From an optimization exercise on the open Yosys and OpenROAD flow, aimed at small area and a short achievable clock period; shortcuts taken in it are not production practice.
At most, simulation tests tie the RTL to the original design; equivalence was not proved.
Not every run is shown, and edits may drop behaviour that the tests do not exercise.
The RTL of runs 10 to 15 was laid out without a check of its function.
Power figures rest on the tool's default switching activity, not on a simulated workload.

`flow/design.v`:
```
module top (
  input         clk,
  input         rst,
  input  [31:0] a,
  input  [31:0] b,
  output [67:0] y
);
  reg [26:0] c11_r;
  reg [26:0] c12_r;
  reg [26:0] c21_r;
  reg [26:0] c22_r;
  always @(posedge clk or posedge rst) begin
    if (rst) begin
      c11_r <= 27'd0;
      c12_r <= 27'd0;
      c21_r <= 27'd0;
      c22_r <= 27'd0;
    end else begin
      c11_r <= c11_d;
      c12_r <= c12_d;
      c21_r <= c21_d;
      c22_r <= c22_d;
    end
  end
  wire c11_pp1 = a[0] & b[0];
  wire c11_pp2 = a[0] & b[1];
  wire c11_pp3 = a[0] & b[2];
  wire c11_pp4 = a[0] & b[3];
  wire c11_pp5 = a[0] & b[4];
  wire c11_pp6 = a[0] & b[5];
  wire c11_pp7 = a[0] & b[6];
  wire c11_pp8 = a[0] & b[7];
  wire c11_pp9 = a[1] & b[0];
  wire c11_pp10 = a[1] & b[1];
  wire c11_pp11 = a[1] & b[2];
  wire c11_pp12 = a[1] & b[3];
  wire c11_pp13 = a[1] & b[4];
  wire c11_pp14 = a[1] & b[5];
  wire c11_pp15 = a[1] & b[6];
  wire c11_pp16 = a[1] & b[7];
  wire c11_pp17 = a[2] & b[0];
  wire c11_pp18 = a[2] & b[1];
  wire c11_pp19 = a[2] & b[2];
  wire c11_pp20 = a[2] & b[3];
  wire c11_pp21 = a[2] & b[4];
  wire c11_pp22 = a[2] & b[5];
  wire c11_pp23 = a[2] & b[6];
  wire c11_pp24 = a[2] & b[7];
  wire c11_pp25 = a[3] & b[0];
  wire c11_pp26 = a[3] & b[1];
  wire c11_pp27 = a[3] & b[2];
  wire c11_pp28 = a[3] & b[3];
  wire c11_pp29 = a[3] & b[4];
  wire c11_pp30 = a[3] & b[5];
  wire c11_pp31 = a[3] & b[6];
  wire c11_pp32 = a[3] & b[7];
  wire c11_pp33 = a[4] & b[0];
  wire c11_pp34 = a[4] & b[1];
  wire c11_pp35 = a[4] & b[2];
  wire c11_pp36 = a[4] & b[3];
  wire c11_pp37 = a[4] & b[4];
  wire c11_pp38 = a[4] & b[5];
  wire c11_pp39 = a[4] & b[6];
  wire c11_pp40 = a[4] & b[7];
  wire c11_pp41 = a[5] & b[0];
  wire c11_pp42 = a[5] & b[1];
  wire c11_pp43 = a[5] & b[2];
  wire c11_pp44 = a[5] & b[3];
  wire c11_pp45 = a[5] & b[4];
  wire c11_pp46 = a[5] & b[5];
  wire c11_pp47 = a[5] & b[6];
  wire c11_pp48 = a[5] & b[7];
  wire c11_pp49 = a[6] & b[0];
  wire c11_pp50 = a[6] & b[1];
  wire c11_pp51 = a[6] & b[2];
  wire c11_pp52 = a[6] & b[3];
  wire c11_pp53 = a[6] & b[4];
  wire c11_pp54 = a[6] & b[5];
  wire c11_pp55 = a[6] & b[6];
  wire c11_pp56 = a[6] & b[7];
  wire c11_pp57 = a[7] & b[0];
  wire c11_pp58 = a[7] & b[1];
  wire c11_pp59 = a[7] & b[2];
  wire c11_pp60 = a[7] & b[3];
  wire c11_pp61 = a[7] & b[4];
  wire c11_pp62 = a[7] & b[5];
  wire c11_pp63 = a[7] & b[6];
  wire c11_pp64 = a[7] & b[7];
  wire c11_pp65 = a[8] & b[16];
  wire c11_pp66 = a[8] & b[17];
  wire c11_pp67 = a[8] & b[18];
  wire c11_pp68 = a[8] & b[19];
  wire c11_pp69 = a[8] & b[20];
  wire c11_pp70 = a[8] & b[21];
  wire c11_pp71 = a[8] & b[22];
  wire c11_pp72 = a[8] & b[23];
  wire c11_pp73 = a[9] & b[16];
  wire c11_pp74 = a[9] & b[17];
  wire c11_pp75 = a[9] & b[18];
  wire c11_pp76 = a[9] & b[19];
  wire c11_pp77 = a[9] & b[20];
  wire c11_pp78 = a[9] & b[21];
  wire c11_pp79 = a[9] & b[22];
  wire c11_pp80 = a[9] & b[23];
  wire c11_pp81 = a[10] & b[16];
  wire c11_pp82 = a[10] & b[17];
  wire c11_pp83 = a[10] & b[18];
  wire c11_pp84 = a[10] & b[19];
  wire c11_pp85 = a[10] & b[20];
  wire c11_pp86 = a[10] & b[21];
  wire c11_pp87 = a[10] & b[22];
  wire c11_pp88 = a[10] & b[23];
  wire c11_pp89 = a[11] & b[16];
  wire c11_pp90 = a[11] & b[17];
  wire c11_pp91 = a[11] & b[18];
  wire c11_pp92 = a[11] & b[19];
  wire c11_pp93 = a[11] & b[20];
  wire c11_pp94 = a[11] & b[21];
  wire c11_pp95 = a[11] & b[22];
  wire c11_pp96 = a[11] & b[23];
  wire c11_pp97 = a[12] & b[16];
  wire c11_pp98 = a[12] & b[17];
  wire c11_pp99 = a[12] & b[18];
  wire c11_pp100 = a[12] & b[19];
  wire c11_pp101 = a[12] & b[20];
  wire c11_pp102 = a[12] & b[21];
  wire c11_pp103 = a[12] & b[22];
  wire c11_pp104 = a[12] & b[23];
  wire c11_pp105 = a[13] & b[16];
  wire c11_pp106 = a[13] & b[17];
  wire c11_pp107 = a[13] & b[18];
  wire c11_pp108 = a[13] & b[19];
  wire c11_pp109 = a[13] & b[20];
  wire c11_pp110 = a[13] & b[21];
  wire c11_pp111 = a[13] & b[22];
  wire c11_pp112 = a[13] & b[23];
  wire c11_pp113 = a[14] & b[16];
  wire c11_pp114 = a[14] & b[17];
  wire c11_pp115 = a[14] & b[18];
  wire c11_pp116 = a[14] & b[19];
  wire c11_pp117 = a[14] & b[20];
  wire c11_pp118 = a[14] & b[21];
  wire c11_pp119 = a[14] & b[22];
  wire c11_pp120 = a[14] & b[23];
  wire c11_pp121 = a[15] & b[16];
  wire c11_pp122 = a[15] & b[17];
  wire c11_pp123 = a[15] & b[18];
  wire c11_pp124 = a[15] & b[19];
  wire c11_pp125 = a[15] & b[20];
  wire c11_pp126 = a[15] & b[21];
  wire c11_pp127 = a[15] & b[22];
  wire c11_pp128 = a[15] & b[23];
  wire c11_s129, c11_c130;
  assign {c11_c130, c11_s129} = c11_pp2 + c11_pp9 + c11_pp66;
  wire c11_s131, c11_c132;
  assign {c11_c132, c11_s131} = c11_pp3 + c11_pp10 + c11_pp17;
  wire c11_s133, c11_c134;
  assign {c11_c134, c11_s133} = c11_pp67 + c11_pp74 + c11_pp81;
  wire c11_s135, c11_c136;
  assign {c11_c136, c11_s135} = c11_c130 + c11_s131 + c11_s133;
  wire c11_s137, c11_c138;
  assign {c11_c138, c11_s137} = c11_pp4 + c11_pp11 + c11_pp18;
  wire c11_s139, c11_c140;
  assign {c11_c140, c11_s139} = c11_pp25 + c11_pp68 + c11_pp75;
  wire c11_s141, c11_c142;
  assign {c11_c142, c11_s141} = c11_pp82 + c11_pp89 + c11_c132;
  wire c11_s143, c11_c144;
  assign {c11_c144, c11_s143} = c11_c134 + c11_s137 + c11_s139;
  wire c11_s145, c11_c146;
  assign {c11_c146, c11_s145} = c11_s141 + c11_c136 + c11_s143;
  wire c11_s147, c11_c148;
  assign {c11_c148, c11_s147} = c11_pp5 + c11_pp12 + c11_pp19;
  wire c11_s149, c11_c150;
  assign {c11_c150, c11_s149} = c11_pp26 + c11_pp33 + c11_pp69;
  wire c11_s151, c11_c152;
  assign {c11_c152, c11_s151} = c11_pp76 + c11_pp83 + c11_pp90;
  wire c11_s153, c11_c154;
  assign {c11_c154, c11_s153} = c11_pp97 + c11_c138 + c11_c140;
  wire c11_s155, c11_c156;
  assign {c11_c156, c11_s155} = c11_s147 + c11_s149 + c11_s151;
  wire c11_s157, c11_c158;
  assign {c11_c158, c11_s157} = c11_c142 + c11_s153 + c11_c144;
  wire c11_s159, c11_c160;
  assign {c11_c160, c11_s159} = c11_s155 + c11_c146 + c11_s157;
  wire c11_s161, c11_c162;
  assign {c11_c162, c11_s161} = c11_pp6 + c11_pp13 + c11_pp20;
  wire c11_s163, c11_c164;
  assign {c11_c164, c11_s163} = c11_pp27 + c11_pp34 + c11_pp41;
  wire c11_s165, c11_c166;
  assign {c11_c166, c11_s165} = c11_pp70 + c11_pp77 + c11_pp84;
  wire c11_s167, c11_c168;
  assign {c11_c168, c11_s167} = c11_pp91 + c11_pp98 + c11_pp105;
  wire c11_s169, c11_c170;
  assign {c11_c170, c11_s169} = c11_c148 + c11_c150 + c11_c152;
  wire c11_s171, c11_c172;
  assign {c11_c172, c11_s171} = c11_s161 + c11_s163 + c11_s165;
  wire c11_s173, c11_c174;
  assign {c11_c174, c11_s173} = c11_s167 + c11_c154 + c11_c156;
  wire c11_s175, c11_c176;
  assign {c11_c176, c11_s175} = c11_s169 + c11_s171 + c11_c158;
  wire c11_s177, c11_c178;
  assign {c11_c178, c11_s177} = c11_s173 + c11_s175 + c11_c160;
  wire c11_s179, c11_c180;
  assign {c11_c180, c11_s179} = c11_pp7 + c11_pp14 + c11_pp21;
  wire c11_s181, c11_c182;
  assign {c11_c182, c11_s181} = c11_pp28 + c11_pp35 + c11_pp42;
  wire c11_s183, c11_c184;
  assign {c11_c184, c11_s183} = c11_pp49 + c11_pp71 + c11_pp78;
  wire c11_s185, c11_c186;
  assign {c11_c186, c11_s185} = c11_pp85 + c11_pp92 + c11_pp99;
  wire c11_s187, c11_c188;
  assign {c11_c188, c11_s187} = c11_pp106 + c11_pp113 + c11_c162;
  wire c11_s189, c11_c190;
  assign {c11_c190, c11_s189} = c11_c164 + c11_c166 + c11_c168;
  wire c11_s191, c11_c192;
  assign {c11_c192, c11_s191} = c11_s179 + c11_s181 + c11_s183;
  wire c11_s193, c11_c194;
  assign {c11_c194, c11_s193} = c11_s185 + c11_c170 + c11_s187;
  wire c11_s195, c11_c196;
  assign {c11_c196, c11_s195} = c11_c172 + c11_s189 + c11_s191;
  wire c11_s197, c11_c198;
  assign {c11_c198, c11_s197} = c11_c174 + c11_s193 + c11_s195;
  wire c11_s199 = c11_c176 ^ c11_s197;
  wire c11_c200 = c11_c176 & c11_s197;
  wire c11_s201, c11_c202;
  assign {c11_c202, c11_s201} = c11_pp8 + c11_pp15 + c11_pp22;
  wire c11_s203, c11_c204;
  assign {c11_c204, c11_s203} = c11_pp29 + c11_pp36 + c11_pp43;
  wire c11_s205, c11_c206;
  assign {c11_c206, c11_s205} = c11_pp50 + c11_pp57 + c11_pp72;
  wire c11_s207, c11_c208;
  assign {c11_c208, c11_s207} = c11_pp79 + c11_pp86 + c11_pp93;
  wire c11_s209, c11_c210;
  assign {c11_c210, c11_s209} = c11_pp100 + c11_pp107 + c11_pp114;
  wire c11_s211, c11_c212;
  assign {c11_c212, c11_s211} = c11_pp121 + c11_c180 + c11_c182;
  wire c11_s213, c11_c214;
  assign {c11_c214, c11_s213} = c11_c184 + c11_c186 + c11_s201;
  wire c11_s215, c11_c216;
  assign {c11_c216, c11_s215} = c11_s203 + c11_s205 + c11_s207;
  wire c11_s217, c11_c218;
  assign {c11_c218, c11_s217} = c11_s209 + c11_c188 + c11_c190;
  wire c11_s219, c11_c220;
  assign {c11_c220, c11_s219} = c11_s211 + c11_c192 + c11_s213;
  wire c11_s221, c11_c222;
  assign {c11_c222, c11_s221} = c11_s215 + c11_c194 + c11_s217;
  wire c11_s223, c11_c224;
  assign {c11_c224, c11_s223} = c11_c196 + c11_s219 + c11_s221;
  wire c11_s227, c11_c228;
  assign {c11_c228, c11_s227} = c11_pp16 + c11_pp23 + c11_pp30;
  wire c11_s229, c11_c230;
  assign {c11_c230, c11_s229} = c11_pp37 + c11_pp44 + c11_pp51;
  wire c11_s231, c11_c232;
  assign {c11_c232, c11_s231} = c11_pp58 + c11_pp80 + c11_pp87;
  wire c11_s233, c11_c234;
  assign {c11_c234, c11_s233} = c11_pp94 + c11_pp101 + c11_pp108;
  wire c11_s235, c11_c236;
  assign {c11_c236, c11_s235} = c11_pp115 + c11_pp122 + c11_c202;
  wire c11_s237, c11_c238;
  assign {c11_c238, c11_s237} = c11_c204 + c11_c206 + c11_c208;
  wire c11_s239, c11_c240;
  assign {c11_c240, c11_s239} = c11_c210 + c11_s227 + c11_s229;
  wire c11_s241, c11_c242;
  assign {c11_c242, c11_s241} = c11_s231 + c11_s233 + c11_c212;
  wire c11_s243, c11_c244;
  assign {c11_c244, c11_s243} = c11_c214 + c11_s235 + c11_c216;
  wire c11_s245, c11_c246;
  assign {c11_c246, c11_s245} = c11_s237 + c11_s239 + c11_c218;
  wire c11_s247, c11_c248;
  assign {c11_c248, c11_s247} = c11_s241 + c11_c220 + c11_s243;
  wire c11_s249, c11_c250;
  assign {c11_c250, c11_s249} = c11_c222 + c11_s245 + c11_s247;
  wire c11_s251 = c11_c224 ^ c11_s249;
  wire c11_c252 = c11_c224 & c11_s249;
  wire c11_s253, c11_c254;
  assign {c11_c254, c11_s253} = c11_pp24 + c11_pp31 + c11_pp38;
  wire c11_s255, c11_c256;
  assign {c11_c256, c11_s255} = c11_pp45 + c11_pp52 + c11_pp59;
  wire c11_s257, c11_c258;
  assign {c11_c258, c11_s257} = c11_pp88 + c11_pp95 + c11_pp102;
  wire c11_s259, c11_c260;
  assign {c11_c260, c11_s259} = c11_pp109 + c11_pp116 + c11_pp123;
  wire c11_s261, c11_c262;
  assign {c11_c262, c11_s261} = c11_c228 + c11_c230 + c11_c232;
  wire c11_s263, c11_c264;
  assign {c11_c264, c11_s263} = c11_c234 + c11_s253 + c11_s255;
  wire c11_s265, c11_c266;
  assign {c11_c266, c11_s265} = c11_s257 + c11_s259 + c11_c236;
  wire c11_s267, c11_c268;
  assign {c11_c268, c11_s267} = c11_c238 + c11_c240 + c11_s261;
  wire c11_s269, c11_c270;
  assign {c11_c270, c11_s269} = c11_s263 + c11_c242 + c11_s265;
  wire c11_s271, c11_c272;
  assign {c11_c272, c11_s271} = c11_c244 + c11_s267 + c11_c246;
  wire c11_s273, c11_c274;
  assign {c11_c274, c11_s273} = c11_s269 + c11_c248 + c11_s271;
  wire c11_s277, c11_c278;
  assign {c11_c278, c11_s277} = c11_pp32 + c11_pp39 + c11_pp46;
  wire c11_s279, c11_c280;
  assign {c11_c280, c11_s279} = c11_pp53 + c11_pp60 + c11_pp96;
  wire c11_s281, c11_c282;
  assign {c11_c282, c11_s281} = c11_pp103 + c11_pp110 + c11_pp117;
  wire c11_s283, c11_c284;
  assign {c11_c284, c11_s283} = c11_pp124 + c11_c254 + c11_c256;
  wire c11_s285, c11_c286;
  assign {c11_c286, c11_s285} = c11_c258 + c11_c260 + c11_s277;
  wire c11_s287, c11_c288;
  assign {c11_c288, c11_s287} = c11_s279 + c11_s281 + c11_c262;
  wire c11_s289, c11_c290;
  assign {c11_c290, c11_s289} = c11_s283 + c11_c264 + c11_s285;
  wire c11_s291, c11_c292;
  assign {c11_c292, c11_s291} = c11_c266 + c11_s287 + c11_c268;
  wire c11_s293, c11_c294;
  assign {c11_c294, c11_s293} = c11_s289 + c11_c270 + c11_s291;
  wire c11_s297, c11_c298;
  assign {c11_c298, c11_s297} = c11_pp40 + c11_pp47 + c11_pp54;
  wire c11_s299, c11_c300;
  assign {c11_c300, c11_s299} = c11_pp61 + c11_pp104 + c11_pp111;
  wire c11_s301, c11_c302;
  assign {c11_c302, c11_s301} = c11_pp118 + c11_pp125 + c11_c278;
  wire c11_s303, c11_c304;
  assign {c11_c304, c11_s303} = c11_c280 + c11_c282 + c11_s297;
  wire c11_s305, c11_c306;
  assign {c11_c306, c11_s305} = c11_s299 + c11_c284 + c11_c286;
  wire c11_s307, c11_c308;
  assign {c11_c308, c11_s307} = c11_s301 + c11_s303 + c11_c288;
  wire c11_s309, c11_c310;
  assign {c11_c310, c11_s309} = c11_c290 + c11_s305 + c11_s307;
  wire c11_s311, c11_c312;
  assign {c11_c312, c11_s311} = c11_c292 + c11_s309 + c11_c294;
  wire c11_s313, c11_c314;
  assign {c11_c314, c11_s313} = c11_pp48 + c11_pp55 + c11_pp62;
  wire c11_s315, c11_c316;
  assign {c11_c316, c11_s315} = c11_pp112 + c11_pp119 + c11_pp126;
  wire c11_s317, c11_c318;
  assign {c11_c318, c11_s317} = c11_c298 + c11_c300 + c11_s313;
  wire c11_s319, c11_c320;
  assign {c11_c320, c11_s319} = c11_s315 + c11_c302 + c11_c304;
  wire c11_s321, c11_c322;
  assign {c11_c322, c11_s321} = c11_s317 + c11_c306 + c11_s319;
  wire c11_s323, c11_c324;
  assign {c11_c324, c11_s323} = c11_c308 + c11_s321 + c11_c310;
  wire c11_s325, c11_c326;
  assign {c11_c326, c11_s325} = c11_pp56 + c11_pp63 + c11_pp120;
  wire c11_s327, c11_c328;
  assign {c11_c328, c11_s327} = c11_pp127 + c11_c314 + c11_c316;
  wire c11_s329, c11_c330;
  assign {c11_c330, c11_s329} = c11_s325 + c11_c318 + c11_s327;
  wire c11_s331, c11_c332;
  assign {c11_c332, c11_s331} = c11_c320 + c11_s329 + c11_c322;
  wire c11_s333, c11_c334;
  assign {c11_c334, c11_s333} = c11_pp64 + c11_pp128 + c11_c326;
  wire c11_s335, c11_c336;
  assign {c11_c336, c11_s335} = c11_c328 + c11_s333 + c11_c330;
  wire [7:0] c11_lo337 = {c11_c178, c11_s177, c11_s159, c11_s145, c11_s135, c11_pp73, c11_pp1} + {c11_s199, 1'b0, 1'b0, 1'b0, 1'b0, c11_s129, c11_pp65};
  wire [26:0] c11_d = {c11_s251, c11_c312, c11_c324, c11_c332, c11_c336, c11_s311, c11_s323, c11_s331, c11_s335, c11_c334, c11_lo337[7], c11_lo337[6], c11_lo337[5], c11_lo337[4], c11_lo337[3], c11_lo337[2], c11_lo337[1], c11_lo337[0], c11_c274, c11_s293, c11_c272, c11_c252, c11_s273, c11_c250, c11_s223, c11_c200, c11_c198};
  wire c11_s225, c11_c226;
  assign {c11_c226, c11_s225} = c11_r[0] + c11_r[1] + c11_r[2];
  wire c11_s275, c11_c276;
  assign {c11_c276, c11_s275} = c11_r[3] + c11_r[4] + c11_r[5];
  wire c11_s295, c11_c296;
  assign {c11_c296, c11_s295} = c11_r[6] + c11_r[7] + c11_r[8];
  wire [11:0] c11_hs338 = {1'b0, {1'b0, c11_r[17], c11_r[18], c11_r[19], c11_r[20], c11_r[21], c11_s295, c11_s275, c11_c226, c11_s225}, c11_r[16]} + {1'b0, {1'b0, c11_r[22], c11_r[23], c11_r[24], c11_r[25], c11_c296, c11_c276, 1'b0, c11_r[26], 1'b0}, c11_r[16]};
  assign y[16:0] = {c11_hs338[10:1], {c11_r[15], c11_r[14], c11_r[13], c11_r[12], c11_r[11], c11_r[10], c11_r[9]}};
  wire c12_pp1 = a[0] & b[8];
  wire c12_pp2 = a[0] & b[9];
  wire c12_pp3 = a[0] & b[10];
  wire c12_pp4 = a[0] & b[11];
  wire c12_pp5 = a[0] & b[12];
  wire c12_pp6 = a[0] & b[13];
  wire c12_pp7 = a[0] & b[14];
  wire c12_pp8 = a[0] & b[15];
  wire c12_pp9 = a[1] & b[8];
  wire c12_pp10 = a[1] & b[9];
  wire c12_pp11 = a[1] & b[10];
  wire c12_pp12 = a[1] & b[11];
  wire c12_pp13 = a[1] & b[12];
  wire c12_pp14 = a[1] & b[13];
  wire c12_pp15 = a[1] & b[14];
  wire c12_pp16 = a[1] & b[15];
  wire c12_pp17 = a[2] & b[8];
  wire c12_pp18 = a[2] & b[9];
  wire c12_pp19 = a[2] & b[10];
  wire c12_pp20 = a[2] & b[11];
  wire c12_pp21 = a[2] & b[12];
  wire c12_pp22 = a[2] & b[13];
  wire c12_pp23 = a[2] & b[14];
  wire c12_pp24 = a[2] & b[15];
  wire c12_pp25 = a[3] & b[8];
  wire c12_pp26 = a[3] & b[9];
  wire c12_pp27 = a[3] & b[10];
  wire c12_pp28 = a[3] & b[11];
  wire c12_pp29 = a[3] & b[12];
  wire c12_pp30 = a[3] & b[13];
  wire c12_pp31 = a[3] & b[14];
  wire c12_pp32 = a[3] & b[15];
  wire c12_pp33 = a[4] & b[8];
  wire c12_pp34 = a[4] & b[9];
  wire c12_pp35 = a[4] & b[10];
  wire c12_pp36 = a[4] & b[11];
  wire c12_pp37 = a[4] & b[12];
  wire c12_pp38 = a[4] & b[13];
  wire c12_pp39 = a[4] & b[14];
  wire c12_pp40 = a[4] & b[15];
  wire c12_pp41 = a[5] & b[8];
  wire c12_pp42 = a[5] & b[9];
  wire c12_pp43 = a[5] & b[10];
  wire c12_pp44 = a[5] & b[11];
  wire c12_pp45 = a[5] & b[12];
  wire c12_pp46 = a[5] & b[13];
  wire c12_pp47 = a[5] & b[14];
  wire c12_pp48 = a[5] & b[15];
  wire c12_pp49 = a[6] & b[8];
  wire c12_pp50 = a[6] & b[9];
  wire c12_pp51 = a[6] & b[10];
  wire c12_pp52 = a[6] & b[11];
  wire c12_pp53 = a[6] & b[12];
  wire c12_pp54 = a[6] & b[13];
  wire c12_pp55 = a[6] & b[14];
  wire c12_pp56 = a[6] & b[15];
  wire c12_pp57 = a[7] & b[8];
  wire c12_pp58 = a[7] & b[9];
  wire c12_pp59 = a[7] & b[10];
  wire c12_pp60 = a[7] & b[11];
  wire c12_pp61 = a[7] & b[12];
  wire c12_pp62 = a[7] & b[13];
  wire c12_pp63 = a[7] & b[14];
  wire c12_pp64 = a[7] & b[15];
  wire c12_pp65 = a[8] & b[24];
  wire c12_pp66 = a[8] & b[25];
  wire c12_pp67 = a[8] & b[26];
  wire c12_pp68 = a[8] & b[27];
  wire c12_pp69 = a[8] & b[28];
  wire c12_pp70 = a[8] & b[29];
  wire c12_pp71 = a[8] & b[30];
  wire c12_pp72 = a[8] & b[31];
  wire c12_pp73 = a[9] & b[24];
  wire c12_pp74 = a[9] & b[25];
  wire c12_pp75 = a[9] & b[26];
  wire c12_pp76 = a[9] & b[27];
  wire c12_pp77 = a[9] & b[28];
  wire c12_pp78 = a[9] & b[29];
  wire c12_pp79 = a[9] & b[30];
  wire c12_pp80 = a[9] & b[31];
  wire c12_pp81 = a[10] & b[24];
  wire c12_pp82 = a[10] & b[25];
  wire c12_pp83 = a[10] & b[26];
  wire c12_pp84 = a[10] & b[27];
  wire c12_pp85 = a[10] & b[28];
  wire c12_pp86 = a[10] & b[29];
  wire c12_pp87 = a[10] & b[30];
  wire c12_pp88 = a[10] & b[31];
  wire c12_pp89 = a[11] & b[24];
  wire c12_pp90 = a[11] & b[25];
  wire c12_pp91 = a[11] & b[26];
  wire c12_pp92 = a[11] & b[27];
  wire c12_pp93 = a[11] & b[28];
  wire c12_pp94 = a[11] & b[29];
  wire c12_pp95 = a[11] & b[30];
  wire c12_pp96 = a[11] & b[31];
  wire c12_pp97 = a[12] & b[24];
  wire c12_pp98 = a[12] & b[25];
  wire c12_pp99 = a[12] & b[26];
  wire c12_pp100 = a[12] & b[27];
  wire c12_pp101 = a[12] & b[28];
  wire c12_pp102 = a[12] & b[29];
  wire c12_pp103 = a[12] & b[30];
  wire c12_pp104 = a[12] & b[31];
  wire c12_pp105 = a[13] & b[24];
  wire c12_pp106 = a[13] & b[25];
  wire c12_pp107 = a[13] & b[26];
  wire c12_pp108 = a[13] & b[27];
  wire c12_pp109 = a[13] & b[28];
  wire c12_pp110 = a[13] & b[29];
  wire c12_pp111 = a[13] & b[30];
  wire c12_pp112 = a[13] & b[31];
  wire c12_pp113 = a[14] & b[24];
  wire c12_pp114 = a[14] & b[25];
  wire c12_pp115 = a[14] & b[26];
  wire c12_pp116 = a[14] & b[27];
  wire c12_pp117 = a[14] & b[28];
  wire c12_pp118 = a[14] & b[29];
  wire c12_pp119 = a[14] & b[30];
  wire c12_pp120 = a[14] & b[31];
  wire c12_pp121 = a[15] & b[24];
  wire c12_pp122 = a[15] & b[25];
  wire c12_pp123 = a[15] & b[26];
  wire c12_pp124 = a[15] & b[27];
  wire c12_pp125 = a[15] & b[28];
  wire c12_pp126 = a[15] & b[29];
  wire c12_pp127 = a[15] & b[30];
  wire c12_pp128 = a[15] & b[31];
  wire c12_s129, c12_c130;
  assign {c12_c130, c12_s129} = c12_pp2 + c12_pp9 + c12_pp66;
  wire c12_s131, c12_c132;
  assign {c12_c132, c12_s131} = c12_pp3 + c12_pp10 + c12_pp17;
  wire c12_s133, c12_c134;
  assign {c12_c134, c12_s133} = c12_pp67 + c12_pp74 + c12_pp81;
  wire c12_s135, c12_c136;
  assign {c12_c136, c12_s135} = c12_c130 + c12_s131 + c12_s133;
  wire c12_s137, c12_c138;
  assign {c12_c138, c12_s137} = c12_pp4 + c12_pp11 + c12_pp18;
  wire c12_s139, c12_c140;
  assign {c12_c140, c12_s139} = c12_pp25 + c12_pp68 + c12_pp75;
  wire c12_s141, c12_c142;
  assign {c12_c142, c12_s141} = c12_pp82 + c12_pp89 + c12_c132;
  wire c12_s143, c12_c144;
  assign {c12_c144, c12_s143} = c12_c134 + c12_s137 + c12_s139;
  wire c12_s145, c12_c146;
  assign {c12_c146, c12_s145} = c12_s141 + c12_c136 + c12_s143;
  wire c12_s147, c12_c148;
  assign {c12_c148, c12_s147} = c12_pp5 + c12_pp12 + c12_pp19;
  wire c12_s149, c12_c150;
  assign {c12_c150, c12_s149} = c12_pp26 + c12_pp33 + c12_pp69;
  wire c12_s151, c12_c152;
  assign {c12_c152, c12_s151} = c12_pp76 + c12_pp83 + c12_pp90;
  wire c12_s153, c12_c154;
  assign {c12_c154, c12_s153} = c12_pp97 + c12_c138 + c12_c140;
  wire c12_s155, c12_c156;
  assign {c12_c156, c12_s155} = c12_s147 + c12_s149 + c12_s151;
  wire c12_s157, c12_c158;
  assign {c12_c158, c12_s157} = c12_c142 + c12_s153 + c12_c144;
  wire c12_s159, c12_c160;
  assign {c12_c160, c12_s159} = c12_s155 + c12_c146 + c12_s157;
  wire c12_s161, c12_c162;
  assign {c12_c162, c12_s161} = c12_pp6 + c12_pp13 + c12_pp20;
  wire c12_s163, c12_c164;
  assign {c12_c164, c12_s163} = c12_pp27 + c12_pp34 + c12_pp41;
  wire c12_s165, c12_c166;
  assign {c12_c166, c12_s165} = c12_pp70 + c12_pp77 + c12_pp84;
  wire c12_s167, c12_c168;
  assign {c12_c168, c12_s167} = c12_pp91 + c12_pp98 + c12_pp105;
  wire c12_s169, c12_c170;
  assign {c12_c170, c12_s169} = c12_c148 + c12_c150 + c12_c152;
  wire c12_s171, c12_c172;
  assign {c12_c172, c12_s171} = c12_s161 + c12_s163 + c12_s165;
  wire c12_s173, c12_c174;
  assign {c12_c174, c12_s173} = c12_s167 + c12_c154 + c12_c156;
  wire c12_s175, c12_c176;
  assign {c12_c176, c12_s175} = c12_s169 + c12_s171 + c12_c158;
  wire c12_s177, c12_c178;
  assign {c12_c178, c12_s177} = c12_s173 + c12_s175 + c12_c160;
  wire c12_s179, c12_c180;
  assign {c12_c180, c12_s179} = c12_pp7 + c12_pp14 + c12_pp21;
  wire c12_s181, c12_c182;
  assign {c12_c182, c12_s181} = c12_pp28 + c12_pp35 + c12_pp42;
  wire c12_s183, c12_c184;
  assign {c12_c184, c12_s183} = c12_pp49 + c12_pp71 + c12_pp78;
  wire c12_s185, c12_c186;
  assign {c12_c186, c12_s185} = c12_pp85 + c12_pp92 + c12_pp99;
  wire c12_s187, c12_c188;
  assign {c12_c188, c12_s187} = c12_pp106 + c12_pp113 + c12_c162;
  wire c12_s189, c12_c190;
  assign {c12_c190, c12_s189} = c12_c164 + c12_c166 + c12_c168;
  wire c12_s191, c12_c192;
  assign {c12_c192, c12_s191} = c12_s179 + c12_s181 + c12_s183;
  wire c12_s193, c12_c194;
  assign {c12_c194, c12_s193} = c12_s185 + c12_c170 + c12_s187;
  wire c12_s195, c12_c196;
  assign {c12_c196, c12_s195} = c12_c172 + c12_s189 + c12_s191;
  wire c12_s197, c12_c198;
  assign {c12_c198, c12_s197} = c12_c174 + c12_s193 + c12_s195;
  wire c12_s199 = c12_c176 ^ c12_s197;
  wire c12_c200 = c12_c176 & c12_s197;
  wire c12_s201, c12_c202;
  assign {c12_c202, c12_s201} = c12_pp8 + c12_pp15 + c12_pp22;
  wire c12_s203, c12_c204;
  assign {c12_c204, c12_s203} = c12_pp29 + c12_pp36 + c12_pp43;
  wire c12_s205, c12_c206;
  assign {c12_c206, c12_s205} = c12_pp50 + c12_pp57 + c12_pp72;
  wire c12_s207, c12_c208;
  assign {c12_c208, c12_s207} = c12_pp79 + c12_pp86 + c12_pp93;
  wire c12_s209, c12_c210;
  assign {c12_c210, c12_s209} = c12_pp100 + c12_pp107 + c12_pp114;
  wire c12_s211, c12_c212;
  assign {c12_c212, c12_s211} = c12_pp121 + c12_c180 + c12_c182;
  wire c12_s213, c12_c214;
  assign {c12_c214, c12_s213} = c12_c184 + c12_c186 + c12_s201;
  wire c12_s215, c12_c216;
  assign {c12_c216, c12_s215} = c12_s203 + c12_s205 + c12_s207;
  wire c12_s217, c12_c218;
  assign {c12_c218, c12_s217} = c12_s209 + c12_c188 + c12_c190;
  wire c12_s219, c12_c220;
  assign {c12_c220, c12_s219} = c12_s211 + c12_c192 + c12_s213;
  wire c12_s221, c12_c222;
  assign {c12_c222, c12_s221} = c12_s215 + c12_c194 + c12_s217;
  wire c12_s223, c12_c224;
  assign {c12_c224, c12_s223} = c12_c196 + c12_s219 + c12_s221;
  wire c12_s227, c12_c228;
  assign {c12_c228, c12_s227} = c12_pp16 + c12_pp23 + c12_pp30;
  wire c12_s229, c12_c230;
  assign {c12_c230, c12_s229} = c12_pp37 + c12_pp44 + c12_pp51;
  wire c12_s231, c12_c232;
  assign {c12_c232, c12_s231} = c12_pp58 + c12_pp80 + c12_pp87;
  wire c12_s233, c12_c234;
  assign {c12_c234, c12_s233} = c12_pp94 + c12_pp101 + c12_pp108;
  wire c12_s235, c12_c236;
  assign {c12_c236, c12_s235} = c12_pp115 + c12_pp122 + c12_c202;
  wire c12_s237, c12_c238;
  assign {c12_c238, c12_s237} = c12_c204 + c12_c206 + c12_c208;
  wire c12_s239, c12_c240;
  assign {c12_c240, c12_s239} = c12_c210 + c12_s227 + c12_s229;
  wire c12_s241, c12_c242;
  assign {c12_c242, c12_s241} = c12_s231 + c12_s233 + c12_c212;
  wire c12_s243, c12_c244;
  assign {c12_c244, c12_s243} = c12_c214 + c12_s235 + c12_c216;
  wire c12_s245, c12_c246;
  assign {c12_c246, c12_s245} = c12_s237 + c12_s239 + c12_c218;
  wire c12_s247, c12_c248;
  assign {c12_c248, c12_s247} = c12_s241 + c12_c220 + c12_s243;
  wire c12_s249, c12_c250;
  assign {c12_c250, c12_s249} = c12_c222 + c12_s245 + c12_s247;
  wire c12_s251 = c12_c224 ^ c12_s249;
  wire c12_c252 = c12_c224 & c12_s249;
  wire c12_s253, c12_c254;
  assign {c12_c254, c12_s253} = c12_pp24 + c12_pp31 + c12_pp38;
  wire c12_s255, c12_c256;
  assign {c12_c256, c12_s255} = c12_pp45 + c12_pp52 + c12_pp59;
  wire c12_s257, c12_c258;
  assign {c12_c258, c12_s257} = c12_pp88 + c12_pp95 + c12_pp102;
  wire c12_s259, c12_c260;
  assign {c12_c260, c12_s259} = c12_pp109 + c12_pp116 + c12_pp123;
  wire c12_s261, c12_c262;
  assign {c12_c262, c12_s261} = c12_c228 + c12_c230 + c12_c232;
  wire c12_s263, c12_c264;
  assign {c12_c264, c12_s263} = c12_c234 + c12_s253 + c12_s255;
  wire c12_s265, c12_c266;
  assign {c12_c266, c12_s265} = c12_s257 + c12_s259 + c12_c236;
  wire c12_s267, c12_c268;
  assign {c12_c268, c12_s267} = c12_c238 + c12_c240 + c12_s261;
  wire c12_s269, c12_c270;
  assign {c12_c270, c12_s269} = c12_s263 + c12_c242 + c12_s265;
  wire c12_s271, c12_c272;
  assign {c12_c272, c12_s271} = c12_c244 + c12_s267 + c12_c246;
  wire c12_s273, c12_c274;
  assign {c12_c274, c12_s273} = c12_s269 + c12_c248 + c12_s271;
  wire c12_s277, c12_c278;
  assign {c12_c278, c12_s277} = c12_pp32 + c12_pp39 + c12_pp46;
  wire c12_s279, c12_c280;
  assign {c12_c280, c12_s279} = c12_pp53 + c12_pp60 + c12_pp96;
  wire c12_s281, c12_c282;
  assign {c12_c282, c12_s281} = c12_pp103 + c12_pp110 + c12_pp117;
  wire c12_s283, c12_c284;
  assign {c12_c284, c12_s283} = c12_pp124 + c12_c254 + c12_c256;
  wire c12_s285, c12_c286;
  assign {c12_c286, c12_s285} = c12_c258 + c12_c260 + c12_s277;
  wire c12_s287, c12_c288;
  assign {c12_c288, c12_s287} = c12_s279 + c12_s281 + c12_c262;
  wire c12_s289, c12_c290;
  assign {c12_c290, c12_s289} = c12_s283 + c12_c264 + c12_s285;
  wire c12_s291, c12_c292;
  assign {c12_c292, c12_s291} = c12_c266 + c12_s287 + c12_c268;
  wire c12_s293, c12_c294;
  assign {c12_c294, c12_s293} = c12_s289 + c12_c270 + c12_s291;
  wire c12_s297, c12_c298;
  assign {c12_c298, c12_s297} = c12_pp40 + c12_pp47 + c12_pp54;
  wire c12_s299, c12_c300;
  assign {c12_c300, c12_s299} = c12_pp61 + c12_pp104 + c12_pp111;
  wire c12_s301, c12_c302;
  assign {c12_c302, c12_s301} = c12_pp118 + c12_pp125 + c12_c278;
  wire c12_s303, c12_c304;
  assign {c12_c304, c12_s303} = c12_c280 + c12_c282 + c12_s297;
  wire c12_s305, c12_c306;
  assign {c12_c306, c12_s305} = c12_s299 + c12_c284 + c12_c286;
  wire c12_s307, c12_c308;
  assign {c12_c308, c12_s307} = c12_s301 + c12_s303 + c12_c288;
  wire c12_s309, c12_c310;
  assign {c12_c310, c12_s309} = c12_c290 + c12_s305 + c12_s307;
  wire c12_s311, c12_c312;
  assign {c12_c312, c12_s311} = c12_c292 + c12_s309 + c12_c294;
  wire c12_s313, c12_c314;
  assign {c12_c314, c12_s313} = c12_pp48 + c12_pp55 + c12_pp62;
  wire c12_s315, c12_c316;
  assign {c12_c316, c12_s315} = c12_pp112 + c12_pp119 + c12_pp126;
  wire c12_s317, c12_c318;
  assign {c12_c318, c12_s317} = c12_c298 + c12_c300 + c12_s313;
  wire c12_s319, c12_c320;
  assign {c12_c320, c12_s319} = c12_s315 + c12_c302 + c12_c304;
  wire c12_s321, c12_c322;
  assign {c12_c322, c12_s321} = c12_s317 + c12_c306 + c12_s319;
  wire c12_s323, c12_c324;
  assign {c12_c324, c12_s323} = c12_c308 + c12_s321 + c12_c310;
  wire c12_s325, c12_c326;
  assign {c12_c326, c12_s325} = c12_pp56 + c12_pp63 + c12_pp120;
  wire c12_s327, c12_c328;
  assign {c12_c328, c12_s327} = c12_pp127 + c12_c314 + c12_c316;
  wire c12_s329, c12_c330;
  assign {c12_c330, c12_s329} = c12_s325 + c12_c318 + c12_s327;
  wire c12_s331, c12_c332;
  assign {c12_c332, c12_s331} = c12_c320 + c12_s329 + c12_c322;
  wire c12_s333, c12_c334;
  assign {c12_c334, c12_s333} = c12_pp64 + c12_pp128 + c12_c326;
  wire c12_s335, c12_c336;
  assign {c12_c336, c12_s335} = c12_c328 + c12_s333 + c12_c330;
  wire [7:0] c12_lo337 = {c12_c178, c12_s177, c12_s159, c12_s145, c12_s135, c12_pp73, c12_pp1} + {c12_s199, 1'b0, 1'b0, 1'b0, 1'b0, c12_s129, c12_pp65};
  wire [26:0] c12_d = {c12_s251, c12_c312, c12_c324, c12_c332, c12_c336, c12_s311, c12_s323, c12_s331, c12_s335, c12_c334, c12_lo337[7], c12_lo337[6], c12_lo337[5], c12_lo337[4], c12_lo337[3], c12_lo337[2], c12_lo337[1], c12_lo337[0], c12_c274, c12_s293, c12_c272, c12_c252, c12_s273, c12_c250, c12_s223, c12_c200, c12_c198};
  wire c12_s225, c12_c226;
  assign {c12_c226, c12_s225} = c12_r[0] + c12_r[1] + c12_r[2];
  wire c12_s275, c12_c276;
  assign {c12_c276, c12_s275} = c12_r[3] + c12_r[4] + c12_r[5];
  wire c12_s295, c12_c296;
  assign {c12_c296, c12_s295} = c12_r[6] + c12_r[7] + c12_r[8];
  wire [11:0] c12_hs338 = {1'b0, {1'b0, c12_r[17], c12_r[18], c12_r[19], c12_r[20], c12_r[21], c12_s295, c12_s275, c12_c226, c12_s225}, c12_r[16]} + {1'b0, {1'b0, c12_r[22], c12_r[23], c12_r[24], c12_r[25], c12_c296, c12_c276, 1'b0, c12_r[26], 1'b0}, c12_r[16]};
  assign y[33:17] = {c12_hs338[10:1], {c12_r[15], c12_r[14], c12_r[13], c12_r[12], c12_r[11], c12_r[10], c12_r[9]}};
  wire c21_pp1 = a[16] & b[0];
  wire c21_pp2 = a[16] & b[1];
  wire c21_pp3 = a[16] & b[2];
  wire c21_pp4 = a[16] & b[3];
  wire c21_pp5 = a[16] & b[4];
  wire c21_pp6 = a[16] & b[5];
  wire c21_pp7 = a[16] & b[6];
  wire c21_pp8 = a[16] & b[7];
  wire c21_pp9 = a[17] & b[0];
  wire c21_pp10 = a[17] & b[1];
  wire c21_pp11 = a[17] & b[2];
  wire c21_pp12 = a[17] & b[3];
  wire c21_pp13 = a[17] & b[4];
  wire c21_pp14 = a[17] & b[5];
  wire c21_pp15 = a[17] & b[6];
  wire c21_pp16 = a[17] & b[7];
  wire c21_pp17 = a[18] & b[0];
  wire c21_pp18 = a[18] & b[1];
  wire c21_pp19 = a[18] & b[2];
  wire c21_pp20 = a[18] & b[3];
  wire c21_pp21 = a[18] & b[4];
  wire c21_pp22 = a[18] & b[5];
  wire c21_pp23 = a[18] & b[6];
  wire c21_pp24 = a[18] & b[7];
  wire c21_pp25 = a[19] & b[0];
  wire c21_pp26 = a[19] & b[1];
  wire c21_pp27 = a[19] & b[2];
  wire c21_pp28 = a[19] & b[3];
  wire c21_pp29 = a[19] & b[4];
  wire c21_pp30 = a[19] & b[5];
  wire c21_pp31 = a[19] & b[6];
  wire c21_pp32 = a[19] & b[7];
  wire c21_pp33 = a[20] & b[0];
  wire c21_pp34 = a[20] & b[1];
  wire c21_pp35 = a[20] & b[2];
  wire c21_pp36 = a[20] & b[3];
  wire c21_pp37 = a[20] & b[4];
  wire c21_pp38 = a[20] & b[5];
  wire c21_pp39 = a[20] & b[6];
  wire c21_pp40 = a[20] & b[7];
  wire c21_pp41 = a[21] & b[0];
  wire c21_pp42 = a[21] & b[1];
  wire c21_pp43 = a[21] & b[2];
  wire c21_pp44 = a[21] & b[3];
  wire c21_pp45 = a[21] & b[4];
  wire c21_pp46 = a[21] & b[5];
  wire c21_pp47 = a[21] & b[6];
  wire c21_pp48 = a[21] & b[7];
  wire c21_pp49 = a[22] & b[0];
  wire c21_pp50 = a[22] & b[1];
  wire c21_pp51 = a[22] & b[2];
  wire c21_pp52 = a[22] & b[3];
  wire c21_pp53 = a[22] & b[4];
  wire c21_pp54 = a[22] & b[5];
  wire c21_pp55 = a[22] & b[6];
  wire c21_pp56 = a[22] & b[7];
  wire c21_pp57 = a[23] & b[0];
  wire c21_pp58 = a[23] & b[1];
  wire c21_pp59 = a[23] & b[2];
  wire c21_pp60 = a[23] & b[3];
  wire c21_pp61 = a[23] & b[4];
  wire c21_pp62 = a[23] & b[5];
  wire c21_pp63 = a[23] & b[6];
  wire c21_pp64 = a[23] & b[7];
  wire c21_pp65 = a[24] & b[16];
  wire c21_pp66 = a[24] & b[17];
  wire c21_pp67 = a[24] & b[18];
  wire c21_pp68 = a[24] & b[19];
  wire c21_pp69 = a[24] & b[20];
  wire c21_pp70 = a[24] & b[21];
  wire c21_pp71 = a[24] & b[22];
  wire c21_pp72 = a[24] & b[23];
  wire c21_pp73 = a[25] & b[16];
  wire c21_pp74 = a[25] & b[17];
  wire c21_pp75 = a[25] & b[18];
  wire c21_pp76 = a[25] & b[19];
  wire c21_pp77 = a[25] & b[20];
  wire c21_pp78 = a[25] & b[21];
  wire c21_pp79 = a[25] & b[22];
  wire c21_pp80 = a[25] & b[23];
  wire c21_pp81 = a[26] & b[16];
  wire c21_pp82 = a[26] & b[17];
  wire c21_pp83 = a[26] & b[18];
  wire c21_pp84 = a[26] & b[19];
  wire c21_pp85 = a[26] & b[20];
  wire c21_pp86 = a[26] & b[21];
  wire c21_pp87 = a[26] & b[22];
  wire c21_pp88 = a[26] & b[23];
  wire c21_pp89 = a[27] & b[16];
  wire c21_pp90 = a[27] & b[17];
  wire c21_pp91 = a[27] & b[18];
  wire c21_pp92 = a[27] & b[19];
  wire c21_pp93 = a[27] & b[20];
  wire c21_pp94 = a[27] & b[21];
  wire c21_pp95 = a[27] & b[22];
  wire c21_pp96 = a[27] & b[23];
  wire c21_pp97 = a[28] & b[16];
  wire c21_pp98 = a[28] & b[17];
  wire c21_pp99 = a[28] & b[18];
  wire c21_pp100 = a[28] & b[19];
  wire c21_pp101 = a[28] & b[20];
  wire c21_pp102 = a[28] & b[21];
  wire c21_pp103 = a[28] & b[22];
  wire c21_pp104 = a[28] & b[23];
  wire c21_pp105 = a[29] & b[16];
  wire c21_pp106 = a[29] & b[17];
  wire c21_pp107 = a[29] & b[18];
  wire c21_pp108 = a[29] & b[19];
  wire c21_pp109 = a[29] & b[20];
  wire c21_pp110 = a[29] & b[21];
  wire c21_pp111 = a[29] & b[22];
  wire c21_pp112 = a[29] & b[23];
  wire c21_pp113 = a[30] & b[16];
  wire c21_pp114 = a[30] & b[17];
  wire c21_pp115 = a[30] & b[18];
  wire c21_pp116 = a[30] & b[19];
  wire c21_pp117 = a[30] & b[20];
  wire c21_pp118 = a[30] & b[21];
  wire c21_pp119 = a[30] & b[22];
  wire c21_pp120 = a[30] & b[23];
  wire c21_pp121 = a[31] & b[16];
  wire c21_pp122 = a[31] & b[17];
  wire c21_pp123 = a[31] & b[18];
  wire c21_pp124 = a[31] & b[19];
  wire c21_pp125 = a[31] & b[20];
  wire c21_pp126 = a[31] & b[21];
  wire c21_pp127 = a[31] & b[22];
  wire c21_pp128 = a[31] & b[23];
  wire c21_s129, c21_c130;
  assign {c21_c130, c21_s129} = c21_pp2 + c21_pp9 + c21_pp66;
  wire c21_s131, c21_c132;
  assign {c21_c132, c21_s131} = c21_pp3 + c21_pp10 + c21_pp17;
  wire c21_s133, c21_c134;
  assign {c21_c134, c21_s133} = c21_pp67 + c21_pp74 + c21_pp81;
  wire c21_s135, c21_c136;
  assign {c21_c136, c21_s135} = c21_c130 + c21_s131 + c21_s133;
  wire c21_s137, c21_c138;
  assign {c21_c138, c21_s137} = c21_pp4 + c21_pp11 + c21_pp18;
  wire c21_s139, c21_c140;
  assign {c21_c140, c21_s139} = c21_pp25 + c21_pp68 + c21_pp75;
  wire c21_s141, c21_c142;
  assign {c21_c142, c21_s141} = c21_pp82 + c21_pp89 + c21_c132;
  wire c21_s143, c21_c144;
  assign {c21_c144, c21_s143} = c21_c134 + c21_s137 + c21_s139;
  wire c21_s145, c21_c146;
  assign {c21_c146, c21_s145} = c21_s141 + c21_c136 + c21_s143;
  wire c21_s147, c21_c148;
  assign {c21_c148, c21_s147} = c21_pp5 + c21_pp12 + c21_pp19;
  wire c21_s149, c21_c150;
  assign {c21_c150, c21_s149} = c21_pp26 + c21_pp33 + c21_pp69;
  wire c21_s151, c21_c152;
  assign {c21_c152, c21_s151} = c21_pp76 + c21_pp83 + c21_pp90;
  wire c21_s153, c21_c154;
  assign {c21_c154, c21_s153} = c21_pp97 + c21_c138 + c21_c140;
  wire c21_s155, c21_c156;
  assign {c21_c156, c21_s155} = c21_s147 + c21_s149 + c21_s151;
  wire c21_s157, c21_c158;
  assign {c21_c158, c21_s157} = c21_c142 + c21_s153 + c21_c144;
  wire c21_s159, c21_c160;
  assign {c21_c160, c21_s159} = c21_s155 + c21_c146 + c21_s157;
  wire c21_s161, c21_c162;
  assign {c21_c162, c21_s161} = c21_pp6 + c21_pp13 + c21_pp20;
  wire c21_s163, c21_c164;
  assign {c21_c164, c21_s163} = c21_pp27 + c21_pp34 + c21_pp41;
  wire c21_s165, c21_c166;
  assign {c21_c166, c21_s165} = c21_pp70 + c21_pp77 + c21_pp84;
  wire c21_s167, c21_c168;
  assign {c21_c168, c21_s167} = c21_pp91 + c21_pp98 + c21_pp105;
  wire c21_s169, c21_c170;
  assign {c21_c170, c21_s169} = c21_c148 + c21_c150 + c21_c152;
  wire c21_s171, c21_c172;
  assign {c21_c172, c21_s171} = c21_s161 + c21_s163 + c21_s165;
  wire c21_s173, c21_c174;
  assign {c21_c174, c21_s173} = c21_s167 + c21_c154 + c21_c156;
  wire c21_s175, c21_c176;
  assign {c21_c176, c21_s175} = c21_s169 + c21_s171 + c21_c158;
  wire c21_s177, c21_c178;
  assign {c21_c178, c21_s177} = c21_s173 + c21_s175 + c21_c160;
  wire c21_s179, c21_c180;
  assign {c21_c180, c21_s179} = c21_pp7 + c21_pp14 + c21_pp21;
  wire c21_s181, c21_c182;
  assign {c21_c182, c21_s181} = c21_pp28 + c21_pp35 + c21_pp42;
  wire c21_s183, c21_c184;
  assign {c21_c184, c21_s183} = c21_pp49 + c21_pp71 + c21_pp78;
  wire c21_s185, c21_c186;
  assign {c21_c186, c21_s185} = c21_pp85 + c21_pp92 + c21_pp99;
  wire c21_s187, c21_c188;
  assign {c21_c188, c21_s187} = c21_pp106 + c21_pp113 + c21_c162;
  wire c21_s189, c21_c190;
  assign {c21_c190, c21_s189} = c21_c164 + c21_c166 + c21_c168;
  wire c21_s191, c21_c192;
  assign {c21_c192, c21_s191} = c21_s179 + c21_s181 + c21_s183;
  wire c21_s193, c21_c194;
  assign {c21_c194, c21_s193} = c21_s185 + c21_c170 + c21_s187;
  wire c21_s195, c21_c196;
  assign {c21_c196, c21_s195} = c21_c172 + c21_s189 + c21_s191;
  wire c21_s197, c21_c198;
  assign {c21_c198, c21_s197} = c21_c174 + c21_s193 + c21_s195;
  wire c21_s199 = c21_c176 ^ c21_s197;
  wire c21_c200 = c21_c176 & c21_s197;
  wire c21_s201, c21_c202;
  assign {c21_c202, c21_s201} = c21_pp8 + c21_pp15 + c21_pp22;
  wire c21_s203, c21_c204;
  assign {c21_c204, c21_s203} = c21_pp29 + c21_pp36 + c21_pp43;
  wire c21_s205, c21_c206;
  assign {c21_c206, c21_s205} = c21_pp50 + c21_pp57 + c21_pp72;
  wire c21_s207, c21_c208;
  assign {c21_c208, c21_s207} = c21_pp79 + c21_pp86 + c21_pp93;
  wire c21_s209, c21_c210;
  assign {c21_c210, c21_s209} = c21_pp100 + c21_pp107 + c21_pp114;
  wire c21_s211, c21_c212;
  assign {c21_c212, c21_s211} = c21_pp121 + c21_c180 + c21_c182;
  wire c21_s213, c21_c214;
  assign {c21_c214, c21_s213} = c21_c184 + c21_c186 + c21_s201;
  wire c21_s215, c21_c216;
  assign {c21_c216, c21_s215} = c21_s203 + c21_s205 + c21_s207;
  wire c21_s217, c21_c218;
  assign {c21_c218, c21_s217} = c21_s209 + c21_c188 + c21_c190;
  wire c21_s219, c21_c220;
  assign {c21_c220, c21_s219} = c21_s211 + c21_c192 + c21_s213;
  wire c21_s221, c21_c222;
  assign {c21_c222, c21_s221} = c21_s215 + c21_c194 + c21_s217;
  wire c21_s223, c21_c224;
  assign {c21_c224, c21_s223} = c21_c196 + c21_s219 + c21_s221;
  wire c21_s227, c21_c228;
  assign {c21_c228, c21_s227} = c21_pp16 + c21_pp23 + c21_pp30;
  wire c21_s229, c21_c230;
  assign {c21_c230, c21_s229} = c21_pp37 + c21_pp44 + c21_pp51;
  wire c21_s231, c21_c232;
  assign {c21_c232, c21_s231} = c21_pp58 + c21_pp80 + c21_pp87;
  wire c21_s233, c21_c234;
  assign {c21_c234, c21_s233} = c21_pp94 + c21_pp101 + c21_pp108;
  wire c21_s235, c21_c236;
  assign {c21_c236, c21_s235} = c21_pp115 + c21_pp122 + c21_c202;
  wire c21_s237, c21_c238;
  assign {c21_c238, c21_s237} = c21_c204 + c21_c206 + c21_c208;
  wire c21_s239, c21_c240;
  assign {c21_c240, c21_s239} = c21_c210 + c21_s227 + c21_s229;
  wire c21_s241, c21_c242;
  assign {c21_c242, c21_s241} = c21_s231 + c21_s233 + c21_c212;
  wire c21_s243, c21_c244;
  assign {c21_c244, c21_s243} = c21_c214 + c21_s235 + c21_c216;
  wire c21_s245, c21_c246;
  assign {c21_c246, c21_s245} = c21_s237 + c21_s239 + c21_c218;
  wire c21_s247, c21_c248;
  assign {c21_c248, c21_s247} = c21_s241 + c21_c220 + c21_s243;
  wire c21_s249, c21_c250;
  assign {c21_c250, c21_s249} = c21_c222 + c21_s245 + c21_s247;
  wire c21_s251 = c21_c224 ^ c21_s249;
  wire c21_c252 = c21_c224 & c21_s249;
  wire c21_s253, c21_c254;
  assign {c21_c254, c21_s253} = c21_pp24 + c21_pp31 + c21_pp38;
  wire c21_s255, c21_c256;
  assign {c21_c256, c21_s255} = c21_pp45 + c21_pp52 + c21_pp59;
  wire c21_s257, c21_c258;
  assign {c21_c258, c21_s257} = c21_pp88 + c21_pp95 + c21_pp102;
  wire c21_s259, c21_c260;
  assign {c21_c260, c21_s259} = c21_pp109 + c21_pp116 + c21_pp123;
  wire c21_s261, c21_c262;
  assign {c21_c262, c21_s261} = c21_c228 + c21_c230 + c21_c232;
  wire c21_s263, c21_c264;
  assign {c21_c264, c21_s263} = c21_c234 + c21_s253 + c21_s255;
  wire c21_s265, c21_c266;
  assign {c21_c266, c21_s265} = c21_s257 + c21_s259 + c21_c236;
  wire c21_s267, c21_c268;
  assign {c21_c268, c21_s267} = c21_c238 + c21_c240 + c21_s261;
  wire c21_s269, c21_c270;
  assign {c21_c270, c21_s269} = c21_s263 + c21_c242 + c21_s265;
  wire c21_s271, c21_c272;
  assign {c21_c272, c21_s271} = c21_c244 + c21_s267 + c21_c246;
  wire c21_s273, c21_c274;
  assign {c21_c274, c21_s273} = c21_s269 + c21_c248 + c21_s271;
  wire c21_s277, c21_c278;
  assign {c21_c278, c21_s277} = c21_pp32 + c21_pp39 + c21_pp46;
  wire c21_s279, c21_c280;
  assign {c21_c280, c21_s279} = c21_pp53 + c21_pp60 + c21_pp96;
  wire c21_s281, c21_c282;
  assign {c21_c282, c21_s281} = c21_pp103 + c21_pp110 + c21_pp117;
  wire c21_s283, c21_c284;
  assign {c21_c284, c21_s283} = c21_pp124 + c21_c254 + c21_c256;
  wire c21_s285, c21_c286;
  assign {c21_c286, c21_s285} = c21_c258 + c21_c260 + c21_s277;
  wire c21_s287, c21_c288;
  assign {c21_c288, c21_s287} = c21_s279 + c21_s281 + c21_c262;
  wire c21_s289, c21_c290;
  assign {c21_c290, c21_s289} = c21_s283 + c21_c264 + c21_s285;
  wire c21_s291, c21_c292;
  assign {c21_c292, c21_s291} = c21_c266 + c21_s287 + c21_c268;
  wire c21_s293, c21_c294;
  assign {c21_c294, c21_s293} = c21_s289 + c21_c270 + c21_s291;
  wire c21_s297, c21_c298;
  assign {c21_c298, c21_s297} = c21_pp40 + c21_pp47 + c21_pp54;
  wire c21_s299, c21_c300;
  assign {c21_c300, c21_s299} = c21_pp61 + c21_pp104 + c21_pp111;
  wire c21_s301, c21_c302;
  assign {c21_c302, c21_s301} = c21_pp118 + c21_pp125 + c21_c278;
  wire c21_s303, c21_c304;
  assign {c21_c304, c21_s303} = c21_c280 + c21_c282 + c21_s297;
  wire c21_s305, c21_c306;
  assign {c21_c306, c21_s305} = c21_s299 + c21_c284 + c21_c286;
  wire c21_s307, c21_c308;
  assign {c21_c308, c21_s307} = c21_s301 + c21_s303 + c21_c288;
  wire c21_s309, c21_c310;
  assign {c21_c310, c21_s309} = c21_c290 + c21_s305 + c21_s307;
  wire c21_s311, c21_c312;
  assign {c21_c312, c21_s311} = c21_c292 + c21_s309 + c21_c294;
  wire c21_s313, c21_c314;
  assign {c21_c314, c21_s313} = c21_pp48 + c21_pp55 + c21_pp62;
  wire c21_s315, c21_c316;
  assign {c21_c316, c21_s315} = c21_pp112 + c21_pp119 + c21_pp126;
  wire c21_s317, c21_c318;
  assign {c21_c318, c21_s317} = c21_c298 + c21_c300 + c21_s313;
  wire c21_s319, c21_c320;
  assign {c21_c320, c21_s319} = c21_s315 + c21_c302 + c21_c304;
  wire c21_s321, c21_c322;
  assign {c21_c322, c21_s321} = c21_s317 + c21_c306 + c21_s319;
  wire c21_s323, c21_c324;
  assign {c21_c324, c21_s323} = c21_c308 + c21_s321 + c21_c310;
  wire c21_s325, c21_c326;
  assign {c21_c326, c21_s325} = c21_pp56 + c21_pp63 + c21_pp120;
  wire c21_s327, c21_c328;
  assign {c21_c328, c21_s327} = c21_pp127 + c21_c314 + c21_c316;
  wire c21_s329, c21_c330;
  assign {c21_c330, c21_s329} = c21_s325 + c21_c318 + c21_s327;
  wire c21_s331, c21_c332;
  assign {c21_c332, c21_s331} = c21_c320 + c21_s329 + c21_c322;
  wire c21_s333, c21_c334;
  assign {c21_c334, c21_s333} = c21_pp64 + c21_pp128 + c21_c326;
  wire c21_s335, c21_c336;
  assign {c21_c336, c21_s335} = c21_c328 + c21_s333 + c21_c330;
  wire [7:0] c21_lo337 = {c21_c178, c21_s177, c21_s159, c21_s145, c21_s135, c21_pp73, c21_pp1} + {c21_s199, 1'b0, 1'b0, 1'b0, 1'b0, c21_s129, c21_pp65};
  wire [26:0] c21_d = {c21_s251, c21_c312, c21_c324, c21_c332, c21_c336, c21_s311, c21_s323, c21_s331, c21_s335, c21_c334, c21_lo337[7], c21_lo337[6], c21_lo337[5], c21_lo337[4], c21_lo337[3], c21_lo337[2], c21_lo337[1], c21_lo337[0], c21_c274, c21_s293, c21_c272, c21_c252, c21_s273, c21_c250, c21_s223, c21_c200, c21_c198};
  wire c21_s225, c21_c226;
  assign {c21_c226, c21_s225} = c21_r[0] + c21_r[1] + c21_r[2];
  wire c21_s275, c21_c276;
  assign {c21_c276, c21_s275} = c21_r[3] + c21_r[4] + c21_r[5];
  wire c21_s295, c21_c296;
  assign {c21_c296, c21_s295} = c21_r[6] + c21_r[7] + c21_r[8];
  wire [11:0] c21_hs338 = {1'b0, {1'b0, c21_r[17], c21_r[18], c21_r[19], c21_r[20], c21_r[21], c21_s295, c21_s275, c21_c226, c21_s225}, c21_r[16]} + {1'b0, {1'b0, c21_r[22], c21_r[23], c21_r[24], c21_r[25], c21_c296, c21_c276, 1'b0, c21_r[26], 1'b0}, c21_r[16]};
  assign y[50:34] = {c21_hs338[10:1], {c21_r[15], c21_r[14], c21_r[13], c21_r[12], c21_r[11], c21_r[10], c21_r[9]}};
  wire c22_pp1 = a[16] & b[8];
  wire c22_pp2 = a[16] & b[9];
  wire c22_pp3 = a[16] & b[10];
  wire c22_pp4 = a[16] & b[11];
  wire c22_pp5 = a[16] & b[12];
  wire c22_pp6 = a[16] & b[13];
  wire c22_pp7 = a[16] & b[14];
  wire c22_pp8 = a[16] & b[15];
  wire c22_pp9 = a[17] & b[8];
  wire c22_pp10 = a[17] & b[9];
  wire c22_pp11 = a[17] & b[10];
  wire c22_pp12 = a[17] & b[11];
  wire c22_pp13 = a[17] & b[12];
  wire c22_pp14 = a[17] & b[13];
  wire c22_pp15 = a[17] & b[14];
  wire c22_pp16 = a[17] & b[15];
  wire c22_pp17 = a[18] & b[8];
  wire c22_pp18 = a[18] & b[9];
  wire c22_pp19 = a[18] & b[10];
  wire c22_pp20 = a[18] & b[11];
  wire c22_pp21 = a[18] & b[12];
  wire c22_pp22 = a[18] & b[13];
  wire c22_pp23 = a[18] & b[14];
  wire c22_pp24 = a[18] & b[15];
  wire c22_pp25 = a[19] & b[8];
  wire c22_pp26 = a[19] & b[9];
  wire c22_pp27 = a[19] & b[10];
  wire c22_pp28 = a[19] & b[11];
  wire c22_pp29 = a[19] & b[12];
  wire c22_pp30 = a[19] & b[13];
  wire c22_pp31 = a[19] & b[14];
  wire c22_pp32 = a[19] & b[15];
  wire c22_pp33 = a[20] & b[8];
  wire c22_pp34 = a[20] & b[9];
  wire c22_pp35 = a[20] & b[10];
  wire c22_pp36 = a[20] & b[11];
  wire c22_pp37 = a[20] & b[12];
  wire c22_pp38 = a[20] & b[13];
  wire c22_pp39 = a[20] & b[14];
  wire c22_pp40 = a[20] & b[15];
  wire c22_pp41 = a[21] & b[8];
  wire c22_pp42 = a[21] & b[9];
  wire c22_pp43 = a[21] & b[10];
  wire c22_pp44 = a[21] & b[11];
  wire c22_pp45 = a[21] & b[12];
  wire c22_pp46 = a[21] & b[13];
  wire c22_pp47 = a[21] & b[14];
  wire c22_pp48 = a[21] & b[15];
  wire c22_pp49 = a[22] & b[8];
  wire c22_pp50 = a[22] & b[9];
  wire c22_pp51 = a[22] & b[10];
  wire c22_pp52 = a[22] & b[11];
  wire c22_pp53 = a[22] & b[12];
  wire c22_pp54 = a[22] & b[13];
  wire c22_pp55 = a[22] & b[14];
  wire c22_pp56 = a[22] & b[15];
  wire c22_pp57 = a[23] & b[8];
  wire c22_pp58 = a[23] & b[9];
  wire c22_pp59 = a[23] & b[10];
  wire c22_pp60 = a[23] & b[11];
  wire c22_pp61 = a[23] & b[12];
  wire c22_pp62 = a[23] & b[13];
  wire c22_pp63 = a[23] & b[14];
  wire c22_pp64 = a[23] & b[15];
  wire c22_pp65 = a[24] & b[24];
  wire c22_pp66 = a[24] & b[25];
  wire c22_pp67 = a[24] & b[26];
  wire c22_pp68 = a[24] & b[27];
  wire c22_pp69 = a[24] & b[28];
  wire c22_pp70 = a[24] & b[29];
  wire c22_pp71 = a[24] & b[30];
  wire c22_pp72 = a[24] & b[31];
  wire c22_pp73 = a[25] & b[24];
  wire c22_pp74 = a[25] & b[25];
  wire c22_pp75 = a[25] & b[26];
  wire c22_pp76 = a[25] & b[27];
  wire c22_pp77 = a[25] & b[28];
  wire c22_pp78 = a[25] & b[29];
  wire c22_pp79 = a[25] & b[30];
  wire c22_pp80 = a[25] & b[31];
  wire c22_pp81 = a[26] & b[24];
  wire c22_pp82 = a[26] & b[25];
  wire c22_pp83 = a[26] & b[26];
  wire c22_pp84 = a[26] & b[27];
  wire c22_pp85 = a[26] & b[28];
  wire c22_pp86 = a[26] & b[29];
  wire c22_pp87 = a[26] & b[30];
  wire c22_pp88 = a[26] & b[31];
  wire c22_pp89 = a[27] & b[24];
  wire c22_pp90 = a[27] & b[25];
  wire c22_pp91 = a[27] & b[26];
  wire c22_pp92 = a[27] & b[27];
  wire c22_pp93 = a[27] & b[28];
  wire c22_pp94 = a[27] & b[29];
  wire c22_pp95 = a[27] & b[30];
  wire c22_pp96 = a[27] & b[31];
  wire c22_pp97 = a[28] & b[24];
  wire c22_pp98 = a[28] & b[25];
  wire c22_pp99 = a[28] & b[26];
  wire c22_pp100 = a[28] & b[27];
  wire c22_pp101 = a[28] & b[28];
  wire c22_pp102 = a[28] & b[29];
  wire c22_pp103 = a[28] & b[30];
  wire c22_pp104 = a[28] & b[31];
  wire c22_pp105 = a[29] & b[24];
  wire c22_pp106 = a[29] & b[25];
  wire c22_pp107 = a[29] & b[26];
  wire c22_pp108 = a[29] & b[27];
  wire c22_pp109 = a[29] & b[28];
  wire c22_pp110 = a[29] & b[29];
  wire c22_pp111 = a[29] & b[30];
  wire c22_pp112 = a[29] & b[31];
  wire c22_pp113 = a[30] & b[24];
  wire c22_pp114 = a[30] & b[25];
  wire c22_pp115 = a[30] & b[26];
  wire c22_pp116 = a[30] & b[27];
  wire c22_pp117 = a[30] & b[28];
  wire c22_pp118 = a[30] & b[29];
  wire c22_pp119 = a[30] & b[30];
  wire c22_pp120 = a[30] & b[31];
  wire c22_pp121 = a[31] & b[24];
  wire c22_pp122 = a[31] & b[25];
  wire c22_pp123 = a[31] & b[26];
  wire c22_pp124 = a[31] & b[27];
  wire c22_pp125 = a[31] & b[28];
  wire c22_pp126 = a[31] & b[29];
  wire c22_pp127 = a[31] & b[30];
  wire c22_pp128 = a[31] & b[31];
  wire c22_s129, c22_c130;
  assign {c22_c130, c22_s129} = c22_pp2 + c22_pp9 + c22_pp66;
  wire c22_s131, c22_c132;
  assign {c22_c132, c22_s131} = c22_pp3 + c22_pp10 + c22_pp17;
  wire c22_s133, c22_c134;
  assign {c22_c134, c22_s133} = c22_pp67 + c22_pp74 + c22_pp81;
  wire c22_s135, c22_c136;
  assign {c22_c136, c22_s135} = c22_c130 + c22_s131 + c22_s133;
  wire c22_s137, c22_c138;
  assign {c22_c138, c22_s137} = c22_pp4 + c22_pp11 + c22_pp18;
  wire c22_s139, c22_c140;
  assign {c22_c140, c22_s139} = c22_pp25 + c22_pp68 + c22_pp75;
  wire c22_s141, c22_c142;
  assign {c22_c142, c22_s141} = c22_pp82 + c22_pp89 + c22_c132;
  wire c22_s143, c22_c144;
  assign {c22_c144, c22_s143} = c22_c134 + c22_s137 + c22_s139;
  wire c22_s145, c22_c146;
  assign {c22_c146, c22_s145} = c22_s141 + c22_c136 + c22_s143;
  wire c22_s147, c22_c148;
  assign {c22_c148, c22_s147} = c22_pp5 + c22_pp12 + c22_pp19;
  wire c22_s149, c22_c150;
  assign {c22_c150, c22_s149} = c22_pp26 + c22_pp33 + c22_pp69;
  wire c22_s151, c22_c152;
  assign {c22_c152, c22_s151} = c22_pp76 + c22_pp83 + c22_pp90;
  wire c22_s153, c22_c154;
  assign {c22_c154, c22_s153} = c22_pp97 + c22_c138 + c22_c140;
  wire c22_s155, c22_c156;
  assign {c22_c156, c22_s155} = c22_s147 + c22_s149 + c22_s151;
  wire c22_s157, c22_c158;
  assign {c22_c158, c22_s157} = c22_c142 + c22_s153 + c22_c144;
  wire c22_s159, c22_c160;
  assign {c22_c160, c22_s159} = c22_s155 + c22_c146 + c22_s157;
  wire c22_s161, c22_c162;
  assign {c22_c162, c22_s161} = c22_pp6 + c22_pp13 + c22_pp20;
  wire c22_s163, c22_c164;
  assign {c22_c164, c22_s163} = c22_pp27 + c22_pp34 + c22_pp41;
  wire c22_s165, c22_c166;
  assign {c22_c166, c22_s165} = c22_pp70 + c22_pp77 + c22_pp84;
  wire c22_s167, c22_c168;
  assign {c22_c168, c22_s167} = c22_pp91 + c22_pp98 + c22_pp105;
  wire c22_s169, c22_c170;
  assign {c22_c170, c22_s169} = c22_c148 + c22_c150 + c22_c152;
  wire c22_s171, c22_c172;
  assign {c22_c172, c22_s171} = c22_s161 + c22_s163 + c22_s165;
  wire c22_s173, c22_c174;
  assign {c22_c174, c22_s173} = c22_s167 + c22_c154 + c22_c156;
  wire c22_s175, c22_c176;
  assign {c22_c176, c22_s175} = c22_s169 + c22_s171 + c22_c158;
  wire c22_s177, c22_c178;
  assign {c22_c178, c22_s177} = c22_s173 + c22_s175 + c22_c160;
  wire c22_s179, c22_c180;
  assign {c22_c180, c22_s179} = c22_pp7 + c22_pp14 + c22_pp21;
  wire c22_s181, c22_c182;
  assign {c22_c182, c22_s181} = c22_pp28 + c22_pp35 + c22_pp42;
  wire c22_s183, c22_c184;
  assign {c22_c184, c22_s183} = c22_pp49 + c22_pp71 + c22_pp78;
  wire c22_s185, c22_c186;
  assign {c22_c186, c22_s185} = c22_pp85 + c22_pp92 + c22_pp99;
  wire c22_s187, c22_c188;
  assign {c22_c188, c22_s187} = c22_pp106 + c22_pp113 + c22_c162;
  wire c22_s189, c22_c190;
  assign {c22_c190, c22_s189} = c22_c164 + c22_c166 + c22_c168;
  wire c22_s191, c22_c192;
  assign {c22_c192, c22_s191} = c22_s179 + c22_s181 + c22_s183;
  wire c22_s193, c22_c194;
  assign {c22_c194, c22_s193} = c22_s185 + c22_c170 + c22_s187;
  wire c22_s195, c22_c196;
  assign {c22_c196, c22_s195} = c22_c172 + c22_s189 + c22_s191;
  wire c22_s197, c22_c198;
  assign {c22_c198, c22_s197} = c22_c174 + c22_s193 + c22_s195;
  wire c22_s199 = c22_c176 ^ c22_s197;
  wire c22_c200 = c22_c176 & c22_s197;
  wire c22_s201, c22_c202;
  assign {c22_c202, c22_s201} = c22_pp8 + c22_pp15 + c22_pp22;
  wire c22_s203, c22_c204;
  assign {c22_c204, c22_s203} = c22_pp29 + c22_pp36 + c22_pp43;
  wire c22_s205, c22_c206;
  assign {c22_c206, c22_s205} = c22_pp50 + c22_pp57 + c22_pp72;
  wire c22_s207, c22_c208;
  assign {c22_c208, c22_s207} = c22_pp79 + c22_pp86 + c22_pp93;
  wire c22_s209, c22_c210;
  assign {c22_c210, c22_s209} = c22_pp100 + c22_pp107 + c22_pp114;
  wire c22_s211, c22_c212;
  assign {c22_c212, c22_s211} = c22_pp121 + c22_c180 + c22_c182;
  wire c22_s213, c22_c214;
  assign {c22_c214, c22_s213} = c22_c184 + c22_c186 + c22_s201;
  wire c22_s215, c22_c216;
  assign {c22_c216, c22_s215} = c22_s203 + c22_s205 + c22_s207;
  wire c22_s217, c22_c218;
  assign {c22_c218, c22_s217} = c22_s209 + c22_c188 + c22_c190;
  wire c22_s219, c22_c220;
  assign {c22_c220, c22_s219} = c22_s211 + c22_c192 + c22_s213;
  wire c22_s221, c22_c222;
  assign {c22_c222, c22_s221} = c22_s215 + c22_c194 + c22_s217;
  wire c22_s223, c22_c224;
  assign {c22_c224, c22_s223} = c22_c196 + c22_s219 + c22_s221;
  wire c22_s227, c22_c228;
  assign {c22_c228, c22_s227} = c22_pp16 + c22_pp23 + c22_pp30;
  wire c22_s229, c22_c230;
  assign {c22_c230, c22_s229} = c22_pp37 + c22_pp44 + c22_pp51;
  wire c22_s231, c22_c232;
  assign {c22_c232, c22_s231} = c22_pp58 + c22_pp80 + c22_pp87;
  wire c22_s233, c22_c234;
  assign {c22_c234, c22_s233} = c22_pp94 + c22_pp101 + c22_pp108;
  wire c22_s235, c22_c236;
  assign {c22_c236, c22_s235} = c22_pp115 + c22_pp122 + c22_c202;
  wire c22_s237, c22_c238;
  assign {c22_c238, c22_s237} = c22_c204 + c22_c206 + c22_c208;
  wire c22_s239, c22_c240;
  assign {c22_c240, c22_s239} = c22_c210 + c22_s227 + c22_s229;
  wire c22_s241, c22_c242;
  assign {c22_c242, c22_s241} = c22_s231 + c22_s233 + c22_c212;
  wire c22_s243, c22_c244;
  assign {c22_c244, c22_s243} = c22_c214 + c22_s235 + c22_c216;
  wire c22_s245, c22_c246;
  assign {c22_c246, c22_s245} = c22_s237 + c22_s239 + c22_c218;
  wire c22_s247, c22_c248;
  assign {c22_c248, c22_s247} = c22_s241 + c22_c220 + c22_s243;
  wire c22_s249, c22_c250;
  assign {c22_c250, c22_s249} = c22_c222 + c22_s245 + c22_s247;
  wire c22_s251 = c22_c224 ^ c22_s249;
  wire c22_c252 = c22_c224 & c22_s249;
  wire c22_s253, c22_c254;
  assign {c22_c254, c22_s253} = c22_pp24 + c22_pp31 + c22_pp38;
  wire c22_s255, c22_c256;
  assign {c22_c256, c22_s255} = c22_pp45 + c22_pp52 + c22_pp59;
  wire c22_s257, c22_c258;
  assign {c22_c258, c22_s257} = c22_pp88 + c22_pp95 + c22_pp102;
  wire c22_s259, c22_c260;
  assign {c22_c260, c22_s259} = c22_pp109 + c22_pp116 + c22_pp123;
  wire c22_s261, c22_c262;
  assign {c22_c262, c22_s261} = c22_c228 + c22_c230 + c22_c232;
  wire c22_s263, c22_c264;
  assign {c22_c264, c22_s263} = c22_c234 + c22_s253 + c22_s255;
  wire c22_s265, c22_c266;
  assign {c22_c266, c22_s265} = c22_s257 + c22_s259 + c22_c236;
  wire c22_s267, c22_c268;
  assign {c22_c268, c22_s267} = c22_c238 + c22_c240 + c22_s261;
  wire c22_s269, c22_c270;
  assign {c22_c270, c22_s269} = c22_s263 + c22_c242 + c22_s265;
  wire c22_s271, c22_c272;
  assign {c22_c272, c22_s271} = c22_c244 + c22_s267 + c22_c246;
  wire c22_s273, c22_c274;
  assign {c22_c274, c22_s273} = c22_s269 + c22_c248 + c22_s271;
  wire c22_s277, c22_c278;
  assign {c22_c278, c22_s277} = c22_pp32 + c22_pp39 + c22_pp46;
  wire c22_s279, c22_c280;
  assign {c22_c280, c22_s279} = c22_pp53 + c22_pp60 + c22_pp96;
  wire c22_s281, c22_c282;
  assign {c22_c282, c22_s281} = c22_pp103 + c22_pp110 + c22_pp117;
  wire c22_s283, c22_c284;
  assign {c22_c284, c22_s283} = c22_pp124 + c22_c254 + c22_c256;
  wire c22_s285, c22_c286;
  assign {c22_c286, c22_s285} = c22_c258 + c22_c260 + c22_s277;
  wire c22_s287, c22_c288;
  assign {c22_c288, c22_s287} = c22_s279 + c22_s281 + c22_c262;
  wire c22_s289, c22_c290;
  assign {c22_c290, c22_s289} = c22_s283 + c22_c264 + c22_s285;
  wire c22_s291, c22_c292;
  assign {c22_c292, c22_s291} = c22_c266 + c22_s287 + c22_c268;
  wire c22_s293, c22_c294;
  assign {c22_c294, c22_s293} = c22_s289 + c22_c270 + c22_s291;
  wire c22_s297, c22_c298;
  assign {c22_c298, c22_s297} = c22_pp40 + c22_pp47 + c22_pp54;
  wire c22_s299, c22_c300;
  assign {c22_c300, c22_s299} = c22_pp61 + c22_pp104 + c22_pp111;
  wire c22_s301, c22_c302;
  assign {c22_c302, c22_s301} = c22_pp118 + c22_pp125 + c22_c278;
  wire c22_s303, c22_c304;
  assign {c22_c304, c22_s303} = c22_c280 + c22_c282 + c22_s297;
  wire c22_s305, c22_c306;
  assign {c22_c306, c22_s305} = c22_s299 + c22_c284 + c22_c286;
  wire c22_s307, c22_c308;
  assign {c22_c308, c22_s307} = c22_s301 + c22_s303 + c22_c288;
  wire c22_s309, c22_c310;
  assign {c22_c310, c22_s309} = c22_c290 + c22_s305 + c22_s307;
  wire c22_s311, c22_c312;
  assign {c22_c312, c22_s311} = c22_c292 + c22_s309 + c22_c294;
  wire c22_s313, c22_c314;
  assign {c22_c314, c22_s313} = c22_pp48 + c22_pp55 + c22_pp62;
  wire c22_s315, c22_c316;
  assign {c22_c316, c22_s315} = c22_pp112 + c22_pp119 + c22_pp126;
  wire c22_s317, c22_c318;
  assign {c22_c318, c22_s317} = c22_c298 + c22_c300 + c22_s313;
  wire c22_s319, c22_c320;
  assign {c22_c320, c22_s319} = c22_s315 + c22_c302 + c22_c304;
  wire c22_s321, c22_c322;
  assign {c22_c322, c22_s321} = c22_s317 + c22_c306 + c22_s319;
  wire c22_s323, c22_c324;
  assign {c22_c324, c22_s323} = c22_c308 + c22_s321 + c22_c310;
  wire c22_s325, c22_c326;
  assign {c22_c326, c22_s325} = c22_pp56 + c22_pp63 + c22_pp120;
  wire c22_s327, c22_c328;
  assign {c22_c328, c22_s327} = c22_pp127 + c22_c314 + c22_c316;
  wire c22_s329, c22_c330;
  assign {c22_c330, c22_s329} = c22_s325 + c22_c318 + c22_s327;
  wire c22_s331, c22_c332;
  assign {c22_c332, c22_s331} = c22_c320 + c22_s329 + c22_c322;
  wire c22_s333, c22_c334;
  assign {c22_c334, c22_s333} = c22_pp64 + c22_pp128 + c22_c326;
  wire c22_s335, c22_c336;
  assign {c22_c336, c22_s335} = c22_c328 + c22_s333 + c22_c330;
  wire [7:0] c22_lo337 = {c22_c178, c22_s177, c22_s159, c22_s145, c22_s135, c22_pp73, c22_pp1} + {c22_s199, 1'b0, 1'b0, 1'b0, 1'b0, c22_s129, c22_pp65};
  wire [26:0] c22_d = {c22_s251, c22_c312, c22_c324, c22_c332, c22_c336, c22_s311, c22_s323, c22_s331, c22_s335, c22_c334, c22_lo337[7], c22_lo337[6], c22_lo337[5], c22_lo337[4], c22_lo337[3], c22_lo337[2], c22_lo337[1], c22_lo337[0], c22_c274, c22_s293, c22_c272, c22_c252, c22_s273, c22_c250, c22_s223, c22_c200, c22_c198};
  wire c22_s225, c22_c226;
  assign {c22_c226, c22_s225} = c22_r[0] + c22_r[1] + c22_r[2];
  wire c22_s275, c22_c276;
  assign {c22_c276, c22_s275} = c22_r[3] + c22_r[4] + c22_r[5];
  wire c22_s295, c22_c296;
  assign {c22_c296, c22_s295} = c22_r[6] + c22_r[7] + c22_r[8];
  wire [11:0] c22_hs338 = {1'b0, {1'b0, c22_r[17], c22_r[18], c22_r[19], c22_r[20], c22_r[21], c22_s295, c22_s275, c22_c226, c22_s225}, c22_r[16]} + {1'b0, {1'b0, c22_r[22], c22_r[23], c22_r[24], c22_r[25], c22_c296, c22_c276, 1'b0, c22_r[26], 1'b0}, c22_r[16]};
  assign y[67:51] = {c22_hs338[10:1], {c22_r[15], c22_r[14], c22_r[13], c22_r[12], c22_r[11], c22_r[10], c22_r[9]}};
endmodule
```
`flow/flow/run.sh`:
```
#!/bin/bash
# Own layout flow: the standard flow, with two changes.
#  1. After the standard synthesis, polarity.py removes inverters around the full adders
#     (a netlist rewrite that keeps every register and the logic function).
#  2. Port buffers are buf_2 cells instead of the default delay-buffer cells.
# Each tool's output goes to a log file of its own in this folder.
set -euo pipefail
here=$(pwd)
R=$here/orfs/results/$FLOW_PLATFORM/top/base
bash standard.sh "$R/1_2_yosys.v" > synth.log 2>&1
cp "$R/1_2_yosys.v" "$here/1_2_yosys.std.v"
python3 flow/polarity.py "$here/1_2_yosys.std.v" "$R/1_2_yosys.v" > polarity.log 2>&1
export BUFFER_PORTS_ARGS="-buffer_cell sky130_fd_sc_hd__buf_2"
bash standard.sh > layout.log 2>&1
```
`flow/flow/polarity.py`:
```
#!/usr/bin/env python3
"""Remove inverters around full adders in a flat sky130hd netlist from Yosys.

A full adder is self-dual: inverting its three inputs inverts both outputs. Yosys's
full-adder extraction often leaves an inverter between two adders. For each full adder
this pass checks whether computing it on inverted inputs (and so giving inverted outputs)
needs fewer inverters, counting AND2<->NAND2 swaps of single-load partial products, and
rewires it when the cell area goes down. The logic function of every register input and
output port is unchanged. Usage: polarity.py IN.v OUT.v"""
import re, sys
from collections import defaultdict

P = 'sky130_fd_sc_hd__'
AREA = {'inv': 3.7536, 'and2': 6.256, 'nand2': 3.7536}
OUTPINS = {'X', 'Y', 'Q', 'Q_N', 'COUT', 'SUM', 'HI', 'LO'}

src = open(sys.argv[1]).read()
m = re.search(r'^module\s+(\w+)\s*\(', src, re.M)
start = m.start()
endm = src.index('endmodule', start)
body = src[start:endm]
pre, post = src[:start], src[endm:]

decl_lines, ports = [], set()
cells = {}          # name -> [type, {pin: net}]
order = []
cell_re = re.compile(r'^\s*(\S+)\s+(\S+)\s*\((.*?)\);', re.S | re.M)
pin_re = re.compile(r'\.(\w+)\s*\(\s*(.*?)\s*\)\s*(?:,|$)', re.S)
header_end = body.index(';') + 1
header = body[:header_end]
rest = body[header_end:]
pos = 0
for st in re.finditer(r'[^;]*;', rest, re.S):
    s = st.group(0).strip()
    if not s:
        continue
    if re.match(r'(input|output|inout)\b', s):
        decl_lines.append(s)
        for nm in re.findall(r'([\\\w][^\s,;]*)\s*(?=[,;]|$)', s.split(']')[-1] if ']' in s else s[len(s.split()[0]):]):
            ports.add(nm.strip())
        continue
    if re.match(r'wire\b', s):
        w = re.match(r'wire\s+(\[[^\]]*\]\s*)?(.*);', s, re.S)
        nm = w.group(2).strip()
        if nm in ports:
            decl_lines.append(s)
        continue
    if s.startswith('assign'):
        raise SystemExit('polarity.py: unexpected assign: ' + s[:80])
    mm = re.match(r'(\S+)\s+(\\\S+\s|\S+)\s*\((.*)\)\s*;', s, re.S)
    if not mm:
        raise SystemExit('polarity.py: cannot parse: ' + s[:120])
    typ, name, pins = mm.group(1), mm.group(2).strip(), mm.group(3)
    pd = {}
    for pm in re.finditer(r'\.(\w+)\s*\(\s*((?:\\\S+\s)|[^()]*?)\s*\)', pins):
        pd[pm.group(1)] = pm.group(2).strip()
    cells[name] = [typ, pd]
    order.append(name)

def base(t):
    return t[len(P):].rsplit('_', 1)[0] if t.startswith(P) else t

def is_port_net(n):
    return n.split('[')[0] in ports or n in ports

drv, loads = {}, defaultdict(set)
def rebuild():
    drv.clear(); loads.clear()
    for c, (t, pd) in cells.items():
        for p, n in pd.items():
            if p in OUTPINS:
                drv[n] = (c, p)
            else:
                loads[n].add((c, p))
rebuild()

cnt = [0]
def newnet():
    cnt[0] += 1
    return f'_pol{cnt[0]}_'
def newcell():
    cnt[0] += 1
    return f'_polc{cnt[0]}_'

def connect(c, p, n):
    old = cells[c][1][p]
    if p in OUTPINS:
        if drv.get(old) == (c, p):
            del drv[old]
        drv[n] = (c, p)
    else:
        loads[old].discard((c, p))
        loads[n].add((c, p))
    cells[c][1][p] = n

def add_inv(a, y):
    c = newcell()
    cells[c] = [P + 'inv_1', {'A': a, 'Y': y}]
    order.append(c)
    drv[y] = (c, 'Y'); loads[a].add((c, 'A'))
    return c

def del_cell(c):
    t, pd = cells.pop(c)
    for p, n in pd.items():
        if p in OUTPINS:
            if drv.get(n) == (c, p):
                del drv[n]
        else:
            loads[n].discard((c, p))

def inv_loads(n):
    return [c for (c, p) in loads[n] if base(cells[c][0]) in ('inv', 'clkinv')]

def plan_input(n, fa):
    """cost and action to get ~n at one input of fa"""
    d = drv.get(n)
    if d and base(cells[d[0]][0]) in ('inv', 'clkinv'):
        m = cells[d[0]][1]['A']
        others = [l for l in loads[n] if l[0] != fa]
        cost = -AREA['inv'] if not others and not is_port_net(n) else 0.0
        return cost, ('use', m, d[0] if cost else None)
    il = inv_loads(n)
    if il:
        return 0.0, ('use', cells[il[0]][1]['Y'], None)
    if d and not is_port_net(n) and len(loads[n]) == 1:
        b = base(cells[d[0]][0])
        if b == 'and2':
            return AREA['nand2'] - AREA['and2'], ('swap', d[0], 'nand2')
        if b == 'nand2':
            return AREA['and2'] - AREA['nand2'], ('swap', d[0], 'and2')
    return AREA['inv'], ('newinv', n)

def plan_output(o):
    il = [c for c in inv_loads(o) if not is_port_net(cells[c][1]['Y'])]
    pil = [c for c in inv_loads(o) if is_port_net(cells[c][1]['Y'])]
    if len(pil) > 1:
        return None
    invs = pil + il
    rest = [l for l in loads[o] if l[0] not in invs]
    cost = -AREA['inv'] * len(invs)
    if rest or is_port_net(o) or not invs:
        cost += AREA['inv']
    return cost

def flip(fa):
    t, pd = cells[fa]
    for p in ('A', 'B', 'CIN'):
        n = pd[p]
        cost, act = plan_input(n, fa)
        if act[0] == 'use':
            connect(fa, p, act[1])
            if act[2] and not loads[n]:
                del_cell(act[2])
        elif act[0] == 'swap':
            dc = act[1]
            dt, dpd = cells[dc]
            op = 'X' if 'X' in dpd else 'Y'
            out = dpd.pop(op)
            del drv[out]
            np_ = 'Y' if act[2] == 'nand2' else 'X'
            dpd[np_] = out
            drv[out] = (dc, np_)
            cells[dc][0] = P + act[2] + '_1'
        else:
            m = newnet()
            add_inv(n, m)
            connect(fa, p, m)
    for p in ('SUM', 'COUT'):
        o = pd[p]
        il = inv_loads(o)
        pil = [c for c in il if is_port_net(cells[c][1]['Y'])]
        il = pil + [c for c in il if c not in pil]
        if il:
            target = cells[il[0]][1]['Y']
            del_cell(il[0])
            for c in il[1:]:
                q = cells[c][1]['Y']
                del_cell(c)
                for (lc, lp) in list(loads[q]):
                    connect(lc, lp, target)
            connect(fa, p, target)
            if loads[o] or is_port_net(o):
                add_inv(target, o)
        else:
            m = newnet()
            connect(fa, p, m)
            add_inv(m, o)

def area():
    a = 0
    for t, _ in cells.values():
        b = base(t)
        if b in AREA:
            a += AREA[b]
    return a

a0 = area()
for it in range(30):
    changed = 0
    for fa in list(order):
        if fa not in cells or base(cells[fa][0]) != 'fa':
            continue
        pd = cells[fa][1]
        cost = 0.0
        ok = True
        seen = set()
        for p in ('A', 'B', 'CIN'):
            n = pd[p]
            c, act = plan_input(n, fa)
            if n in seen:
                ok = False
            seen.add(n)
            cost += c
        for p in ('SUM', 'COUT'):
            c = plan_output(pd[p])
            if c is None:
                ok = False
                break
            cost += c
        if ok and cost < -0.5:
            flip(fa)
            changed += 1
    if not changed:
        break
order = [c for c in order if c in cells]

# Timing-driven input order of the full adders: the latest input goes to CIN, the fastest
# pin, and the earliest to A, the slowest. Arrival times come from a rough delay model.
FA_D = {'A': (0.60, 0.48), 'B': (0.57, 0.46), 'CIN': (0.55, 0.43)}   # (SUM, COUT)
def cell_delay(t):
    b = base(t)
    return {'inv': 0.10, 'clkinv': 0.10, 'nand2': 0.13, 'nor2': 0.15, 'ha': 0.35,
            'buf': 0.15, 'clkbuf': 0.15}.get(b, 0.20)
rebuild()
arr = {}
SEQ = ('df', 'sdf', 'edf')
def arrival(n, stack=0):
    if n in arr:
        return arr[n]
    d = drv.get(n)
    if d is None:
        arr[n] = 0.4
        return 0.4
    c, p = d
    t, pd = cells[c]
    b = base(t)
    if b.startswith(SEQ) or b in ('conb',):
        arr[n] = 0.4
        return 0.4
    ins = [pd[q] for q in pd if q not in OUTPINS]
    if b == 'fa':
        ats = {q: arrival(pd[q], stack + 1) for q in ('A', 'B', 'CIN')}
        res = {}
        for q in ('A', 'B', 'CIN'):
            res[q] = ats[q]
        su = max(res[q] + FA_D[q][0] for q in res)
        co = max(res[q] + FA_D[q][1] for q in res)
        arr[pd['SUM']] = su
        arr[pd['COUT']] = co
        return arr[n]
    a = max([arrival(x, stack + 1) for x in ins] or [0.0]) + cell_delay(t)
    for q in pd:
        if q in OUTPINS:
            arr[pd[q]] = a
    return a
import sys as _s
_s.setrecursionlimit(100000)
swaps = 0
def fa_topo():
    seen, out = set(), []
    def visit(c):
        if c in seen:
            return
        seen.add(c)
        t, pd = cells[c]
        if not base(t).startswith(SEQ):
            for q, n in pd.items():
                if q not in OUTPINS and n in drv:
                    visit(drv[n][0])
        out.append(c)
    for c in list(cells):
        visit(c)
    return out
for c in fa_topo():
    t, pd = cells[c]
    if base(t) == 'fa':
        nets = [pd['A'], pd['B'], pd['CIN']]
        ats = sorted(nets, key=lambda n: arrival(n))
        if ats != nets:
            for q in ('A', 'B', 'CIN'):
                loads[pd[q]].discard((c, q))
            pd['A'], pd['B'], pd['CIN'] = ats
            for q in ('A', 'B', 'CIN'):
                loads[pd[q]].add((c, q))
            swaps += 1
    # recompute this cell's outputs
    for q in pd:
        if q in OUTPINS:
            arr.pop(pd[q], None)
    for q in pd:
        if q in OUTPINS:
            arrival(pd[q])
sys.stderr.write(f'polarity.py: reordered the inputs of {swaps} full adders\n')
a1 = area()
sys.stderr.write(f'polarity.py: {it+1} passes, inv/and2/nand2 area {a0:.1f} -> {a1:.1f}\n')

nets = set()
for c in order:
    for n in cells[c][1].values():
        if not n.startswith("1'") and not is_port_net(n):
            nets.add(n)
out = [pre, header, '\n']
for d in decl_lines:
    out.append('  ' + d + '\n')
for n in sorted(nets):
    out.append(f'  wire {n}{" " if n.startswith(chr(92)) else ""};\n')
for c in order:
    t, pd = cells[c]
    pins = ',\n'.join(f'    .{p}({n}{" " if n.startswith(chr(92)) else ""})' for p, n in pd.items())
    out.append(f'  {t} {c}{" " if c.startswith(chr(92)) else ""} (\n{pins}\n  );\n')
out.append(post)
open(sys.argv[2], 'w').write(''.join(out))
```
`flow/standard.sh`:
```
#!/bin/bash
# synth_recipe.tcl (not shown) runs the flow's synth.tcl, then flattens the netlist and writes it again
# the make line also repeats each setting of config.mk as NAME=value (left out here)
make -C /OpenROAD-flow-scripts/flow DESIGN_CONFIG=/design/flow/config.mk WORK_HOME=/design/flow/orfs CLKGATE_MAP_FILE= SYNTH_SCRIPT=/design/flow/synth_recipe.tcl "${@:-finish}"
```
`flow/config.mk`:
```
export PLATFORM = sky130hd
export DESIGN_NAME = top
export DESIGN_NICKNAME = top
export VERILOG_FILES = /design/flow/design.v
export SDC_FILE = /design/flow/constraint.sdc
export NUM_CORES = 4
export LEC_CHECK = 0
export CAP_MARGIN = 20
export CORE_MARGIN = 2
export CORE_UTILIZATION = 40
export SLEW_MARGIN = 40
```
`flow/constraint.sdc`:
```
create_clock -name core_clock -period 12.0 [get_ports {clk}]
set_input_delay 2.4000 -clock core_clock [delete_from_list [all_inputs] [get_ports {clk}]]
set_output_delay 2.4000 -clock core_clock [all_outputs]
set_load 0.01 [all_outputs]
```
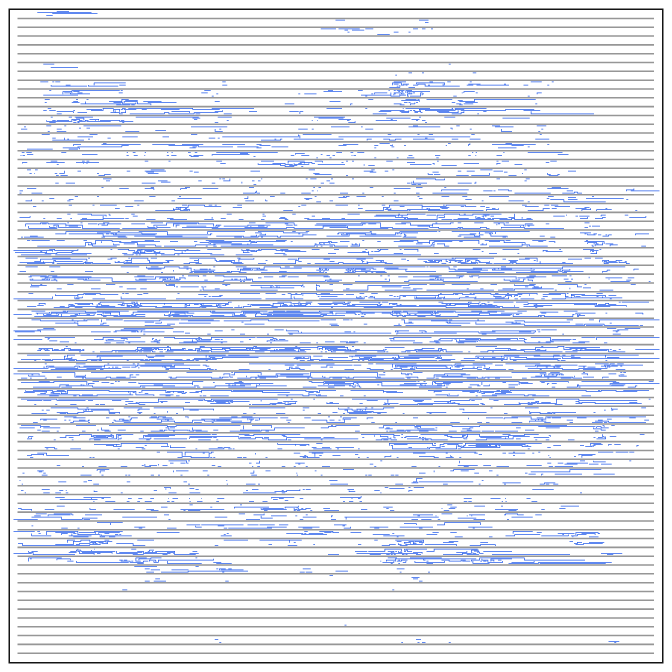
Fig. 1. Met1 routing (run 1).
Supply wires on this layer in grey.
The longest straight run is 53.8 µm. The layer carries 13700 µm of wire. 1612 nets have wire on it.

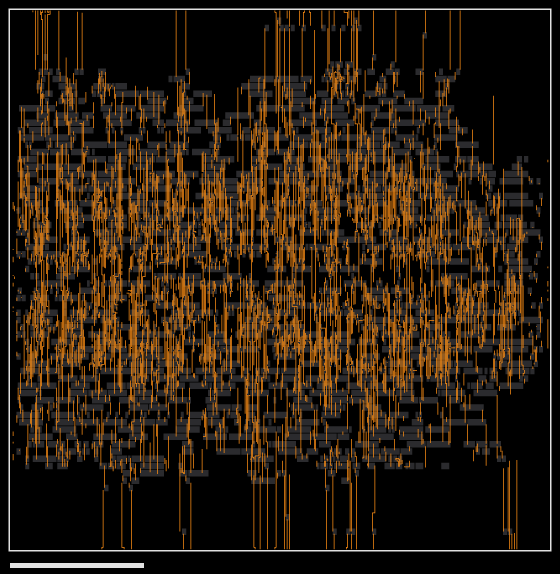
Fig. 2. The metal 2 layer (run 1).
Bar = 50 µm. Cells faint in the background.
The layer carries 18800 µm of wire. 1838 nets have wire on it.
total length of routed wires: 35200 µm
via count: 10400
met2 Track Usage GR: 33.3%

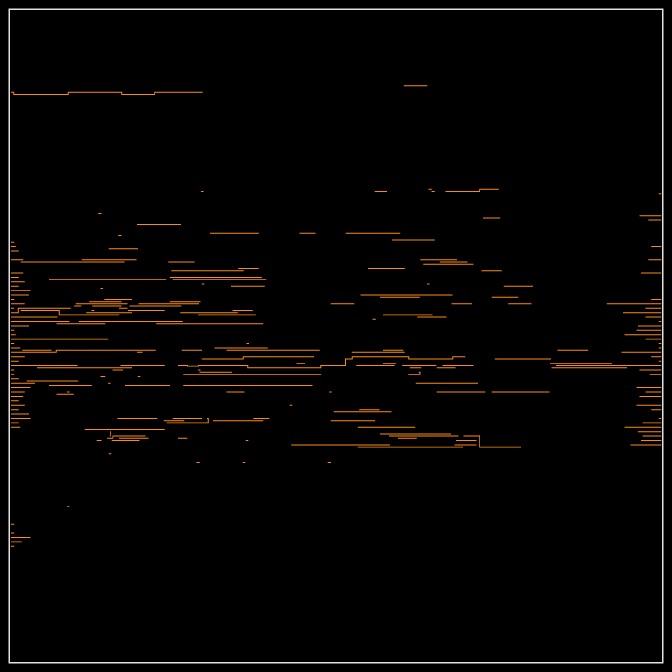
Fig. 3. M3 wires (run 1).
The wires run mostly horizontal. The longest straight run is 42.3 µm. 155 nets have wire on it. The layer carries 2150 µm of wire.
met3 usage: 2.75%

==> metrics.cfg, run 1 <==
[routing]
ant_nets = 0
wl_met2_um = 18800
drt_first_pass_iters = 5
viasPerCell = 5.13

[layout]
mostFrequentLayoutCell = nand2_1
instances_no_fill = 2023
seq_share_pct = 16.2
seq_cells = 108
antenna_cells = 1
multi_input_area_um2 = 12000

[worst_setup_path]
crit_path_max_fanout = 16
crit_path_end = c22_r[16]$_DFF_PP0_
critical_path_buf_inv_count = 2
cp-startpoint = b[11]
crit_slowest_cell = fa_1
crit_top_cell = fa_1

[power_and_ir_drop]
power_frac_clock_pct = 8.8
clock_net_power_uw = 296

[timing]
post-route-worst-setup-slack_ps = 6510
slew_headroom_pct = 60.8
setup-tns-final_ps = 0

[placement]
hpwl_um = 28900

[clocking]
post_cts_resized = 0
cts_max_level = 3
cts_setup_buffers = 0

[outcome]
status = complete, no violations

[synthesis]
synth_cells = 1446

[floorplanning]
core_um2 = 38500

==> run 1 -> run 2 <==
--- a/flow/config.mk
+++ b/flow/config.mk
@@ -9,3 +9,3 @@
 export CORE_MARGIN = 2
 export CORE_UTILIZATION = 40
-export SLEW_MARGIN = 40
+export SLEW_MARGIN = 70
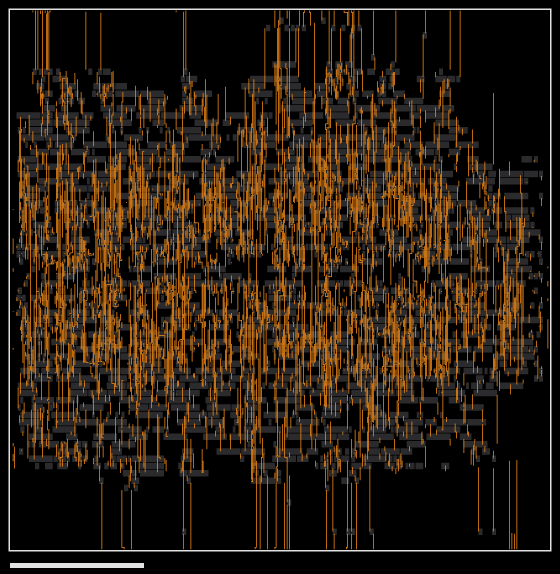
Fig. 4. The metal 2 layer (run 2).
Bar = 50 µm. Cells faint in the background.
The wires run mostly vertical. The longest straight run is 64.1 µm. The layer holds 53% of the routed length. 1842 nets have wire on it. The layer carries 18800 µm of wire.
via count: 10400
total length of routed wires: 35500 µm
met2 Track Usage GR: 33.4%

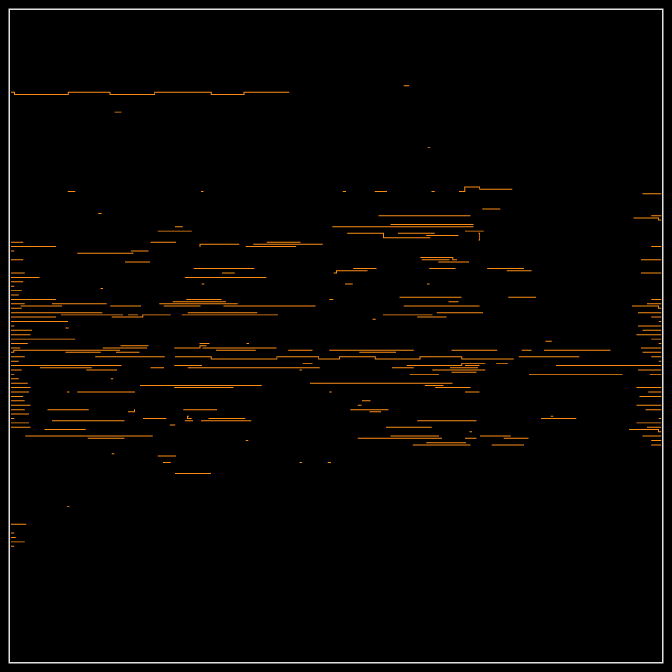
Fig. 5. M3 wires (run 2).
The layer holds 6.5% of the routed length. 168 nets have wire on it.
met3 usage: 2.96%

==> run 2 against run 1 <==
Still clean. Non-clock buffer count grew 1. Sequential cell count did not move. Die area unchanged. Count of clock-buffer cells in the layout decreased by 1. Combinational power is essentially flat. Area after synthesis stayed put. Fmax rose by 0.15%. Largest power group unchanged.
==> metrics.cfg, run 2 <==
[outcome]
status = complete, no violations  ; unchanged

[routing]
wl_met2_um = 18800  ; about the same
drt_first_pass_iters = 7  ; was 5
viasPerCell = 5.13  ; about the same
ant_nets = 0  ; unchanged

[power_and_ir_drop]
clock_net_power_uw = 336  ; was 296 µW
power_frac_clock_pct = 9.9  ; was 8.8%

[timing]
setup-tns-final_ps = 0  ; unchanged
slew_headroom_pct = 70.2  ; was 60.8%
post-route-worst-setup-slack_ps = 6520  ; was 6510 ps

[global_route]
first_global_vias = 11800  ; was 11700

[hold_path]
hold_path.class = input port to async pin  ; unchanged

[layout]
instances_no_fill = 2023  ; unchanged
multi_input_area_um2 = 12000  ; about the same
antenna_cells = 0  ; was 1
seq_cells = 108  ; unchanged
seq_share_pct = 16.1  ; was 16.2%
mostFrequentLayoutCell = nand2_1  ; unchanged
multi_input_comb_cells = 1148  ; unchanged
fill_cells = 3700  ; was 3699

[synthesis]
synth_cells = 1446  ; unchanged
syn_area_per_cell_um2 = 10.8  ; unchanged

[worst_setup_path]
critical_path_required_ps = 12260  ; about the same
cp-startpoint = b[11]  ; unchanged
critical_path_buf_inv_count = 2  ; unchanged
crit_path_end = c22_r[16]$_DFF_PP0_  ; unchanged
crit_slowest_cell = fa_1  ; unchanged
crit_type = input port to flip-flop  ; unchanged
worstPathCellList = buf_2, nand2_1, fa_1, fa_1, fa_1, fa_1, inv_1, ha_1, ha_1, a31o_2  ; was buf_2, nand2_1, fa_1, fa_1, fa_1, fa_1, fa_1, inv_1, ha_1, a31o_2
crit_path_max_fanout = 16  ; unchanged
crit_top_cell = fa_1  ; unchanged

[clocking]
post_cts_resized = 0  ; unchanged
cts_setup_buffers = 0  ; unchanged
tritoncts = built  ; unchanged

[floorplanning]
die_y_um = 201  ; unchanged
core_um2 = 38500  ; unchanged

[placement]
place_inst = 2007  ; was 2006
hpwl_um = 29000  ; was 28900 µm

[flow_run]
maxCapViolCount = 0  ; unchanged

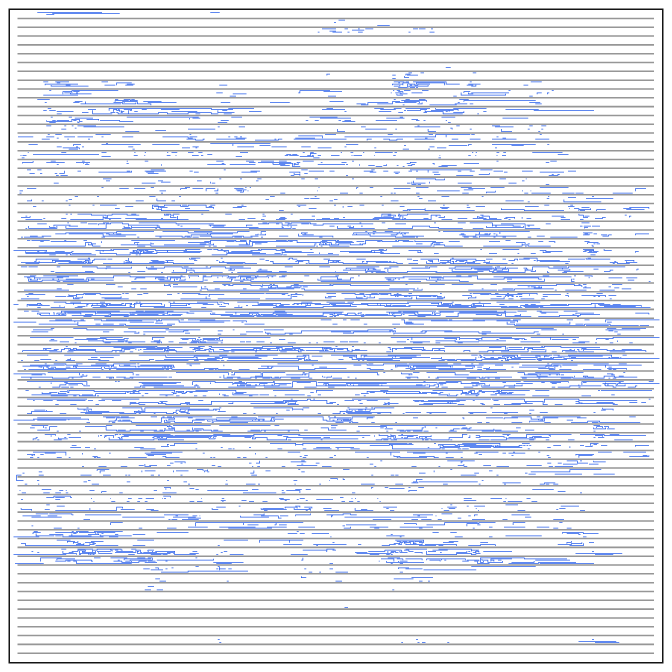
Fig. 6. Met1 routing (run 2).
Supply wires on this layer in grey.
1628 nets have wire on it. The layer holds 39% of the routed length. The longest straight run is 36.8 µm.

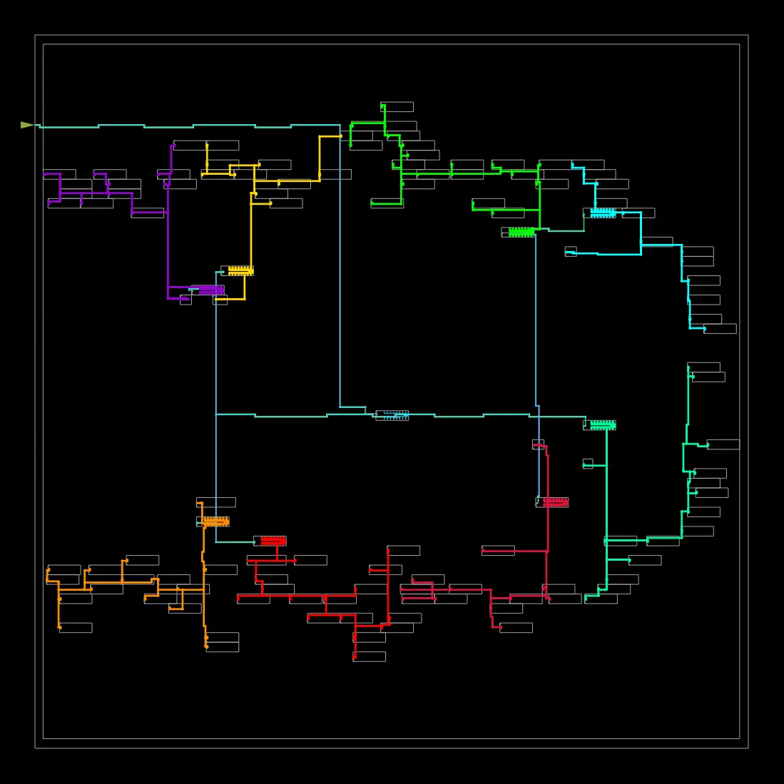
Fig. 7. The clock tree on the layout (run 2).
TritonCTS Buffers: 9
clk sink count: 108
H-tree depth: 3
clock root cell: clkbuf_16

==> run 2 -> run 3 <==
--- a/flow/config.mk
+++ b/flow/config.mk
@@ -8,4 +8,5 @@
 export CAP_MARGIN = 20
 export CORE_MARGIN = 2
-export CORE_UTILIZATION = 40
+export CORE_UTILIZATION = 60
+export PLACE_DENSITY = 0.75
 export SLEW_MARGIN = 70
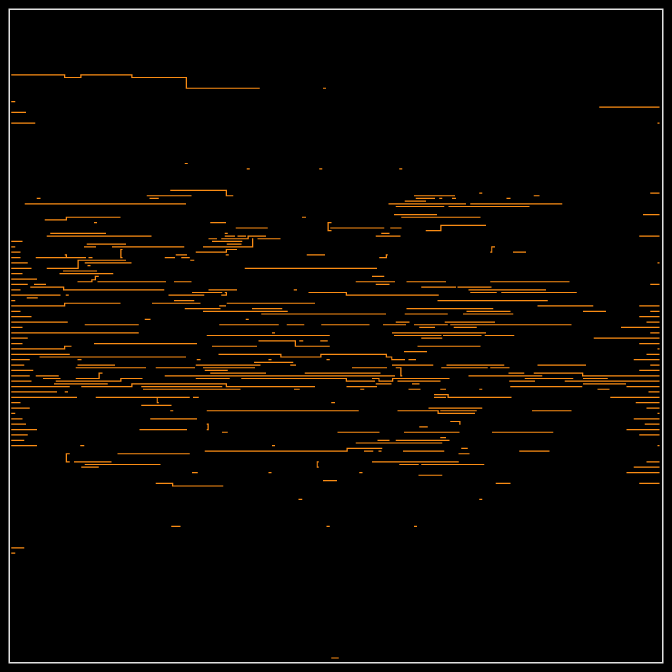
Fig. 8. M3 wires (run 3).
179 nets have wire on it. The wires run mostly horizontal. The layer carries 2940 µm of wire.
total length of routed wires: 33800 µm
via count: 10700
met3 usage: 4.45%

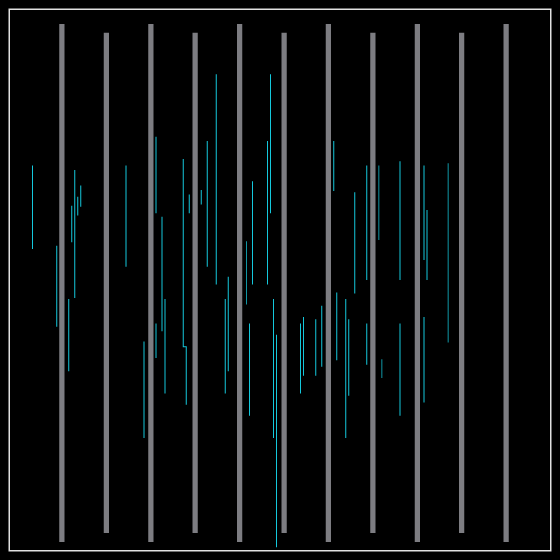
Fig. 9. Metal 4 (run 3).
Supply wires on this layer in grey.
The wires run mostly vertical. 38 nets have wire on it. The longest straight run is 64.6 µm. The layer carries 1280 µm of wire.

==> run 3 against run 2 <==
Still clean. Total power is 1.8% lower. Global-route usage up 8.5 points. First-iteration DRC count rose by 27%. Die area shrank 33%. Via count increased by 3.2%. Critical path type unchanged. Highest routed layer unchanged.
==> metrics.cfg, run 3 <==
[worst_setup_path]
cp-startpoint = b[11]  ; unchanged
critical_path_required_ps = 12250  ; was 12260 ps
worstPathCellList = buf_2, nand2_1, fa_1, fa_1, fa_1, fa_1, inv_1, ha_1, ha_1, a31o_2  ; unchanged
crit_slowest_cell = fa_1  ; unchanged
crit_path_max_fanout = 16  ; unchanged
critical_path_buf_inv_count = 2  ; unchanged
crit_top_cell = fa_1  ; unchanged
crit_type = input port to flip-flop  ; unchanged
crit_path_end = c12_r[16]$_DFF_PP0_  ; was c22_r[16]$_DFF_PP0_

[layout]
instances_no_fill = 1836  ; was 2023
multi_input_comb_cells = 1148  ; unchanged
antenna_cells = 1  ; was 0
seq_share_pct = 16.3  ; was 16.1%
fill_cells = 1980  ; was 3700
multi_input_area_um2 = 12000  ; unchanged

[clocking]
cts_max_level = 3  ; unchanged
post_cts_resized = 0  ; unchanged
cts.sinks = 108  ; unchanged
cts_setup_buffers = 0  ; unchanged
numCtsBuffers = 9  ; unchanged
cts_max_path_buffers = 2  ; unchanged
tritoncts = built  ; unchanged

[synthesis]
synth_cells = 1446  ; unchanged

[hold_path]
hold_path.class = input port to async pin  ; unchanged

[routing]
viasPerCell = 5.84  ; was 5.13
drt_first_pass_iters = 6  ; was 7

[power_and_ir_drop]
power_uw = 3350  ; was 3410 µW
pg_comb_uw = 2440  ; was 2470 µW
clock_net_power_uw = 308  ; was 336 µW

[floorplanning]
die_y_um = 165  ; was 201 µm
core_um2 = 25300  ; was 38500 µm²

[outcome]
status = complete, no violations  ; unchanged

[flow_run]
maxCapViolCount = 0  ; unchanged

[timing]
maxSlewViolCount = 0  ; unchanged
post-route-worst-setup-slack_ps = 6490  ; was 6520 ps

[placement]
hpwl_um = 27100  ; was 29000 µm

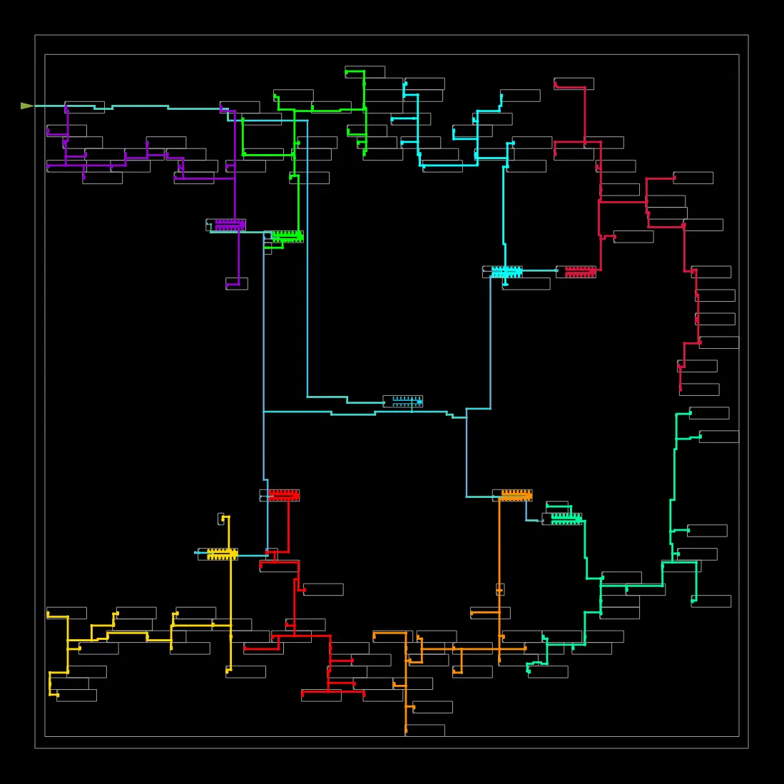
Fig. 10. The clock tree on the layout (run 3).
FFs & Latches: 108

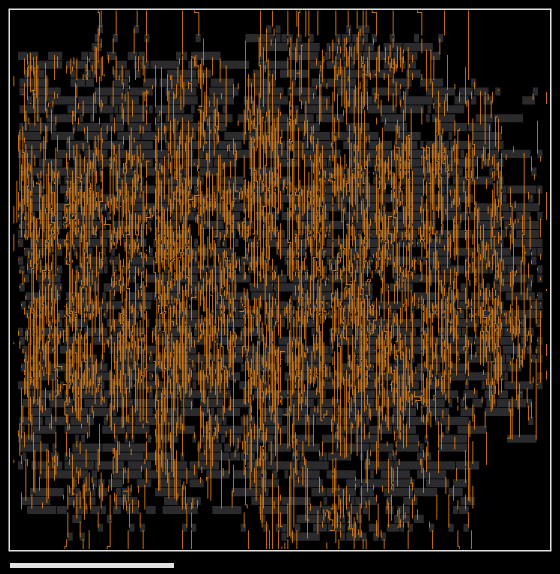
Fig. 11. The metal 2 layer (run 3).
Bar = 50 µm. Cells faint in the background.
1894 nets have wire on it. The wires run mostly vertical.
met2 Track Usage GR: 48.6%

==> run 3 -> run 4 <==
==> flow/flow/run.sh (replaced) <==
#!/bin/bash
# Own layout flow: the standard flow, with two changes.
#  1. After the standard synthesis, polarity.py removes inverters around the full adders
#     and orders each full adder's inputs by arrival time (a netlist rewrite that keeps
#     every register and the logic function).
#  2. Input ports get buf_4 buffers (each drives 16 gates) and output ports buf_1
#     buffers, instead of the default delay-buffer cells.
# Each tool's output goes to a log file of its own in this folder.
set -euo pipefail
here=$(pwd)
R=$here/orfs/results/$FLOW_PLATFORM/top/base
bash standard.sh "$R/1_2_yosys.v" > synth.log 2>&1
cp "$R/1_2_yosys.v" "$here/1_2_yosys.std.v"
python3 flow/polarity.py "$here/1_2_yosys.std.v" "$R/1_2_yosys.v" > polarity.log 2>&1
export BUFFER_PORTS_ARGS="-inputs -buffer_cell sky130_fd_sc_hd__buf_4"
export POST_GLOBAL_PLACE_TCL="$here/flow/outbuf.tcl"
bash standard.sh > layout.log 2>&1
==> flow/flow/outbuf.tcl (new file) <==
# Buffer the output ports (the input ports were buffered before global placement).
buffer_ports -outputs -buffer_cell sky130_fd_sc_hd__buf_1
--- a/flow/config.mk
+++ b/flow/config.mk
@@ -8,5 +8,4 @@
 export CAP_MARGIN = 20
 export CORE_MARGIN = 2
-export CORE_UTILIZATION = 60
-export PLACE_DENSITY = 0.75
+export CORE_UTILIZATION = 40
 export SLEW_MARGIN = 70
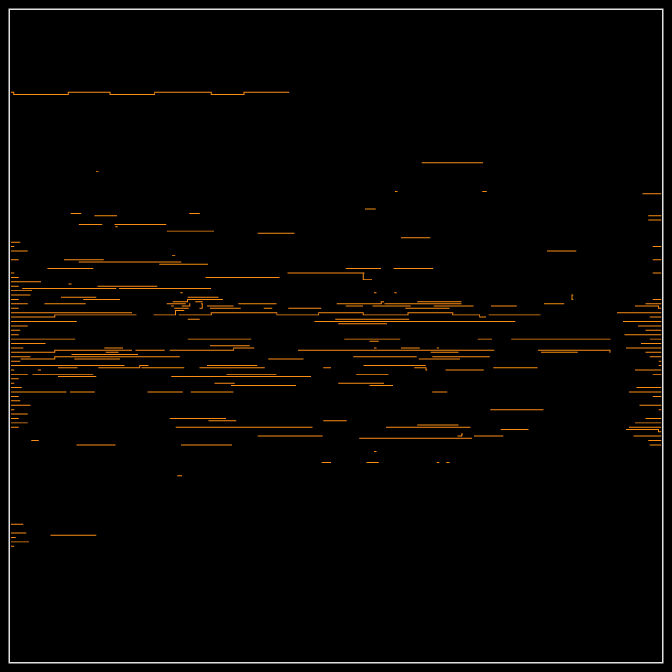
Fig. 12. M3 wires (run 4).
The wires run mostly horizontal. 152 nets have wire on it.
via count: 10400
met3 usage: 3.26%
total length of routed wires: 35800 µm

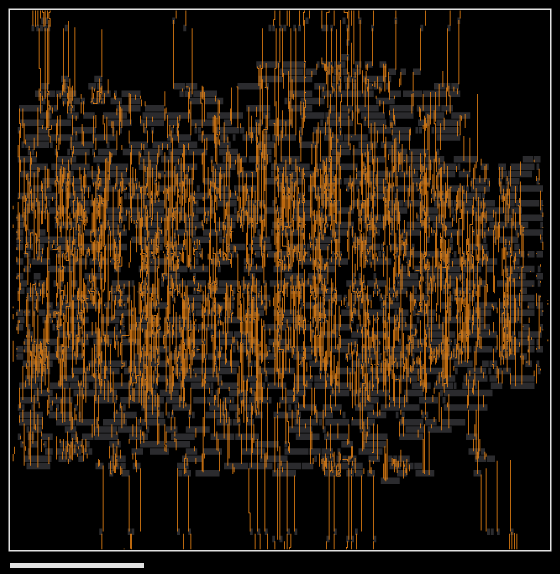
Fig. 13. The metal 2 layer (run 4).
Bar = 50 µm. Cells faint in the background.
The layer holds 53% of the routed length. 1856 nets have wire on it. The layer carries 19000 µm of wire.
met2 Track Usage GR: 33.3%

==> run 4 against run 3 <==
Core utilization fell by 22 points. Total power decreased by 0.39%. Highest routed layer unchanged. Worst hold slack about the same.
==> metrics.cfg, run 4 <==
[layout]
seq_share_pct = 16.0  ; was 16.3%
seq_cells = 108  ; unchanged
post-route-util_pct = 43.8  ; was 65.3%
antenna_cells = 0  ; was 1
mostFrequentLayoutCell = nand2_1  ; unchanged
instances_no_fill = 2023  ; was 1836
fill_cells = 3662  ; was 1980
clk_share_pct = 1.79  ; was 1.84%
multi_input_comb_cells = 1148  ; unchanged

[timing]
maxSlewViolCount = 0  ; unchanged
setup-tns-final_ps = 0  ; unchanged
post-route-worst-setup-slack_ps = 6640  ; was 6490 ps
slew_headroom_pct = 76.9  ; was 70.8%
fin_crit_sh_pct = 44.6  ; was 45.9%
tightest_slew_ps = 347  ; was 437 ps

[floorplanning]
taps = 518  ; was 330
start_util_pct = 40.4  ; was 61.4%
core_um2 = 38500  ; was 25300 µm²
die_y_um = 201  ; was 165 µm

[clocking]
cts_setup_buffers = 0  ; unchanged
tritoncts = built  ; unchanged
cts.sinks = 108  ; unchanged
cts_max_level = 3  ; unchanged
cts_max_path_buffers = 2  ; unchanged
post_cts_resized = 0  ; unchanged

[routing]
dr.first_iter.drc_count = 582  ; was 912
wl_met2_um = 19000  ; was 18000 µm
ant_nets = 0  ; unchanged
viasPerCell = 5.13  ; was 5.84
drt_first_pass_iters = 7  ; was 6

[worst_setup_path]
worstPathCellList = buf_4, nand2_1, fa_1, fa_1, fa_1, fa_1, inv_1, ha_1, ha_1, a31o_2  ; was buf_2, nand2_1, fa_1, fa_1, fa_1, fa_1, inv_1, ha_1, ha_1, a31o_2
crit_path_max_fanout = 16  ; unchanged
crit_type = input port to flip-flop  ; unchanged
crit_path_end = c22_r[16]$_DFF_PP0_  ; was c12_r[16]$_DFF_PP0_
critical_path_required_ps = 12260  ; was 12250 ps
cp-startpoint = b[8]  ; was b[11]
critical_path_buf_inv_count = 2  ; unchanged
crit_slowest_cell = fa_1  ; unchanged

[placement]
placement.cell_area_um2 = 16500  ; was 16200 µm²
hpwl_um = 29000  ; was 27100 µm

[synthesis]
syn_area_per_cell_um2 = 10.8  ; unchanged
synth_cells = 1446  ; unchanged

[global_route]
first_global_vias = 11600  ; was 11900

[hold_path]
hold_path.class = input port to async pin  ; unchanged

[power_and_ir_drop]
pg_comb_uw = 2410  ; was 2440 µW
clock_net_power_uw = 313  ; was 308 µW
power_frac_clock_pct = 9.4  ; was 9.2%
power_uw = 3330  ; was 3350 µW

[flow_run]
maxCapViolCount = 0  ; unchanged

[outcome]
status = complete, no violations  ; unchanged

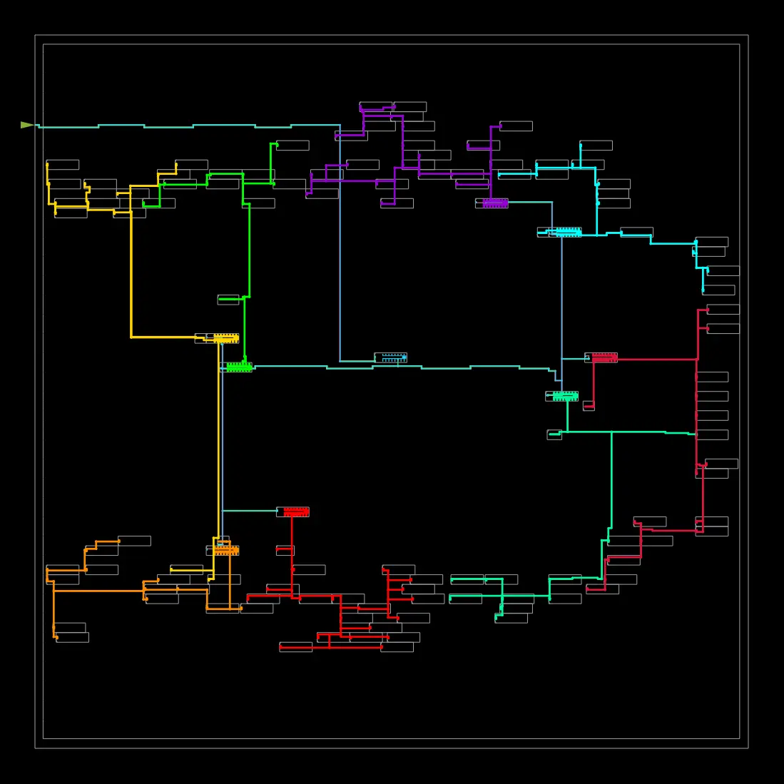
Fig. 14. The clock tree on the layout (run 4).

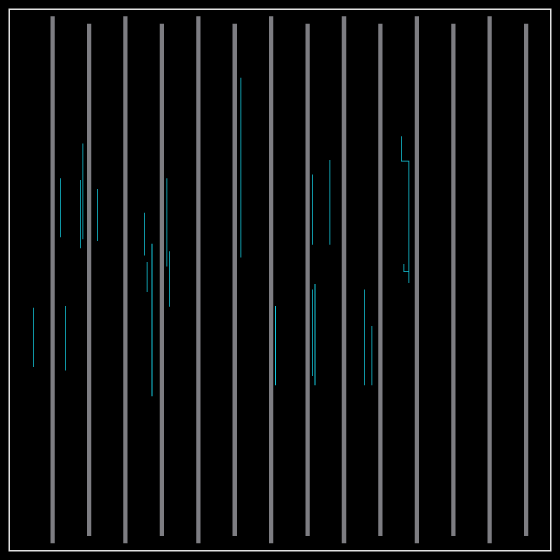
Fig. 15. Metal 4 (run 4).
Supply wires on this layer in grey.
The longest straight run is 66.6 µm. The wires run mostly vertical. The layer carries 624 µm of wire. The layer holds 1.7% of the routed length. 19 nets have wire on it.

==> run 4 -> run 5 <==
--- a/flow/config.mk
+++ b/flow/config.mk
@@ -9,3 +9,3 @@
 export CORE_MARGIN = 2
 export CORE_UTILIZATION = 40
-export SLEW_MARGIN = 70
+export SLEW_MARGIN = 55
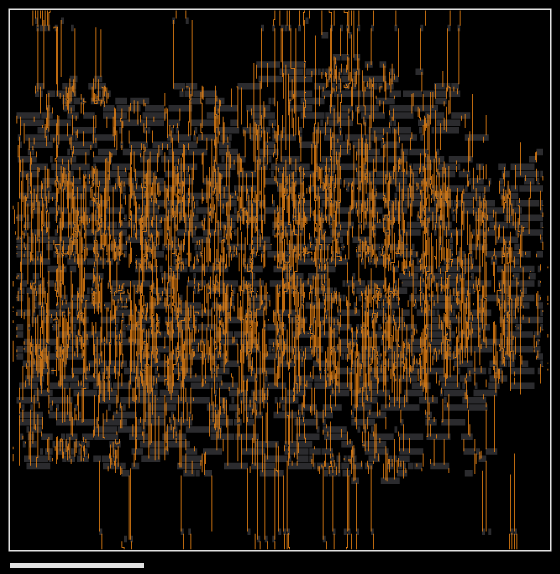
Fig. 16. The metal 2 layer (run 5).
Bar = 50 µm. Cells faint in the background.
The longest straight run is 51.0 µm. 1863 nets have wire on it. The layer holds 54% of the routed length.
via count: 10400
total length of routed wires: 35700 µm
met2 Track Usage GR: 33.9%

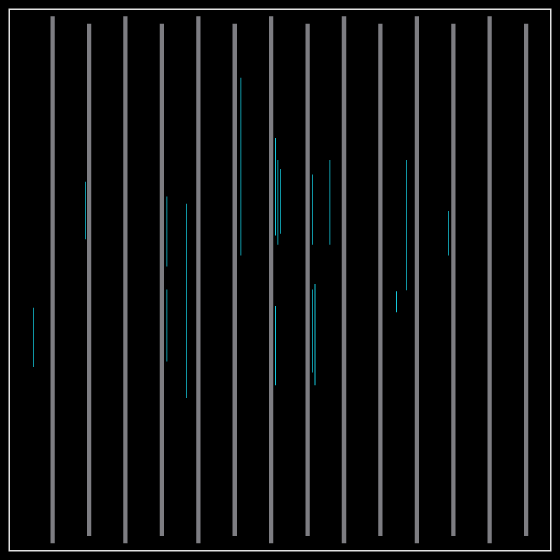
Fig. 17. Metal 4 (run 5).
Supply wires on this layer in grey.
The layer holds 1.5% of the routed length. The layer carries 551 µm of wire. The wires run mostly vertical.

==> run 5 against run 4 <==
Total power up 0.86%. Via count down 0.16%. Largest cell class unchanged. Routed wire length down 0.20%. Sequential cell count unchanged. Critical endpoint is now c12_r[16]$_DFF_PP0_. Fmax about the same.
==> metrics.cfg, run 5 <==
[layout]
multi_input_comb_cells = 1148  ; unchanged
clk_share_pct = 1.91  ; was 1.79%
seq_cells = 108  ; unchanged
mostFrequentLayoutCell = nand2_1  ; unchanged
antenna_cells = 0  ; unchanged
post-route-util_pct = 43.7  ; was 43.8%
instances_no_fill = 2021  ; was 2023

[routing]
drt_first_pass_iters = 5  ; was 7
dr.first_iter.drc_count = 556  ; was 582
viasPerCell = 5.13  ; about the same

[floorplanning]
core_um2 = 38500  ; unchanged

[placement]
place_inst = 2006  ; was 2007
hpwl_um = 28900  ; was 29000 µm

[timing]
tightest_slew_ps = 539  ; was 347 ps
slew_headroom_pct = 64.0  ; was 76.9%
fin_crit_sh_pct = 44.6  ; about the same
setup-tns-final_ps = 0  ; unchanged

[power_and_ir_drop]
power_uw = 3360  ; was 3330 µW
power_frac_clock_pct = 10.0  ; was 9.4%

[worst_setup_path]
crit_slowest_cell = fa_1  ; unchanged
crit_path_max_fanout = 16  ; unchanged
crit_type = input port to flip-flop  ; unchanged

[clocking]
clockRootBuffer = clkbuf_16  ; unchanged
cts.sinks = 108  ; unchanged

[outcome]
status = complete, no violations  ; unchanged

[global_route]
first_global_vias = 11700  ; was 11600

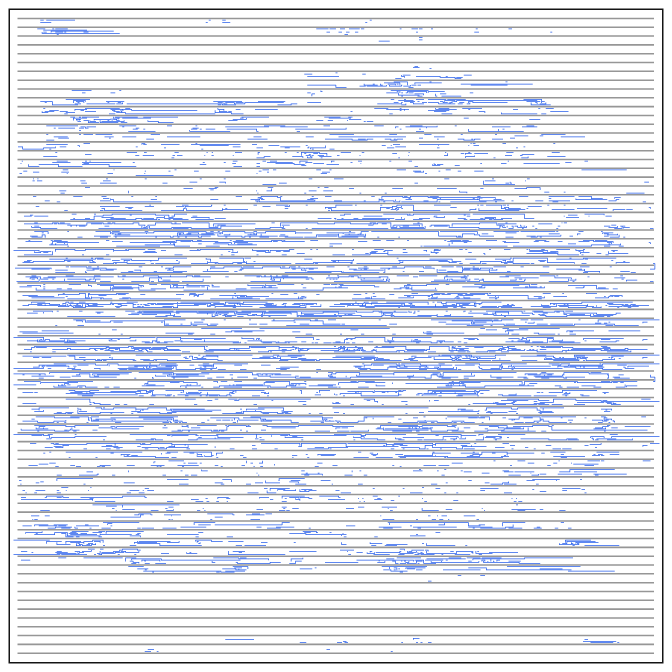
Fig. 18. Met1 routing (run 5).
Supply wires on this layer in grey.
1618 nets have wire on it. The wires run mostly horizontal. The layer carries 13600 µm of wire.

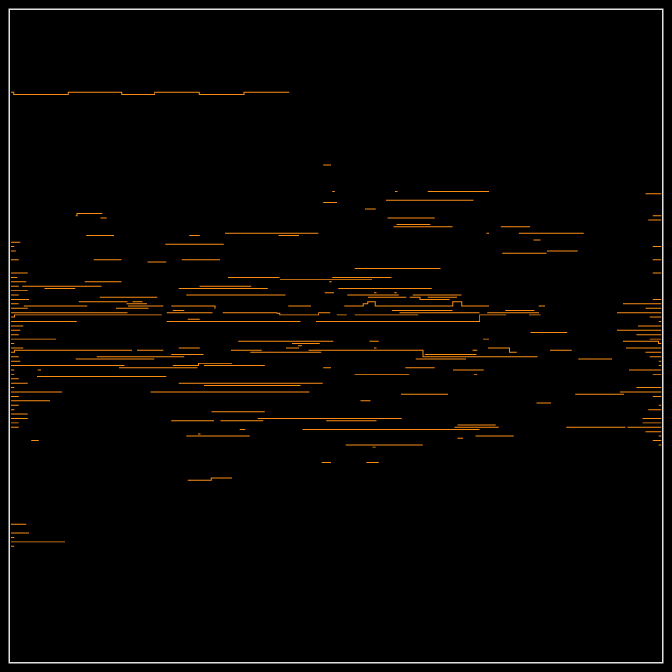
Fig. 19. M3 wires (run 5).
The wires run mostly horizontal. The longest straight run is 54.3 µm. 148 nets have wire on it. The layer holds 6.8% of the routed length.

==> run 5 -> run 6 <==
--- a/flow/config.mk
+++ b/flow/config.mk
@@ -9,3 +9,3 @@
 export CORE_MARGIN = 2
 export CORE_UTILIZATION = 40
-export SLEW_MARGIN = 55
+export SLEW_MARGIN = 20
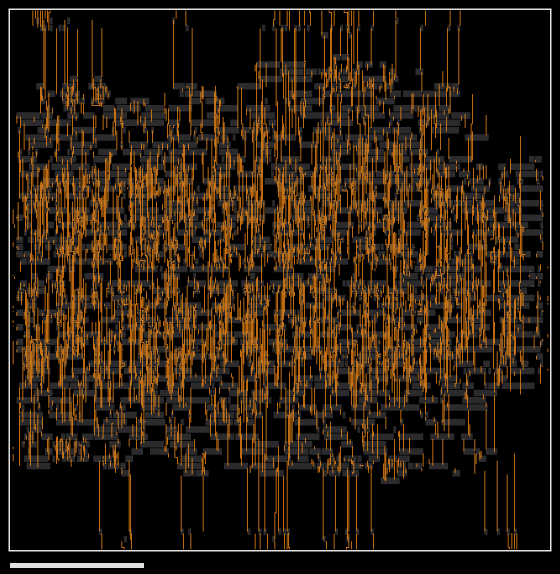
Fig. 20. The metal 2 layer (run 6).
Bar = 50 µm. Cells faint in the background.
The longest straight run is 64.3 µm. The layer carries 18800 µm of wire. 1865 nets have wire on it. The wires run mostly vertical. The layer holds 53% of the routed length.

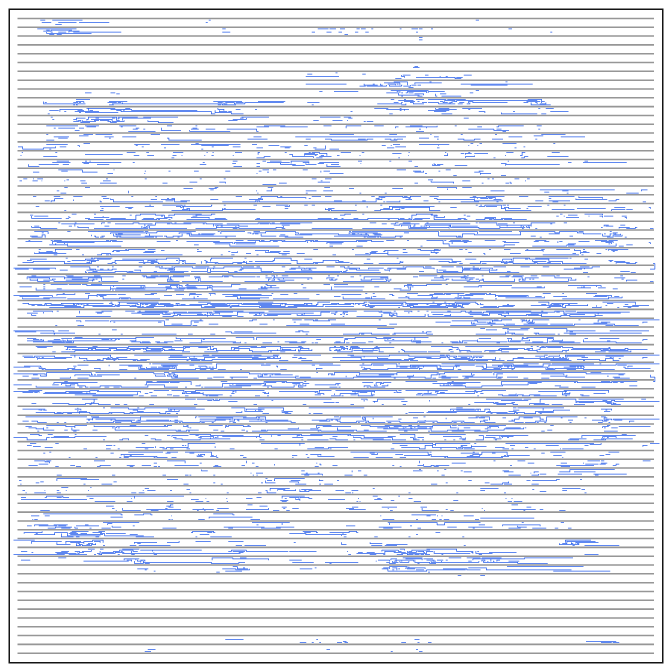
Fig. 21. Met1 routing (run 6).
Supply wires on this layer in grey.
The layer holds 38% of the routed length. The wires run mostly horizontal. The layer carries 13600 µm of wire. 1622 nets have wire on it. The longest straight run is 46.5 µm.

==> run 6 against run 5 <==
Still clean on timing, DRC and antenna. Worst hold slack gained 62 ps. Final cell count is essentially flat. Clock power shrank 9.9%. Synthesized cell count is the same. Count of clock-buffer cells in the layout grew 1. Sequential share of layout area is essentially flat. First-iteration DRC count grew 5.8%. Via count grew 0.31%. Non-clock buffer count is the same. Routed wire length shrank 0.49%. Die area is the same. Sequential cell count is the same.
==> metrics.cfg, run 6 <==
[outcome]
status = complete, no violations  ; unchanged

[layout]
instances_no_fill = 2022  ; was 2021
multi_input_area_um2 = 12000  ; unchanged
clk_share_pct = 1.70  ; was 1.91%
area_growth_pct = 7.95  ; was 8.22%
mostFrequentLayoutCell = nand2_1  ; unchanged
post-route-util_pct = 43.6  ; was 43.7%
multi_input_comb_cells = 1148  ; unchanged
fill_cells = 3676  ; was 3681
seq_cells = 108  ; unchanged
antenna_cells = 0  ; unchanged

[worst_setup_path]
crit_top_cell = fa_1  ; unchanged
worstPathCellList = buf_4, nand2_1, fa_1, fa_1, fa_1, fa_1, inv_1, ha_1, ha_1, a31o_2  ; unchanged
cp-startpoint = b[10]  ; unchanged
crit_path_end = c12_r[16]$_DFF_PP0_  ; unchanged
critical_path_required_ps = 12260  ; about the same
crit_slowest_cell = fa_1  ; unchanged
crit_type = input port to flip-flop  ; unchanged
critical_path_buf_inv_count = 2  ; unchanged

[clocking]
clockRootBuffer = clkbuf_16  ; unchanged
numCtsBuffers = 9  ; unchanged
cts_max_level = 3  ; unchanged
tritoncts = built  ; unchanged
post_cts_resized = 0  ; unchanged
cts_setup_buffers = 0  ; unchanged

[timing]
tightest_slew_ps = 742  ; was 539 ps
setup-tns-final_ps = 0  ; unchanged
fin_crit_sh_pct = 44.6  ; about the same
post-route-worst-setup-slack_ps = 6650  ; was 6640 ps
slew_headroom_pct = 50.5  ; was 64.0%

[floorplanning]
core_um2 = 38500  ; unchanged
start_util_pct = 40.4  ; unchanged
taps = 518  ; unchanged

[flow_run]
maxCapViolCount = 0  ; unchanged

[placement]
placement.cell_area_um2 = 16500  ; about the same
place_inst = 2006  ; unchanged
hpwl_um = 29000  ; was 28900 µm

[global_route]
met3_usage_pct = 3.50  ; was 3.34%
met2_usage_pct = 33.2  ; was 33.9%

[routing]
dr.first_iter.drc_count = 588  ; was 556
wl_met2_um = 18800  ; was 19100 µm
ant_nets = 0  ; unchanged
drt_first_pass_iters = 8  ; was 5
routed_wl_um = 35500  ; was 35700 µm
via_count = 10400  ; about the same

[power_and_ir_drop]
pg_comb_uw = 2410  ; was 2420 µW
power_uw = 3320  ; was 3360 µW

[hold_path]
hold_path.class = input port to async pin  ; unchanged

[synthesis]
syn_area_per_cell_um2 = 10.8  ; unchanged

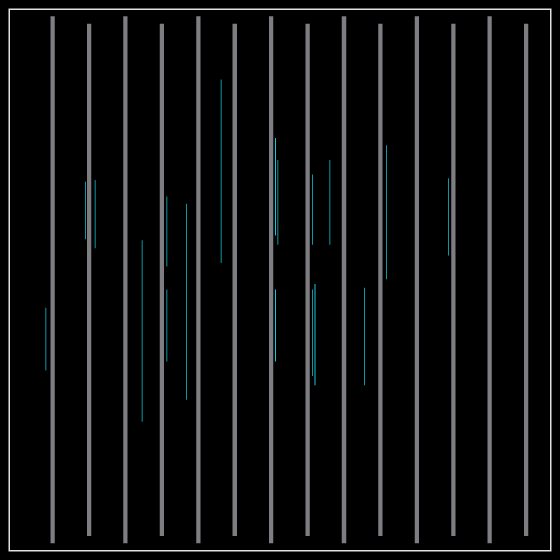
Fig. 22. Metal 4 (run 6).
Supply wires on this layer in grey.
17 nets have wire on it. The wires run mostly vertical.

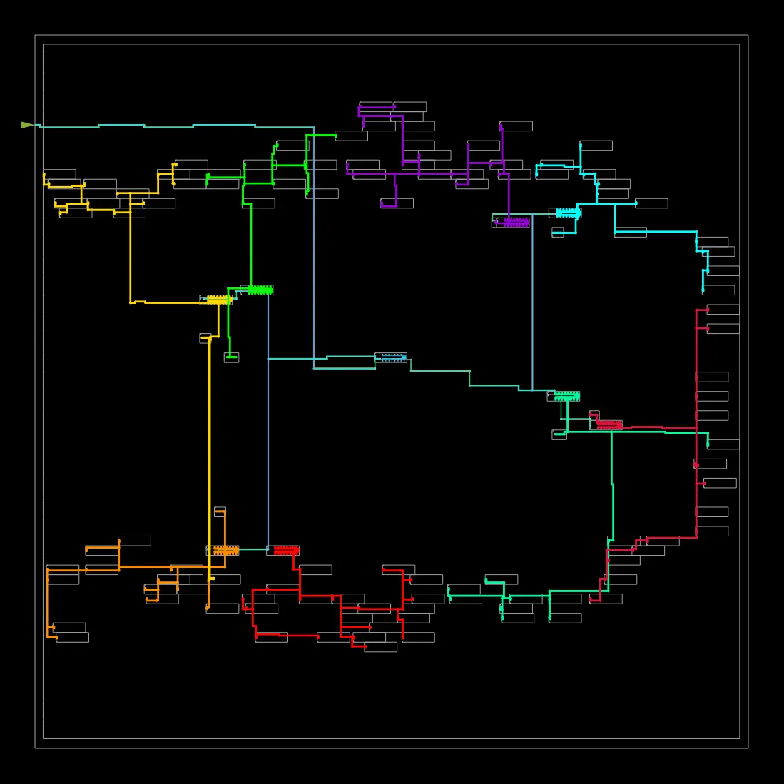
Fig. 23. The clock tree on the layout (run 6).

==> run 6 -> run 7 <==
--- a/flow/config.mk
+++ b/flow/config.mk
@@ -9,3 +9,3 @@
 export CORE_MARGIN = 2
 export CORE_UTILIZATION = 40
-export SLEW_MARGIN = 20
+export SLEW_MARGIN = 40
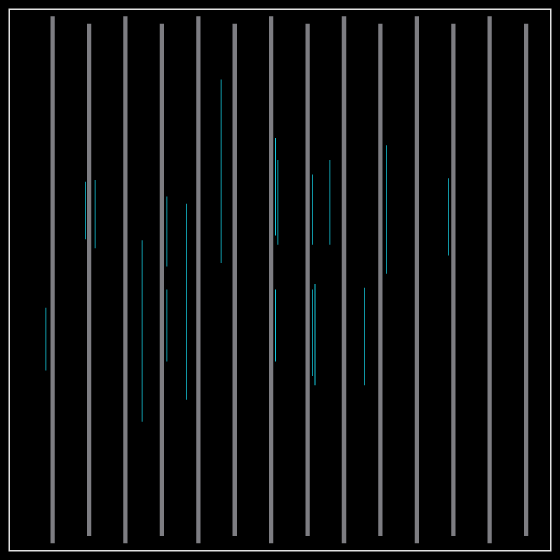
Fig. 24. Metal 4 (run 7).
Supply wires on this layer in grey.
The layer holds 1.9% of the routed length. The layer carries 662 µm of wire. The longest straight run is 72.8 µm. The wires run mostly vertical.

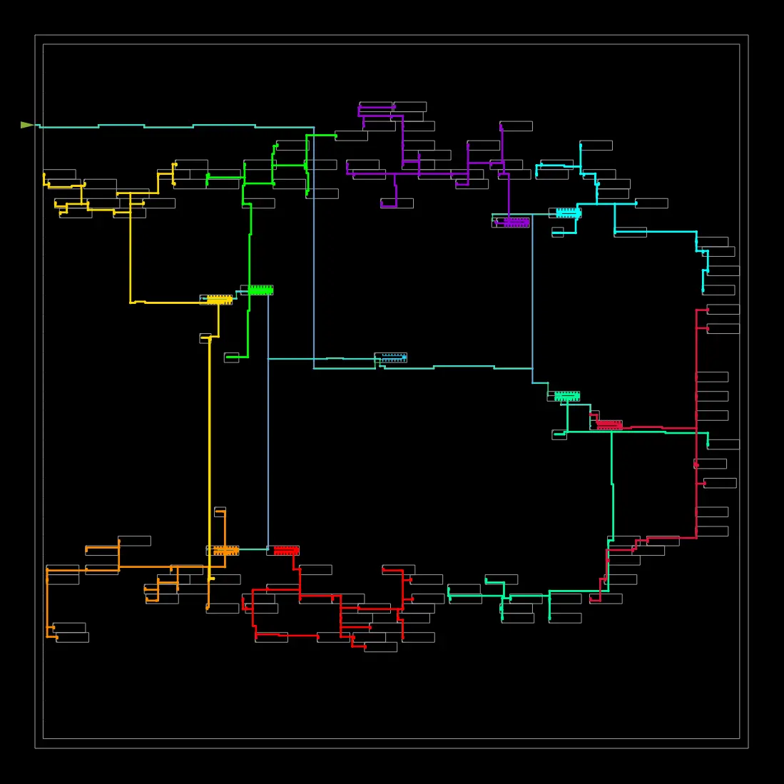
Fig. 25. The clock tree on the layout (run 7).

==> run 7 against run 6 <==
Worst hold slack gained 3.0 ps. Non-clock buffer count is the same. Final cell count is the same. Clock power is essentially flat. Count of clock-buffer cells in the layout is the same. Sequential cell count is the same. Core utilization is essentially flat. Global-route usage is the same. Synthesized cell count is the same. Still clean on timing, DRC and antenna. Setup slack lost 5.7 ps. Die area is the same. Critical path type unchanged.
==> metrics.cfg, run 7 <==
[layout]
seq_cells = 108  ; unchanged
antenna_cells = 0  ; unchanged
multi_input_area_um2 = 12000  ; unchanged
post-route-util_pct = 43.6  ; about the same
fill_cells = 3676  ; unchanged
area_growth_pct = 7.97  ; was 7.95%
seq_share_pct = 16.1  ; about the same
instances_no_fill = 2022  ; unchanged

[flow_run]
maxCapViolCount = 0  ; unchanged

[outcome]
status = complete, no violations  ; unchanged

[worst_setup_path]
crit_path_end = c22_r[16]$_DFF_PP0_  ; was c12_r[16]$_DFF_PP0_
crit_slowest_cell = fa_1  ; unchanged
crit_path_max_fanout = 16  ; unchanged
cp-startpoint = b[8]  ; was b[10]
worstPathCellList = buf_4, nand2_1, fa_1, fa_1, fa_1, fa_1, inv_1, ha_1, ha_1, a31o_2  ; unchanged
crit_top_cell = fa_1  ; unchanged
critical_path_buf_inv_count = 2  ; unchanged

[clocking]
cts_setup_buffers = 0  ; unchanged
cts_max_level = 3  ; unchanged
tritoncts = built  ; unchanged
cts_max_path_buffers = 2  ; unchanged
numCtsBuffers = 9  ; unchanged

[floorplanning]
core_um2 = 38500  ; unchanged
start_util_pct = 40.4  ; unchanged

[power_and_ir_drop]
clock_net_power_uw = 302  ; about the same
power_uw = 3320  ; about the same

[placement]
placement.cell_area_um2 = 16500  ; unchanged
hpwl_um = 29000  ; unchanged

[timing]
post-route-worst-setup-slack_ps = 6640  ; was 6650 ps
slew_headroom_pct = 59.1  ; was 50.5%

[routing]
ant_nets = 0  ; unchanged

[synthesis]
synth_cells = 1446  ; unchanged

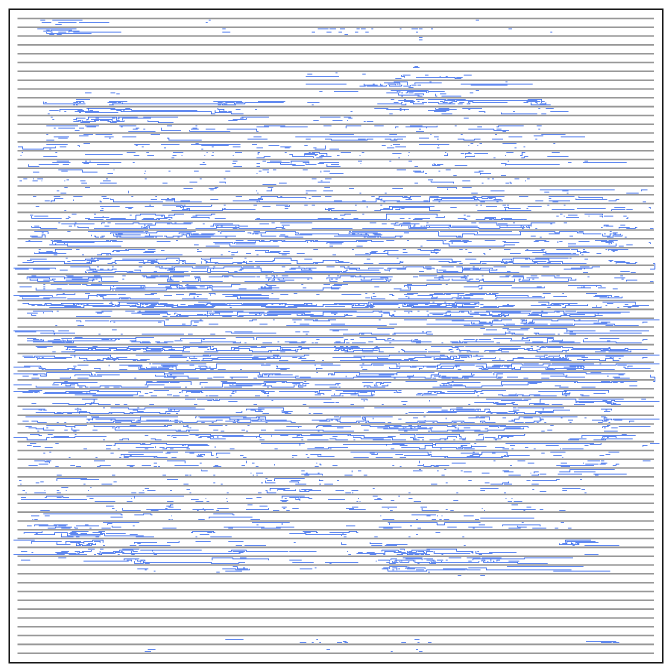
Fig. 26. Met1 routing (run 7).
Supply wires on this layer in grey.
The layer holds 38% of the routed length. 1623 nets have wire on it. The wires run mostly horizontal. The longest straight run is 40.5 µm.
GR met1 Demand/Resource: 24.5%
total length of routed wires: 35600 µm
via count: 10400

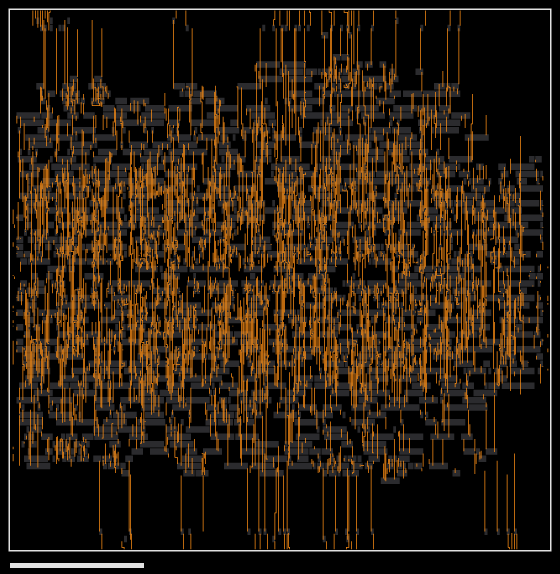
Fig. 27. The metal 2 layer (run 7).
Bar = 50 µm. Cells faint in the background.
The layer holds 53% of the routed length. 1866 nets have wire on it. The longest straight run is 64.3 µm. The wires run mostly vertical.
met2 Track Usage GR: 33.2%

==> run 7 -> run 8 <==
--- a/flow/config.mk
+++ b/flow/config.mk
@@ -9,3 +9,4 @@
 export CORE_MARGIN = 2
 export CORE_UTILIZATION = 40
+export PLACE_DENSITY = 0.75
 export SLEW_MARGIN = 40
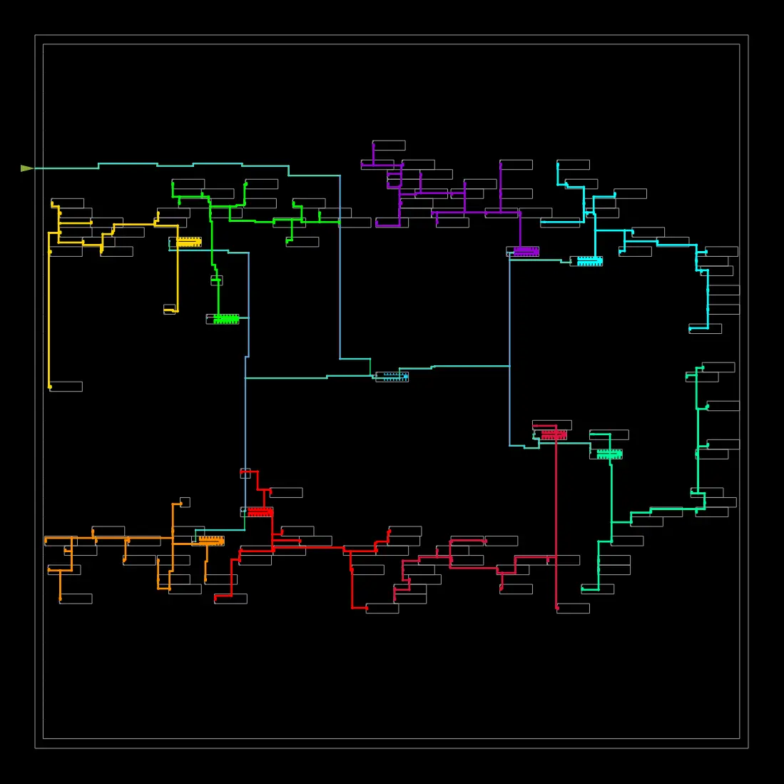
Fig. 28. The clock tree on the layout (run 8).

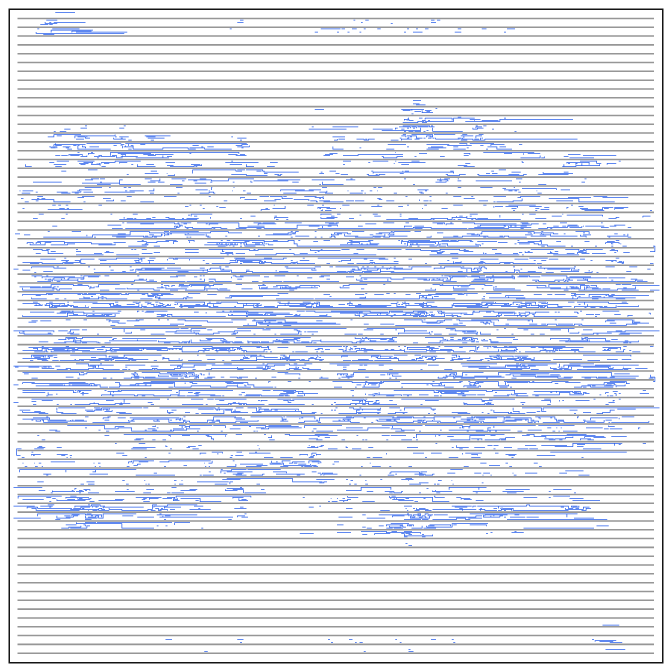
Fig. 29. Met1 routing (run 8).
Supply wires on this layer in grey.
The layer holds 36% of the routed length. 1634 nets have wire on it.

==> run 8 against run 7 <==
Still clean on timing, DRC and antenna. Total power increased by 2.2%. Count of clock-buffer cells in the layout fell by 1. Design area rose by 0.37%. Sequential power hardly changed.
==> metrics.cfg, run 8 <==
[outcome]
status = complete, no violations  ; unchanged

[routing]
routed_wl_um = 35400  ; was 35600 µm
viasPerCell = 5.23  ; was 5.16
drt_first_pass_iters = 6  ; was 5
via_count = 10600  ; was 10400
wl_met2_um = 18400  ; was 18800 µm

[worst_setup_path]
cp-startpoint = b[0]  ; was b[8]
critical_path_buf_inv_count = 2  ; unchanged
crit_path_end = c11_r[16]$_DFF_PP0_  ; was c22_r[16]$_DFF_PP0_
critical_path_required_ps = 12260  ; about the same
crit_type = input port to flip-flop  ; unchanged

[layout]
seq_cells = 108  ; unchanged
multi_input_comb_cells = 1148  ; unchanged
mostFrequentLayoutCell = nand2_1  ; unchanged

[clocking]
cts_max_level = 3  ; unchanged
cts_setup_buffers = 0  ; unchanged
numCtsBuffers = 9  ; unchanged
post_cts_resized = 0  ; unchanged
tritoncts = built  ; unchanged

[global_route]
met3_usage_pct = 3.79  ; was 3.50%

[placement]
place_inst = 2006  ; unchanged
hpwl_um = 28500  ; was 29000 µm

[timing]
post-route-worst-setup-slack_ps = 6640  ; about the same

[power_and_ir_drop]
pg_comb_uw = 2430  ; was 2410 µW

[floorplanning]
taps = 518  ; unchanged
core_um2 = 38500  ; unchanged

[flow_run]
maxCapViolCount = 0  ; unchanged

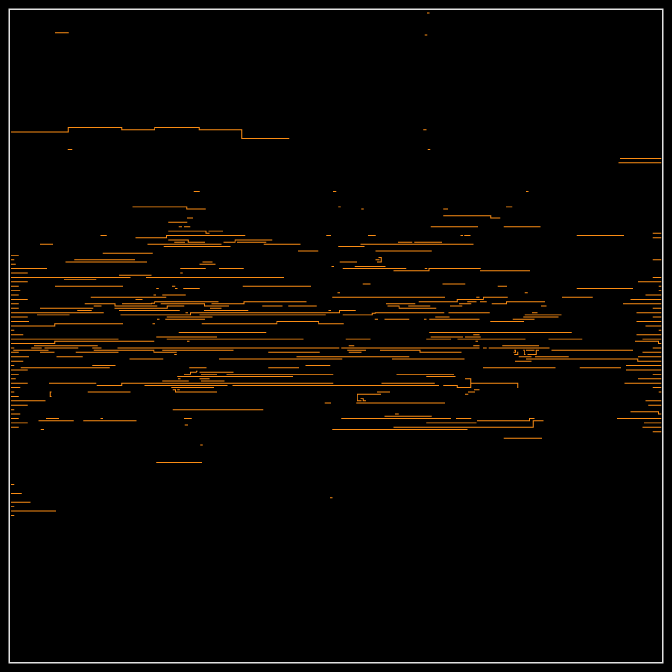
Fig. 30. M3 wires (run 8).
The layer carries 3430 µm of wire. The longest straight run is 68.1 µm. The wires run mostly horizontal. 192 nets have wire on it.

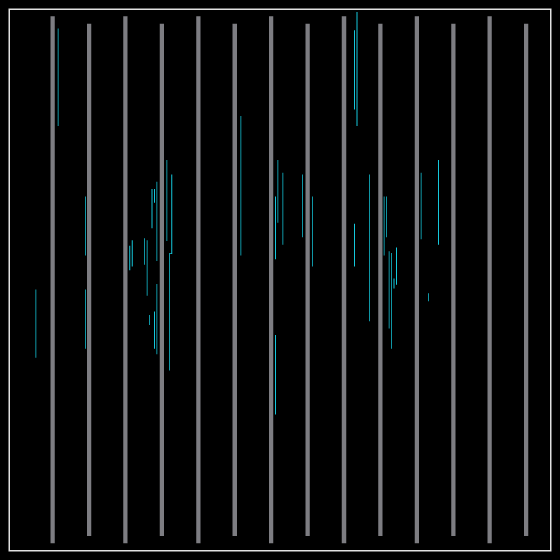
Fig. 31. Metal 4 (run 8).
Supply wires on this layer in grey.
The layer carries 868 µm of wire. The longest straight run is 54.4 µm. The wires run mostly vertical.

==> run 8 -> run 9 <==
--- a/flow/config.mk
+++ b/flow/config.mk
@@ -9,4 +9,4 @@
 export CORE_MARGIN = 2
 export CORE_UTILIZATION = 40
-export PLACE_DENSITY = 0.75
+export GPL_TIMING_DRIVEN = 0
 export SLEW_MARGIN = 40
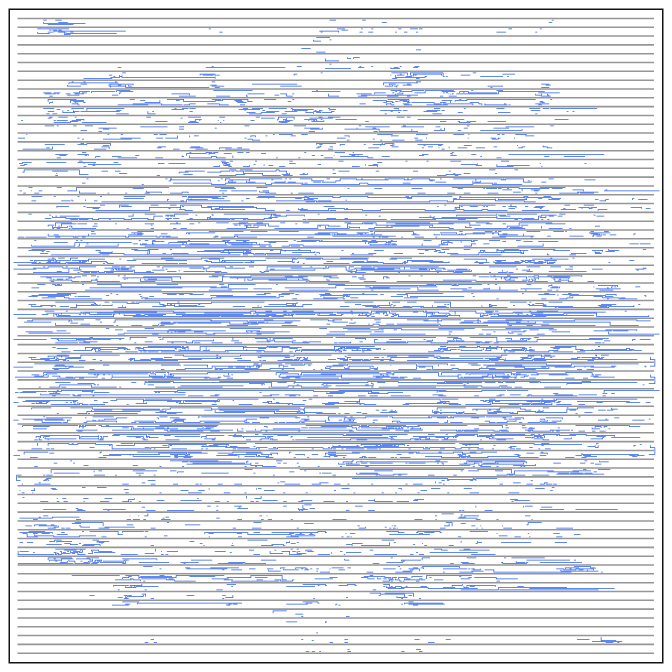
Fig. 32. Met1 routing (run 9).
Supply wires on this layer in grey.
1753 nets have wire on it. The layer holds 38% of the routed length. The layer carries 16200 µm of wire. The longest straight run is 61.6 µm. The wires run mostly horizontal.

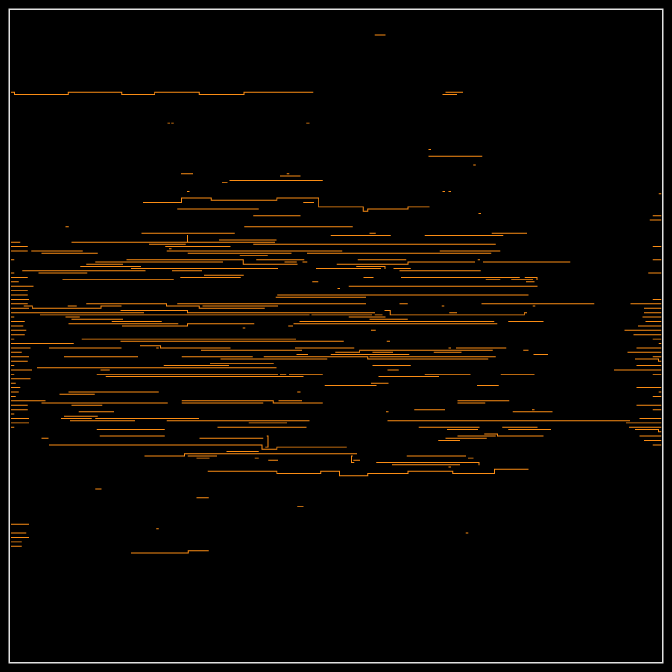
Fig. 33. M3 wires (run 9).
The longest straight run is 82.8 µm. The wires run mostly horizontal. The layer holds 10% of the routed length. The layer carries 4480 µm of wire. 198 nets have wire on it.
total length of routed wires: 42800 µm
met3 usage: 6.37%
via count: 11000

==> run 9 against run 8 <==
Fmax is 11% lower. Largest cell class unchanged. First-iteration DRC count is 8.6% lower. Routed wire length is 21% higher.
==> metrics.cfg, run 9 <==
[synthesis]
syn_area_per_cell_um2 = 10.8  ; unchanged
synth_cells = 1446  ; unchanged

[timing]
tightest_slew_ps = 843  ; was 609 ps
slew_headroom_pct = 43.8  ; was 59.4%
maxSlewViolCount = 0  ; unchanged
post-route-worst-setup-slack_ps = 5990  ; was 6640 ps
fin_crit_sh_pct = 50.1  ; was 44.7%

[layout]
area_growth_pct = 11.1  ; was 8.38%
stdcell_area_um2 = 17300  ; was 16900 µm²
instances_no_fill = 2115  ; was 2022
mostFrequentLayoutCell = nand2_1  ; unchanged
seq_share_pct = 15.6  ; was 16.0%
clk_share_pct = 1.70  ; was 2.06%
antenna_cells = 1  ; was 0
fill_cells = 3692  ; was 3536
multi_input_area_um2 = 12000  ; unchanged
ff_latch_area_um2 = 2700  ; unchanged

[global_route]
grt_util_met1_pct = 29.2  ; was 24.4%
first_global_vias = 12500  ; was 11900
grt_max_degree = 62  ; unchanged

[clocking]
cts.sinks = 108  ; unchanged
numCtsBuffers = 9  ; unchanged
tritoncts = built  ; unchanged
cts_max_level = 3  ; unchanged
cts_max_path_buffers = 2  ; unchanged
clockRootBuffer = clkbuf_16  ; unchanged
post_cts_resized = 0  ; unchanged
cts.reportedPaths.clkPinSlew_ps = 70  ; about the same

[worst_setup_path]
critical_path_required_ps = 12270  ; was 12260 ps
cp.depth = 11  ; was 10
crit_path_end = c22_r[16]$_DFF_PP0_  ; was c11_r[16]$_DFF_PP0_
critical_path_buf_inv_count = 3  ; was 2
worstPathCellList = buf_4, clkbuf_1, nand2_1, fa_1, fa_1, fa_1, fa_1, inv_1, ha_1, ha_1, a31o_2  ; was buf_4, nand2_1, fa_1, fa_1, fa_1, fa_1, inv_1, ha_1, ha_1, a31o_2
crit_family = adder cells  ; unchanged
crit_type = input port to flip-flop  ; unchanged
crit_path_max_fanout = 10  ; was 16
crit_slowest_cell = clkbuf_1  ; was fa_1
crit_top_cell = fa_1  ; unchanged

[floorplanning]
core_um2 = 38500  ; unchanged
start_util_pct = 40.4  ; unchanged
die_y_um = 201  ; unchanged
taps = 518  ; unchanged

[routing]
wl_met2_um = 21100  ; was 18400 µm
viasPerCell = 5.20  ; was 5.23
ant_nets = 0  ; unchanged
drt_first_pass_iters = 5  ; was 6
dr.first_iter.drc_count = 783  ; was 857

[hold_path]
hold_path.class = input port to async pin  ; unchanged

[power_and_ir_drop]
power_frac_clock_pct = 8.9  ; was 10.4%
pg_comb_uw = 2500  ; was 2430 µW
power_uw = 3410  ; was 3390 µW
clock_net_power_uw = 303  ; was 352 µW

[placement]
place_inst = 2098  ; was 2006
placement.cell_area_um2 = 17000  ; was 16500 µm²
hpwl_um = 35900  ; was 28500 µm

[flow_run]
maxCapViolCount = 0  ; unchanged

[outcome]
status = complete, no violations  ; unchanged

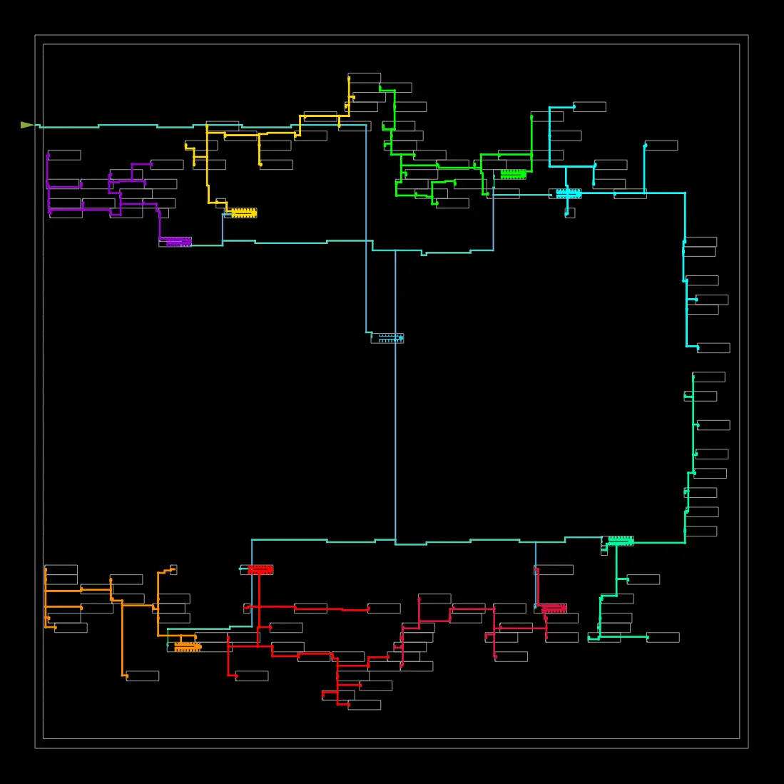
Fig. 34. The clock tree on the layout (run 9).

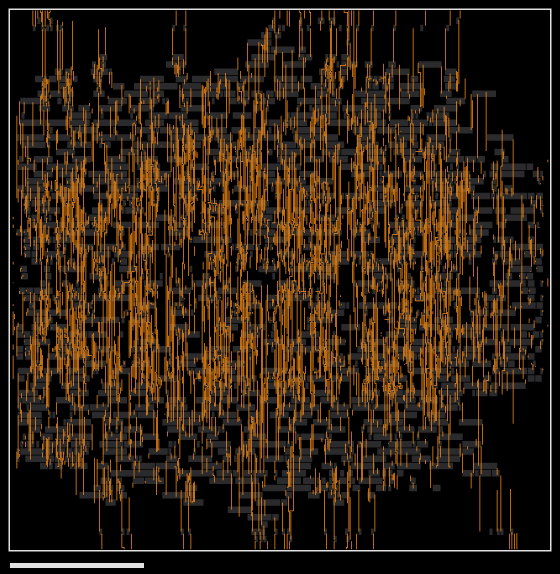
Fig. 35. The metal 2 layer (run 9).
Bar = 50 µm. Cells faint in the background.
The layer carries 21.1 mm of wire. The longest straight run is 81.3 µm. The layer holds 49% of the routed length. 1922 nets have wire on it.
met2 Track Usage GR: 37.6%

==> run 9 -> run 10 <==
--- a/flow/design.v
+++ b/flow/design.v
@@ -6,14 +6,14 @@
   output [67:0] y
 );
-  reg [26:0] c11_r;
-  reg [26:0] c12_r;
-  reg [26:0] c21_r;
-  reg [26:0] c22_r;
+  reg [27:0] c11_r;
+  reg [27:0] c12_r;
+  reg [27:0] c21_r;
+  reg [27:0] c22_r;
   always @(posedge clk or posedge rst) begin
     if (rst) begin
-      c11_r <= 27'd0;
-      c12_r <= 27'd0;
-      c21_r <= 27'd0;
-      c22_r <= 27'd0;
+      c11_r <= 28'b0000000000000000000000000000;
+      c12_r <= 28'b0000000000000000000000000000;
+      c21_r <= 28'b0000000000000000000000000000;
+      c22_r <= 28'b0000000000000000000000000000;
     end else begin
       c11_r <= c11_d;
@@ -353,6 +353,6 @@
   wire c11_s335, c11_c336;
   assign {c11_c336, c11_s335} = c11_c328 + c11_s333 + c11_c330;
-  wire [7:0] c11_lo337 = {c11_c178, c11_s177, c11_s159, c11_s145, c11_s135, c11_pp73, c11_pp1} + {c11_s199, 1'b0, 1'b0, 1'b0, 1'b0, c11_s129, c11_pp65};
-  wire [26:0] c11_d = {c11_s251, c11_c312, c11_c324, c11_c332, c11_c336, c11_s311, c11_s323, c11_s331, c11_s335, c11_c334, c11_lo337[7], c11_lo337[6], c11_lo337[5], c11_lo337[4], c11_lo337[3], c11_lo337[2], c11_lo337[1], c11_lo337[0], c11_c274, c11_s293, c11_c272, c11_c252, c11_s273, c11_c250, c11_s223, c11_c200, c11_c198};
+  wire [5:0] c11_lo337 = {c11_s159, c11_s145, c11_s135, c11_pp73, c11_pp1} + {1'b0, 1'b0, 1'b0, c11_s129, c11_pp65};
+  wire [27:0] c11_d = {c11_s199, c11_s251, c11_c312, c11_c324, c11_c332, c11_c336, c11_s177, c11_c178, c11_s311, c11_s323, c11_s331, c11_s335, c11_c334, c11_lo337[5], c11_lo337[4], c11_lo337[3], c11_lo337[2], c11_lo337[1], c11_lo337[0], c11_c274, c11_s293, c11_c272, c11_c252, c11_s273, c11_c250, c11_s223, c11_c200, c11_c198};
   wire c11_s225, c11_c226;
   assign {c11_c226, c11_s225} = c11_r[0] + c11_r[1] + c11_r[2];
@@ -361,6 +361,6 @@
   wire c11_s295, c11_c296;
   assign {c11_c296, c11_s295} = c11_r[6] + c11_r[7] + c11_r[8];
-  wire [11:0] c11_hs338 = {1'b0, {1'b0, c11_r[17], c11_r[18], c11_r[19], c11_r[20], c11_r[21], c11_s295, c11_s275, c11_c226, c11_s225}, c11_r[16]} + {1'b0, {1'b0, c11_r[22], c11_r[23], c11_r[24], c11_r[25], c11_c296, c11_c276, 1'b0, c11_r[26], 1'b0}, c11_r[16]};
-  assign y[16:0] = {c11_hs338[10:1], {c11_r[15], c11_r[14], c11_r[13], c11_r[12], c11_r[11], c11_r[10], c11_r[9]}};
+  wire [13:0] c11_hs338 = {1'b0, {1'b0, c11_r[15], c11_r[16], c11_r[17], c11_r[18], c11_r[19], c11_s295, c11_s275, c11_c226, c11_s225, c11_r[20], c11_r[21]}, c11_r[14]} + {1'b0, {1'b0, c11_r[22], c11_r[23], c11_r[24], c11_r[25], c11_c296, c11_c276, 1'b0, c11_r[26], 1'b0, c11_r[27], 1'b0}, c11_r[14]};
+  assign y[16:0] = {c11_hs338[12:1], {c11_r[13], c11_r[12], c11_r[11], c11_r[10], c11_r[9]}};
   wire c12_pp1 = a[0] & b[8];
   wire c12_pp2 = a[0] & b[9];
@@ -693,6 +693,6 @@
   wire c12_s335, c12_c336;
   assign {c12_c336, c12_s335} = c12_c328 + c12_s333 + c12_c330;
-  wire [7:0] c12_lo337 = {c12_c178, c12_s177, c12_s159, c12_s145, c12_s135, c12_pp73, c12_pp1} + {c12_s199, 1'b0, 1'b0, 1'b0, 1'b0, c12_s129, c12_pp65};
-  wire [26:0] c12_d = {c12_s251, c12_c312, c12_c324, c12_c332, c12_c336, c12_s311, c12_s323, c12_s331, c12_s335, c12_c334, c12_lo337[7], c12_lo337[6], c12_lo337[5], c12_lo337[4], c12_lo337[3], c12_lo337[2], c12_lo337[1], c12_lo337[0], c12_c274, c12_s293, c12_c272, c12_c252, c12_s273, c12_c250, c12_s223, c12_c200, c12_c198};
+  wire [5:0] c12_lo337 = {c12_s159, c12_s145, c12_s135, c12_pp73, c12_pp1} + {1'b0, 1'b0, 1'b0, c12_s129, c12_pp65};
+  wire [27:0] c12_d = {c12_s199, c12_s251, c12_c312, c12_c324, c12_c332, c12_c336, c12_s177, c12_c178, c12_s311, c12_s323, c12_s331, c12_s335, c12_c334, c12_lo337[5], c12_lo337[4], c12_lo337[3], c12_lo337[2], c12_lo337[1], c12_lo337[0], c12_c274, c12_s293, c12_c272, c12_c252, c12_s273, c12_c250, c12_s223, c12_c200, c12_c198};
   wire c12_s225, c12_c226;
   assign {c12_c226, c12_s225} = c12_r[0] + c12_r[1] + c12_r[2];
@@ -701,6 +701,6 @@
   wire c12_s295, c12_c296;
   assign {c12_c296, c12_s295} = c12_r[6] + c12_r[7] + c12_r[8];
-  wire [11:0] c12_hs338 = {1'b0, {1'b0, c12_r[17], c12_r[18], c12_r[19], c12_r[20], c12_r[21], c12_s295, c12_s275, c12_c226, c12_s225}, c12_r[16]} + {1'b0, {1'b0, c12_r[22], c12_r[23], c12_r[24], c12_r[25], c12_c296, c12_c276, 1'b0, c12_r[26], 1'b0}, c12_r[16]};
-  assign y[33:17] = {c12_hs338[10:1], {c12_r[15], c12_r[14], c12_r[13], c12_r[12], c12_r[11], c12_r[10], c12_r[9]}};
+  wire [13:0] c12_hs338 = {1'b0, {1'b0, c12_r[15], c12_r[16], c12_r[17], c12_r[18], c12_r[19], c12_s295, c12_s275, c12_c226, c12_s225, c12_r[20], c12_r[21]}, c12_r[14]} + {1'b0, {1'b0, c12_r[22], c12_r[23], c12_r[24], c12_r[25], c12_c296, c12_c276, 1'b0, c12_r[26], 1'b0, c12_r[27], 1'b0}, c12_r[14]};
+  assign y[33:17] = {c12_hs338[12:1], {c12_r[13], c12_r[12], c12_r[11], c12_r[10], c12_r[9]}};
   wire c21_pp1 = a[16] & b[0];
   wire c21_pp2 = a[16] & b[1];
@@ -1033,6 +1033,6 @@
   wire c21_s335, c21_c336;
   assign {c21_c336, c21_s335} = c21_c328 + c21_s333 + c21_c330;
-  wire [7:0] c21_lo337 = {c21_c178, c21_s177, c21_s159, c21_s145, c21_s135, c21_pp73, c21_pp1} + {c21_s199, 1'b0, 1'b0, 1'b0, 1'b0, c21_s129, c21_pp65};
-  wire [26:0] c21_d = {c21_s251, c21_c312, c21_c324, c21_c332, c21_c336, c21_s311, c21_s323, c21_s331, c21_s335, c21_c334, c21_lo337[7], c21_lo337[6], c21_lo337[5], c21_lo337[4], c21_lo337[3], c21_lo337[2], c21_lo337[1], c21_lo337[0], c21_c274, c21_s293, c21_c272, c21_c252, c21_s273, c21_c250, c21_s223, c21_c200, c21_c198};
+  wire [5:0] c21_lo337 = {c21_s159, c21_s145, c21_s135, c21_pp73, c21_pp1} + {1'b0, 1'b0, 1'b0, c21_s129, c21_pp65};
+  wire [27:0] c21_d = {c21_s199, c21_s251, c21_c312, c21_c324, c21_c332, c21_c336, c21_s177, c21_c178, c21_s311, c21_s323, c21_s331, c21_s335, c21_c334, c21_lo337[5], c21_lo337[4], c21_lo337[3], c21_lo337[2], c21_lo337[1], c21_lo337[0], c21_c274, c21_s293, c21_c272, c21_c252, c21_s273, c21_c250, c21_s223, c21_c200, c21_c198};
   wire c21_s225, c21_c226;
   assign {c21_c226, c21_s225} = c21_r[0] + c21_r[1] + c21_r[2];
@@ -1041,6 +1041,6 @@
   wire c21_s295, c21_c296;
   assign {c21_c296, c21_s295} = c21_r[6] + c21_r[7] + c21_r[8];
-  wire [11:0] c21_hs338 = {1'b0, {1'b0, c21_r[17], c21_r[18], c21_r[19], c21_r[20], c21_r[21], c21_s295, c21_s275, c21_c226, c21_s225}, c21_r[16]} + {1'b0, {1'b0, c21_r[22], c21_r[23], c21_r[24], c21_r[25], c21_c296, c21_c276, 1'b0, c21_r[26], 1'b0}, c21_r[16]};
-  assign y[50:34] = {c21_hs338[10:1], {c21_r[15], c21_r[14], c21_r[13], c21_r[12], c21_r[11], c21_r[10], c21_r[9]}};
+  wire [13:0] c21_hs338 = {1'b0, {1'b0, c21_r[15], c21_r[16], c21_r[17], c21_r[18], c21_r[19], c21_s295, c21_s275, c21_c226, c21_s225, c21_r[20], c21_r[21]}, c21_r[14]} + {1'b0, {1'b0, c21_r[22], c21_r[23], c21_r[24], c21_r[25], c21_c296, c21_c276, 1'b0, c21_r[26], 1'b0, c21_r[27], 1'b0}, c21_r[14]};
+  assign y[50:34] = {c21_hs338[12:1], {c21_r[13], c21_r[12], c21_r[11], c21_r[10], c21_r[9]}};
   wire c22_pp1 = a[16] & b[8];
   wire c22_pp2 = a[16] & b[9];
@@ -1373,6 +1373,6 @@
   wire c22_s335, c22_c336;
   assign {c22_c336, c22_s335} = c22_c328 + c22_s333 + c22_c330;
-  wire [7:0] c22_lo337 = {c22_c178, c22_s177, c22_s159, c22_s145, c22_s135, c22_pp73, c22_pp1} + {c22_s199, 1'b0, 1'b0, 1'b0, 1'b0, c22_s129, c22_pp65};
-  wire [26:0] c22_d = {c22_s251, c22_c312, c22_c324, c22_c332, c22_c336, c22_s311, c22_s323, c22_s331, c22_s335, c22_c334, c22_lo337[7], c22_lo337[6], c22_lo337[5], c22_lo337[4], c22_lo337[3], c22_lo337[2], c22_lo337[1], c22_lo337[0], c22_c274, c22_s293, c22_c272, c22_c252, c22_s273, c22_c250, c22_s223, c22_c200, c22_c198};
+  wire [5:0] c22_lo337 = {c22_s159, c22_s145, c22_s135, c22_pp73, c22_pp1} + {1'b0, 1'b0, 1'b0, c22_s129, c22_pp65};
+  wire [27:0] c22_d = {c22_s199, c22_s251, c22_c312, c22_c324, c22_c332, c22_c336, c22_s177, c22_c178, c22_s311, c22_s323, c22_s331, c22_s335, c22_c334, c22_lo337[5], c22_lo337[4], c22_lo337[3], c22_lo337[2], c22_lo337[1], c22_lo337[0], c22_c274, c22_s293, c22_c272, c22_c252, c22_s273, c22_c250, c22_s223, c22_c200, c22_c198};
   wire c22_s225, c22_c226;
   assign {c22_c226, c22_s225} = c22_r[0] + c22_r[1] + c22_r[2];
@@ -1381,5 +1381,5 @@
   wire c22_s295, c22_c296;
   assign {c22_c296, c22_s295} = c22_r[6] + c22_r[7] + c22_r[8];
-  wire [11:0] c22_hs338 = {1'b0, {1'b0, c22_r[17], c22_r[18], c22_r[19], c22_r[20], c22_r[21], c22_s295, c22_s275, c22_c226, c22_s225}, c22_r[16]} + {1'b0, {1'b0, c22_r[22], c22_r[23], c22_r[24], c22_r[25], c22_c296, c22_c276, 1'b0, c22_r[26], 1'b0}, c22_r[16]};
-  assign y[67:51] = {c22_hs338[10:1], {c22_r[15], c22_r[14], c22_r[13], c22_r[12], c22_r[11], c22_r[10], c22_r[9]}};
+  wire [13:0] c22_hs338 = {1'b0, {1'b0, c22_r[15], c22_r[16], c22_r[17], c22_r[18], c22_r[19], c22_s295, c22_s275, c22_c226, c22_s225, c22_r[20], c22_r[21]}, c22_r[14]} + {1'b0, {1'b0, c22_r[22], c22_r[23], c22_r[24], c22_r[25], c22_c296, c22_c276, 1'b0, c22_r[26], 1'b0, c22_r[27], 1'b0}, c22_r[14]};
+  assign y[67:51] = {c22_hs338[12:1], {c22_r[13], c22_r[12], c22_r[11], c22_r[10], c22_r[9]}};
 endmodule
--- a/flow/config.mk
+++ b/flow/config.mk
@@ -9,4 +9,3 @@
 export CORE_MARGIN = 2
 export CORE_UTILIZATION = 40
-export GPL_TIMING_DRIVEN = 0
-export SLEW_MARGIN = 40
+export SLEW_MARGIN = 70
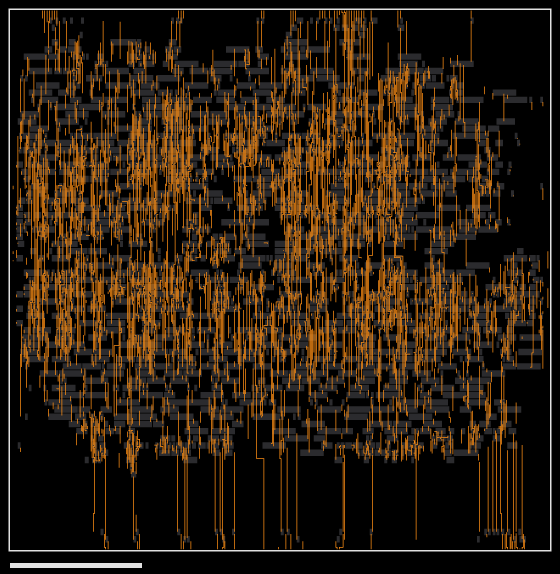
Fig. 36. The metal 2 layer (run 10).
Bar = 50 µm. Cells faint in the background.
The layer holds 50% of the routed length. 1918 nets have wire on it.
met2 Track Usage GR: 35.1%
via count: 11300
total length of routed wires: 40700 µm

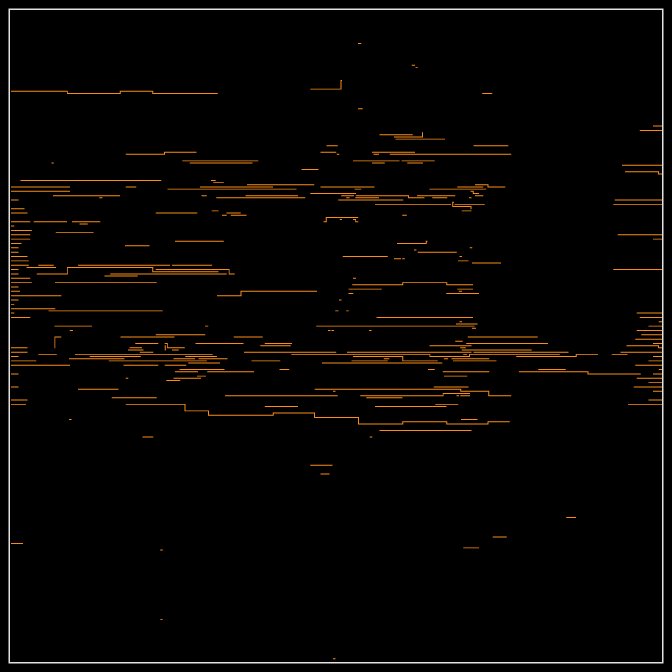
Fig. 37. M3 wires (run 10).
161 nets have wire on it. The layer carries 2910 µm of wire. The longest straight run is 49.2 µm. The layer holds 7.2% of the routed length.

==> run 10 against run 9 <==
Non-clock buffer count is 88 lower. Critical endpoint is now y[14]. Critical path type is now flip-flop to output pin. Via count rose by 3.0%. Fmax up 11%. First-iteration DRC count up 8.9%. Total power up 6.4%. Sequential share of layout area grew 0.40 points. Clock power grew 14%. Setup slack gained 580 ps. Worst hold slack improved by 15 ps. Final cell count increased by 0.14%. Synthesized cell count up 5.8%.
==> metrics.cfg, run 10 <==
[placement]
place_inst = 2100  ; was 2098
hpwl_um = 31600  ; was 35900 µm

[routing]
wl_met2_um = 20500  ; was 21100 µm
viasPerCell = 5.35  ; was 5.20
drt_first_pass_iters = 5  ; unchanged
ant_nets = 0  ; unchanged
dr.first_iter.drc_count = 853  ; was 783

[worst_setup_path]
crit_type = flip-flop to output pin  ; was input port to flip-flop
cp.depth = 8  ; was 11
crit_slowest_cell = or4_1  ; was clkbuf_1
critical_path_buf_inv_count = 2  ; was 3
worstPathCellList = fa_1, ha_1, a21oi_1, o31ai_4, clkbuf_4, or4_1, nand4_1, buf_1  ; was buf_4, clkbuf_1, nand2_1, fa_1, fa_1, fa_1, fa_1, inv_1, ha_1, ha_1, a31o_2
crit_family = adder cells  ; unchanged
crit_path_end = y[14]  ; was c22_r[16]$_DFF_PP0_
cp-startpoint = c11_r[0]$_DFF_PP0_  ; was b[12]
critical_path_required_ps = 9600  ; was 12270 ps

[clocking]
cts.reportedPaths.clkPinSlew_ps = 90  ; was 70 ps
numCtsBuffers = 9  ; unchanged
cts_max_level = 3  ; unchanged
cts_setup_buffers = 0  ; unchanged
cts_max_path_buffers = 2  ; unchanged
clockRootBuffer = clkbuf_16  ; unchanged
tritoncts = built  ; unchanged

[power_and_ir_drop]
cellPowerDensity_nw_per_um2 = 208  ; was 197 nW/µm²
power_leader = combinational logic  ; unchanged
power_uw = 3630  ; was 3410 µW
power_frac_clock_pct = 9.5  ; was 8.9%

[floorplanning]
start_util_pct = 40.4  ; about the same
taps = 525  ; was 518
die_y_um = 204  ; was 201 µm
core_um2 = 39500  ; was 38500 µm²

[layout]
antenna_cells = 1  ; unchanged
seq_share_pct = 16.0  ; was 15.6%
clk_share_pct = 1.89  ; was 1.70%
area_growth_pct = 9.26  ; was 11.1%
multi_input_area_um2 = 12500  ; was 12000 µm²
ff_latch_area_um2 = 2800  ; was 2700 µm²
nNonClkInverters = 104  ; was 98
instances_no_fill = 2118  ; was 2115
mostFrequentLayoutCell = nand2_1  ; unchanged
fill_cells = 3779  ; was 3692
post-route-util_pct = 44.2  ; was 44.9%

[timing]
maxSlewViolCount = 0  ; unchanged
hold_ws_ps = 2010  ; was 1990 ps
setup-tns-final_ps = 0  ; unchanged
fin_crit_sh_pct = 45.3  ; was 50.1%
tightest_slew_ps = 431  ; was 843 ps
slew_headroom_pct = 71.1  ; was 43.8%
hold_viol = 0  ; unchanged

[synthesis]
syn_area_per_cell_um2 = 10.5  ; was 10.8 µm²

[global_route]
first_global_vias = 12700  ; was 12500
met3_usage_pct = 4.11  ; was 6.37%
grt_max_degree = 51  ; was 62
grt_util_met1_pct = 27.8  ; was 29.2%

[outcome]
status = complete, no violations  ; unchanged

[flow_run]
maxCapViolCount = 0  ; unchanged

[hold_path]
hold_path.class = input port to async pin  ; unchanged

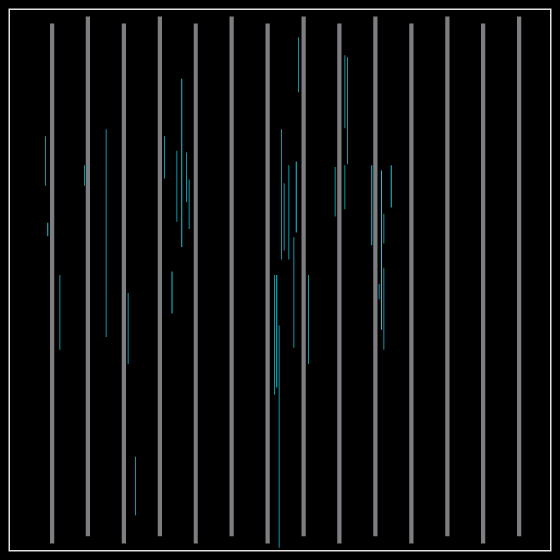
Fig. 38. Metal 4 (run 10).
Supply wires on this layer in grey.
The wires run mostly vertical. The layer carries 999 µm of wire. The layer holds 2.5% of the routed length. The longest straight run is 83.6 µm.

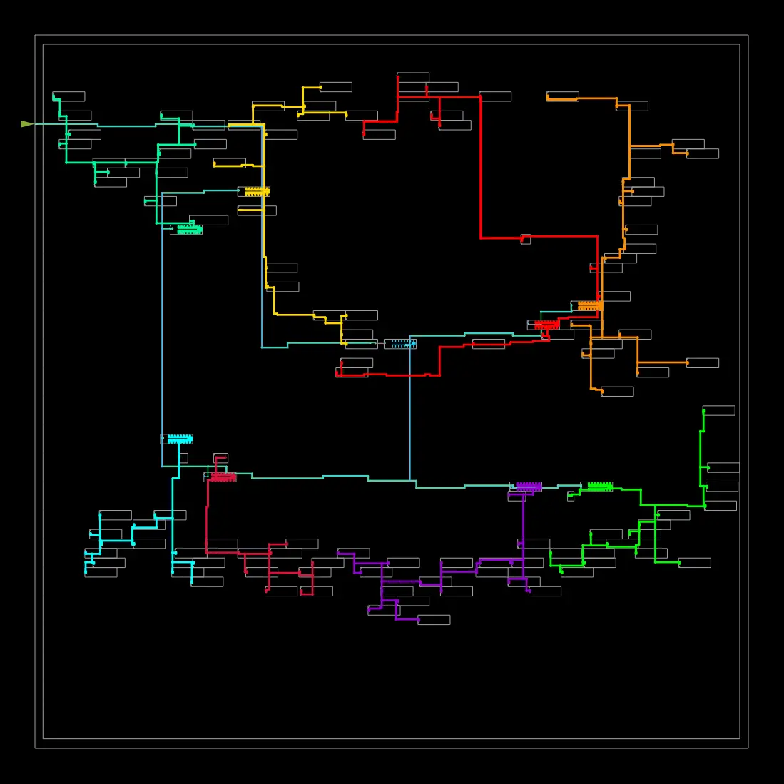
Fig. 39. The clock tree on the layout (run 10).
clk sink count: 112
FFs & Latches: 112

==> run 10 -> run 11 <==
--- a/flow/design.v
+++ b/flow/design.v
@@ -353,6 +353,6 @@
   wire c11_s335, c11_c336;
   assign {c11_c336, c11_s335} = c11_c328 + c11_s333 + c11_c330;
-  wire [5:0] c11_lo337 = {c11_s159, c11_s145, c11_s135, c11_pp73, c11_pp1} + {1'b0, 1'b0, 1'b0, c11_s129, c11_pp65};
-  wire [27:0] c11_d = {c11_s199, c11_s251, c11_c312, c11_c324, c11_c332, c11_c336, c11_s177, c11_c178, c11_s311, c11_s323, c11_s331, c11_s335, c11_c334, c11_lo337[5], c11_lo337[4], c11_lo337[3], c11_lo337[2], c11_lo337[1], c11_lo337[0], c11_c274, c11_s293, c11_c272, c11_c252, c11_s273, c11_c250, c11_s223, c11_c200, c11_c198};
+  wire [4:0] c11_lo337 = {c11_s145, c11_s135, c11_pp73, c11_pp1} + {1'b0, 1'b0, c11_s129, c11_pp65};
+  wire [27:0] c11_d = {c11_s199, c11_s251, c11_c312, c11_c324, c11_c332, c11_c336, c11_s159, c11_s177, c11_c178, c11_s311, c11_s323, c11_s331, c11_s335, c11_c334, c11_lo337[4], c11_lo337[3], c11_lo337[2], c11_lo337[1], c11_lo337[0], c11_c274, c11_s293, c11_c272, c11_c252, c11_s273, c11_c250, c11_s223, c11_c200, c11_c198};
   wire c11_s225, c11_c226;
   assign {c11_c226, c11_s225} = c11_r[0] + c11_r[1] + c11_r[2];
@@ -361,6 +361,6 @@
   wire c11_s295, c11_c296;
   assign {c11_c296, c11_s295} = c11_r[6] + c11_r[7] + c11_r[8];
-  wire [13:0] c11_hs338 = {1'b0, {1'b0, c11_r[15], c11_r[16], c11_r[17], c11_r[18], c11_r[19], c11_s295, c11_s275, c11_c226, c11_s225, c11_r[20], c11_r[21]}, c11_r[14]} + {1'b0, {1'b0, c11_r[22], c11_r[23], c11_r[24], c11_r[25], c11_c296, c11_c276, 1'b0, c11_r[26], 1'b0, c11_r[27], 1'b0}, c11_r[14]};
-  assign y[16:0] = {c11_hs338[12:1], {c11_r[13], c11_r[12], c11_r[11], c11_r[10], c11_r[9]}};
+  wire [14:0] c11_hs338 = {1'b0, {1'b0, c11_r[14], c11_r[15], c11_r[16], c11_r[17], c11_r[18], c11_s295, c11_s275, c11_c226, c11_s225, c11_r[19], c11_r[20], c11_r[21]}, c11_r[13]} + {1'b0, {1'b0, c11_r[22], c11_r[23], c11_r[24], c11_r[25], c11_c296, c11_c276, 1'b0, c11_r[26], 1'b0, c11_r[27], 1'b0, 1'b0}, c11_r[13]};
+  assign y[16:0] = {c11_hs338[13:1], {c11_r[12], c11_r[11], c11_r[10], c11_r[9]}};
   wire c12_pp1 = a[0] & b[8];
   wire c12_pp2 = a[0] & b[9];
@@ -693,6 +693,6 @@
   wire c12_s335, c12_c336;
   assign {c12_c336, c12_s335} = c12_c328 + c12_s333 + c12_c330;
-  wire [5:0] c12_lo337 = {c12_s159, c12_s145, c12_s135, c12_pp73, c12_pp1} + {1'b0, 1'b0, 1'b0, c12_s129, c12_pp65};
-  wire [27:0] c12_d = {c12_s199, c12_s251, c12_c312, c12_c324, c12_c332, c12_c336, c12_s177, c12_c178, c12_s311, c12_s323, c12_s331, c12_s335, c12_c334, c12_lo337[5], c12_lo337[4], c12_lo337[3], c12_lo337[2], c12_lo337[1], c12_lo337[0], c12_c274, c12_s293, c12_c272, c12_c252, c12_s273, c12_c250, c12_s223, c12_c200, c12_c198};
+  wire [4:0] c12_lo337 = {c12_s145, c12_s135, c12_pp73, c12_pp1} + {1'b0, 1'b0, c12_s129, c12_pp65};
+  wire [27:0] c12_d = {c12_s199, c12_s251, c12_c312, c12_c324, c12_c332, c12_c336, c12_s159, c12_s177, c12_c178, c12_s311, c12_s323, c12_s331, c12_s335, c12_c334, c12_lo337[4], c12_lo337[3], c12_lo337[2], c12_lo337[1], c12_lo337[0], c12_c274, c12_s293, c12_c272, c12_c252, c12_s273, c12_c250, c12_s223, c12_c200, c12_c198};
   wire c12_s225, c12_c226;
   assign {c12_c226, c12_s225} = c12_r[0] + c12_r[1] + c12_r[2];
@@ -701,6 +701,6 @@
   wire c12_s295, c12_c296;
   assign {c12_c296, c12_s295} = c12_r[6] + c12_r[7] + c12_r[8];
-  wire [13:0] c12_hs338 = {1'b0, {1'b0, c12_r[15], c12_r[16], c12_r[17], c12_r[18], c12_r[19], c12_s295, c12_s275, c12_c226, c12_s225, c12_r[20], c12_r[21]}, c12_r[14]} + {1'b0, {1'b0, c12_r[22], c12_r[23], c12_r[24], c12_r[25], c12_c296, c12_c276, 1'b0, c12_r[26], 1'b0, c12_r[27], 1'b0}, c12_r[14]};
-  assign y[33:17] = {c12_hs338[12:1], {c12_r[13], c12_r[12], c12_r[11], c12_r[10], c12_r[9]}};
+  wire [14:0] c12_hs338 = {1'b0, {1'b0, c12_r[14], c12_r[15], c12_r[16], c12_r[17], c12_r[18], c12_s295, c12_s275, c12_c226, c12_s225, c12_r[19], c12_r[20], c12_r[21]}, c12_r[13]} + {1'b0, {1'b0, c12_r[22], c12_r[23], c12_r[24], c12_r[25], c12_c296, c12_c276, 1'b0, c12_r[26], 1'b0, c12_r[27], 1'b0, 1'b0}, c12_r[13]};
+  assign y[33:17] = {c12_hs338[13:1], {c12_r[12], c12_r[11], c12_r[10], c12_r[9]}};
   wire c21_pp1 = a[16] & b[0];
   wire c21_pp2 = a[16] & b[1];
@@ -1033,6 +1033,6 @@
   wire c21_s335, c21_c336;
   assign {c21_c336, c21_s335} = c21_c328 + c21_s333 + c21_c330;
-  wire [5:0] c21_lo337 = {c21_s159, c21_s145, c21_s135, c21_pp73, c21_pp1} + {1'b0, 1'b0, 1'b0, c21_s129, c21_pp65};
-  wire [27:0] c21_d = {c21_s199, c21_s251, c21_c312, c21_c324, c21_c332, c21_c336, c21_s177, c21_c178, c21_s311, c21_s323, c21_s331, c21_s335, c21_c334, c21_lo337[5], c21_lo337[4], c21_lo337[3], c21_lo337[2], c21_lo337[1], c21_lo337[0], c21_c274, c21_s293, c21_c272, c21_c252, c21_s273, c21_c250, c21_s223, c21_c200, c21_c198};
+  wire [4:0] c21_lo337 = {c21_s145, c21_s135, c21_pp73, c21_pp1} + {1'b0, 1'b0, c21_s129, c21_pp65};
+  wire [27:0] c21_d = {c21_s199, c21_s251, c21_c312, c21_c324, c21_c332, c21_c336, c21_s159, c21_s177, c21_c178, c21_s311, c21_s323, c21_s331, c21_s335, c21_c334, c21_lo337[4], c21_lo337[3], c21_lo337[2], c21_lo337[1], c21_lo337[0], c21_c274, c21_s293, c21_c272, c21_c252, c21_s273, c21_c250, c21_s223, c21_c200, c21_c198};
   wire c21_s225, c21_c226;
   assign {c21_c226, c21_s225} = c21_r[0] + c21_r[1] + c21_r[2];
@@ -1041,6 +1041,6 @@
   wire c21_s295, c21_c296;
   assign {c21_c296, c21_s295} = c21_r[6] + c21_r[7] + c21_r[8];
-  wire [13:0] c21_hs338 = {1'b0, {1'b0, c21_r[15], c21_r[16], c21_r[17], c21_r[18], c21_r[19], c21_s295, c21_s275, c21_c226, c21_s225, c21_r[20], c21_r[21]}, c21_r[14]} + {1'b0, {1'b0, c21_r[22], c21_r[23], c21_r[24], c21_r[25], c21_c296, c21_c276, 1'b0, c21_r[26], 1'b0, c21_r[27], 1'b0}, c21_r[14]};
-  assign y[50:34] = {c21_hs338[12:1], {c21_r[13], c21_r[12], c21_r[11], c21_r[10], c21_r[9]}};
+  wire [14:0] c21_hs338 = {1'b0, {1'b0, c21_r[14], c21_r[15], c21_r[16], c21_r[17], c21_r[18], c21_s295, c21_s275, c21_c226, c21_s225, c21_r[19], c21_r[20], c21_r[21]}, c21_r[13]} + {1'b0, {1'b0, c21_r[22], c21_r[23], c21_r[24], c21_r[25], c21_c296, c21_c276, 1'b0, c21_r[26], 1'b0, c21_r[27], 1'b0, 1'b0}, c21_r[13]};
+  assign y[50:34] = {c21_hs338[13:1], {c21_r[12], c21_r[11], c21_r[10], c21_r[9]}};
   wire c22_pp1 = a[16] & b[8];
   wire c22_pp2 = a[16] & b[9];
@@ -1373,6 +1373,6 @@
   wire c22_s335, c22_c336;
   assign {c22_c336, c22_s335} = c22_c328 + c22_s333 + c22_c330;
-  wire [5:0] c22_lo337 = {c22_s159, c22_s145, c22_s135, c22_pp73, c22_pp1} + {1'b0, 1'b0, 1'b0, c22_s129, c22_pp65};
-  wire [27:0] c22_d = {c22_s199, c22_s251, c22_c312, c22_c324, c22_c332, c22_c336, c22_s177, c22_c178, c22_s311, c22_s323, c22_s331, c22_s335, c22_c334, c22_lo337[5], c22_lo337[4], c22_lo337[3], c22_lo337[2], c22_lo337[1], c22_lo337[0], c22_c274, c22_s293, c22_c272, c22_c252, c22_s273, c22_c250, c22_s223, c22_c200, c22_c198};
+  wire [4:0] c22_lo337 = {c22_s145, c22_s135, c22_pp73, c22_pp1} + {1'b0, 1'b0, c22_s129, c22_pp65};
+  wire [27:0] c22_d = {c22_s199, c22_s251, c22_c312, c22_c324, c22_c332, c22_c336, c22_s159, c22_s177, c22_c178, c22_s311, c22_s323, c22_s331, c22_s335, c22_c334, c22_lo337[4], c22_lo337[3], c22_lo337[2], c22_lo337[1], c22_lo337[0], c22_c274, c22_s293, c22_c272, c22_c252, c22_s273, c22_c250, c22_s223, c22_c200, c22_c198};
   wire c22_s225, c22_c226;
   assign {c22_c226, c22_s225} = c22_r[0] + c22_r[1] + c22_r[2];
@@ -1381,5 +1381,5 @@
   wire c22_s295, c22_c296;
   assign {c22_c296, c22_s295} = c22_r[6] + c22_r[7] + c22_r[8];
-  wire [13:0] c22_hs338 = {1'b0, {1'b0, c22_r[15], c22_r[16], c22_r[17], c22_r[18], c22_r[19], c22_s295, c22_s275, c22_c226, c22_s225, c22_r[20], c22_r[21]}, c22_r[14]} + {1'b0, {1'b0, c22_r[22], c22_r[23], c22_r[24], c22_r[25], c22_c296, c22_c276, 1'b0, c22_r[26], 1'b0, c22_r[27], 1'b0}, c22_r[14]};
-  assign y[67:51] = {c22_hs338[12:1], {c22_r[13], c22_r[12], c22_r[11], c22_r[10], c22_r[9]}};
+  wire [14:0] c22_hs338 = {1'b0, {1'b0, c22_r[14], c22_r[15], c22_r[16], c22_r[17], c22_r[18], c22_s295, c22_s275, c22_c226, c22_s225, c22_r[19], c22_r[20], c22_r[21]}, c22_r[13]} + {1'b0, {1'b0, c22_r[22], c22_r[23], c22_r[24], c22_r[25], c22_c296, c22_c276, 1'b0, c22_r[26], 1'b0, c22_r[27], 1'b0, 1'b0}, c22_r[13]};
+  assign y[67:51] = {c22_hs338[13:1], {c22_r[12], c22_r[11], c22_r[10], c22_r[9]}};
 endmodule
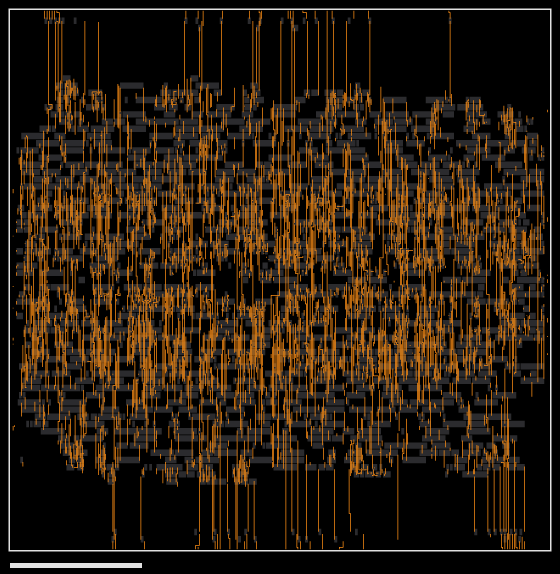
Fig. 40. The metal 2 layer (run 11).
Bar = 50 µm. Cells faint in the background.
1900 nets have wire on it. The longest straight run is 76.2 µm. The wires run mostly vertical. The layer holds 52% of the routed length. The layer carries 19300 µm of wire.

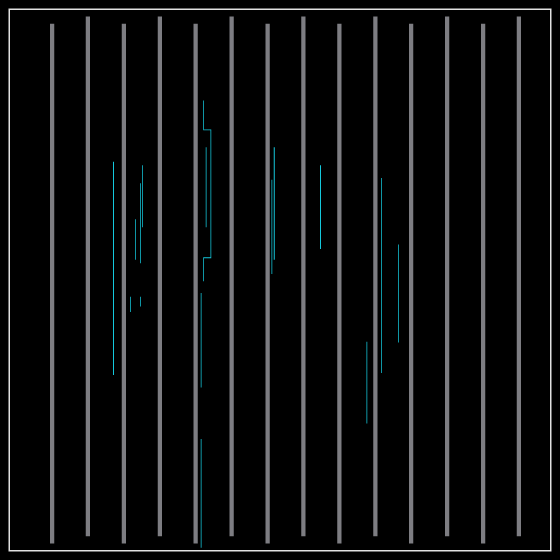
Fig. 41. Metal 4 (run 11).
Supply wires on this layer in grey.
15 nets have wire on it. The longest straight run is 80.2 µm. The layer holds 1.6% of the routed length.
via count: 10900
total length of routed wires: 36900 µm

==> run 11 against run 10 <==
Still clean. Sequential cell count unchanged. Synthesized cell count fell by 2.9%. Design area is 0.34% lower. Critical endpoint is now c12_r[18]$_DFF_PP0_. Largest cell class unchanged.
==> metrics.cfg, run 11 <==
[outcome]
status = complete, no violations  ; unchanged

[layout]
instances_no_fill = 2075  ; was 2118
antenna_cells = 1  ; unchanged
mostFrequentLayoutCell = nand2_1  ; unchanged
seq_share_pct = 16.1  ; was 16.0%
fill_cells = 3775  ; was 3779

[global_route]
met2_usage_pct = 33.5  ; was 35.1%
grt_util_met1_pct = 25.6  ; was 27.8%
first_global_vias = 12100  ; was 12700

[power_and_ir_drop]
pg_comb_uw = 2580  ; was 2660 µW

[clocking]
cts_setup_buffers = 0  ; unchanged
cts_max_path_buffers = 2  ; unchanged
numCtsBuffers = 9  ; unchanged
post_cts_resized = 0  ; unchanged

[timing]
setup-tns-final_ps = 0  ; unchanged

[hold_path]
hold_path.class = input port to async pin  ; unchanged

[floorplanning]
taps = 525  ; unchanged

[routing]
viasPerCell = 5.24  ; was 5.35
ant_nets = 0  ; unchanged

[worst_setup_path]
crit_top_cell = fa_1
worstPathCellList = buf_4, nand2_1, fa_1, fa_1, fa_1, fa_1, fa_1, fa_1, inv_1  ; was fa_1, ha_1, a21oi_1, o31ai_4, clkbuf_4, or4_1, nand4_1, buf_1
critical_path_required_ps = 12270  ; was 9600 ps
crit_type = input port to flip-flop  ; was flip-flop to output pin
crit_slowest_cell = fa_1  ; was or4_1

[synthesis]
syn_area_per_cell_um2 = 10.8  ; was 10.5 µm²
synth_cells = 1485  ; was 1530

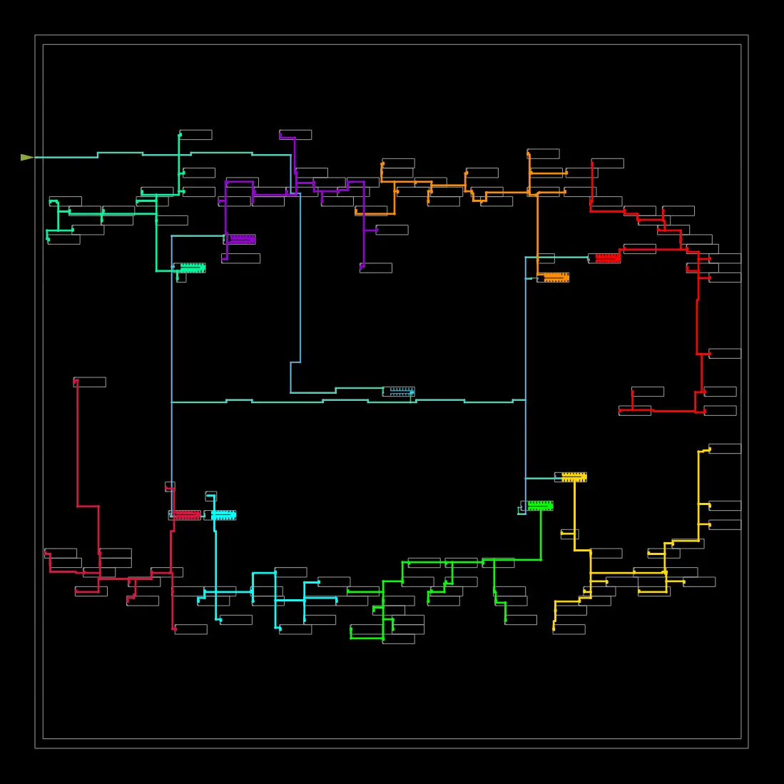
Fig. 42. The clock tree on the layout (run 11).

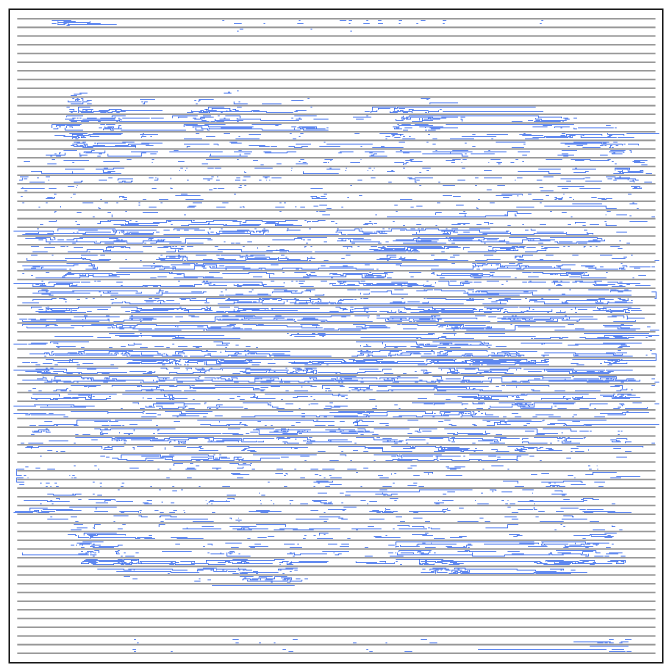
Fig. 43. Met1 routing (run 11).
Supply wires on this layer in grey.
The longest straight run is 62.1 µm. The layer holds 40% of the routed length. 1678 nets have wire on it.

==> run 11 -> run 12 <==
--- a/flow/design.v
+++ b/flow/design.v
@@ -6,14 +6,14 @@
   output [67:0] y
 );
-  reg [27:0] c11_r;
-  reg [27:0] c12_r;
-  reg [27:0] c21_r;
-  reg [27:0] c22_r;
+  reg [28:0] c11_r;
+  reg [28:0] c12_r;
+  reg [28:0] c21_r;
+  reg [28:0] c22_r;
   always @(posedge clk or posedge rst) begin
     if (rst) begin
-      c11_r <= 28'b0000000000000000000000000000;
-      c12_r <= 28'b0000000000000000000000000000;
-      c21_r <= 28'b0000000000000000000000000000;
-      c22_r <= 28'b0000000000000000000000000000;
+      c11_r <= 29'b00000000000000000000000000000;
+      c12_r <= 29'b00000000000000000000000000000;
+      c21_r <= 29'b00000000000000000000000000000;
+      c22_r <= 29'b00000000000000000000000000000;
     end else begin
       c11_r <= c11_d;
@@ -271,6 +271,4 @@
   wire c11_s249, c11_c250;
   assign {c11_c250, c11_s249} = c11_c222 + c11_s245 + c11_s247;
-  wire c11_s251 = c11_c224 ^ c11_s249;
-  wire c11_c252 = c11_c224 & c11_s249;
   wire c11_s253, c11_c254;
   assign {c11_c254, c11_s253} = c11_pp24 + c11_pp31 + c11_pp38;
@@ -327,6 +325,4 @@
   wire c11_s309, c11_c310;
   assign {c11_c310, c11_s309} = c11_c290 + c11_s305 + c11_s307;
-  wire c11_s311, c11_c312;
-  assign {c11_c312, c11_s311} = c11_c292 + c11_s309 + c11_c294;
   wire c11_s313, c11_c314;
   assign {c11_c314, c11_s313} = c11_pp48 + c11_pp55 + c11_pp62;
@@ -353,14 +349,18 @@
   wire c11_s335, c11_c336;
   assign {c11_c336, c11_s335} = c11_c328 + c11_s333 + c11_c330;
-  wire [4:0] c11_lo337 = {c11_s145, c11_s135, c11_pp73, c11_pp1} + {1'b0, 1'b0, c11_s129, c11_pp65};
-  wire [27:0] c11_d = {c11_s199, c11_s251, c11_c312, c11_c324, c11_c332, c11_c336, c11_s159, c11_s177, c11_c178, c11_s311, c11_s323, c11_s331, c11_s335, c11_c334, c11_lo337[4], c11_lo337[3], c11_lo337[2], c11_lo337[1], c11_lo337[0], c11_c274, c11_s293, c11_c272, c11_c252, c11_s273, c11_c250, c11_s223, c11_c200, c11_c198};
+  wire [6:0] c11_lo337 = {c11_s177, c11_s159, c11_s145, c11_s135, c11_pp73, c11_pp1} + {1'b0, 1'b0, 1'b0, 1'b0, c11_s129, c11_pp65};
+  wire [28:0] c11_d = {c11_s199, c11_c324, c11_c332, c11_c336, c11_c178, c11_s323, c11_s331, c11_s335, c11_c334, c11_lo337[6], c11_lo337[5], c11_lo337[4], c11_lo337[3], c11_lo337[2], c11_lo337[1], c11_lo337[0], c11_c294, c11_s309, c11_c292, c11_c274, c11_s293, c11_c272, c11_s273, c11_c250, c11_s249, c11_c224, c11_s223, c11_c200, c11_c198};
   wire c11_s225, c11_c226;
   assign {c11_c226, c11_s225} = c11_r[0] + c11_r[1] + c11_r[2];
+  wire c11_s251 = c11_r[3] ^ c11_r[4];
+  wire c11_c252 = c11_r[3] & c11_r[4];
   wire c11_s275, c11_c276;
-  assign {c11_c276, c11_s275} = c11_r[3] + c11_r[4] + c11_r[5];
+  assign {c11_c276, c11_s275} = c11_r[5] + c11_r[6] + c11_c252;
   wire c11_s295, c11_c296;
-  assign {c11_c296, c11_s295} = c11_r[6] + c11_r[7] + c11_r[8];
-  wire [14:0] c11_hs338 = {1'b0, {1'b0, c11_r[14], c11_r[15], c11_r[16], c11_r[17], c11_r[18], c11_s295, c11_s275, c11_c226, c11_s225, c11_r[19], c11_r[20], c11_r[21]}, c11_r[13]} + {1'b0, {1'b0, c11_r[22], c11_r[23], c11_r[24], c11_r[25], c11_c296, c11_c276, 1'b0, c11_r[26], 1'b0, c11_r[27], 1'b0, 1'b0}, c11_r[13]};
-  assign y[16:0] = {c11_hs338[13:1], {c11_r[12], c11_r[11], c11_r[10], c11_r[9]}};
+  assign {c11_c296, c11_s295} = c11_r[7] + c11_r[8] + c11_r[9];
+  wire c11_s311, c11_c312;
+  assign {c11_c312, c11_s311} = c11_r[10] + c11_r[11] + c11_r[12];
+  wire [12:0] c11_hs338 = {1'b0, {1'b0, c11_r[20], c11_r[21], c11_r[22], c11_r[23], c11_s311, c11_s295, c11_s275, c11_c226, c11_s225, c11_r[24]}, c11_r[19]} + {1'b0, {1'b0, c11_r[25], c11_r[26], c11_r[27], c11_c312, c11_c296, c11_c276, 1'b0, c11_s251, 1'b0, c11_r[28]}, c11_r[19]};
+  assign y[16:0] = {c11_hs338[11:1], {c11_r[18], c11_r[17], c11_r[16], c11_r[15], c11_r[14], c11_r[13]}};
   wire c12_pp1 = a[0] & b[8];
   wire c12_pp2 = a[0] & b[9];
@@ -611,6 +611,4 @@
   wire c12_s249, c12_c250;
   assign {c12_c250, c12_s249} = c12_c222 + c12_s245 + c12_s247;
-  wire c12_s251 = c12_c224 ^ c12_s249;
-  wire c12_c252 = c12_c224 & c12_s249;
   wire c12_s253, c12_c254;
   assign {c12_c254, c12_s253} = c12_pp24 + c12_pp31 + c12_pp38;
@@ -667,6 +665,4 @@
   wire c12_s309, c12_c310;
   assign {c12_c310, c12_s309} = c12_c290 + c12_s305 + c12_s307;
-  wire c12_s311, c12_c312;
-  assign {c12_c312, c12_s311} = c12_c292 + c12_s309 + c12_c294;
   wire c12_s313, c12_c314;
   assign {c12_c314, c12_s313} = c12_pp48 + c12_pp55 + c12_pp62;
@@ -693,14 +689,18 @@
   wire c12_s335, c12_c336;
   assign {c12_c336, c12_s335} = c12_c328 + c12_s333 + c12_c330;
-  wire [4:0] c12_lo337 = {c12_s145, c12_s135, c12_pp73, c12_pp1} + {1'b0, 1'b0, c12_s129, c12_pp65};
-  wire [27:0] c12_d = {c12_s199, c12_s251, c12_c312, c12_c324, c12_c332, c12_c336, c12_s159, c12_s177, c12_c178, c12_s311, c12_s323, c12_s331, c12_s335, c12_c334, c12_lo337[4], c12_lo337[3], c12_lo337[2], c12_lo337[1], c12_lo337[0], c12_c274, c12_s293, c12_c272, c12_c252, c12_s273, c12_c250, c12_s223, c12_c200, c12_c198};
+  wire [6:0] c12_lo337 = {c12_s177, c12_s159, c12_s145, c12_s135, c12_pp73, c12_pp1} + {1'b0, 1'b0, 1'b0, 1'b0, c12_s129, c12_pp65};
+  wire [28:0] c12_d = {c12_s199, c12_c324, c12_c332, c12_c336, c12_c178, c12_s323, c12_s331, c12_s335, c12_c334, c12_lo337[6], c12_lo337[5], c12_lo337[4], c12_lo337[3], c12_lo337[2], c12_lo337[1], c12_lo337[0], c12_c294, c12_s309, c12_c292, c12_c274, c12_s293, c12_c272, c12_s273, c12_c250, c12_s249, c12_c224, c12_s223, c12_c200, c12_c198};
   wire c12_s225, c12_c226;
   assign {c12_c226, c12_s225} = c12_r[0] + c12_r[1] + c12_r[2];
+  wire c12_s251 = c12_r[3] ^ c12_r[4];
+  wire c12_c252 = c12_r[3] & c12_r[4];
   wire c12_s275, c12_c276;
-  assign {c12_c276, c12_s275} = c12_r[3] + c12_r[4] + c12_r[5];
+  assign {c12_c276, c12_s275} = c12_r[5] + c12_r[6] + c12_c252;
   wire c12_s295, c12_c296;
-  assign {c12_c296, c12_s295} = c12_r[6] + c12_r[7] + c12_r[8];
-  wire [14:0] c12_hs338 = {1'b0, {1'b0, c12_r[14], c12_r[15], c12_r[16], c12_r[17], c12_r[18], c12_s295, c12_s275, c12_c226, c12_s225, c12_r[19], c12_r[20], c12_r[21]}, c12_r[13]} + {1'b0, {1'b0, c12_r[22], c12_r[23], c12_r[24], c12_r[25], c12_c296, c12_c276, 1'b0, c12_r[26], 1'b0, c12_r[27], 1'b0, 1'b0}, c12_r[13]};
-  assign y[33:17] = {c12_hs338[13:1], {c12_r[12], c12_r[11], c12_r[10], c12_r[9]}};
+  assign {c12_c296, c12_s295} = c12_r[7] + c12_r[8] + c12_r[9];
+  wire c12_s311, c12_c312;
+  assign {c12_c312, c12_s311} = c12_r[10] + c12_r[11] + c12_r[12];
+  wire [12:0] c12_hs338 = {1'b0, {1'b0, c12_r[20], c12_r[21], c12_r[22], c12_r[23], c12_s311, c12_s295, c12_s275, c12_c226, c12_s225, c12_r[24]}, c12_r[19]} + {1'b0, {1'b0, c12_r[25], c12_r[26], c12_r[27], c12_c312, c12_c296, c12_c276, 1'b0, c12_s251, 1'b0, c12_r[28]}, c12_r[19]};
+  assign y[33:17] = {c12_hs338[11:1], {c12_r[18], c12_r[17], c12_r[16], c12_r[15], c12_r[14], c12_r[13]}};
   wire c21_pp1 = a[16] & b[0];
   wire c21_pp2 = a[16] & b[1];
@@ -951,6 +951,4 @@
   wire c21_s249, c21_c250;
   assign {c21_c250, c21_s249} = c21_c222 + c21_s245 + c21_s247;
-  wire c21_s251 = c21_c224 ^ c21_s249;
-  wire c21_c252 = c21_c224 & c21_s249;
   wire c21_s253, c21_c254;
   assign {c21_c254, c21_s253} = c21_pp24 + c21_pp31 + c21_pp38;
@@ -1007,6 +1005,4 @@
   wire c21_s309, c21_c310;
   assign {c21_c310, c21_s309} = c21_c290 + c21_s305 + c21_s307;
-  wire c21_s311, c21_c312;
-  assign {c21_c312, c21_s311} = c21_c292 + c21_s309 + c21_c294;
   wire c21_s313, c21_c314;
   assign {c21_c314, c21_s313} = c21_pp48 + c21_pp55 + c21_pp62;
@@ -1033,14 +1029,18 @@
   wire c21_s335, c21_c336;
   assign {c21_c336, c21_s335} = c21_c328 + c21_s333 + c21_c330;
-  wire [4:0] c21_lo337 = {c21_s145, c21_s135, c21_pp73, c21_pp1} + {1'b0, 1'b0, c21_s129, c21_pp65};
-  wire [27:0] c21_d = {c21_s199, c21_s251, c21_c312, c21_c324, c21_c332, c21_c336, c21_s159, c21_s177, c21_c178, c21_s311, c21_s323, c21_s331, c21_s335, c21_c334, c21_lo337[4], c21_lo337[3], c21_lo337[2], c21_lo337[1], c21_lo337[0], c21_c274, c21_s293, c21_c272, c21_c252, c21_s273, c21_c250, c21_s223, c21_c200, c21_c198};
+  wire [6:0] c21_lo337 = {c21_s177, c21_s159, c21_s145, c21_s135, c21_pp73, c21_pp1} + {1'b0, 1'b0, 1'b0, 1'b0, c21_s129, c21_pp65};
+  wire [28:0] c21_d = {c21_s199, c21_c324, c21_c332, c21_c336, c21_c178, c21_s323, c21_s331, c21_s335, c21_c334, c21_lo337[6], c21_lo337[5], c21_lo337[4], c21_lo337[3], c21_lo337[2], c21_lo337[1], c21_lo337[0], c21_c294, c21_s309, c21_c292, c21_c274, c21_s293, c21_c272, c21_s273, c21_c250, c21_s249, c21_c224, c21_s223, c21_c200, c21_c198};
   wire c21_s225, c21_c226;
   assign {c21_c226, c21_s225} = c21_r[0] + c21_r[1] + c21_r[2];
+  wire c21_s251 = c21_r[3] ^ c21_r[4];
+  wire c21_c252 = c21_r[3] & c21_r[4];
   wire c21_s275, c21_c276;
-  assign {c21_c276, c21_s275} = c21_r[3] + c21_r[4] + c21_r[5];
+  assign {c21_c276, c21_s275} = c21_r[5] + c21_r[6] + c21_c252;
   wire c21_s295, c21_c296;
-  assign {c21_c296, c21_s295} = c21_r[6] + c21_r[7] + c21_r[8];
-  wire [14:0] c21_hs338 = {1'b0, {1'b0, c21_r[14], c21_r[15], c21_r[16], c21_r[17], c21_r[18], c21_s295, c21_s275, c21_c226, c21_s225, c21_r[19], c21_r[20], c21_r[21]}, c21_r[13]} + {1'b0, {1'b0, c21_r[22], c21_r[23], c21_r[24], c21_r[25], c21_c296, c21_c276, 1'b0, c21_r[26], 1'b0, c21_r[27], 1'b0, 1'b0}, c21_r[13]};
-  assign y[50:34] = {c21_hs338[13:1], {c21_r[12], c21_r[11], c21_r[10], c21_r[9]}};
+  assign {c21_c296, c21_s295} = c21_r[7] + c21_r[8] + c21_r[9];
+  wire c21_s311, c21_c312;
+  assign {c21_c312, c21_s311} = c21_r[10] + c21_r[11] + c21_r[12];
+  wire [12:0] c21_hs338 = {1'b0, {1'b0, c21_r[20], c21_r[21], c21_r[22], c21_r[23], c21_s311, c21_s295, c21_s275, c21_c226, c21_s225, c21_r[24]}, c21_r[19]} + {1'b0, {1'b0, c21_r[25], c21_r[26], c21_r[27], c21_c312, c21_c296, c21_c276, 1'b0, c21_s251, 1'b0, c21_r[28]}, c21_r[19]};
+  assign y[50:34] = {c21_hs338[11:1], {c21_r[18], c21_r[17], c21_r[16], c21_r[15], c21_r[14], c21_r[13]}};
   wire c22_pp1 = a[16] & b[8];
   wire c22_pp2 = a[16] & b[9];
@@ -1291,6 +1291,4 @@
   wire c22_s249, c22_c250;
   assign {c22_c250, c22_s249} = c22_c222 + c22_s245 + c22_s247;
-  wire c22_s251 = c22_c224 ^ c22_s249;
-  wire c22_c252 = c22_c224 & c22_s249;
   wire c22_s253, c22_c254;
   assign {c22_c254, c22_s253} = c22_pp24 + c22_pp31 + c22_pp38;
@@ -1347,6 +1345,4 @@
   wire c22_s309, c22_c310;
   assign {c22_c310, c22_s309} = c22_c290 + c22_s305 + c22_s307;
-  wire c22_s311, c22_c312;
-  assign {c22_c312, c22_s311} = c22_c292 + c22_s309 + c22_c294;
   wire c22_s313, c22_c314;
   assign {c22_c314, c22_s313} = c22_pp48 + c22_pp55 + c22_pp62;
@@ -1373,13 +1369,17 @@
   wire c22_s335, c22_c336;
   assign {c22_c336, c22_s335} = c22_c328 + c22_s333 + c22_c330;
-  wire [4:0] c22_lo337 = {c22_s145, c22_s135, c22_pp73, c22_pp1} + {1'b0, 1'b0, c22_s129, c22_pp65};
-  wire [27:0] c22_d = {c22_s199, c22_s251, c22_c312, c22_c324, c22_c332, c22_c336, c22_s159, c22_s177, c22_c178, c22_s311, c22_s323, c22_s331, c22_s335, c22_c334, c22_lo337[4], c22_lo337[3], c22_lo337[2], c22_lo337[1], c22_lo337[0], c22_c274, c22_s293, c22_c272, c22_c252, c22_s273, c22_c250, c22_s223, c22_c200, c22_c198};
+  wire [6:0] c22_lo337 = {c22_s177, c22_s159, c22_s145, c22_s135, c22_pp73, c22_pp1} + {1'b0, 1'b0, 1'b0, 1'b0, c22_s129, c22_pp65};
+  wire [28:0] c22_d = {c22_s199, c22_c324, c22_c332, c22_c336, c22_c178, c22_s323, c22_s331, c22_s335, c22_c334, c22_lo337[6], c22_lo337[5], c22_lo337[4], c22_lo337[3], c22_lo337[2], c22_lo337[1], c22_lo337[0], c22_c294, c22_s309, c22_c292, c22_c274, c22_s293, c22_c272, c22_s273, c22_c250, c22_s249, c22_c224, c22_s223, c22_c200, c22_c198};
   wire c22_s225, c22_c226;
   assign {c22_c226, c22_s225} = c22_r[0] + c22_r[1] + c22_r[2];
+  wire c22_s251 = c22_r[3] ^ c22_r[4];
+  wire c22_c252 = c22_r[3] & c22_r[4];
   wire c22_s275, c22_c276;
-  assign {c22_c276, c22_s275} = c22_r[3] + c22_r[4] + c22_r[5];
+  assign {c22_c276, c22_s275} = c22_r[5] + c22_r[6] + c22_c252;
   wire c22_s295, c22_c296;
-  assign {c22_c296, c22_s295} = c22_r[6] + c22_r[7] + c22_r[8];
-  wire [14:0] c22_hs338 = {1'b0, {1'b0, c22_r[14], c22_r[15], c22_r[16], c22_r[17], c22_r[18], c22_s295, c22_s275, c22_c226, c22_s225, c22_r[19], c22_r[20], c22_r[21]}, c22_r[13]} + {1'b0, {1'b0, c22_r[22], c22_r[23], c22_r[24], c22_r[25], c22_c296, c22_c276, 1'b0, c22_r[26], 1'b0, c22_r[27], 1'b0, 1'b0}, c22_r[13]};
-  assign y[67:51] = {c22_hs338[13:1], {c22_r[12], c22_r[11], c22_r[10], c22_r[9]}};
+  assign {c22_c296, c22_s295} = c22_r[7] + c22_r[8] + c22_r[9];
+  wire c22_s311, c22_c312;
+  assign {c22_c312, c22_s311} = c22_r[10] + c22_r[11] + c22_r[12];
+  wire [12:0] c22_hs338 = {1'b0, {1'b0, c22_r[20], c22_r[21], c22_r[22], c22_r[23], c22_s311, c22_s295, c22_s275, c22_c226, c22_s225, c22_r[24]}, c22_r[19]} + {1'b0, {1'b0, c22_r[25], c22_r[26], c22_r[27], c22_c312, c22_c296, c22_c276, 1'b0, c22_s251, 1'b0, c22_r[28]}, c22_r[19]};
+  assign y[67:51] = {c22_hs338[11:1], {c22_r[18], c22_r[17], c22_r[16], c22_r[15], c22_r[14], c22_r[13]}};
 endmodule
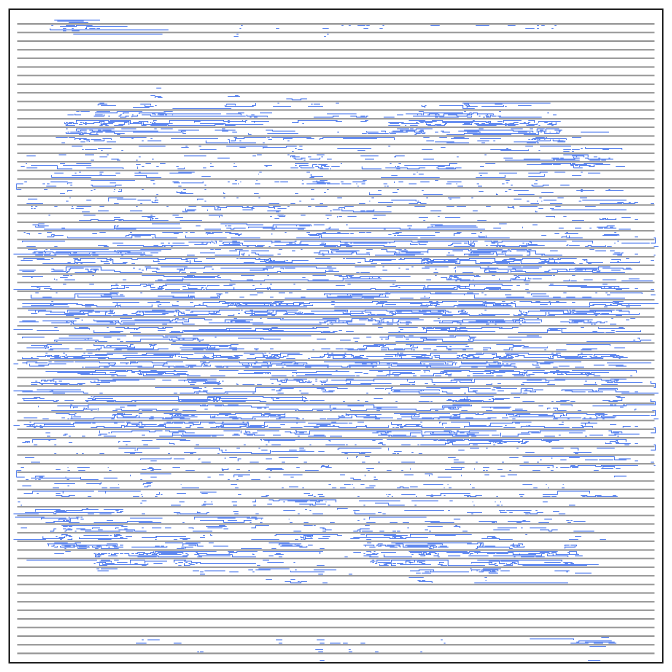
Fig. 44. Met1 routing (run 12).
Supply wires on this layer in grey.
The layer holds 40% of the routed length. The longest straight run is 62.1 µm. The wires run mostly horizontal. The layer carries 15200 µm of wire. 1749 nets have wire on it.

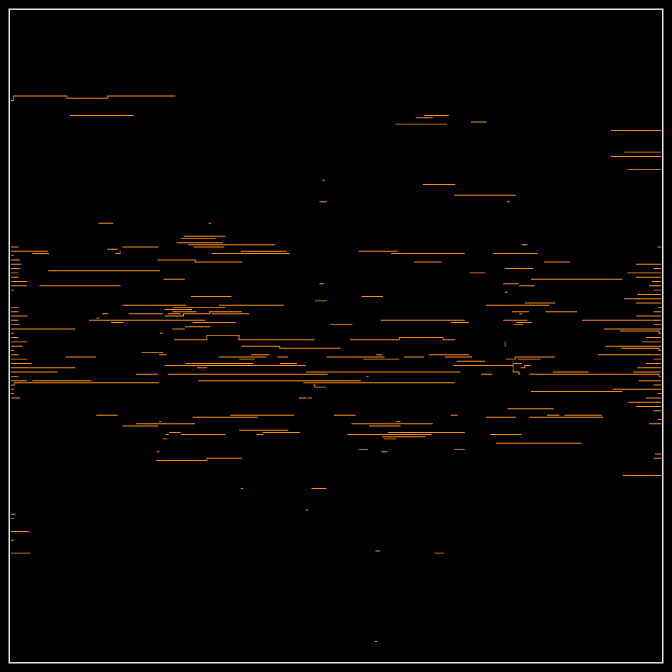
Fig. 45. M3 wires (run 12).
168 nets have wire on it. The longest straight run is 51.1 µm. The wires run mostly horizontal.

==> run 12 against run 11 <==
Combinational power rose by 5%. Highest routed layer unchanged. Worst hold slack got worse by 62 ps. Design area rose by 2.7%. Non-clock buffer count rose by 2. Clock power rose by 62%.
==> metrics.cfg, run 12 <==
[layout]
mostFrequentLayoutCell = nand2_1  ; unchanged
seq_cells = 116  ; was 112
clk_share_pct = 3.21  ; was 1.76%
antenna_cells = 0  ; was 1
post-route-util_pct = 44.8  ; was 43.9%
stdcell_area_um2 = 17900  ; was 17400 µm²
multi_input_comb_cells = 1231  ; was 1181
ff_latch_area_um2 = 2900  ; was 2800 µm²
instances_no_fill = 2151  ; was 2075
nNonClkInverters = 111  ; was 106

[routing]
dr.first_iter.drc_count = 757  ; was 671
viasPerCell = 5.22  ; was 5.24
drt_first_pass_iters = 5  ; unchanged
wl_met2_um = 19300  ; about the same
ant_nets = 0  ; unchanged

[floorplanning]
start_util_pct = 40.8  ; was 40.4%
core_um2 = 39900  ; was 39600 µm²
taps = 525  ; unchanged

[placement]
hpwl_um = 30500  ; was 30100 µm
placement.cell_area_um2 = 17300  ; was 17100 µm²

[synthesis]
syn_area_per_cell_um2 = 10.5  ; was 10.8 µm²
synth_cells = 1554  ; was 1485

[clocking]
cts_setup_buffers = 0  ; unchanged
cts.sinks = 116  ; was 112
numCtsBuffers = 17  ; was 9

[worst_setup_path]
crit_type = flip-flop to output pin  ; was input port to flip-flop
worstPathCellList = ha_1, fa_1, ha_1, nand2_2, a221o_1, a311oi_2, xor2_1, buf_1  ; was buf_4, nand2_1, fa_1, fa_1, fa_1, fa_1, fa_1, fa_1, inv_1
cp.depth = 8  ; was 9
cp-startpoint = c21_r[3]$_DFF_PP0_  ; was b[12]

[flow_run]
maxCapViolCount = 0  ; unchanged

[hold_path]
hold_path.class = input port to async pin  ; unchanged

[timing]
setup-tns-final_ps = 0  ; unchanged
maxSlewViolCount = 0  ; unchanged
post-route-worst-setup-slack_ps = 6730  ; was 6690 ps

[outcome]
status = complete, no violations  ; unchanged

[global_route]
grt_util_met1_pct = 26.1  ; was 25.6%

[power_and_ir_drop]
clock_net_power_uw = 514  ; was 318 µW

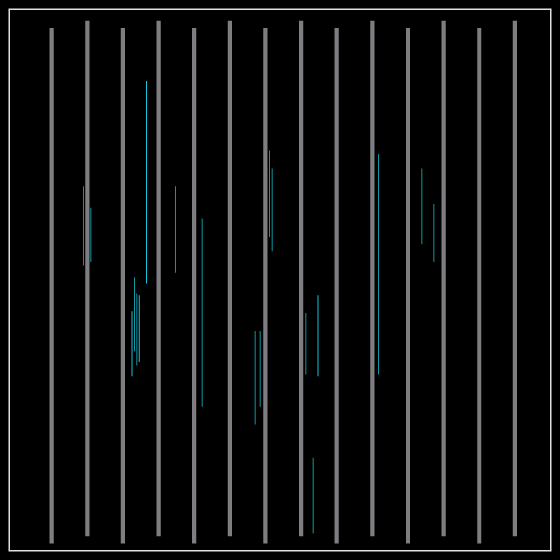
Fig. 46. Metal 4 (run 12).
Supply wires on this layer in grey.
18 nets have wire on it. The layer carries 680 µm of wire. The wires run mostly vertical.
via count: 11200
total length of routed wires: 37500 µm

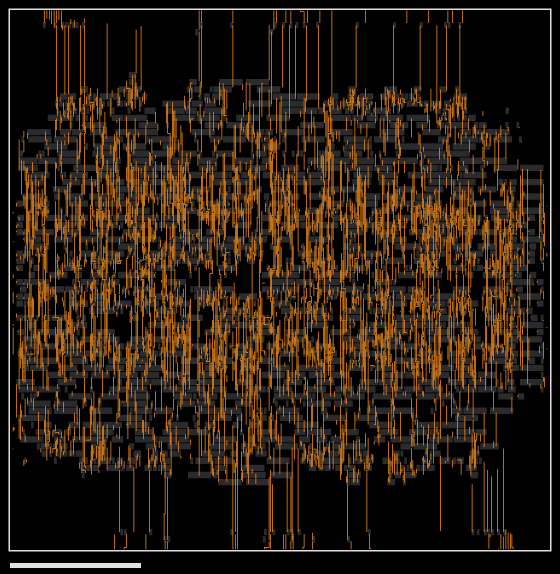
Fig. 47. The metal 2 layer (run 12).
Bar = 50 µm. Cells faint in the background.
1963 nets have wire on it. The wires run mostly vertical. The longest straight run is 81.6 µm.

==> run 12 -> run 13 <==
--- a/flow/design.v
+++ b/flow/design.v
@@ -221,6 +221,4 @@
   wire c11_s197, c11_c198;
   assign {c11_c198, c11_s197} = c11_c174 + c11_s193 + c11_s195;
-  wire c11_s199 = c11_c176 ^ c11_s197;
-  wire c11_c200 = c11_c176 & c11_s197;
   wire c11_s201, c11_c202;
   assign {c11_c202, c11_s201} = c11_pp8 + c11_pp15 + c11_pp22;
@@ -247,4 +245,6 @@
   wire c11_s223, c11_c224;
   assign {c11_c224, c11_s223} = c11_c196 + c11_s219 + c11_s221;
+  wire c11_s225 = c11_c198 ^ c11_s223;
+  wire c11_c226 = c11_c198 & c11_s223;
   wire c11_s227, c11_c228;
   assign {c11_c228, c11_s227} = c11_pp16 + c11_pp23 + c11_pp30;
@@ -349,18 +349,18 @@
   wire c11_s335, c11_c336;
   assign {c11_c336, c11_s335} = c11_c328 + c11_s333 + c11_c330;
-  wire [6:0] c11_lo337 = {c11_s177, c11_s159, c11_s145, c11_s135, c11_pp73, c11_pp1} + {1'b0, 1'b0, 1'b0, 1'b0, c11_s129, c11_pp65};
-  wire [28:0] c11_d = {c11_s199, c11_c324, c11_c332, c11_c336, c11_c178, c11_s323, c11_s331, c11_s335, c11_c334, c11_lo337[6], c11_lo337[5], c11_lo337[4], c11_lo337[3], c11_lo337[2], c11_lo337[1], c11_lo337[0], c11_c294, c11_s309, c11_c292, c11_c274, c11_s293, c11_c272, c11_s273, c11_c250, c11_s249, c11_c224, c11_s223, c11_c200, c11_c198};
-  wire c11_s225, c11_c226;
-  assign {c11_c226, c11_s225} = c11_r[0] + c11_r[1] + c11_r[2];
-  wire c11_s251 = c11_r[3] ^ c11_r[4];
-  wire c11_c252 = c11_r[3] & c11_r[4];
-  wire c11_s275, c11_c276;
-  assign {c11_c276, c11_s275} = c11_r[5] + c11_r[6] + c11_c252;
+  wire [5:0] c11_lo337 = {c11_s159, c11_s145, c11_s135, c11_pp73, c11_pp1} + {1'b0, 1'b0, 1'b0, c11_s129, c11_pp65};
+  wire [28:0] c11_d = {c11_s225, c11_c324, c11_c332, c11_c336, c11_s177, c11_s323, c11_s331, c11_s335, c11_c334, c11_lo337[5], c11_lo337[4], c11_lo337[3], c11_lo337[2], c11_lo337[1], c11_lo337[0], c11_c294, c11_s309, c11_c292, c11_c274, c11_s293, c11_c272, c11_s273, c11_c250, c11_c226, c11_s249, c11_c224, c11_c178, c11_s197, c11_c176};
+  wire c11_s199, c11_c200;
+  assign {c11_c200, c11_s199} = c11_r[0] + c11_r[1] + c11_r[2];
+  wire c11_s251, c11_c252;
+  assign {c11_c252, c11_s251} = c11_r[3] + c11_r[4] + c11_r[5];
+  wire c11_s275 = c11_r[6] ^ c11_r[7];
+  wire c11_c276 = c11_r[6] & c11_r[7];
   wire c11_s295, c11_c296;
-  assign {c11_c296, c11_s295} = c11_r[7] + c11_r[8] + c11_r[9];
+  assign {c11_c296, c11_s295} = c11_r[8] + c11_r[9] + c11_r[10];
   wire c11_s311, c11_c312;
-  assign {c11_c312, c11_s311} = c11_r[10] + c11_r[11] + c11_r[12];
-  wire [12:0] c11_hs338 = {1'b0, {1'b0, c11_r[20], c11_r[21], c11_r[22], c11_r[23], c11_s311, c11_s295, c11_s275, c11_c226, c11_s225, c11_r[24]}, c11_r[19]} + {1'b0, {1'b0, c11_r[25], c11_r[26], c11_r[27], c11_c312, c11_c296, c11_c276, 1'b0, c11_s251, 1'b0, c11_r[28]}, c11_r[19]};
-  assign y[16:0] = {c11_hs338[11:1], {c11_r[18], c11_r[17], c11_r[16], c11_r[15], c11_r[14], c11_r[13]}};
+  assign {c11_c312, c11_s311} = c11_r[11] + c11_r[12] + c11_r[13];
+  wire [13:0] c11_hs338 = {1'b0, {1'b0, c11_r[20], c11_r[21], c11_r[22], c11_r[23], c11_s311, c11_c276, c11_s275, c11_s251, c11_c200, c11_s199, c11_r[24]}, c11_r[19]} + {1'b0, {1'b0, c11_r[25], c11_r[26], c11_r[27], c11_c312, c11_c296, c11_s295, c11_c252, 1'b0, c11_r[28], 1'b0, 1'b0}, c11_r[19]};
+  assign y[16:0] = {c11_hs338[12:1], {c11_r[18], c11_r[17], c11_r[16], c11_r[15], c11_r[14]}};
   wire c12_pp1 = a[0] & b[8];
   wire c12_pp2 = a[0] & b[9];
@@ -561,6 +561,4 @@
   wire c12_s197, c12_c198;
   assign {c12_c198, c12_s197} = c12_c174 + c12_s193 + c12_s195;
-  wire c12_s199 = c12_c176 ^ c12_s197;
-  wire c12_c200 = c12_c176 & c12_s197;
   wire c12_s201, c12_c202;
   assign {c12_c202, c12_s201} = c12_pp8 + c12_pp15 + c12_pp22;
@@ -587,4 +585,6 @@
   wire c12_s223, c12_c224;
   assign {c12_c224, c12_s223} = c12_c196 + c12_s219 + c12_s221;
+  wire c12_s225 = c12_c198 ^ c12_s223;
+  wire c12_c226 = c12_c198 & c12_s223;
   wire c12_s227, c12_c228;
   assign {c12_c228, c12_s227} = c12_pp16 + c12_pp23 + c12_pp30;
@@ -689,18 +689,18 @@
   wire c12_s335, c12_c336;
   assign {c12_c336, c12_s335} = c12_c328 + c12_s333 + c12_c330;
-  wire [6:0] c12_lo337 = {c12_s177, c12_s159, c12_s145, c12_s135, c12_pp73, c12_pp1} + {1'b0, 1'b0, 1'b0, 1'b0, c12_s129, c12_pp65};
-  wire [28:0] c12_d = {c12_s199, c12_c324, c12_c332, c12_c336, c12_c178, c12_s323, c12_s331, c12_s335, c12_c334, c12_lo337[6], c12_lo337[5], c12_lo337[4], c12_lo337[3], c12_lo337[2], c12_lo337[1], c12_lo337[0], c12_c294, c12_s309, c12_c292, c12_c274, c12_s293, c12_c272, c12_s273, c12_c250, c12_s249, c12_c224, c12_s223, c12_c200, c12_c198};
-  wire c12_s225, c12_c226;
-  assign {c12_c226, c12_s225} = c12_r[0] + c12_r[1] + c12_r[2];
-  wire c12_s251 = c12_r[3] ^ c12_r[4];
-  wire c12_c252 = c12_r[3] & c12_r[4];
-  wire c12_s275, c12_c276;
-  assign {c12_c276, c12_s275} = c12_r[5] + c12_r[6] + c12_c252;
+  wire [5:0] c12_lo337 = {c12_s159, c12_s145, c12_s135, c12_pp73, c12_pp1} + {1'b0, 1'b0, 1'b0, c12_s129, c12_pp65};
+  wire [28:0] c12_d = {c12_s225, c12_c324, c12_c332, c12_c336, c12_s177, c12_s323, c12_s331, c12_s335, c12_c334, c12_lo337[5], c12_lo337[4], c12_lo337[3], c12_lo337[2], c12_lo337[1], c12_lo337[0], c12_c294, c12_s309, c12_c292, c12_c274, c12_s293, c12_c272, c12_s273, c12_c250, c12_c226, c12_s249, c12_c224, c12_c178, c12_s197, c12_c176};
+  wire c12_s199, c12_c200;
+  assign {c12_c200, c12_s199} = c12_r[0] + c12_r[1] + c12_r[2];
+  wire c12_s251, c12_c252;
+  assign {c12_c252, c12_s251} = c12_r[3] + c12_r[4] + c12_r[5];
+  wire c12_s275 = c12_r[6] ^ c12_r[7];
+  wire c12_c276 = c12_r[6] & c12_r[7];
   wire c12_s295, c12_c296;
-  assign {c12_c296, c12_s295} = c12_r[7] + c12_r[8] + c12_r[9];
+  assign {c12_c296, c12_s295} = c12_r[8] + c12_r[9] + c12_r[10];
   wire c12_s311, c12_c312;
-  assign {c12_c312, c12_s311} = c12_r[10] + c12_r[11] + c12_r[12];
-  wire [12:0] c12_hs338 = {1'b0, {1'b0, c12_r[20], c12_r[21], c12_r[22], c12_r[23], c12_s311, c12_s295, c12_s275, c12_c226, c12_s225, c12_r[24]}, c12_r[19]} + {1'b0, {1'b0, c12_r[25], c12_r[26], c12_r[27], c12_c312, c12_c296, c12_c276, 1'b0, c12_s251, 1'b0, c12_r[28]}, c12_r[19]};
-  assign y[33:17] = {c12_hs338[11:1], {c12_r[18], c12_r[17], c12_r[16], c12_r[15], c12_r[14], c12_r[13]}};
+  assign {c12_c312, c12_s311} = c12_r[11] + c12_r[12] + c12_r[13];
+  wire [13:0] c12_hs338 = {1'b0, {1'b0, c12_r[20], c12_r[21], c12_r[22], c12_r[23], c12_s311, c12_c276, c12_s275, c12_s251, c12_c200, c12_s199, c12_r[24]}, c12_r[19]} + {1'b0, {1'b0, c12_r[25], c12_r[26], c12_r[27], c12_c312, c12_c296, c12_s295, c12_c252, 1'b0, c12_r[28], 1'b0, 1'b0}, c12_r[19]};
+  assign y[33:17] = {c12_hs338[12:1], {c12_r[18], c12_r[17], c12_r[16], c12_r[15], c12_r[14]}};
   wire c21_pp1 = a[16] & b[0];
   wire c21_pp2 = a[16] & b[1];
@@ -901,6 +901,4 @@
   wire c21_s197, c21_c198;
   assign {c21_c198, c21_s197} = c21_c174 + c21_s193 + c21_s195;
-  wire c21_s199 = c21_c176 ^ c21_s197;
-  wire c21_c200 = c21_c176 & c21_s197;
   wire c21_s201, c21_c202;
   assign {c21_c202, c21_s201} = c21_pp8 + c21_pp15 + c21_pp22;
@@ -927,4 +925,6 @@
   wire c21_s223, c21_c224;
   assign {c21_c224, c21_s223} = c21_c196 + c21_s219 + c21_s221;
+  wire c21_s225 = c21_c198 ^ c21_s223;
+  wire c21_c226 = c21_c198 & c21_s223;
   wire c21_s227, c21_c228;
   assign {c21_c228, c21_s227} = c21_pp16 + c21_pp23 + c21_pp30;
@@ -1029,18 +1029,18 @@
   wire c21_s335, c21_c336;
   assign {c21_c336, c21_s335} = c21_c328 + c21_s333 + c21_c330;
-  wire [6:0] c21_lo337 = {c21_s177, c21_s159, c21_s145, c21_s135, c21_pp73, c21_pp1} + {1'b0, 1'b0, 1'b0, 1'b0, c21_s129, c21_pp65};
-  wire [28:0] c21_d = {c21_s199, c21_c324, c21_c332, c21_c336, c21_c178, c21_s323, c21_s331, c21_s335, c21_c334, c21_lo337[6], c21_lo337[5], c21_lo337[4], c21_lo337[3], c21_lo337[2], c21_lo337[1], c21_lo337[0], c21_c294, c21_s309, c21_c292, c21_c274, c21_s293, c21_c272, c21_s273, c21_c250, c21_s249, c21_c224, c21_s223, c21_c200, c21_c198};
-  wire c21_s225, c21_c226;
-  assign {c21_c226, c21_s225} = c21_r[0] + c21_r[1] + c21_r[2];
-  wire c21_s251 = c21_r[3] ^ c21_r[4];
-  wire c21_c252 = c21_r[3] & c21_r[4];
-  wire c21_s275, c21_c276;
-  assign {c21_c276, c21_s275} = c21_r[5] + c21_r[6] + c21_c252;
+  wire [5:0] c21_lo337 = {c21_s159, c21_s145, c21_s135, c21_pp73, c21_pp1} + {1'b0, 1'b0, 1'b0, c21_s129, c21_pp65};
+  wire [28:0] c21_d = {c21_s225, c21_c324, c21_c332, c21_c336, c21_s177, c21_s323, c21_s331, c21_s335, c21_c334, c21_lo337[5], c21_lo337[4], c21_lo337[3], c21_lo337[2], c21_lo337[1], c21_lo337[0], c21_c294, c21_s309, c21_c292, c21_c274, c21_s293, c21_c272, c21_s273, c21_c250, c21_c226, c21_s249, c21_c224, c21_c178, c21_s197, c21_c176};
+  wire c21_s199, c21_c200;
+  assign {c21_c200, c21_s199} = c21_r[0] + c21_r[1] + c21_r[2];
+  wire c21_s251, c21_c252;
+  assign {c21_c252, c21_s251} = c21_r[3] + c21_r[4] + c21_r[5];
+  wire c21_s275 = c21_r[6] ^ c21_r[7];
+  wire c21_c276 = c21_r[6] & c21_r[7];
   wire c21_s295, c21_c296;
-  assign {c21_c296, c21_s295} = c21_r[7] + c21_r[8] + c21_r[9];
+  assign {c21_c296, c21_s295} = c21_r[8] + c21_r[9] + c21_r[10];
   wire c21_s311, c21_c312;
-  assign {c21_c312, c21_s311} = c21_r[10] + c21_r[11] + c21_r[12];
-  wire [12:0] c21_hs338 = {1'b0, {1'b0, c21_r[20], c21_r[21], c21_r[22], c21_r[23], c21_s311, c21_s295, c21_s275, c21_c226, c21_s225, c21_r[24]}, c21_r[19]} + {1'b0, {1'b0, c21_r[25], c21_r[26], c21_r[27], c21_c312, c21_c296, c21_c276, 1'b0, c21_s251, 1'b0, c21_r[28]}, c21_r[19]};
-  assign y[50:34] = {c21_hs338[11:1], {c21_r[18], c21_r[17], c21_r[16], c21_r[15], c21_r[14], c21_r[13]}};
+  assign {c21_c312, c21_s311} = c21_r[11] + c21_r[12] + c21_r[13];
+  wire [13:0] c21_hs338 = {1'b0, {1'b0, c21_r[20], c21_r[21], c21_r[22], c21_r[23], c21_s311, c21_c276, c21_s275, c21_s251, c21_c200, c21_s199, c21_r[24]}, c21_r[19]} + {1'b0, {1'b0, c21_r[25], c21_r[26], c21_r[27], c21_c312, c21_c296, c21_s295, c21_c252, 1'b0, c21_r[28], 1'b0, 1'b0}, c21_r[19]};
+  assign y[50:34] = {c21_hs338[12:1], {c21_r[18], c21_r[17], c21_r[16], c21_r[15], c21_r[14]}};
   wire c22_pp1 = a[16] & b[8];
   wire c22_pp2 = a[16] & b[9];
@@ -1241,6 +1241,4 @@
   wire c22_s197, c22_c198;
   assign {c22_c198, c22_s197} = c22_c174 + c22_s193 + c22_s195;
-  wire c22_s199 = c22_c176 ^ c22_s197;
-  wire c22_c200 = c22_c176 & c22_s197;
   wire c22_s201, c22_c202;
   assign {c22_c202, c22_s201} = c22_pp8 + c22_pp15 + c22_pp22;
@@ -1267,4 +1265,6 @@
   wire c22_s223, c22_c224;
   assign {c22_c224, c22_s223} = c22_c196 + c22_s219 + c22_s221;
+  wire c22_s225 = c22_c198 ^ c22_s223;
+  wire c22_c226 = c22_c198 & c22_s223;
   wire c22_s227, c22_c228;
   assign {c22_c228, c22_s227} = c22_pp16 + c22_pp23 + c22_pp30;
@@ -1369,17 +1369,17 @@
   wire c22_s335, c22_c336;
   assign {c22_c336, c22_s335} = c22_c328 + c22_s333 + c22_c330;
-  wire [6:0] c22_lo337 = {c22_s177, c22_s159, c22_s145, c22_s135, c22_pp73, c22_pp1} + {1'b0, 1'b0, 1'b0, 1'b0, c22_s129, c22_pp65};
-  wire [28:0] c22_d = {c22_s199, c22_c324, c22_c332, c22_c336, c22_c178, c22_s323, c22_s331, c22_s335, c22_c334, c22_lo337[6], c22_lo337[5], c22_lo337[4], c22_lo337[3], c22_lo337[2], c22_lo337[1], c22_lo337[0], c22_c294, c22_s309, c22_c292, c22_c274, c22_s293, c22_c272, c22_s273, c22_c250, c22_s249, c22_c224, c22_s223, c22_c200, c22_c198};
-  wire c22_s225, c22_c226;
-  assign {c22_c226, c22_s225} = c22_r[0] + c22_r[1] + c22_r[2];
-  wire c22_s251 = c22_r[3] ^ c22_r[4];
-  wire c22_c252 = c22_r[3] & c22_r[4];
-  wire c22_s275, c22_c276;
-  assign {c22_c276, c22_s275} = c22_r[5] + c22_r[6] + c22_c252;
+  wire [5:0] c22_lo337 = {c22_s159, c22_s145, c22_s135, c22_pp73, c22_pp1} + {1'b0, 1'b0, 1'b0, c22_s129, c22_pp65};
+  wire [28:0] c22_d = {c22_s225, c22_c324, c22_c332, c22_c336, c22_s177, c22_s323, c22_s331, c22_s335, c22_c334, c22_lo337[5], c22_lo337[4], c22_lo337[3], c22_lo337[2], c22_lo337[1], c22_lo337[0], c22_c294, c22_s309, c22_c292, c22_c274, c22_s293, c22_c272, c22_s273, c22_c250, c22_c226, c22_s249, c22_c224, c22_c178, c22_s197, c22_c176};
+  wire c22_s199, c22_c200;
+  assign {c22_c200, c22_s199} = c22_r[0] + c22_r[1] + c22_r[2];
+  wire c22_s251, c22_c252;
+  assign {c22_c252, c22_s251} = c22_r[3] + c22_r[4] + c22_r[5];
+  wire c22_s275 = c22_r[6] ^ c22_r[7];
+  wire c22_c276 = c22_r[6] & c22_r[7];
   wire c22_s295, c22_c296;
-  assign {c22_c296, c22_s295} = c22_r[7] + c22_r[8] + c22_r[9];
+  assign {c22_c296, c22_s295} = c22_r[8] + c22_r[9] + c22_r[10];
   wire c22_s311, c22_c312;
-  assign {c22_c312, c22_s311} = c22_r[10] + c22_r[11] + c22_r[12];
-  wire [12:0] c22_hs338 = {1'b0, {1'b0, c22_r[20], c22_r[21], c22_r[22], c22_r[23], c22_s311, c22_s295, c22_s275, c22_c226, c22_s225, c22_r[24]}, c22_r[19]} + {1'b0, {1'b0, c22_r[25], c22_r[26], c22_r[27], c22_c312, c22_c296, c22_c276, 1'b0, c22_s251, 1'b0, c22_r[28]}, c22_r[19]};
-  assign y[67:51] = {c22_hs338[11:1], {c22_r[18], c22_r[17], c22_r[16], c22_r[15], c22_r[14], c22_r[13]}};
+  assign {c22_c312, c22_s311} = c22_r[11] + c22_r[12] + c22_r[13];
+  wire [13:0] c22_hs338 = {1'b0, {1'b0, c22_r[20], c22_r[21], c22_r[22], c22_r[23], c22_s311, c22_c276, c22_s275, c22_s251, c22_c200, c22_s199, c22_r[24]}, c22_r[19]} + {1'b0, {1'b0, c22_r[25], c22_r[26], c22_r[27], c22_c312, c22_c296, c22_s295, c22_c252, 1'b0, c22_r[28], 1'b0, 1'b0}, c22_r[19]};
+  assign y[67:51] = {c22_hs338[12:1], {c22_r[18], c22_r[17], c22_r[16], c22_r[15], c22_r[14]}};
 endmodule
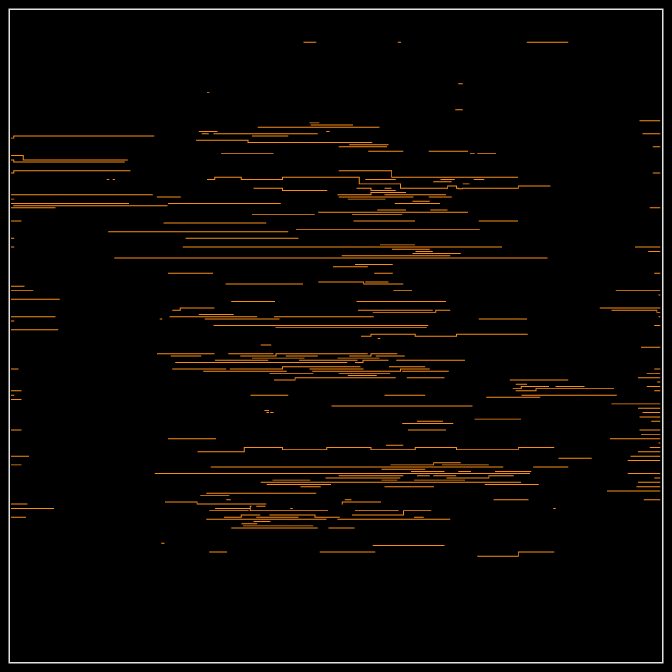
Fig. 48. M3 wires (run 13).
143 nets have wire on it. The wires run mostly horizontal.

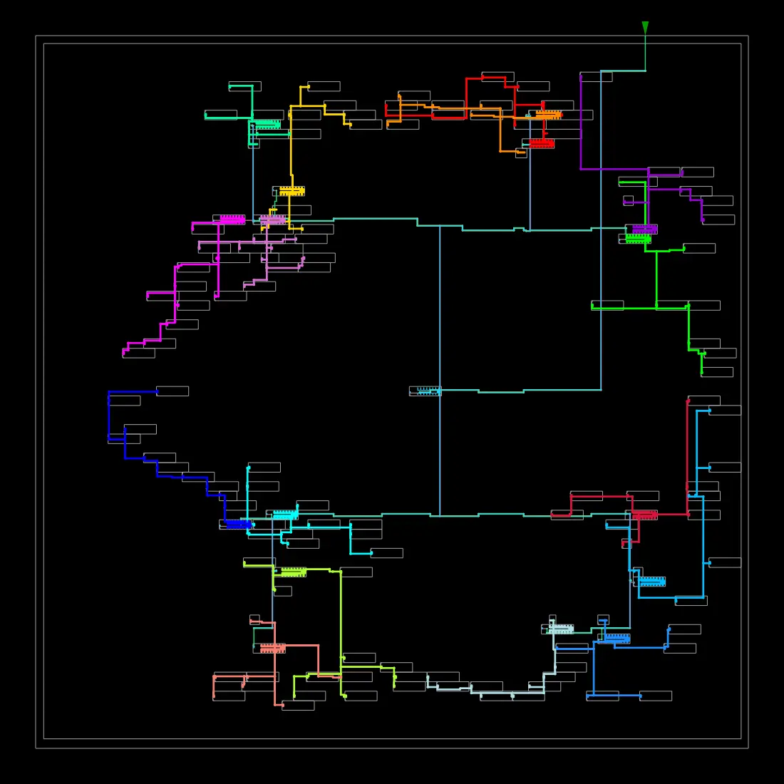
Fig. 49. The clock tree on the layout (run 13).
TritonCTS Buffers: 17
clk sink count: 116
FFs & Latches: 116
H-tree depth: 4

==> run 13 against run 12 <==
Still clean on timing, DRC and antenna. Final cell count down 2.7%. Setup slack better by 49 ps. Worst hold slack better by 28 ps. Routed wire length up 11%. Design area down 1.0%. Fmax up 0.94%. Largest power group unchanged. Highest routed layer unchanged.
==> metrics.cfg, run 13 <==
[outcome]
status = complete, no violations  ; unchanged

[routing]
wl_met2_um = 18900  ; was 19300 µm
dr.first_iter.drc_count = 727  ; was 757
viasPerCell = 5.20  ; was 5.22
ant_nets = 0  ; unchanged

[worst_setup_path]
crit_path_end = y[31]  ; was y[49]
worstPathCellList = fa_2, ha_1, a311oi_1, o311ai_0, a21oi_1, xnor2_1, buf_1  ; was ha_1, fa_1, ha_1, nand2_2, a221o_1, a311oi_2, xor2_1, buf_1
crit_slowest_cell = fa_2  ; was a221o_1
crit_family = compound AO/OA/AOI/OAI gates  ; was adder cells
crit_type = flip-flop to output pin  ; unchanged
crit_path_max_fanout = 4  ; was 3
critical_path_required_ps = 9600  ; about the same

[timing]
tightest_slew_ps = 380  ; was 347 ps
maxSlewViolCount = 0  ; unchanged
fin_crit_sh_pct = 43.5  ; was 43.9%
slew_headroom_pct = 74.5  ; was 76.3%

[placement]
hpwl_um = 31400  ; was 30500 µm

[floorplanning]
start_util_pct = 40.3  ; was 40.8%

[clocking]
cts.reportedPaths.clkPinSlew_ps = 60  ; about the same
tritoncts = built  ; unchanged
cts_setup_buffers = 0  ; unchanged

[global_route]
first_global_vias = 12300  ; was 12500
met2_usage_pct = 33.2  ; was 33.0%
met3_usage_pct = 7.70  ; was 3.04%

[layout]
clk_share_pct = 3.52  ; was 3.21%
instances_no_fill = 2092  ; was 2151
stdcell_area_um2 = 17700  ; was 17900 µm²
multi_input_area_um2 = 12300  ; was 12500 µm²

[power_and_ir_drop]
pg_comb_uw = 2760  ; was 2720 µW
power_frac_clock_pct = 13.8  ; was 13.3%
clock_net_power_uw = 546  ; was 514 µW

[hold_path]
hold_path.class = input port to async pin  ; unchanged

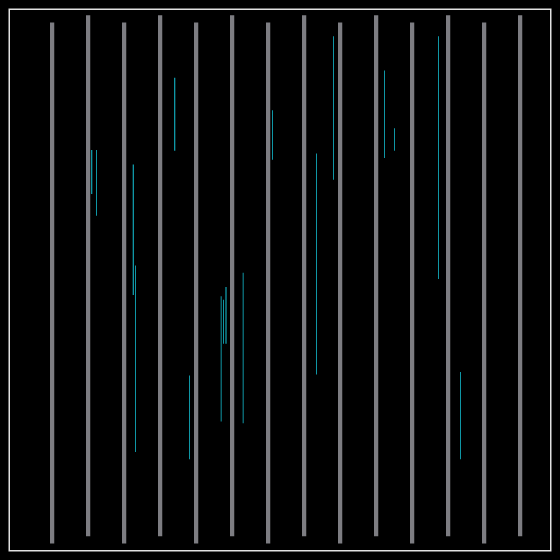
Fig. 50. Metal 4 (run 13).
Supply wires on this layer in grey.
The wires run mostly vertical. The longest straight run is 91.1 µm. 11 nets have wire on it.
via count: 10900
total length of routed wires: 41800 µm

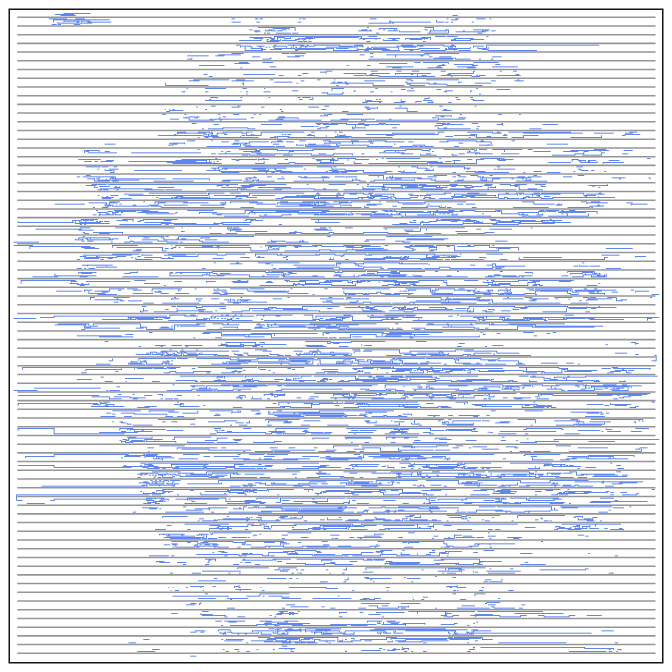
Fig. 51. Met1 routing (run 13).
Supply wires on this layer in grey.
The wires run mostly horizontal. The longest straight run is 53.4 µm. 1732 nets have wire on it. The layer carries 17900 µm of wire. The layer holds 43% of the routed length.

==> run 14: too many edits to list; what changed since run 13 <==
flow/design.v: 1385 -> 1385 lines; modules unchanged: 0
  top: edited, 1385 -> 1385 lines
--- a/flow/config.mk
+++ b/flow/config.mk
@@ -9,3 +9,3 @@
 export CORE_MARGIN = 2
 export CORE_UTILIZATION = 40
-export SLEW_MARGIN = 70
+export SLEW_MARGIN = 40
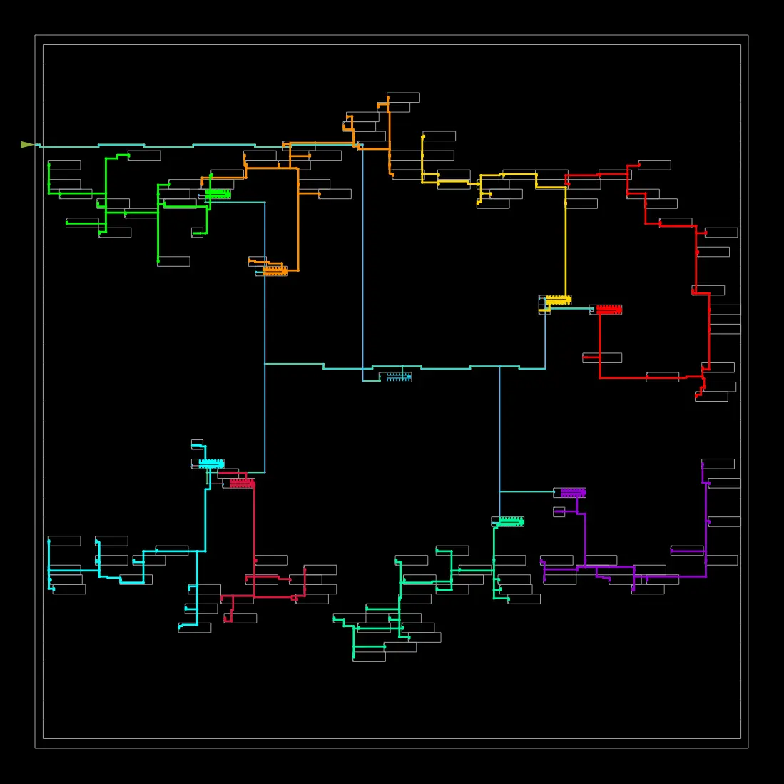
Fig. 52. The clock tree on the layout (run 14).
FFs & Latches: 108
TritonCTS Buffers: 9
H-tree depth: 3

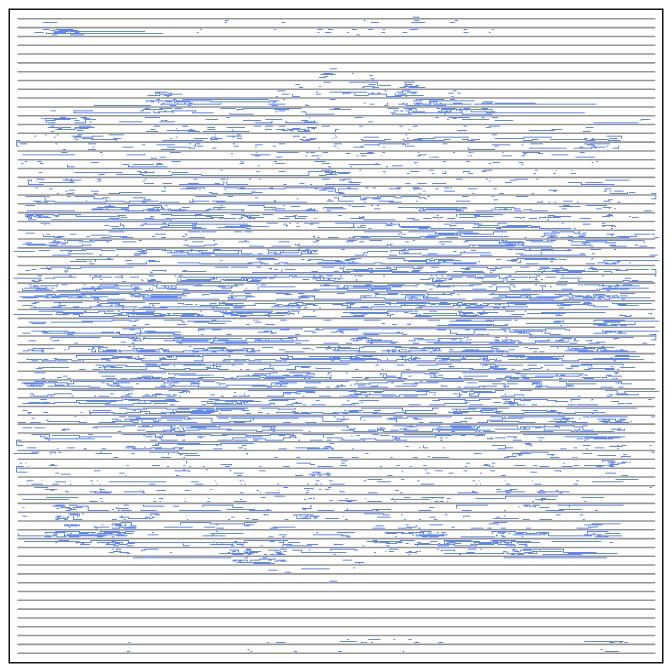
Fig. 53. Met1 routing (run 14).
Supply wires on this layer in grey.
The wires run mostly horizontal. 1591 nets have wire on it. The layer carries 13900 µm of wire.

==> run 14 against run 13 <==
Routed wire length shrank 14%. Count of clock-buffer cells in the layout down 11. Sequential share of layout area shrank 0.39 points. Non-clock buffer count fell by 1. Final cell count shrank 3.0%. Via count down 3.2%. Area after synthesis fell by 2.3%. First-iteration DRC count is 17% lower. Global-route usage down 2.9 points. Worst hold slack gained 150 ps. Core utilization shrank 0.96 points. Setup slack got worse by 96 ps. Critical path type is now input port to flip-flop. Critical endpoint is now c12_r[19]$_DFF_PP0_. Largest cell class unchanged. Largest power group unchanged. Highest routed layer unchanged.
==> metrics.cfg, run 14 <==
[power_and_ir_drop]
pg_comb_uw = 2390  ; was 2760 µW
power_frac_clock_pct = 9.7  ; was 13.8%
power_uw = 3310  ; was 3960 µW

[worst_setup_path]
crit_slowest_cell = fa_1  ; was fa_2
critical_path_required_ps = 12270  ; was 9600 ps
crit_type = input port to flip-flop  ; was flip-flop to output pin
crit_path_max_fanout = 16  ; was 4
crit_path_end = c12_r[19]$_DFF_PP0_  ; was y[31]

[layout]
clk_share_pct = 1.90  ; was 3.52%
stdcell_area_um2 = 16900  ; was 17700 µm²
instances_no_fill = 2029  ; was 2092

[clocking]
tritoncts = built  ; unchanged
clockRootBuffer = clkbuf_16  ; unchanged
cts_max_path_buffers = 2  ; unchanged
post_cts_resized = 0  ; unchanged
cts.sinks = 108  ; was 116

[hold_path]
hold_path.class = input port to async pin  ; unchanged

[timing]
setup-tns-final_ps = 0  ; unchanged
fin_crit_sh_pct = 44.3  ; was 43.5%

[outcome]
status = complete, no violations  ; unchanged

[global_route]
grt_util_met1_pct = 25.0  ; was 31.0%
first_global_vias = 12000  ; was 12300

[flow_run]
maxCapViolCount = 0  ; unchanged

[placement]
place_inst = 2013  ; was 2060
hpwl_um = 29200  ; was 31400 µm

[floorplanning]
core_um2 = 38600  ; was 39500 µm²

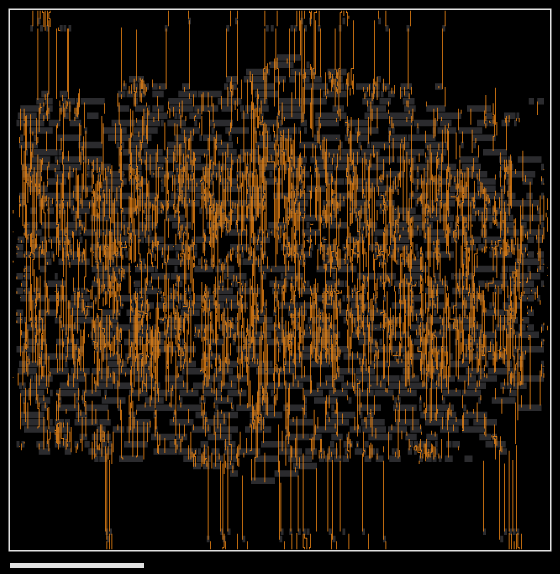
Fig. 54. The metal 2 layer (run 14).
Bar = 50 µm. Cells faint in the background.
The layer holds 53% of the routed length. The wires run mostly vertical. The layer carries 18900 µm of wire. 1868 nets have wire on it. The longest straight run is 56.4 µm.
total length of routed wires: 35800 µm
met2 Track Usage GR: 33.5%
via count: 10500

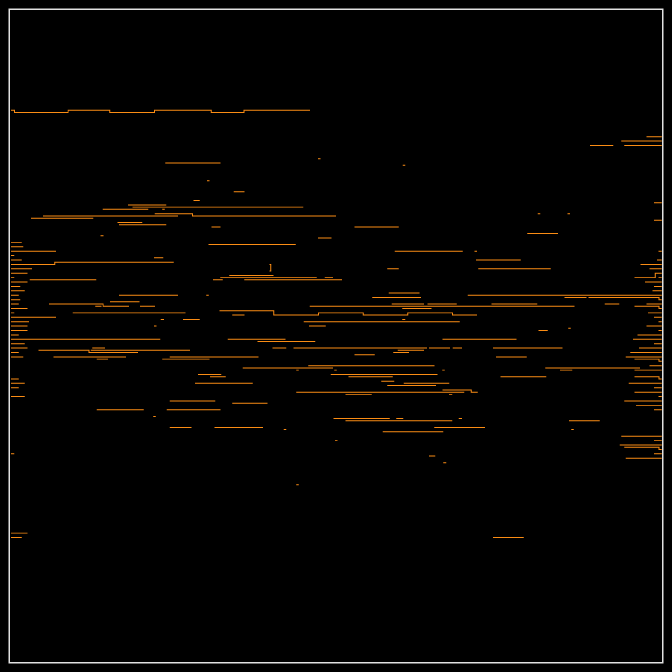
Fig. 55. M3 wires (run 14).
The longest straight run is 81.4 µm. The wires run mostly horizontal.

==> run 14 -> run 15 <==
--- a/flow/flow/run.sh
+++ b/flow/flow/run.sh
@@ -15,3 +15,4 @@
 export BUFFER_PORTS_ARGS="-inputs -buffer_cell sky130_fd_sc_hd__buf_4"
 export POST_GLOBAL_PLACE_TCL="$here/flow/outbuf.tcl"
+export SETUP_SLACK_MARGIN=7.2
 bash standard.sh > layout.log 2>&1
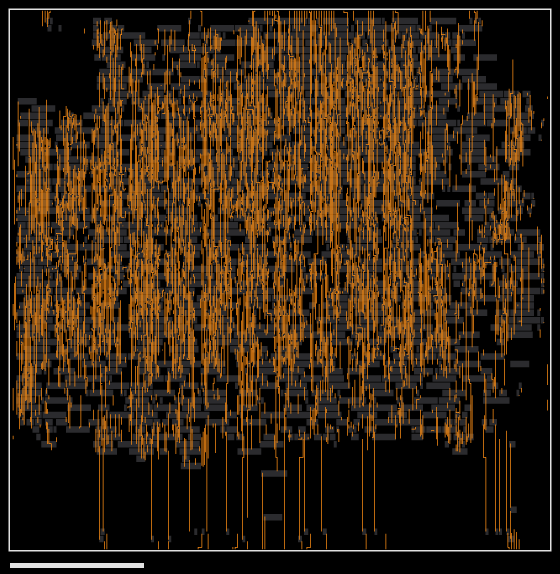
Fig. 56. The metal 2 layer (run 15).
Bar = 50 µm. Cells faint in the background.
2018 nets have wire on it. The layer carries 24.9 mm of wire. The longest straight run is 56.4 µm. The layer holds 50% of the routed length. The wires run mostly vertical.

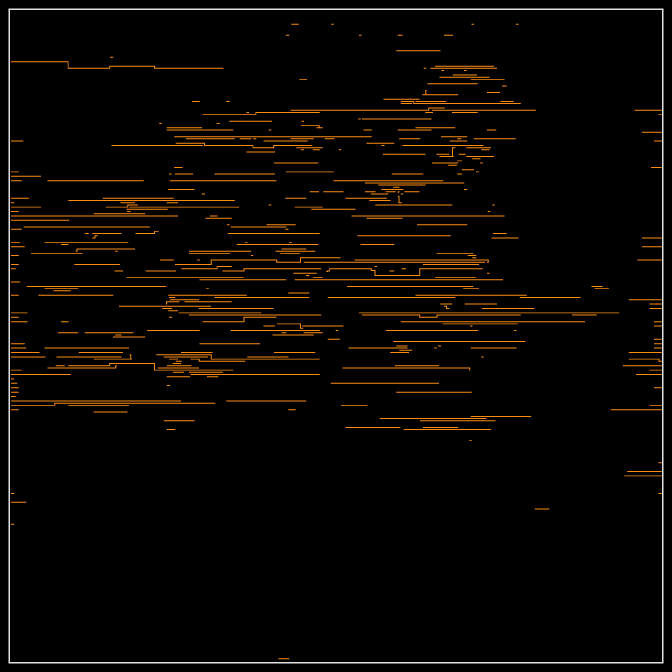
Fig. 57. M3 wires (run 15).
The layer holds 8.6% of the routed length. 209 nets have wire on it. The layer carries 4240 µm of wire. The wires run mostly horizontal. The longest straight run is 80.0 µm.

==> run 15 against run 14 <==
Still clean on timing, DRC and antenna. Routed wire length is 38% higher. First-iteration DRC count up 73%. Combinational power grew 39%. Non-clock buffer count grew 152. Critical path type unchanged. Largest cell class unchanged. Largest power group unchanged. Highest routed layer unchanged.
==> metrics.cfg, run 15 <==
[clocking]
clockRootBuffer = clkbuf_16  ; unchanged
cts.reportedPaths.clkPinSlew_ps = 80  ; about the same
tritoncts = built  ; unchanged
cts_max_level = 3  ; unchanged

[routing]
via_count = 11900  ; was 10500
drt_first_pass_iters = 6  ; unchanged
wl_met2_um = 24900  ; was 18900 µm

[layout]
post-route-util_pct = 55.8  ; was 43.8%
mostFrequentLayoutCell = nand2_1  ; unchanged
antenna_cells = 0  ; unchanged
multi_input_comb_cells = 1160  ; unchanged
stdcell_area_um2 = 21500  ; was 16900 µm²
clk_share_pct = 1.46  ; was 1.90%
multi_input_area_um2 = 13800  ; was 12100 µm²

[timing]
hold_viol = 0  ; unchanged
hold_ws_ps = 2240  ; was 2090 ps
fin_crit_sh_pct = 42.4  ; was 44.3%
maxSlewViolCount = 0  ; unchanged
slew_headroom_pct = 51.3  ; was 55.2%

[worst_setup_path]
critical_path_buf_inv_count = 4  ; was 2
crit_path_max_fanout = 8  ; was 16
cp.depth = 11  ; was 9
crit_family = adder cells  ; unchanged

[power_and_ir_drop]
power_uw = 4270  ; was 3310 µW
pg_comb_uw = 3330  ; was 2390 µW
power_leader = combinational logic  ; unchanged
power_frac_clock_pct = 7.8  ; was 9.7%
clock_net_power_uw = 335  ; was 322 µW
cellPowerDensity_nw_per_um2 = 199  ; was 196 nW/µm²

[placement]
hpwl_um = 31400  ; was 29200 µm
place_inst = 2014  ; was 2013

[floorplanning]
start_util_pct = 40.4  ; unchanged

[synthesis]
synth_cells = 1449  ; unchanged

[global_route]
grt_util_met1_pct = 30.2  ; was 25.0%
grt_max_degree = 58  ; was 61
first_global_vias = 12800  ; was 12000

[outcome]
status = complete, no violations  ; unchanged

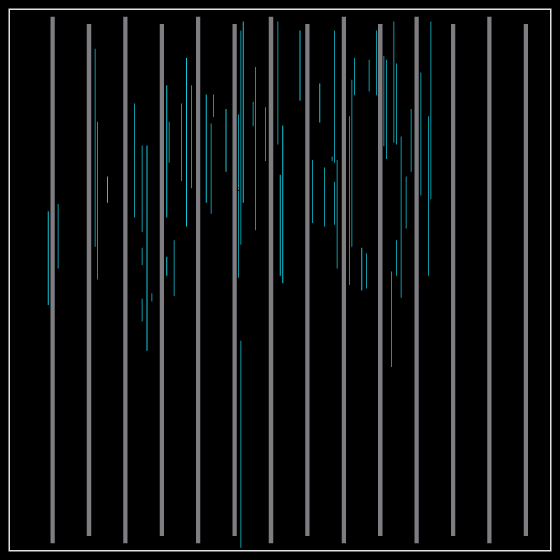
Fig. 58. Metal 4 (run 15).
Supply wires on this layer in grey.
The layer holds 4.2% of the routed length. The layer carries 2070 µm of wire. 55 nets have wire on it. The longest straight run is 79.6 µm.

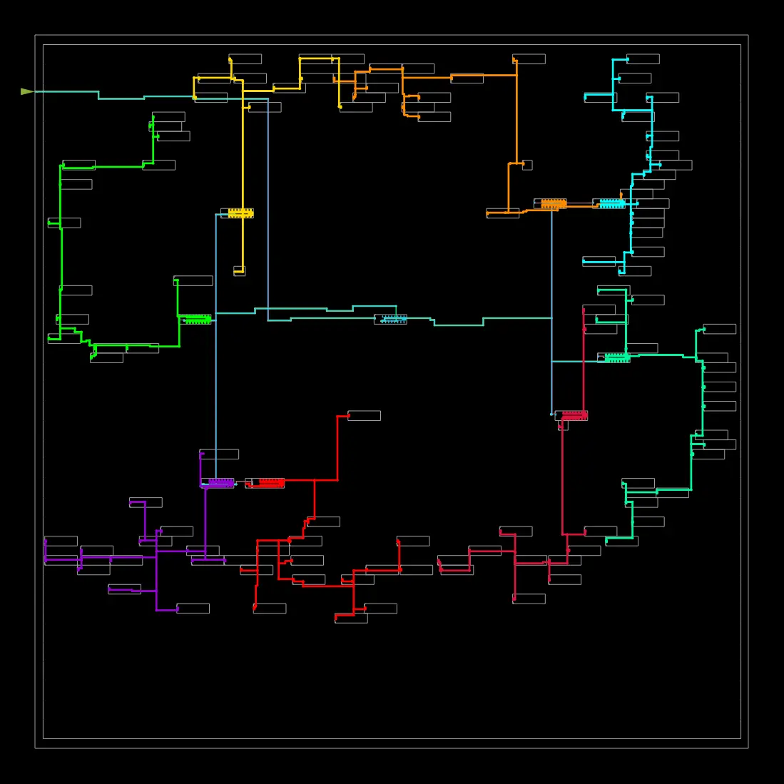
Fig. 59. The clock tree on the layout (run 15).
clk sink count: 108


==> layout pictures side by side <==
M3 wires.
(a)
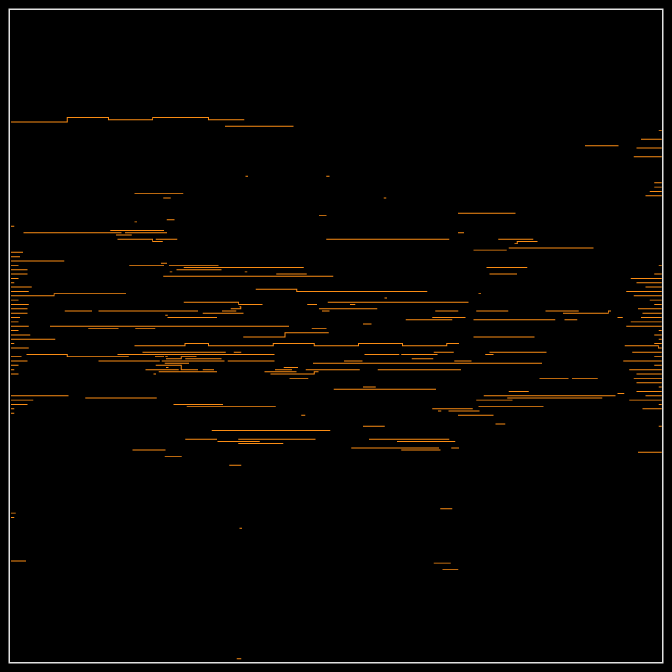
(b)
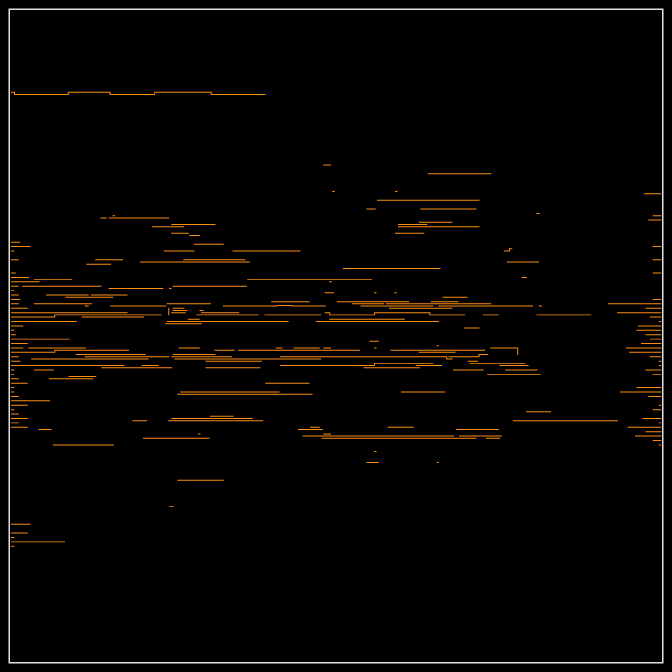
- (b) = run 7
- (a) = run 11

Key to (a):
The layer holds 6.6% of the routed length. The longest straight run is 74.5 µm. The wires run mostly horizontal.

what the ideal ports hide:
In the flow no input, the clock included, has a driving cell. The finished layouts below were timed again as built, in two steps.
Step 1: set_driving_cell puts a clkbuf_16 on clk and a buf_2 on each other input, an assumption about the parent block.
Step 2 times the ports against the registers' clock, not the clock port: input delays grow and output delays shrink by t, the midpoint of the rising clock arrivals with the driver on.
Slacks: ideal ports / drivers / drivers and shift; pairs: ideal ports / drivers.
| run | shift t [ns] | setup slack, ns | worst register clock-pin slew, ns |
|---|---|---|---|
| run 1 | 0.421 | 6.508 / 6.504 / 6.083 | 0.07 / 0.07 |
| run 2 | 0.423 | 6.516 / 6.504 / 6.081 | 0.08 / 0.08 |
| run 3 | 0.409 | 6.487 / 6.504 / 6.095 | 0.07 / 0.07 |
| run 4 | 0.417 | 6.644 / 6.635 / 6.217 | 0.09 / 0.09 |
| run 5 | 0.416 | 6.644 / 6.629 / 6.212 | 0.08 / 0.08 |
| run 6 | 0.418 | 6.649 / 6.630 / 6.212 | 0.09 / 0.09 |
| run 7 | 0.419 | 6.643 / 6.631 / 6.212 | 0.09 / 0.09 |
| run 8 | 0.417 | 6.642 / 6.646 / 6.229 | 0.07 / 0.07 |
| run 9 | 0.430 | 5.990 / 6.014 / 5.584 | 0.07 / 0.07 |
| run 10 | 0.430 | 6.568 / 6.517 / 6.269 | 0.09 / 0.09 |
| run 11 | 0.422 | 6.691 / 6.712 / 6.289 | 0.07 / 0.07 |
| run 12 | 0.481 | 6.731 / 6.679 / 6.432 | 0.06 / 0.06 |
| run 13 | 0.500 | 6.780 / 6.727 / 6.307 | 0.06 / 0.06 |
| run 14 | 0.423 | 6.683 / 6.698 / 6.275 | 0.08 / 0.08 |
| run 15 | 0.423 | 6.912 / 6.802 / 6.379 | 0.08 / 0.08 |
After both steps setup and hold are still met in every run listed. The setup slack of run 15, which loses most, moves by -0.110 ns with the drivers and by -0.533 ns with both steps.
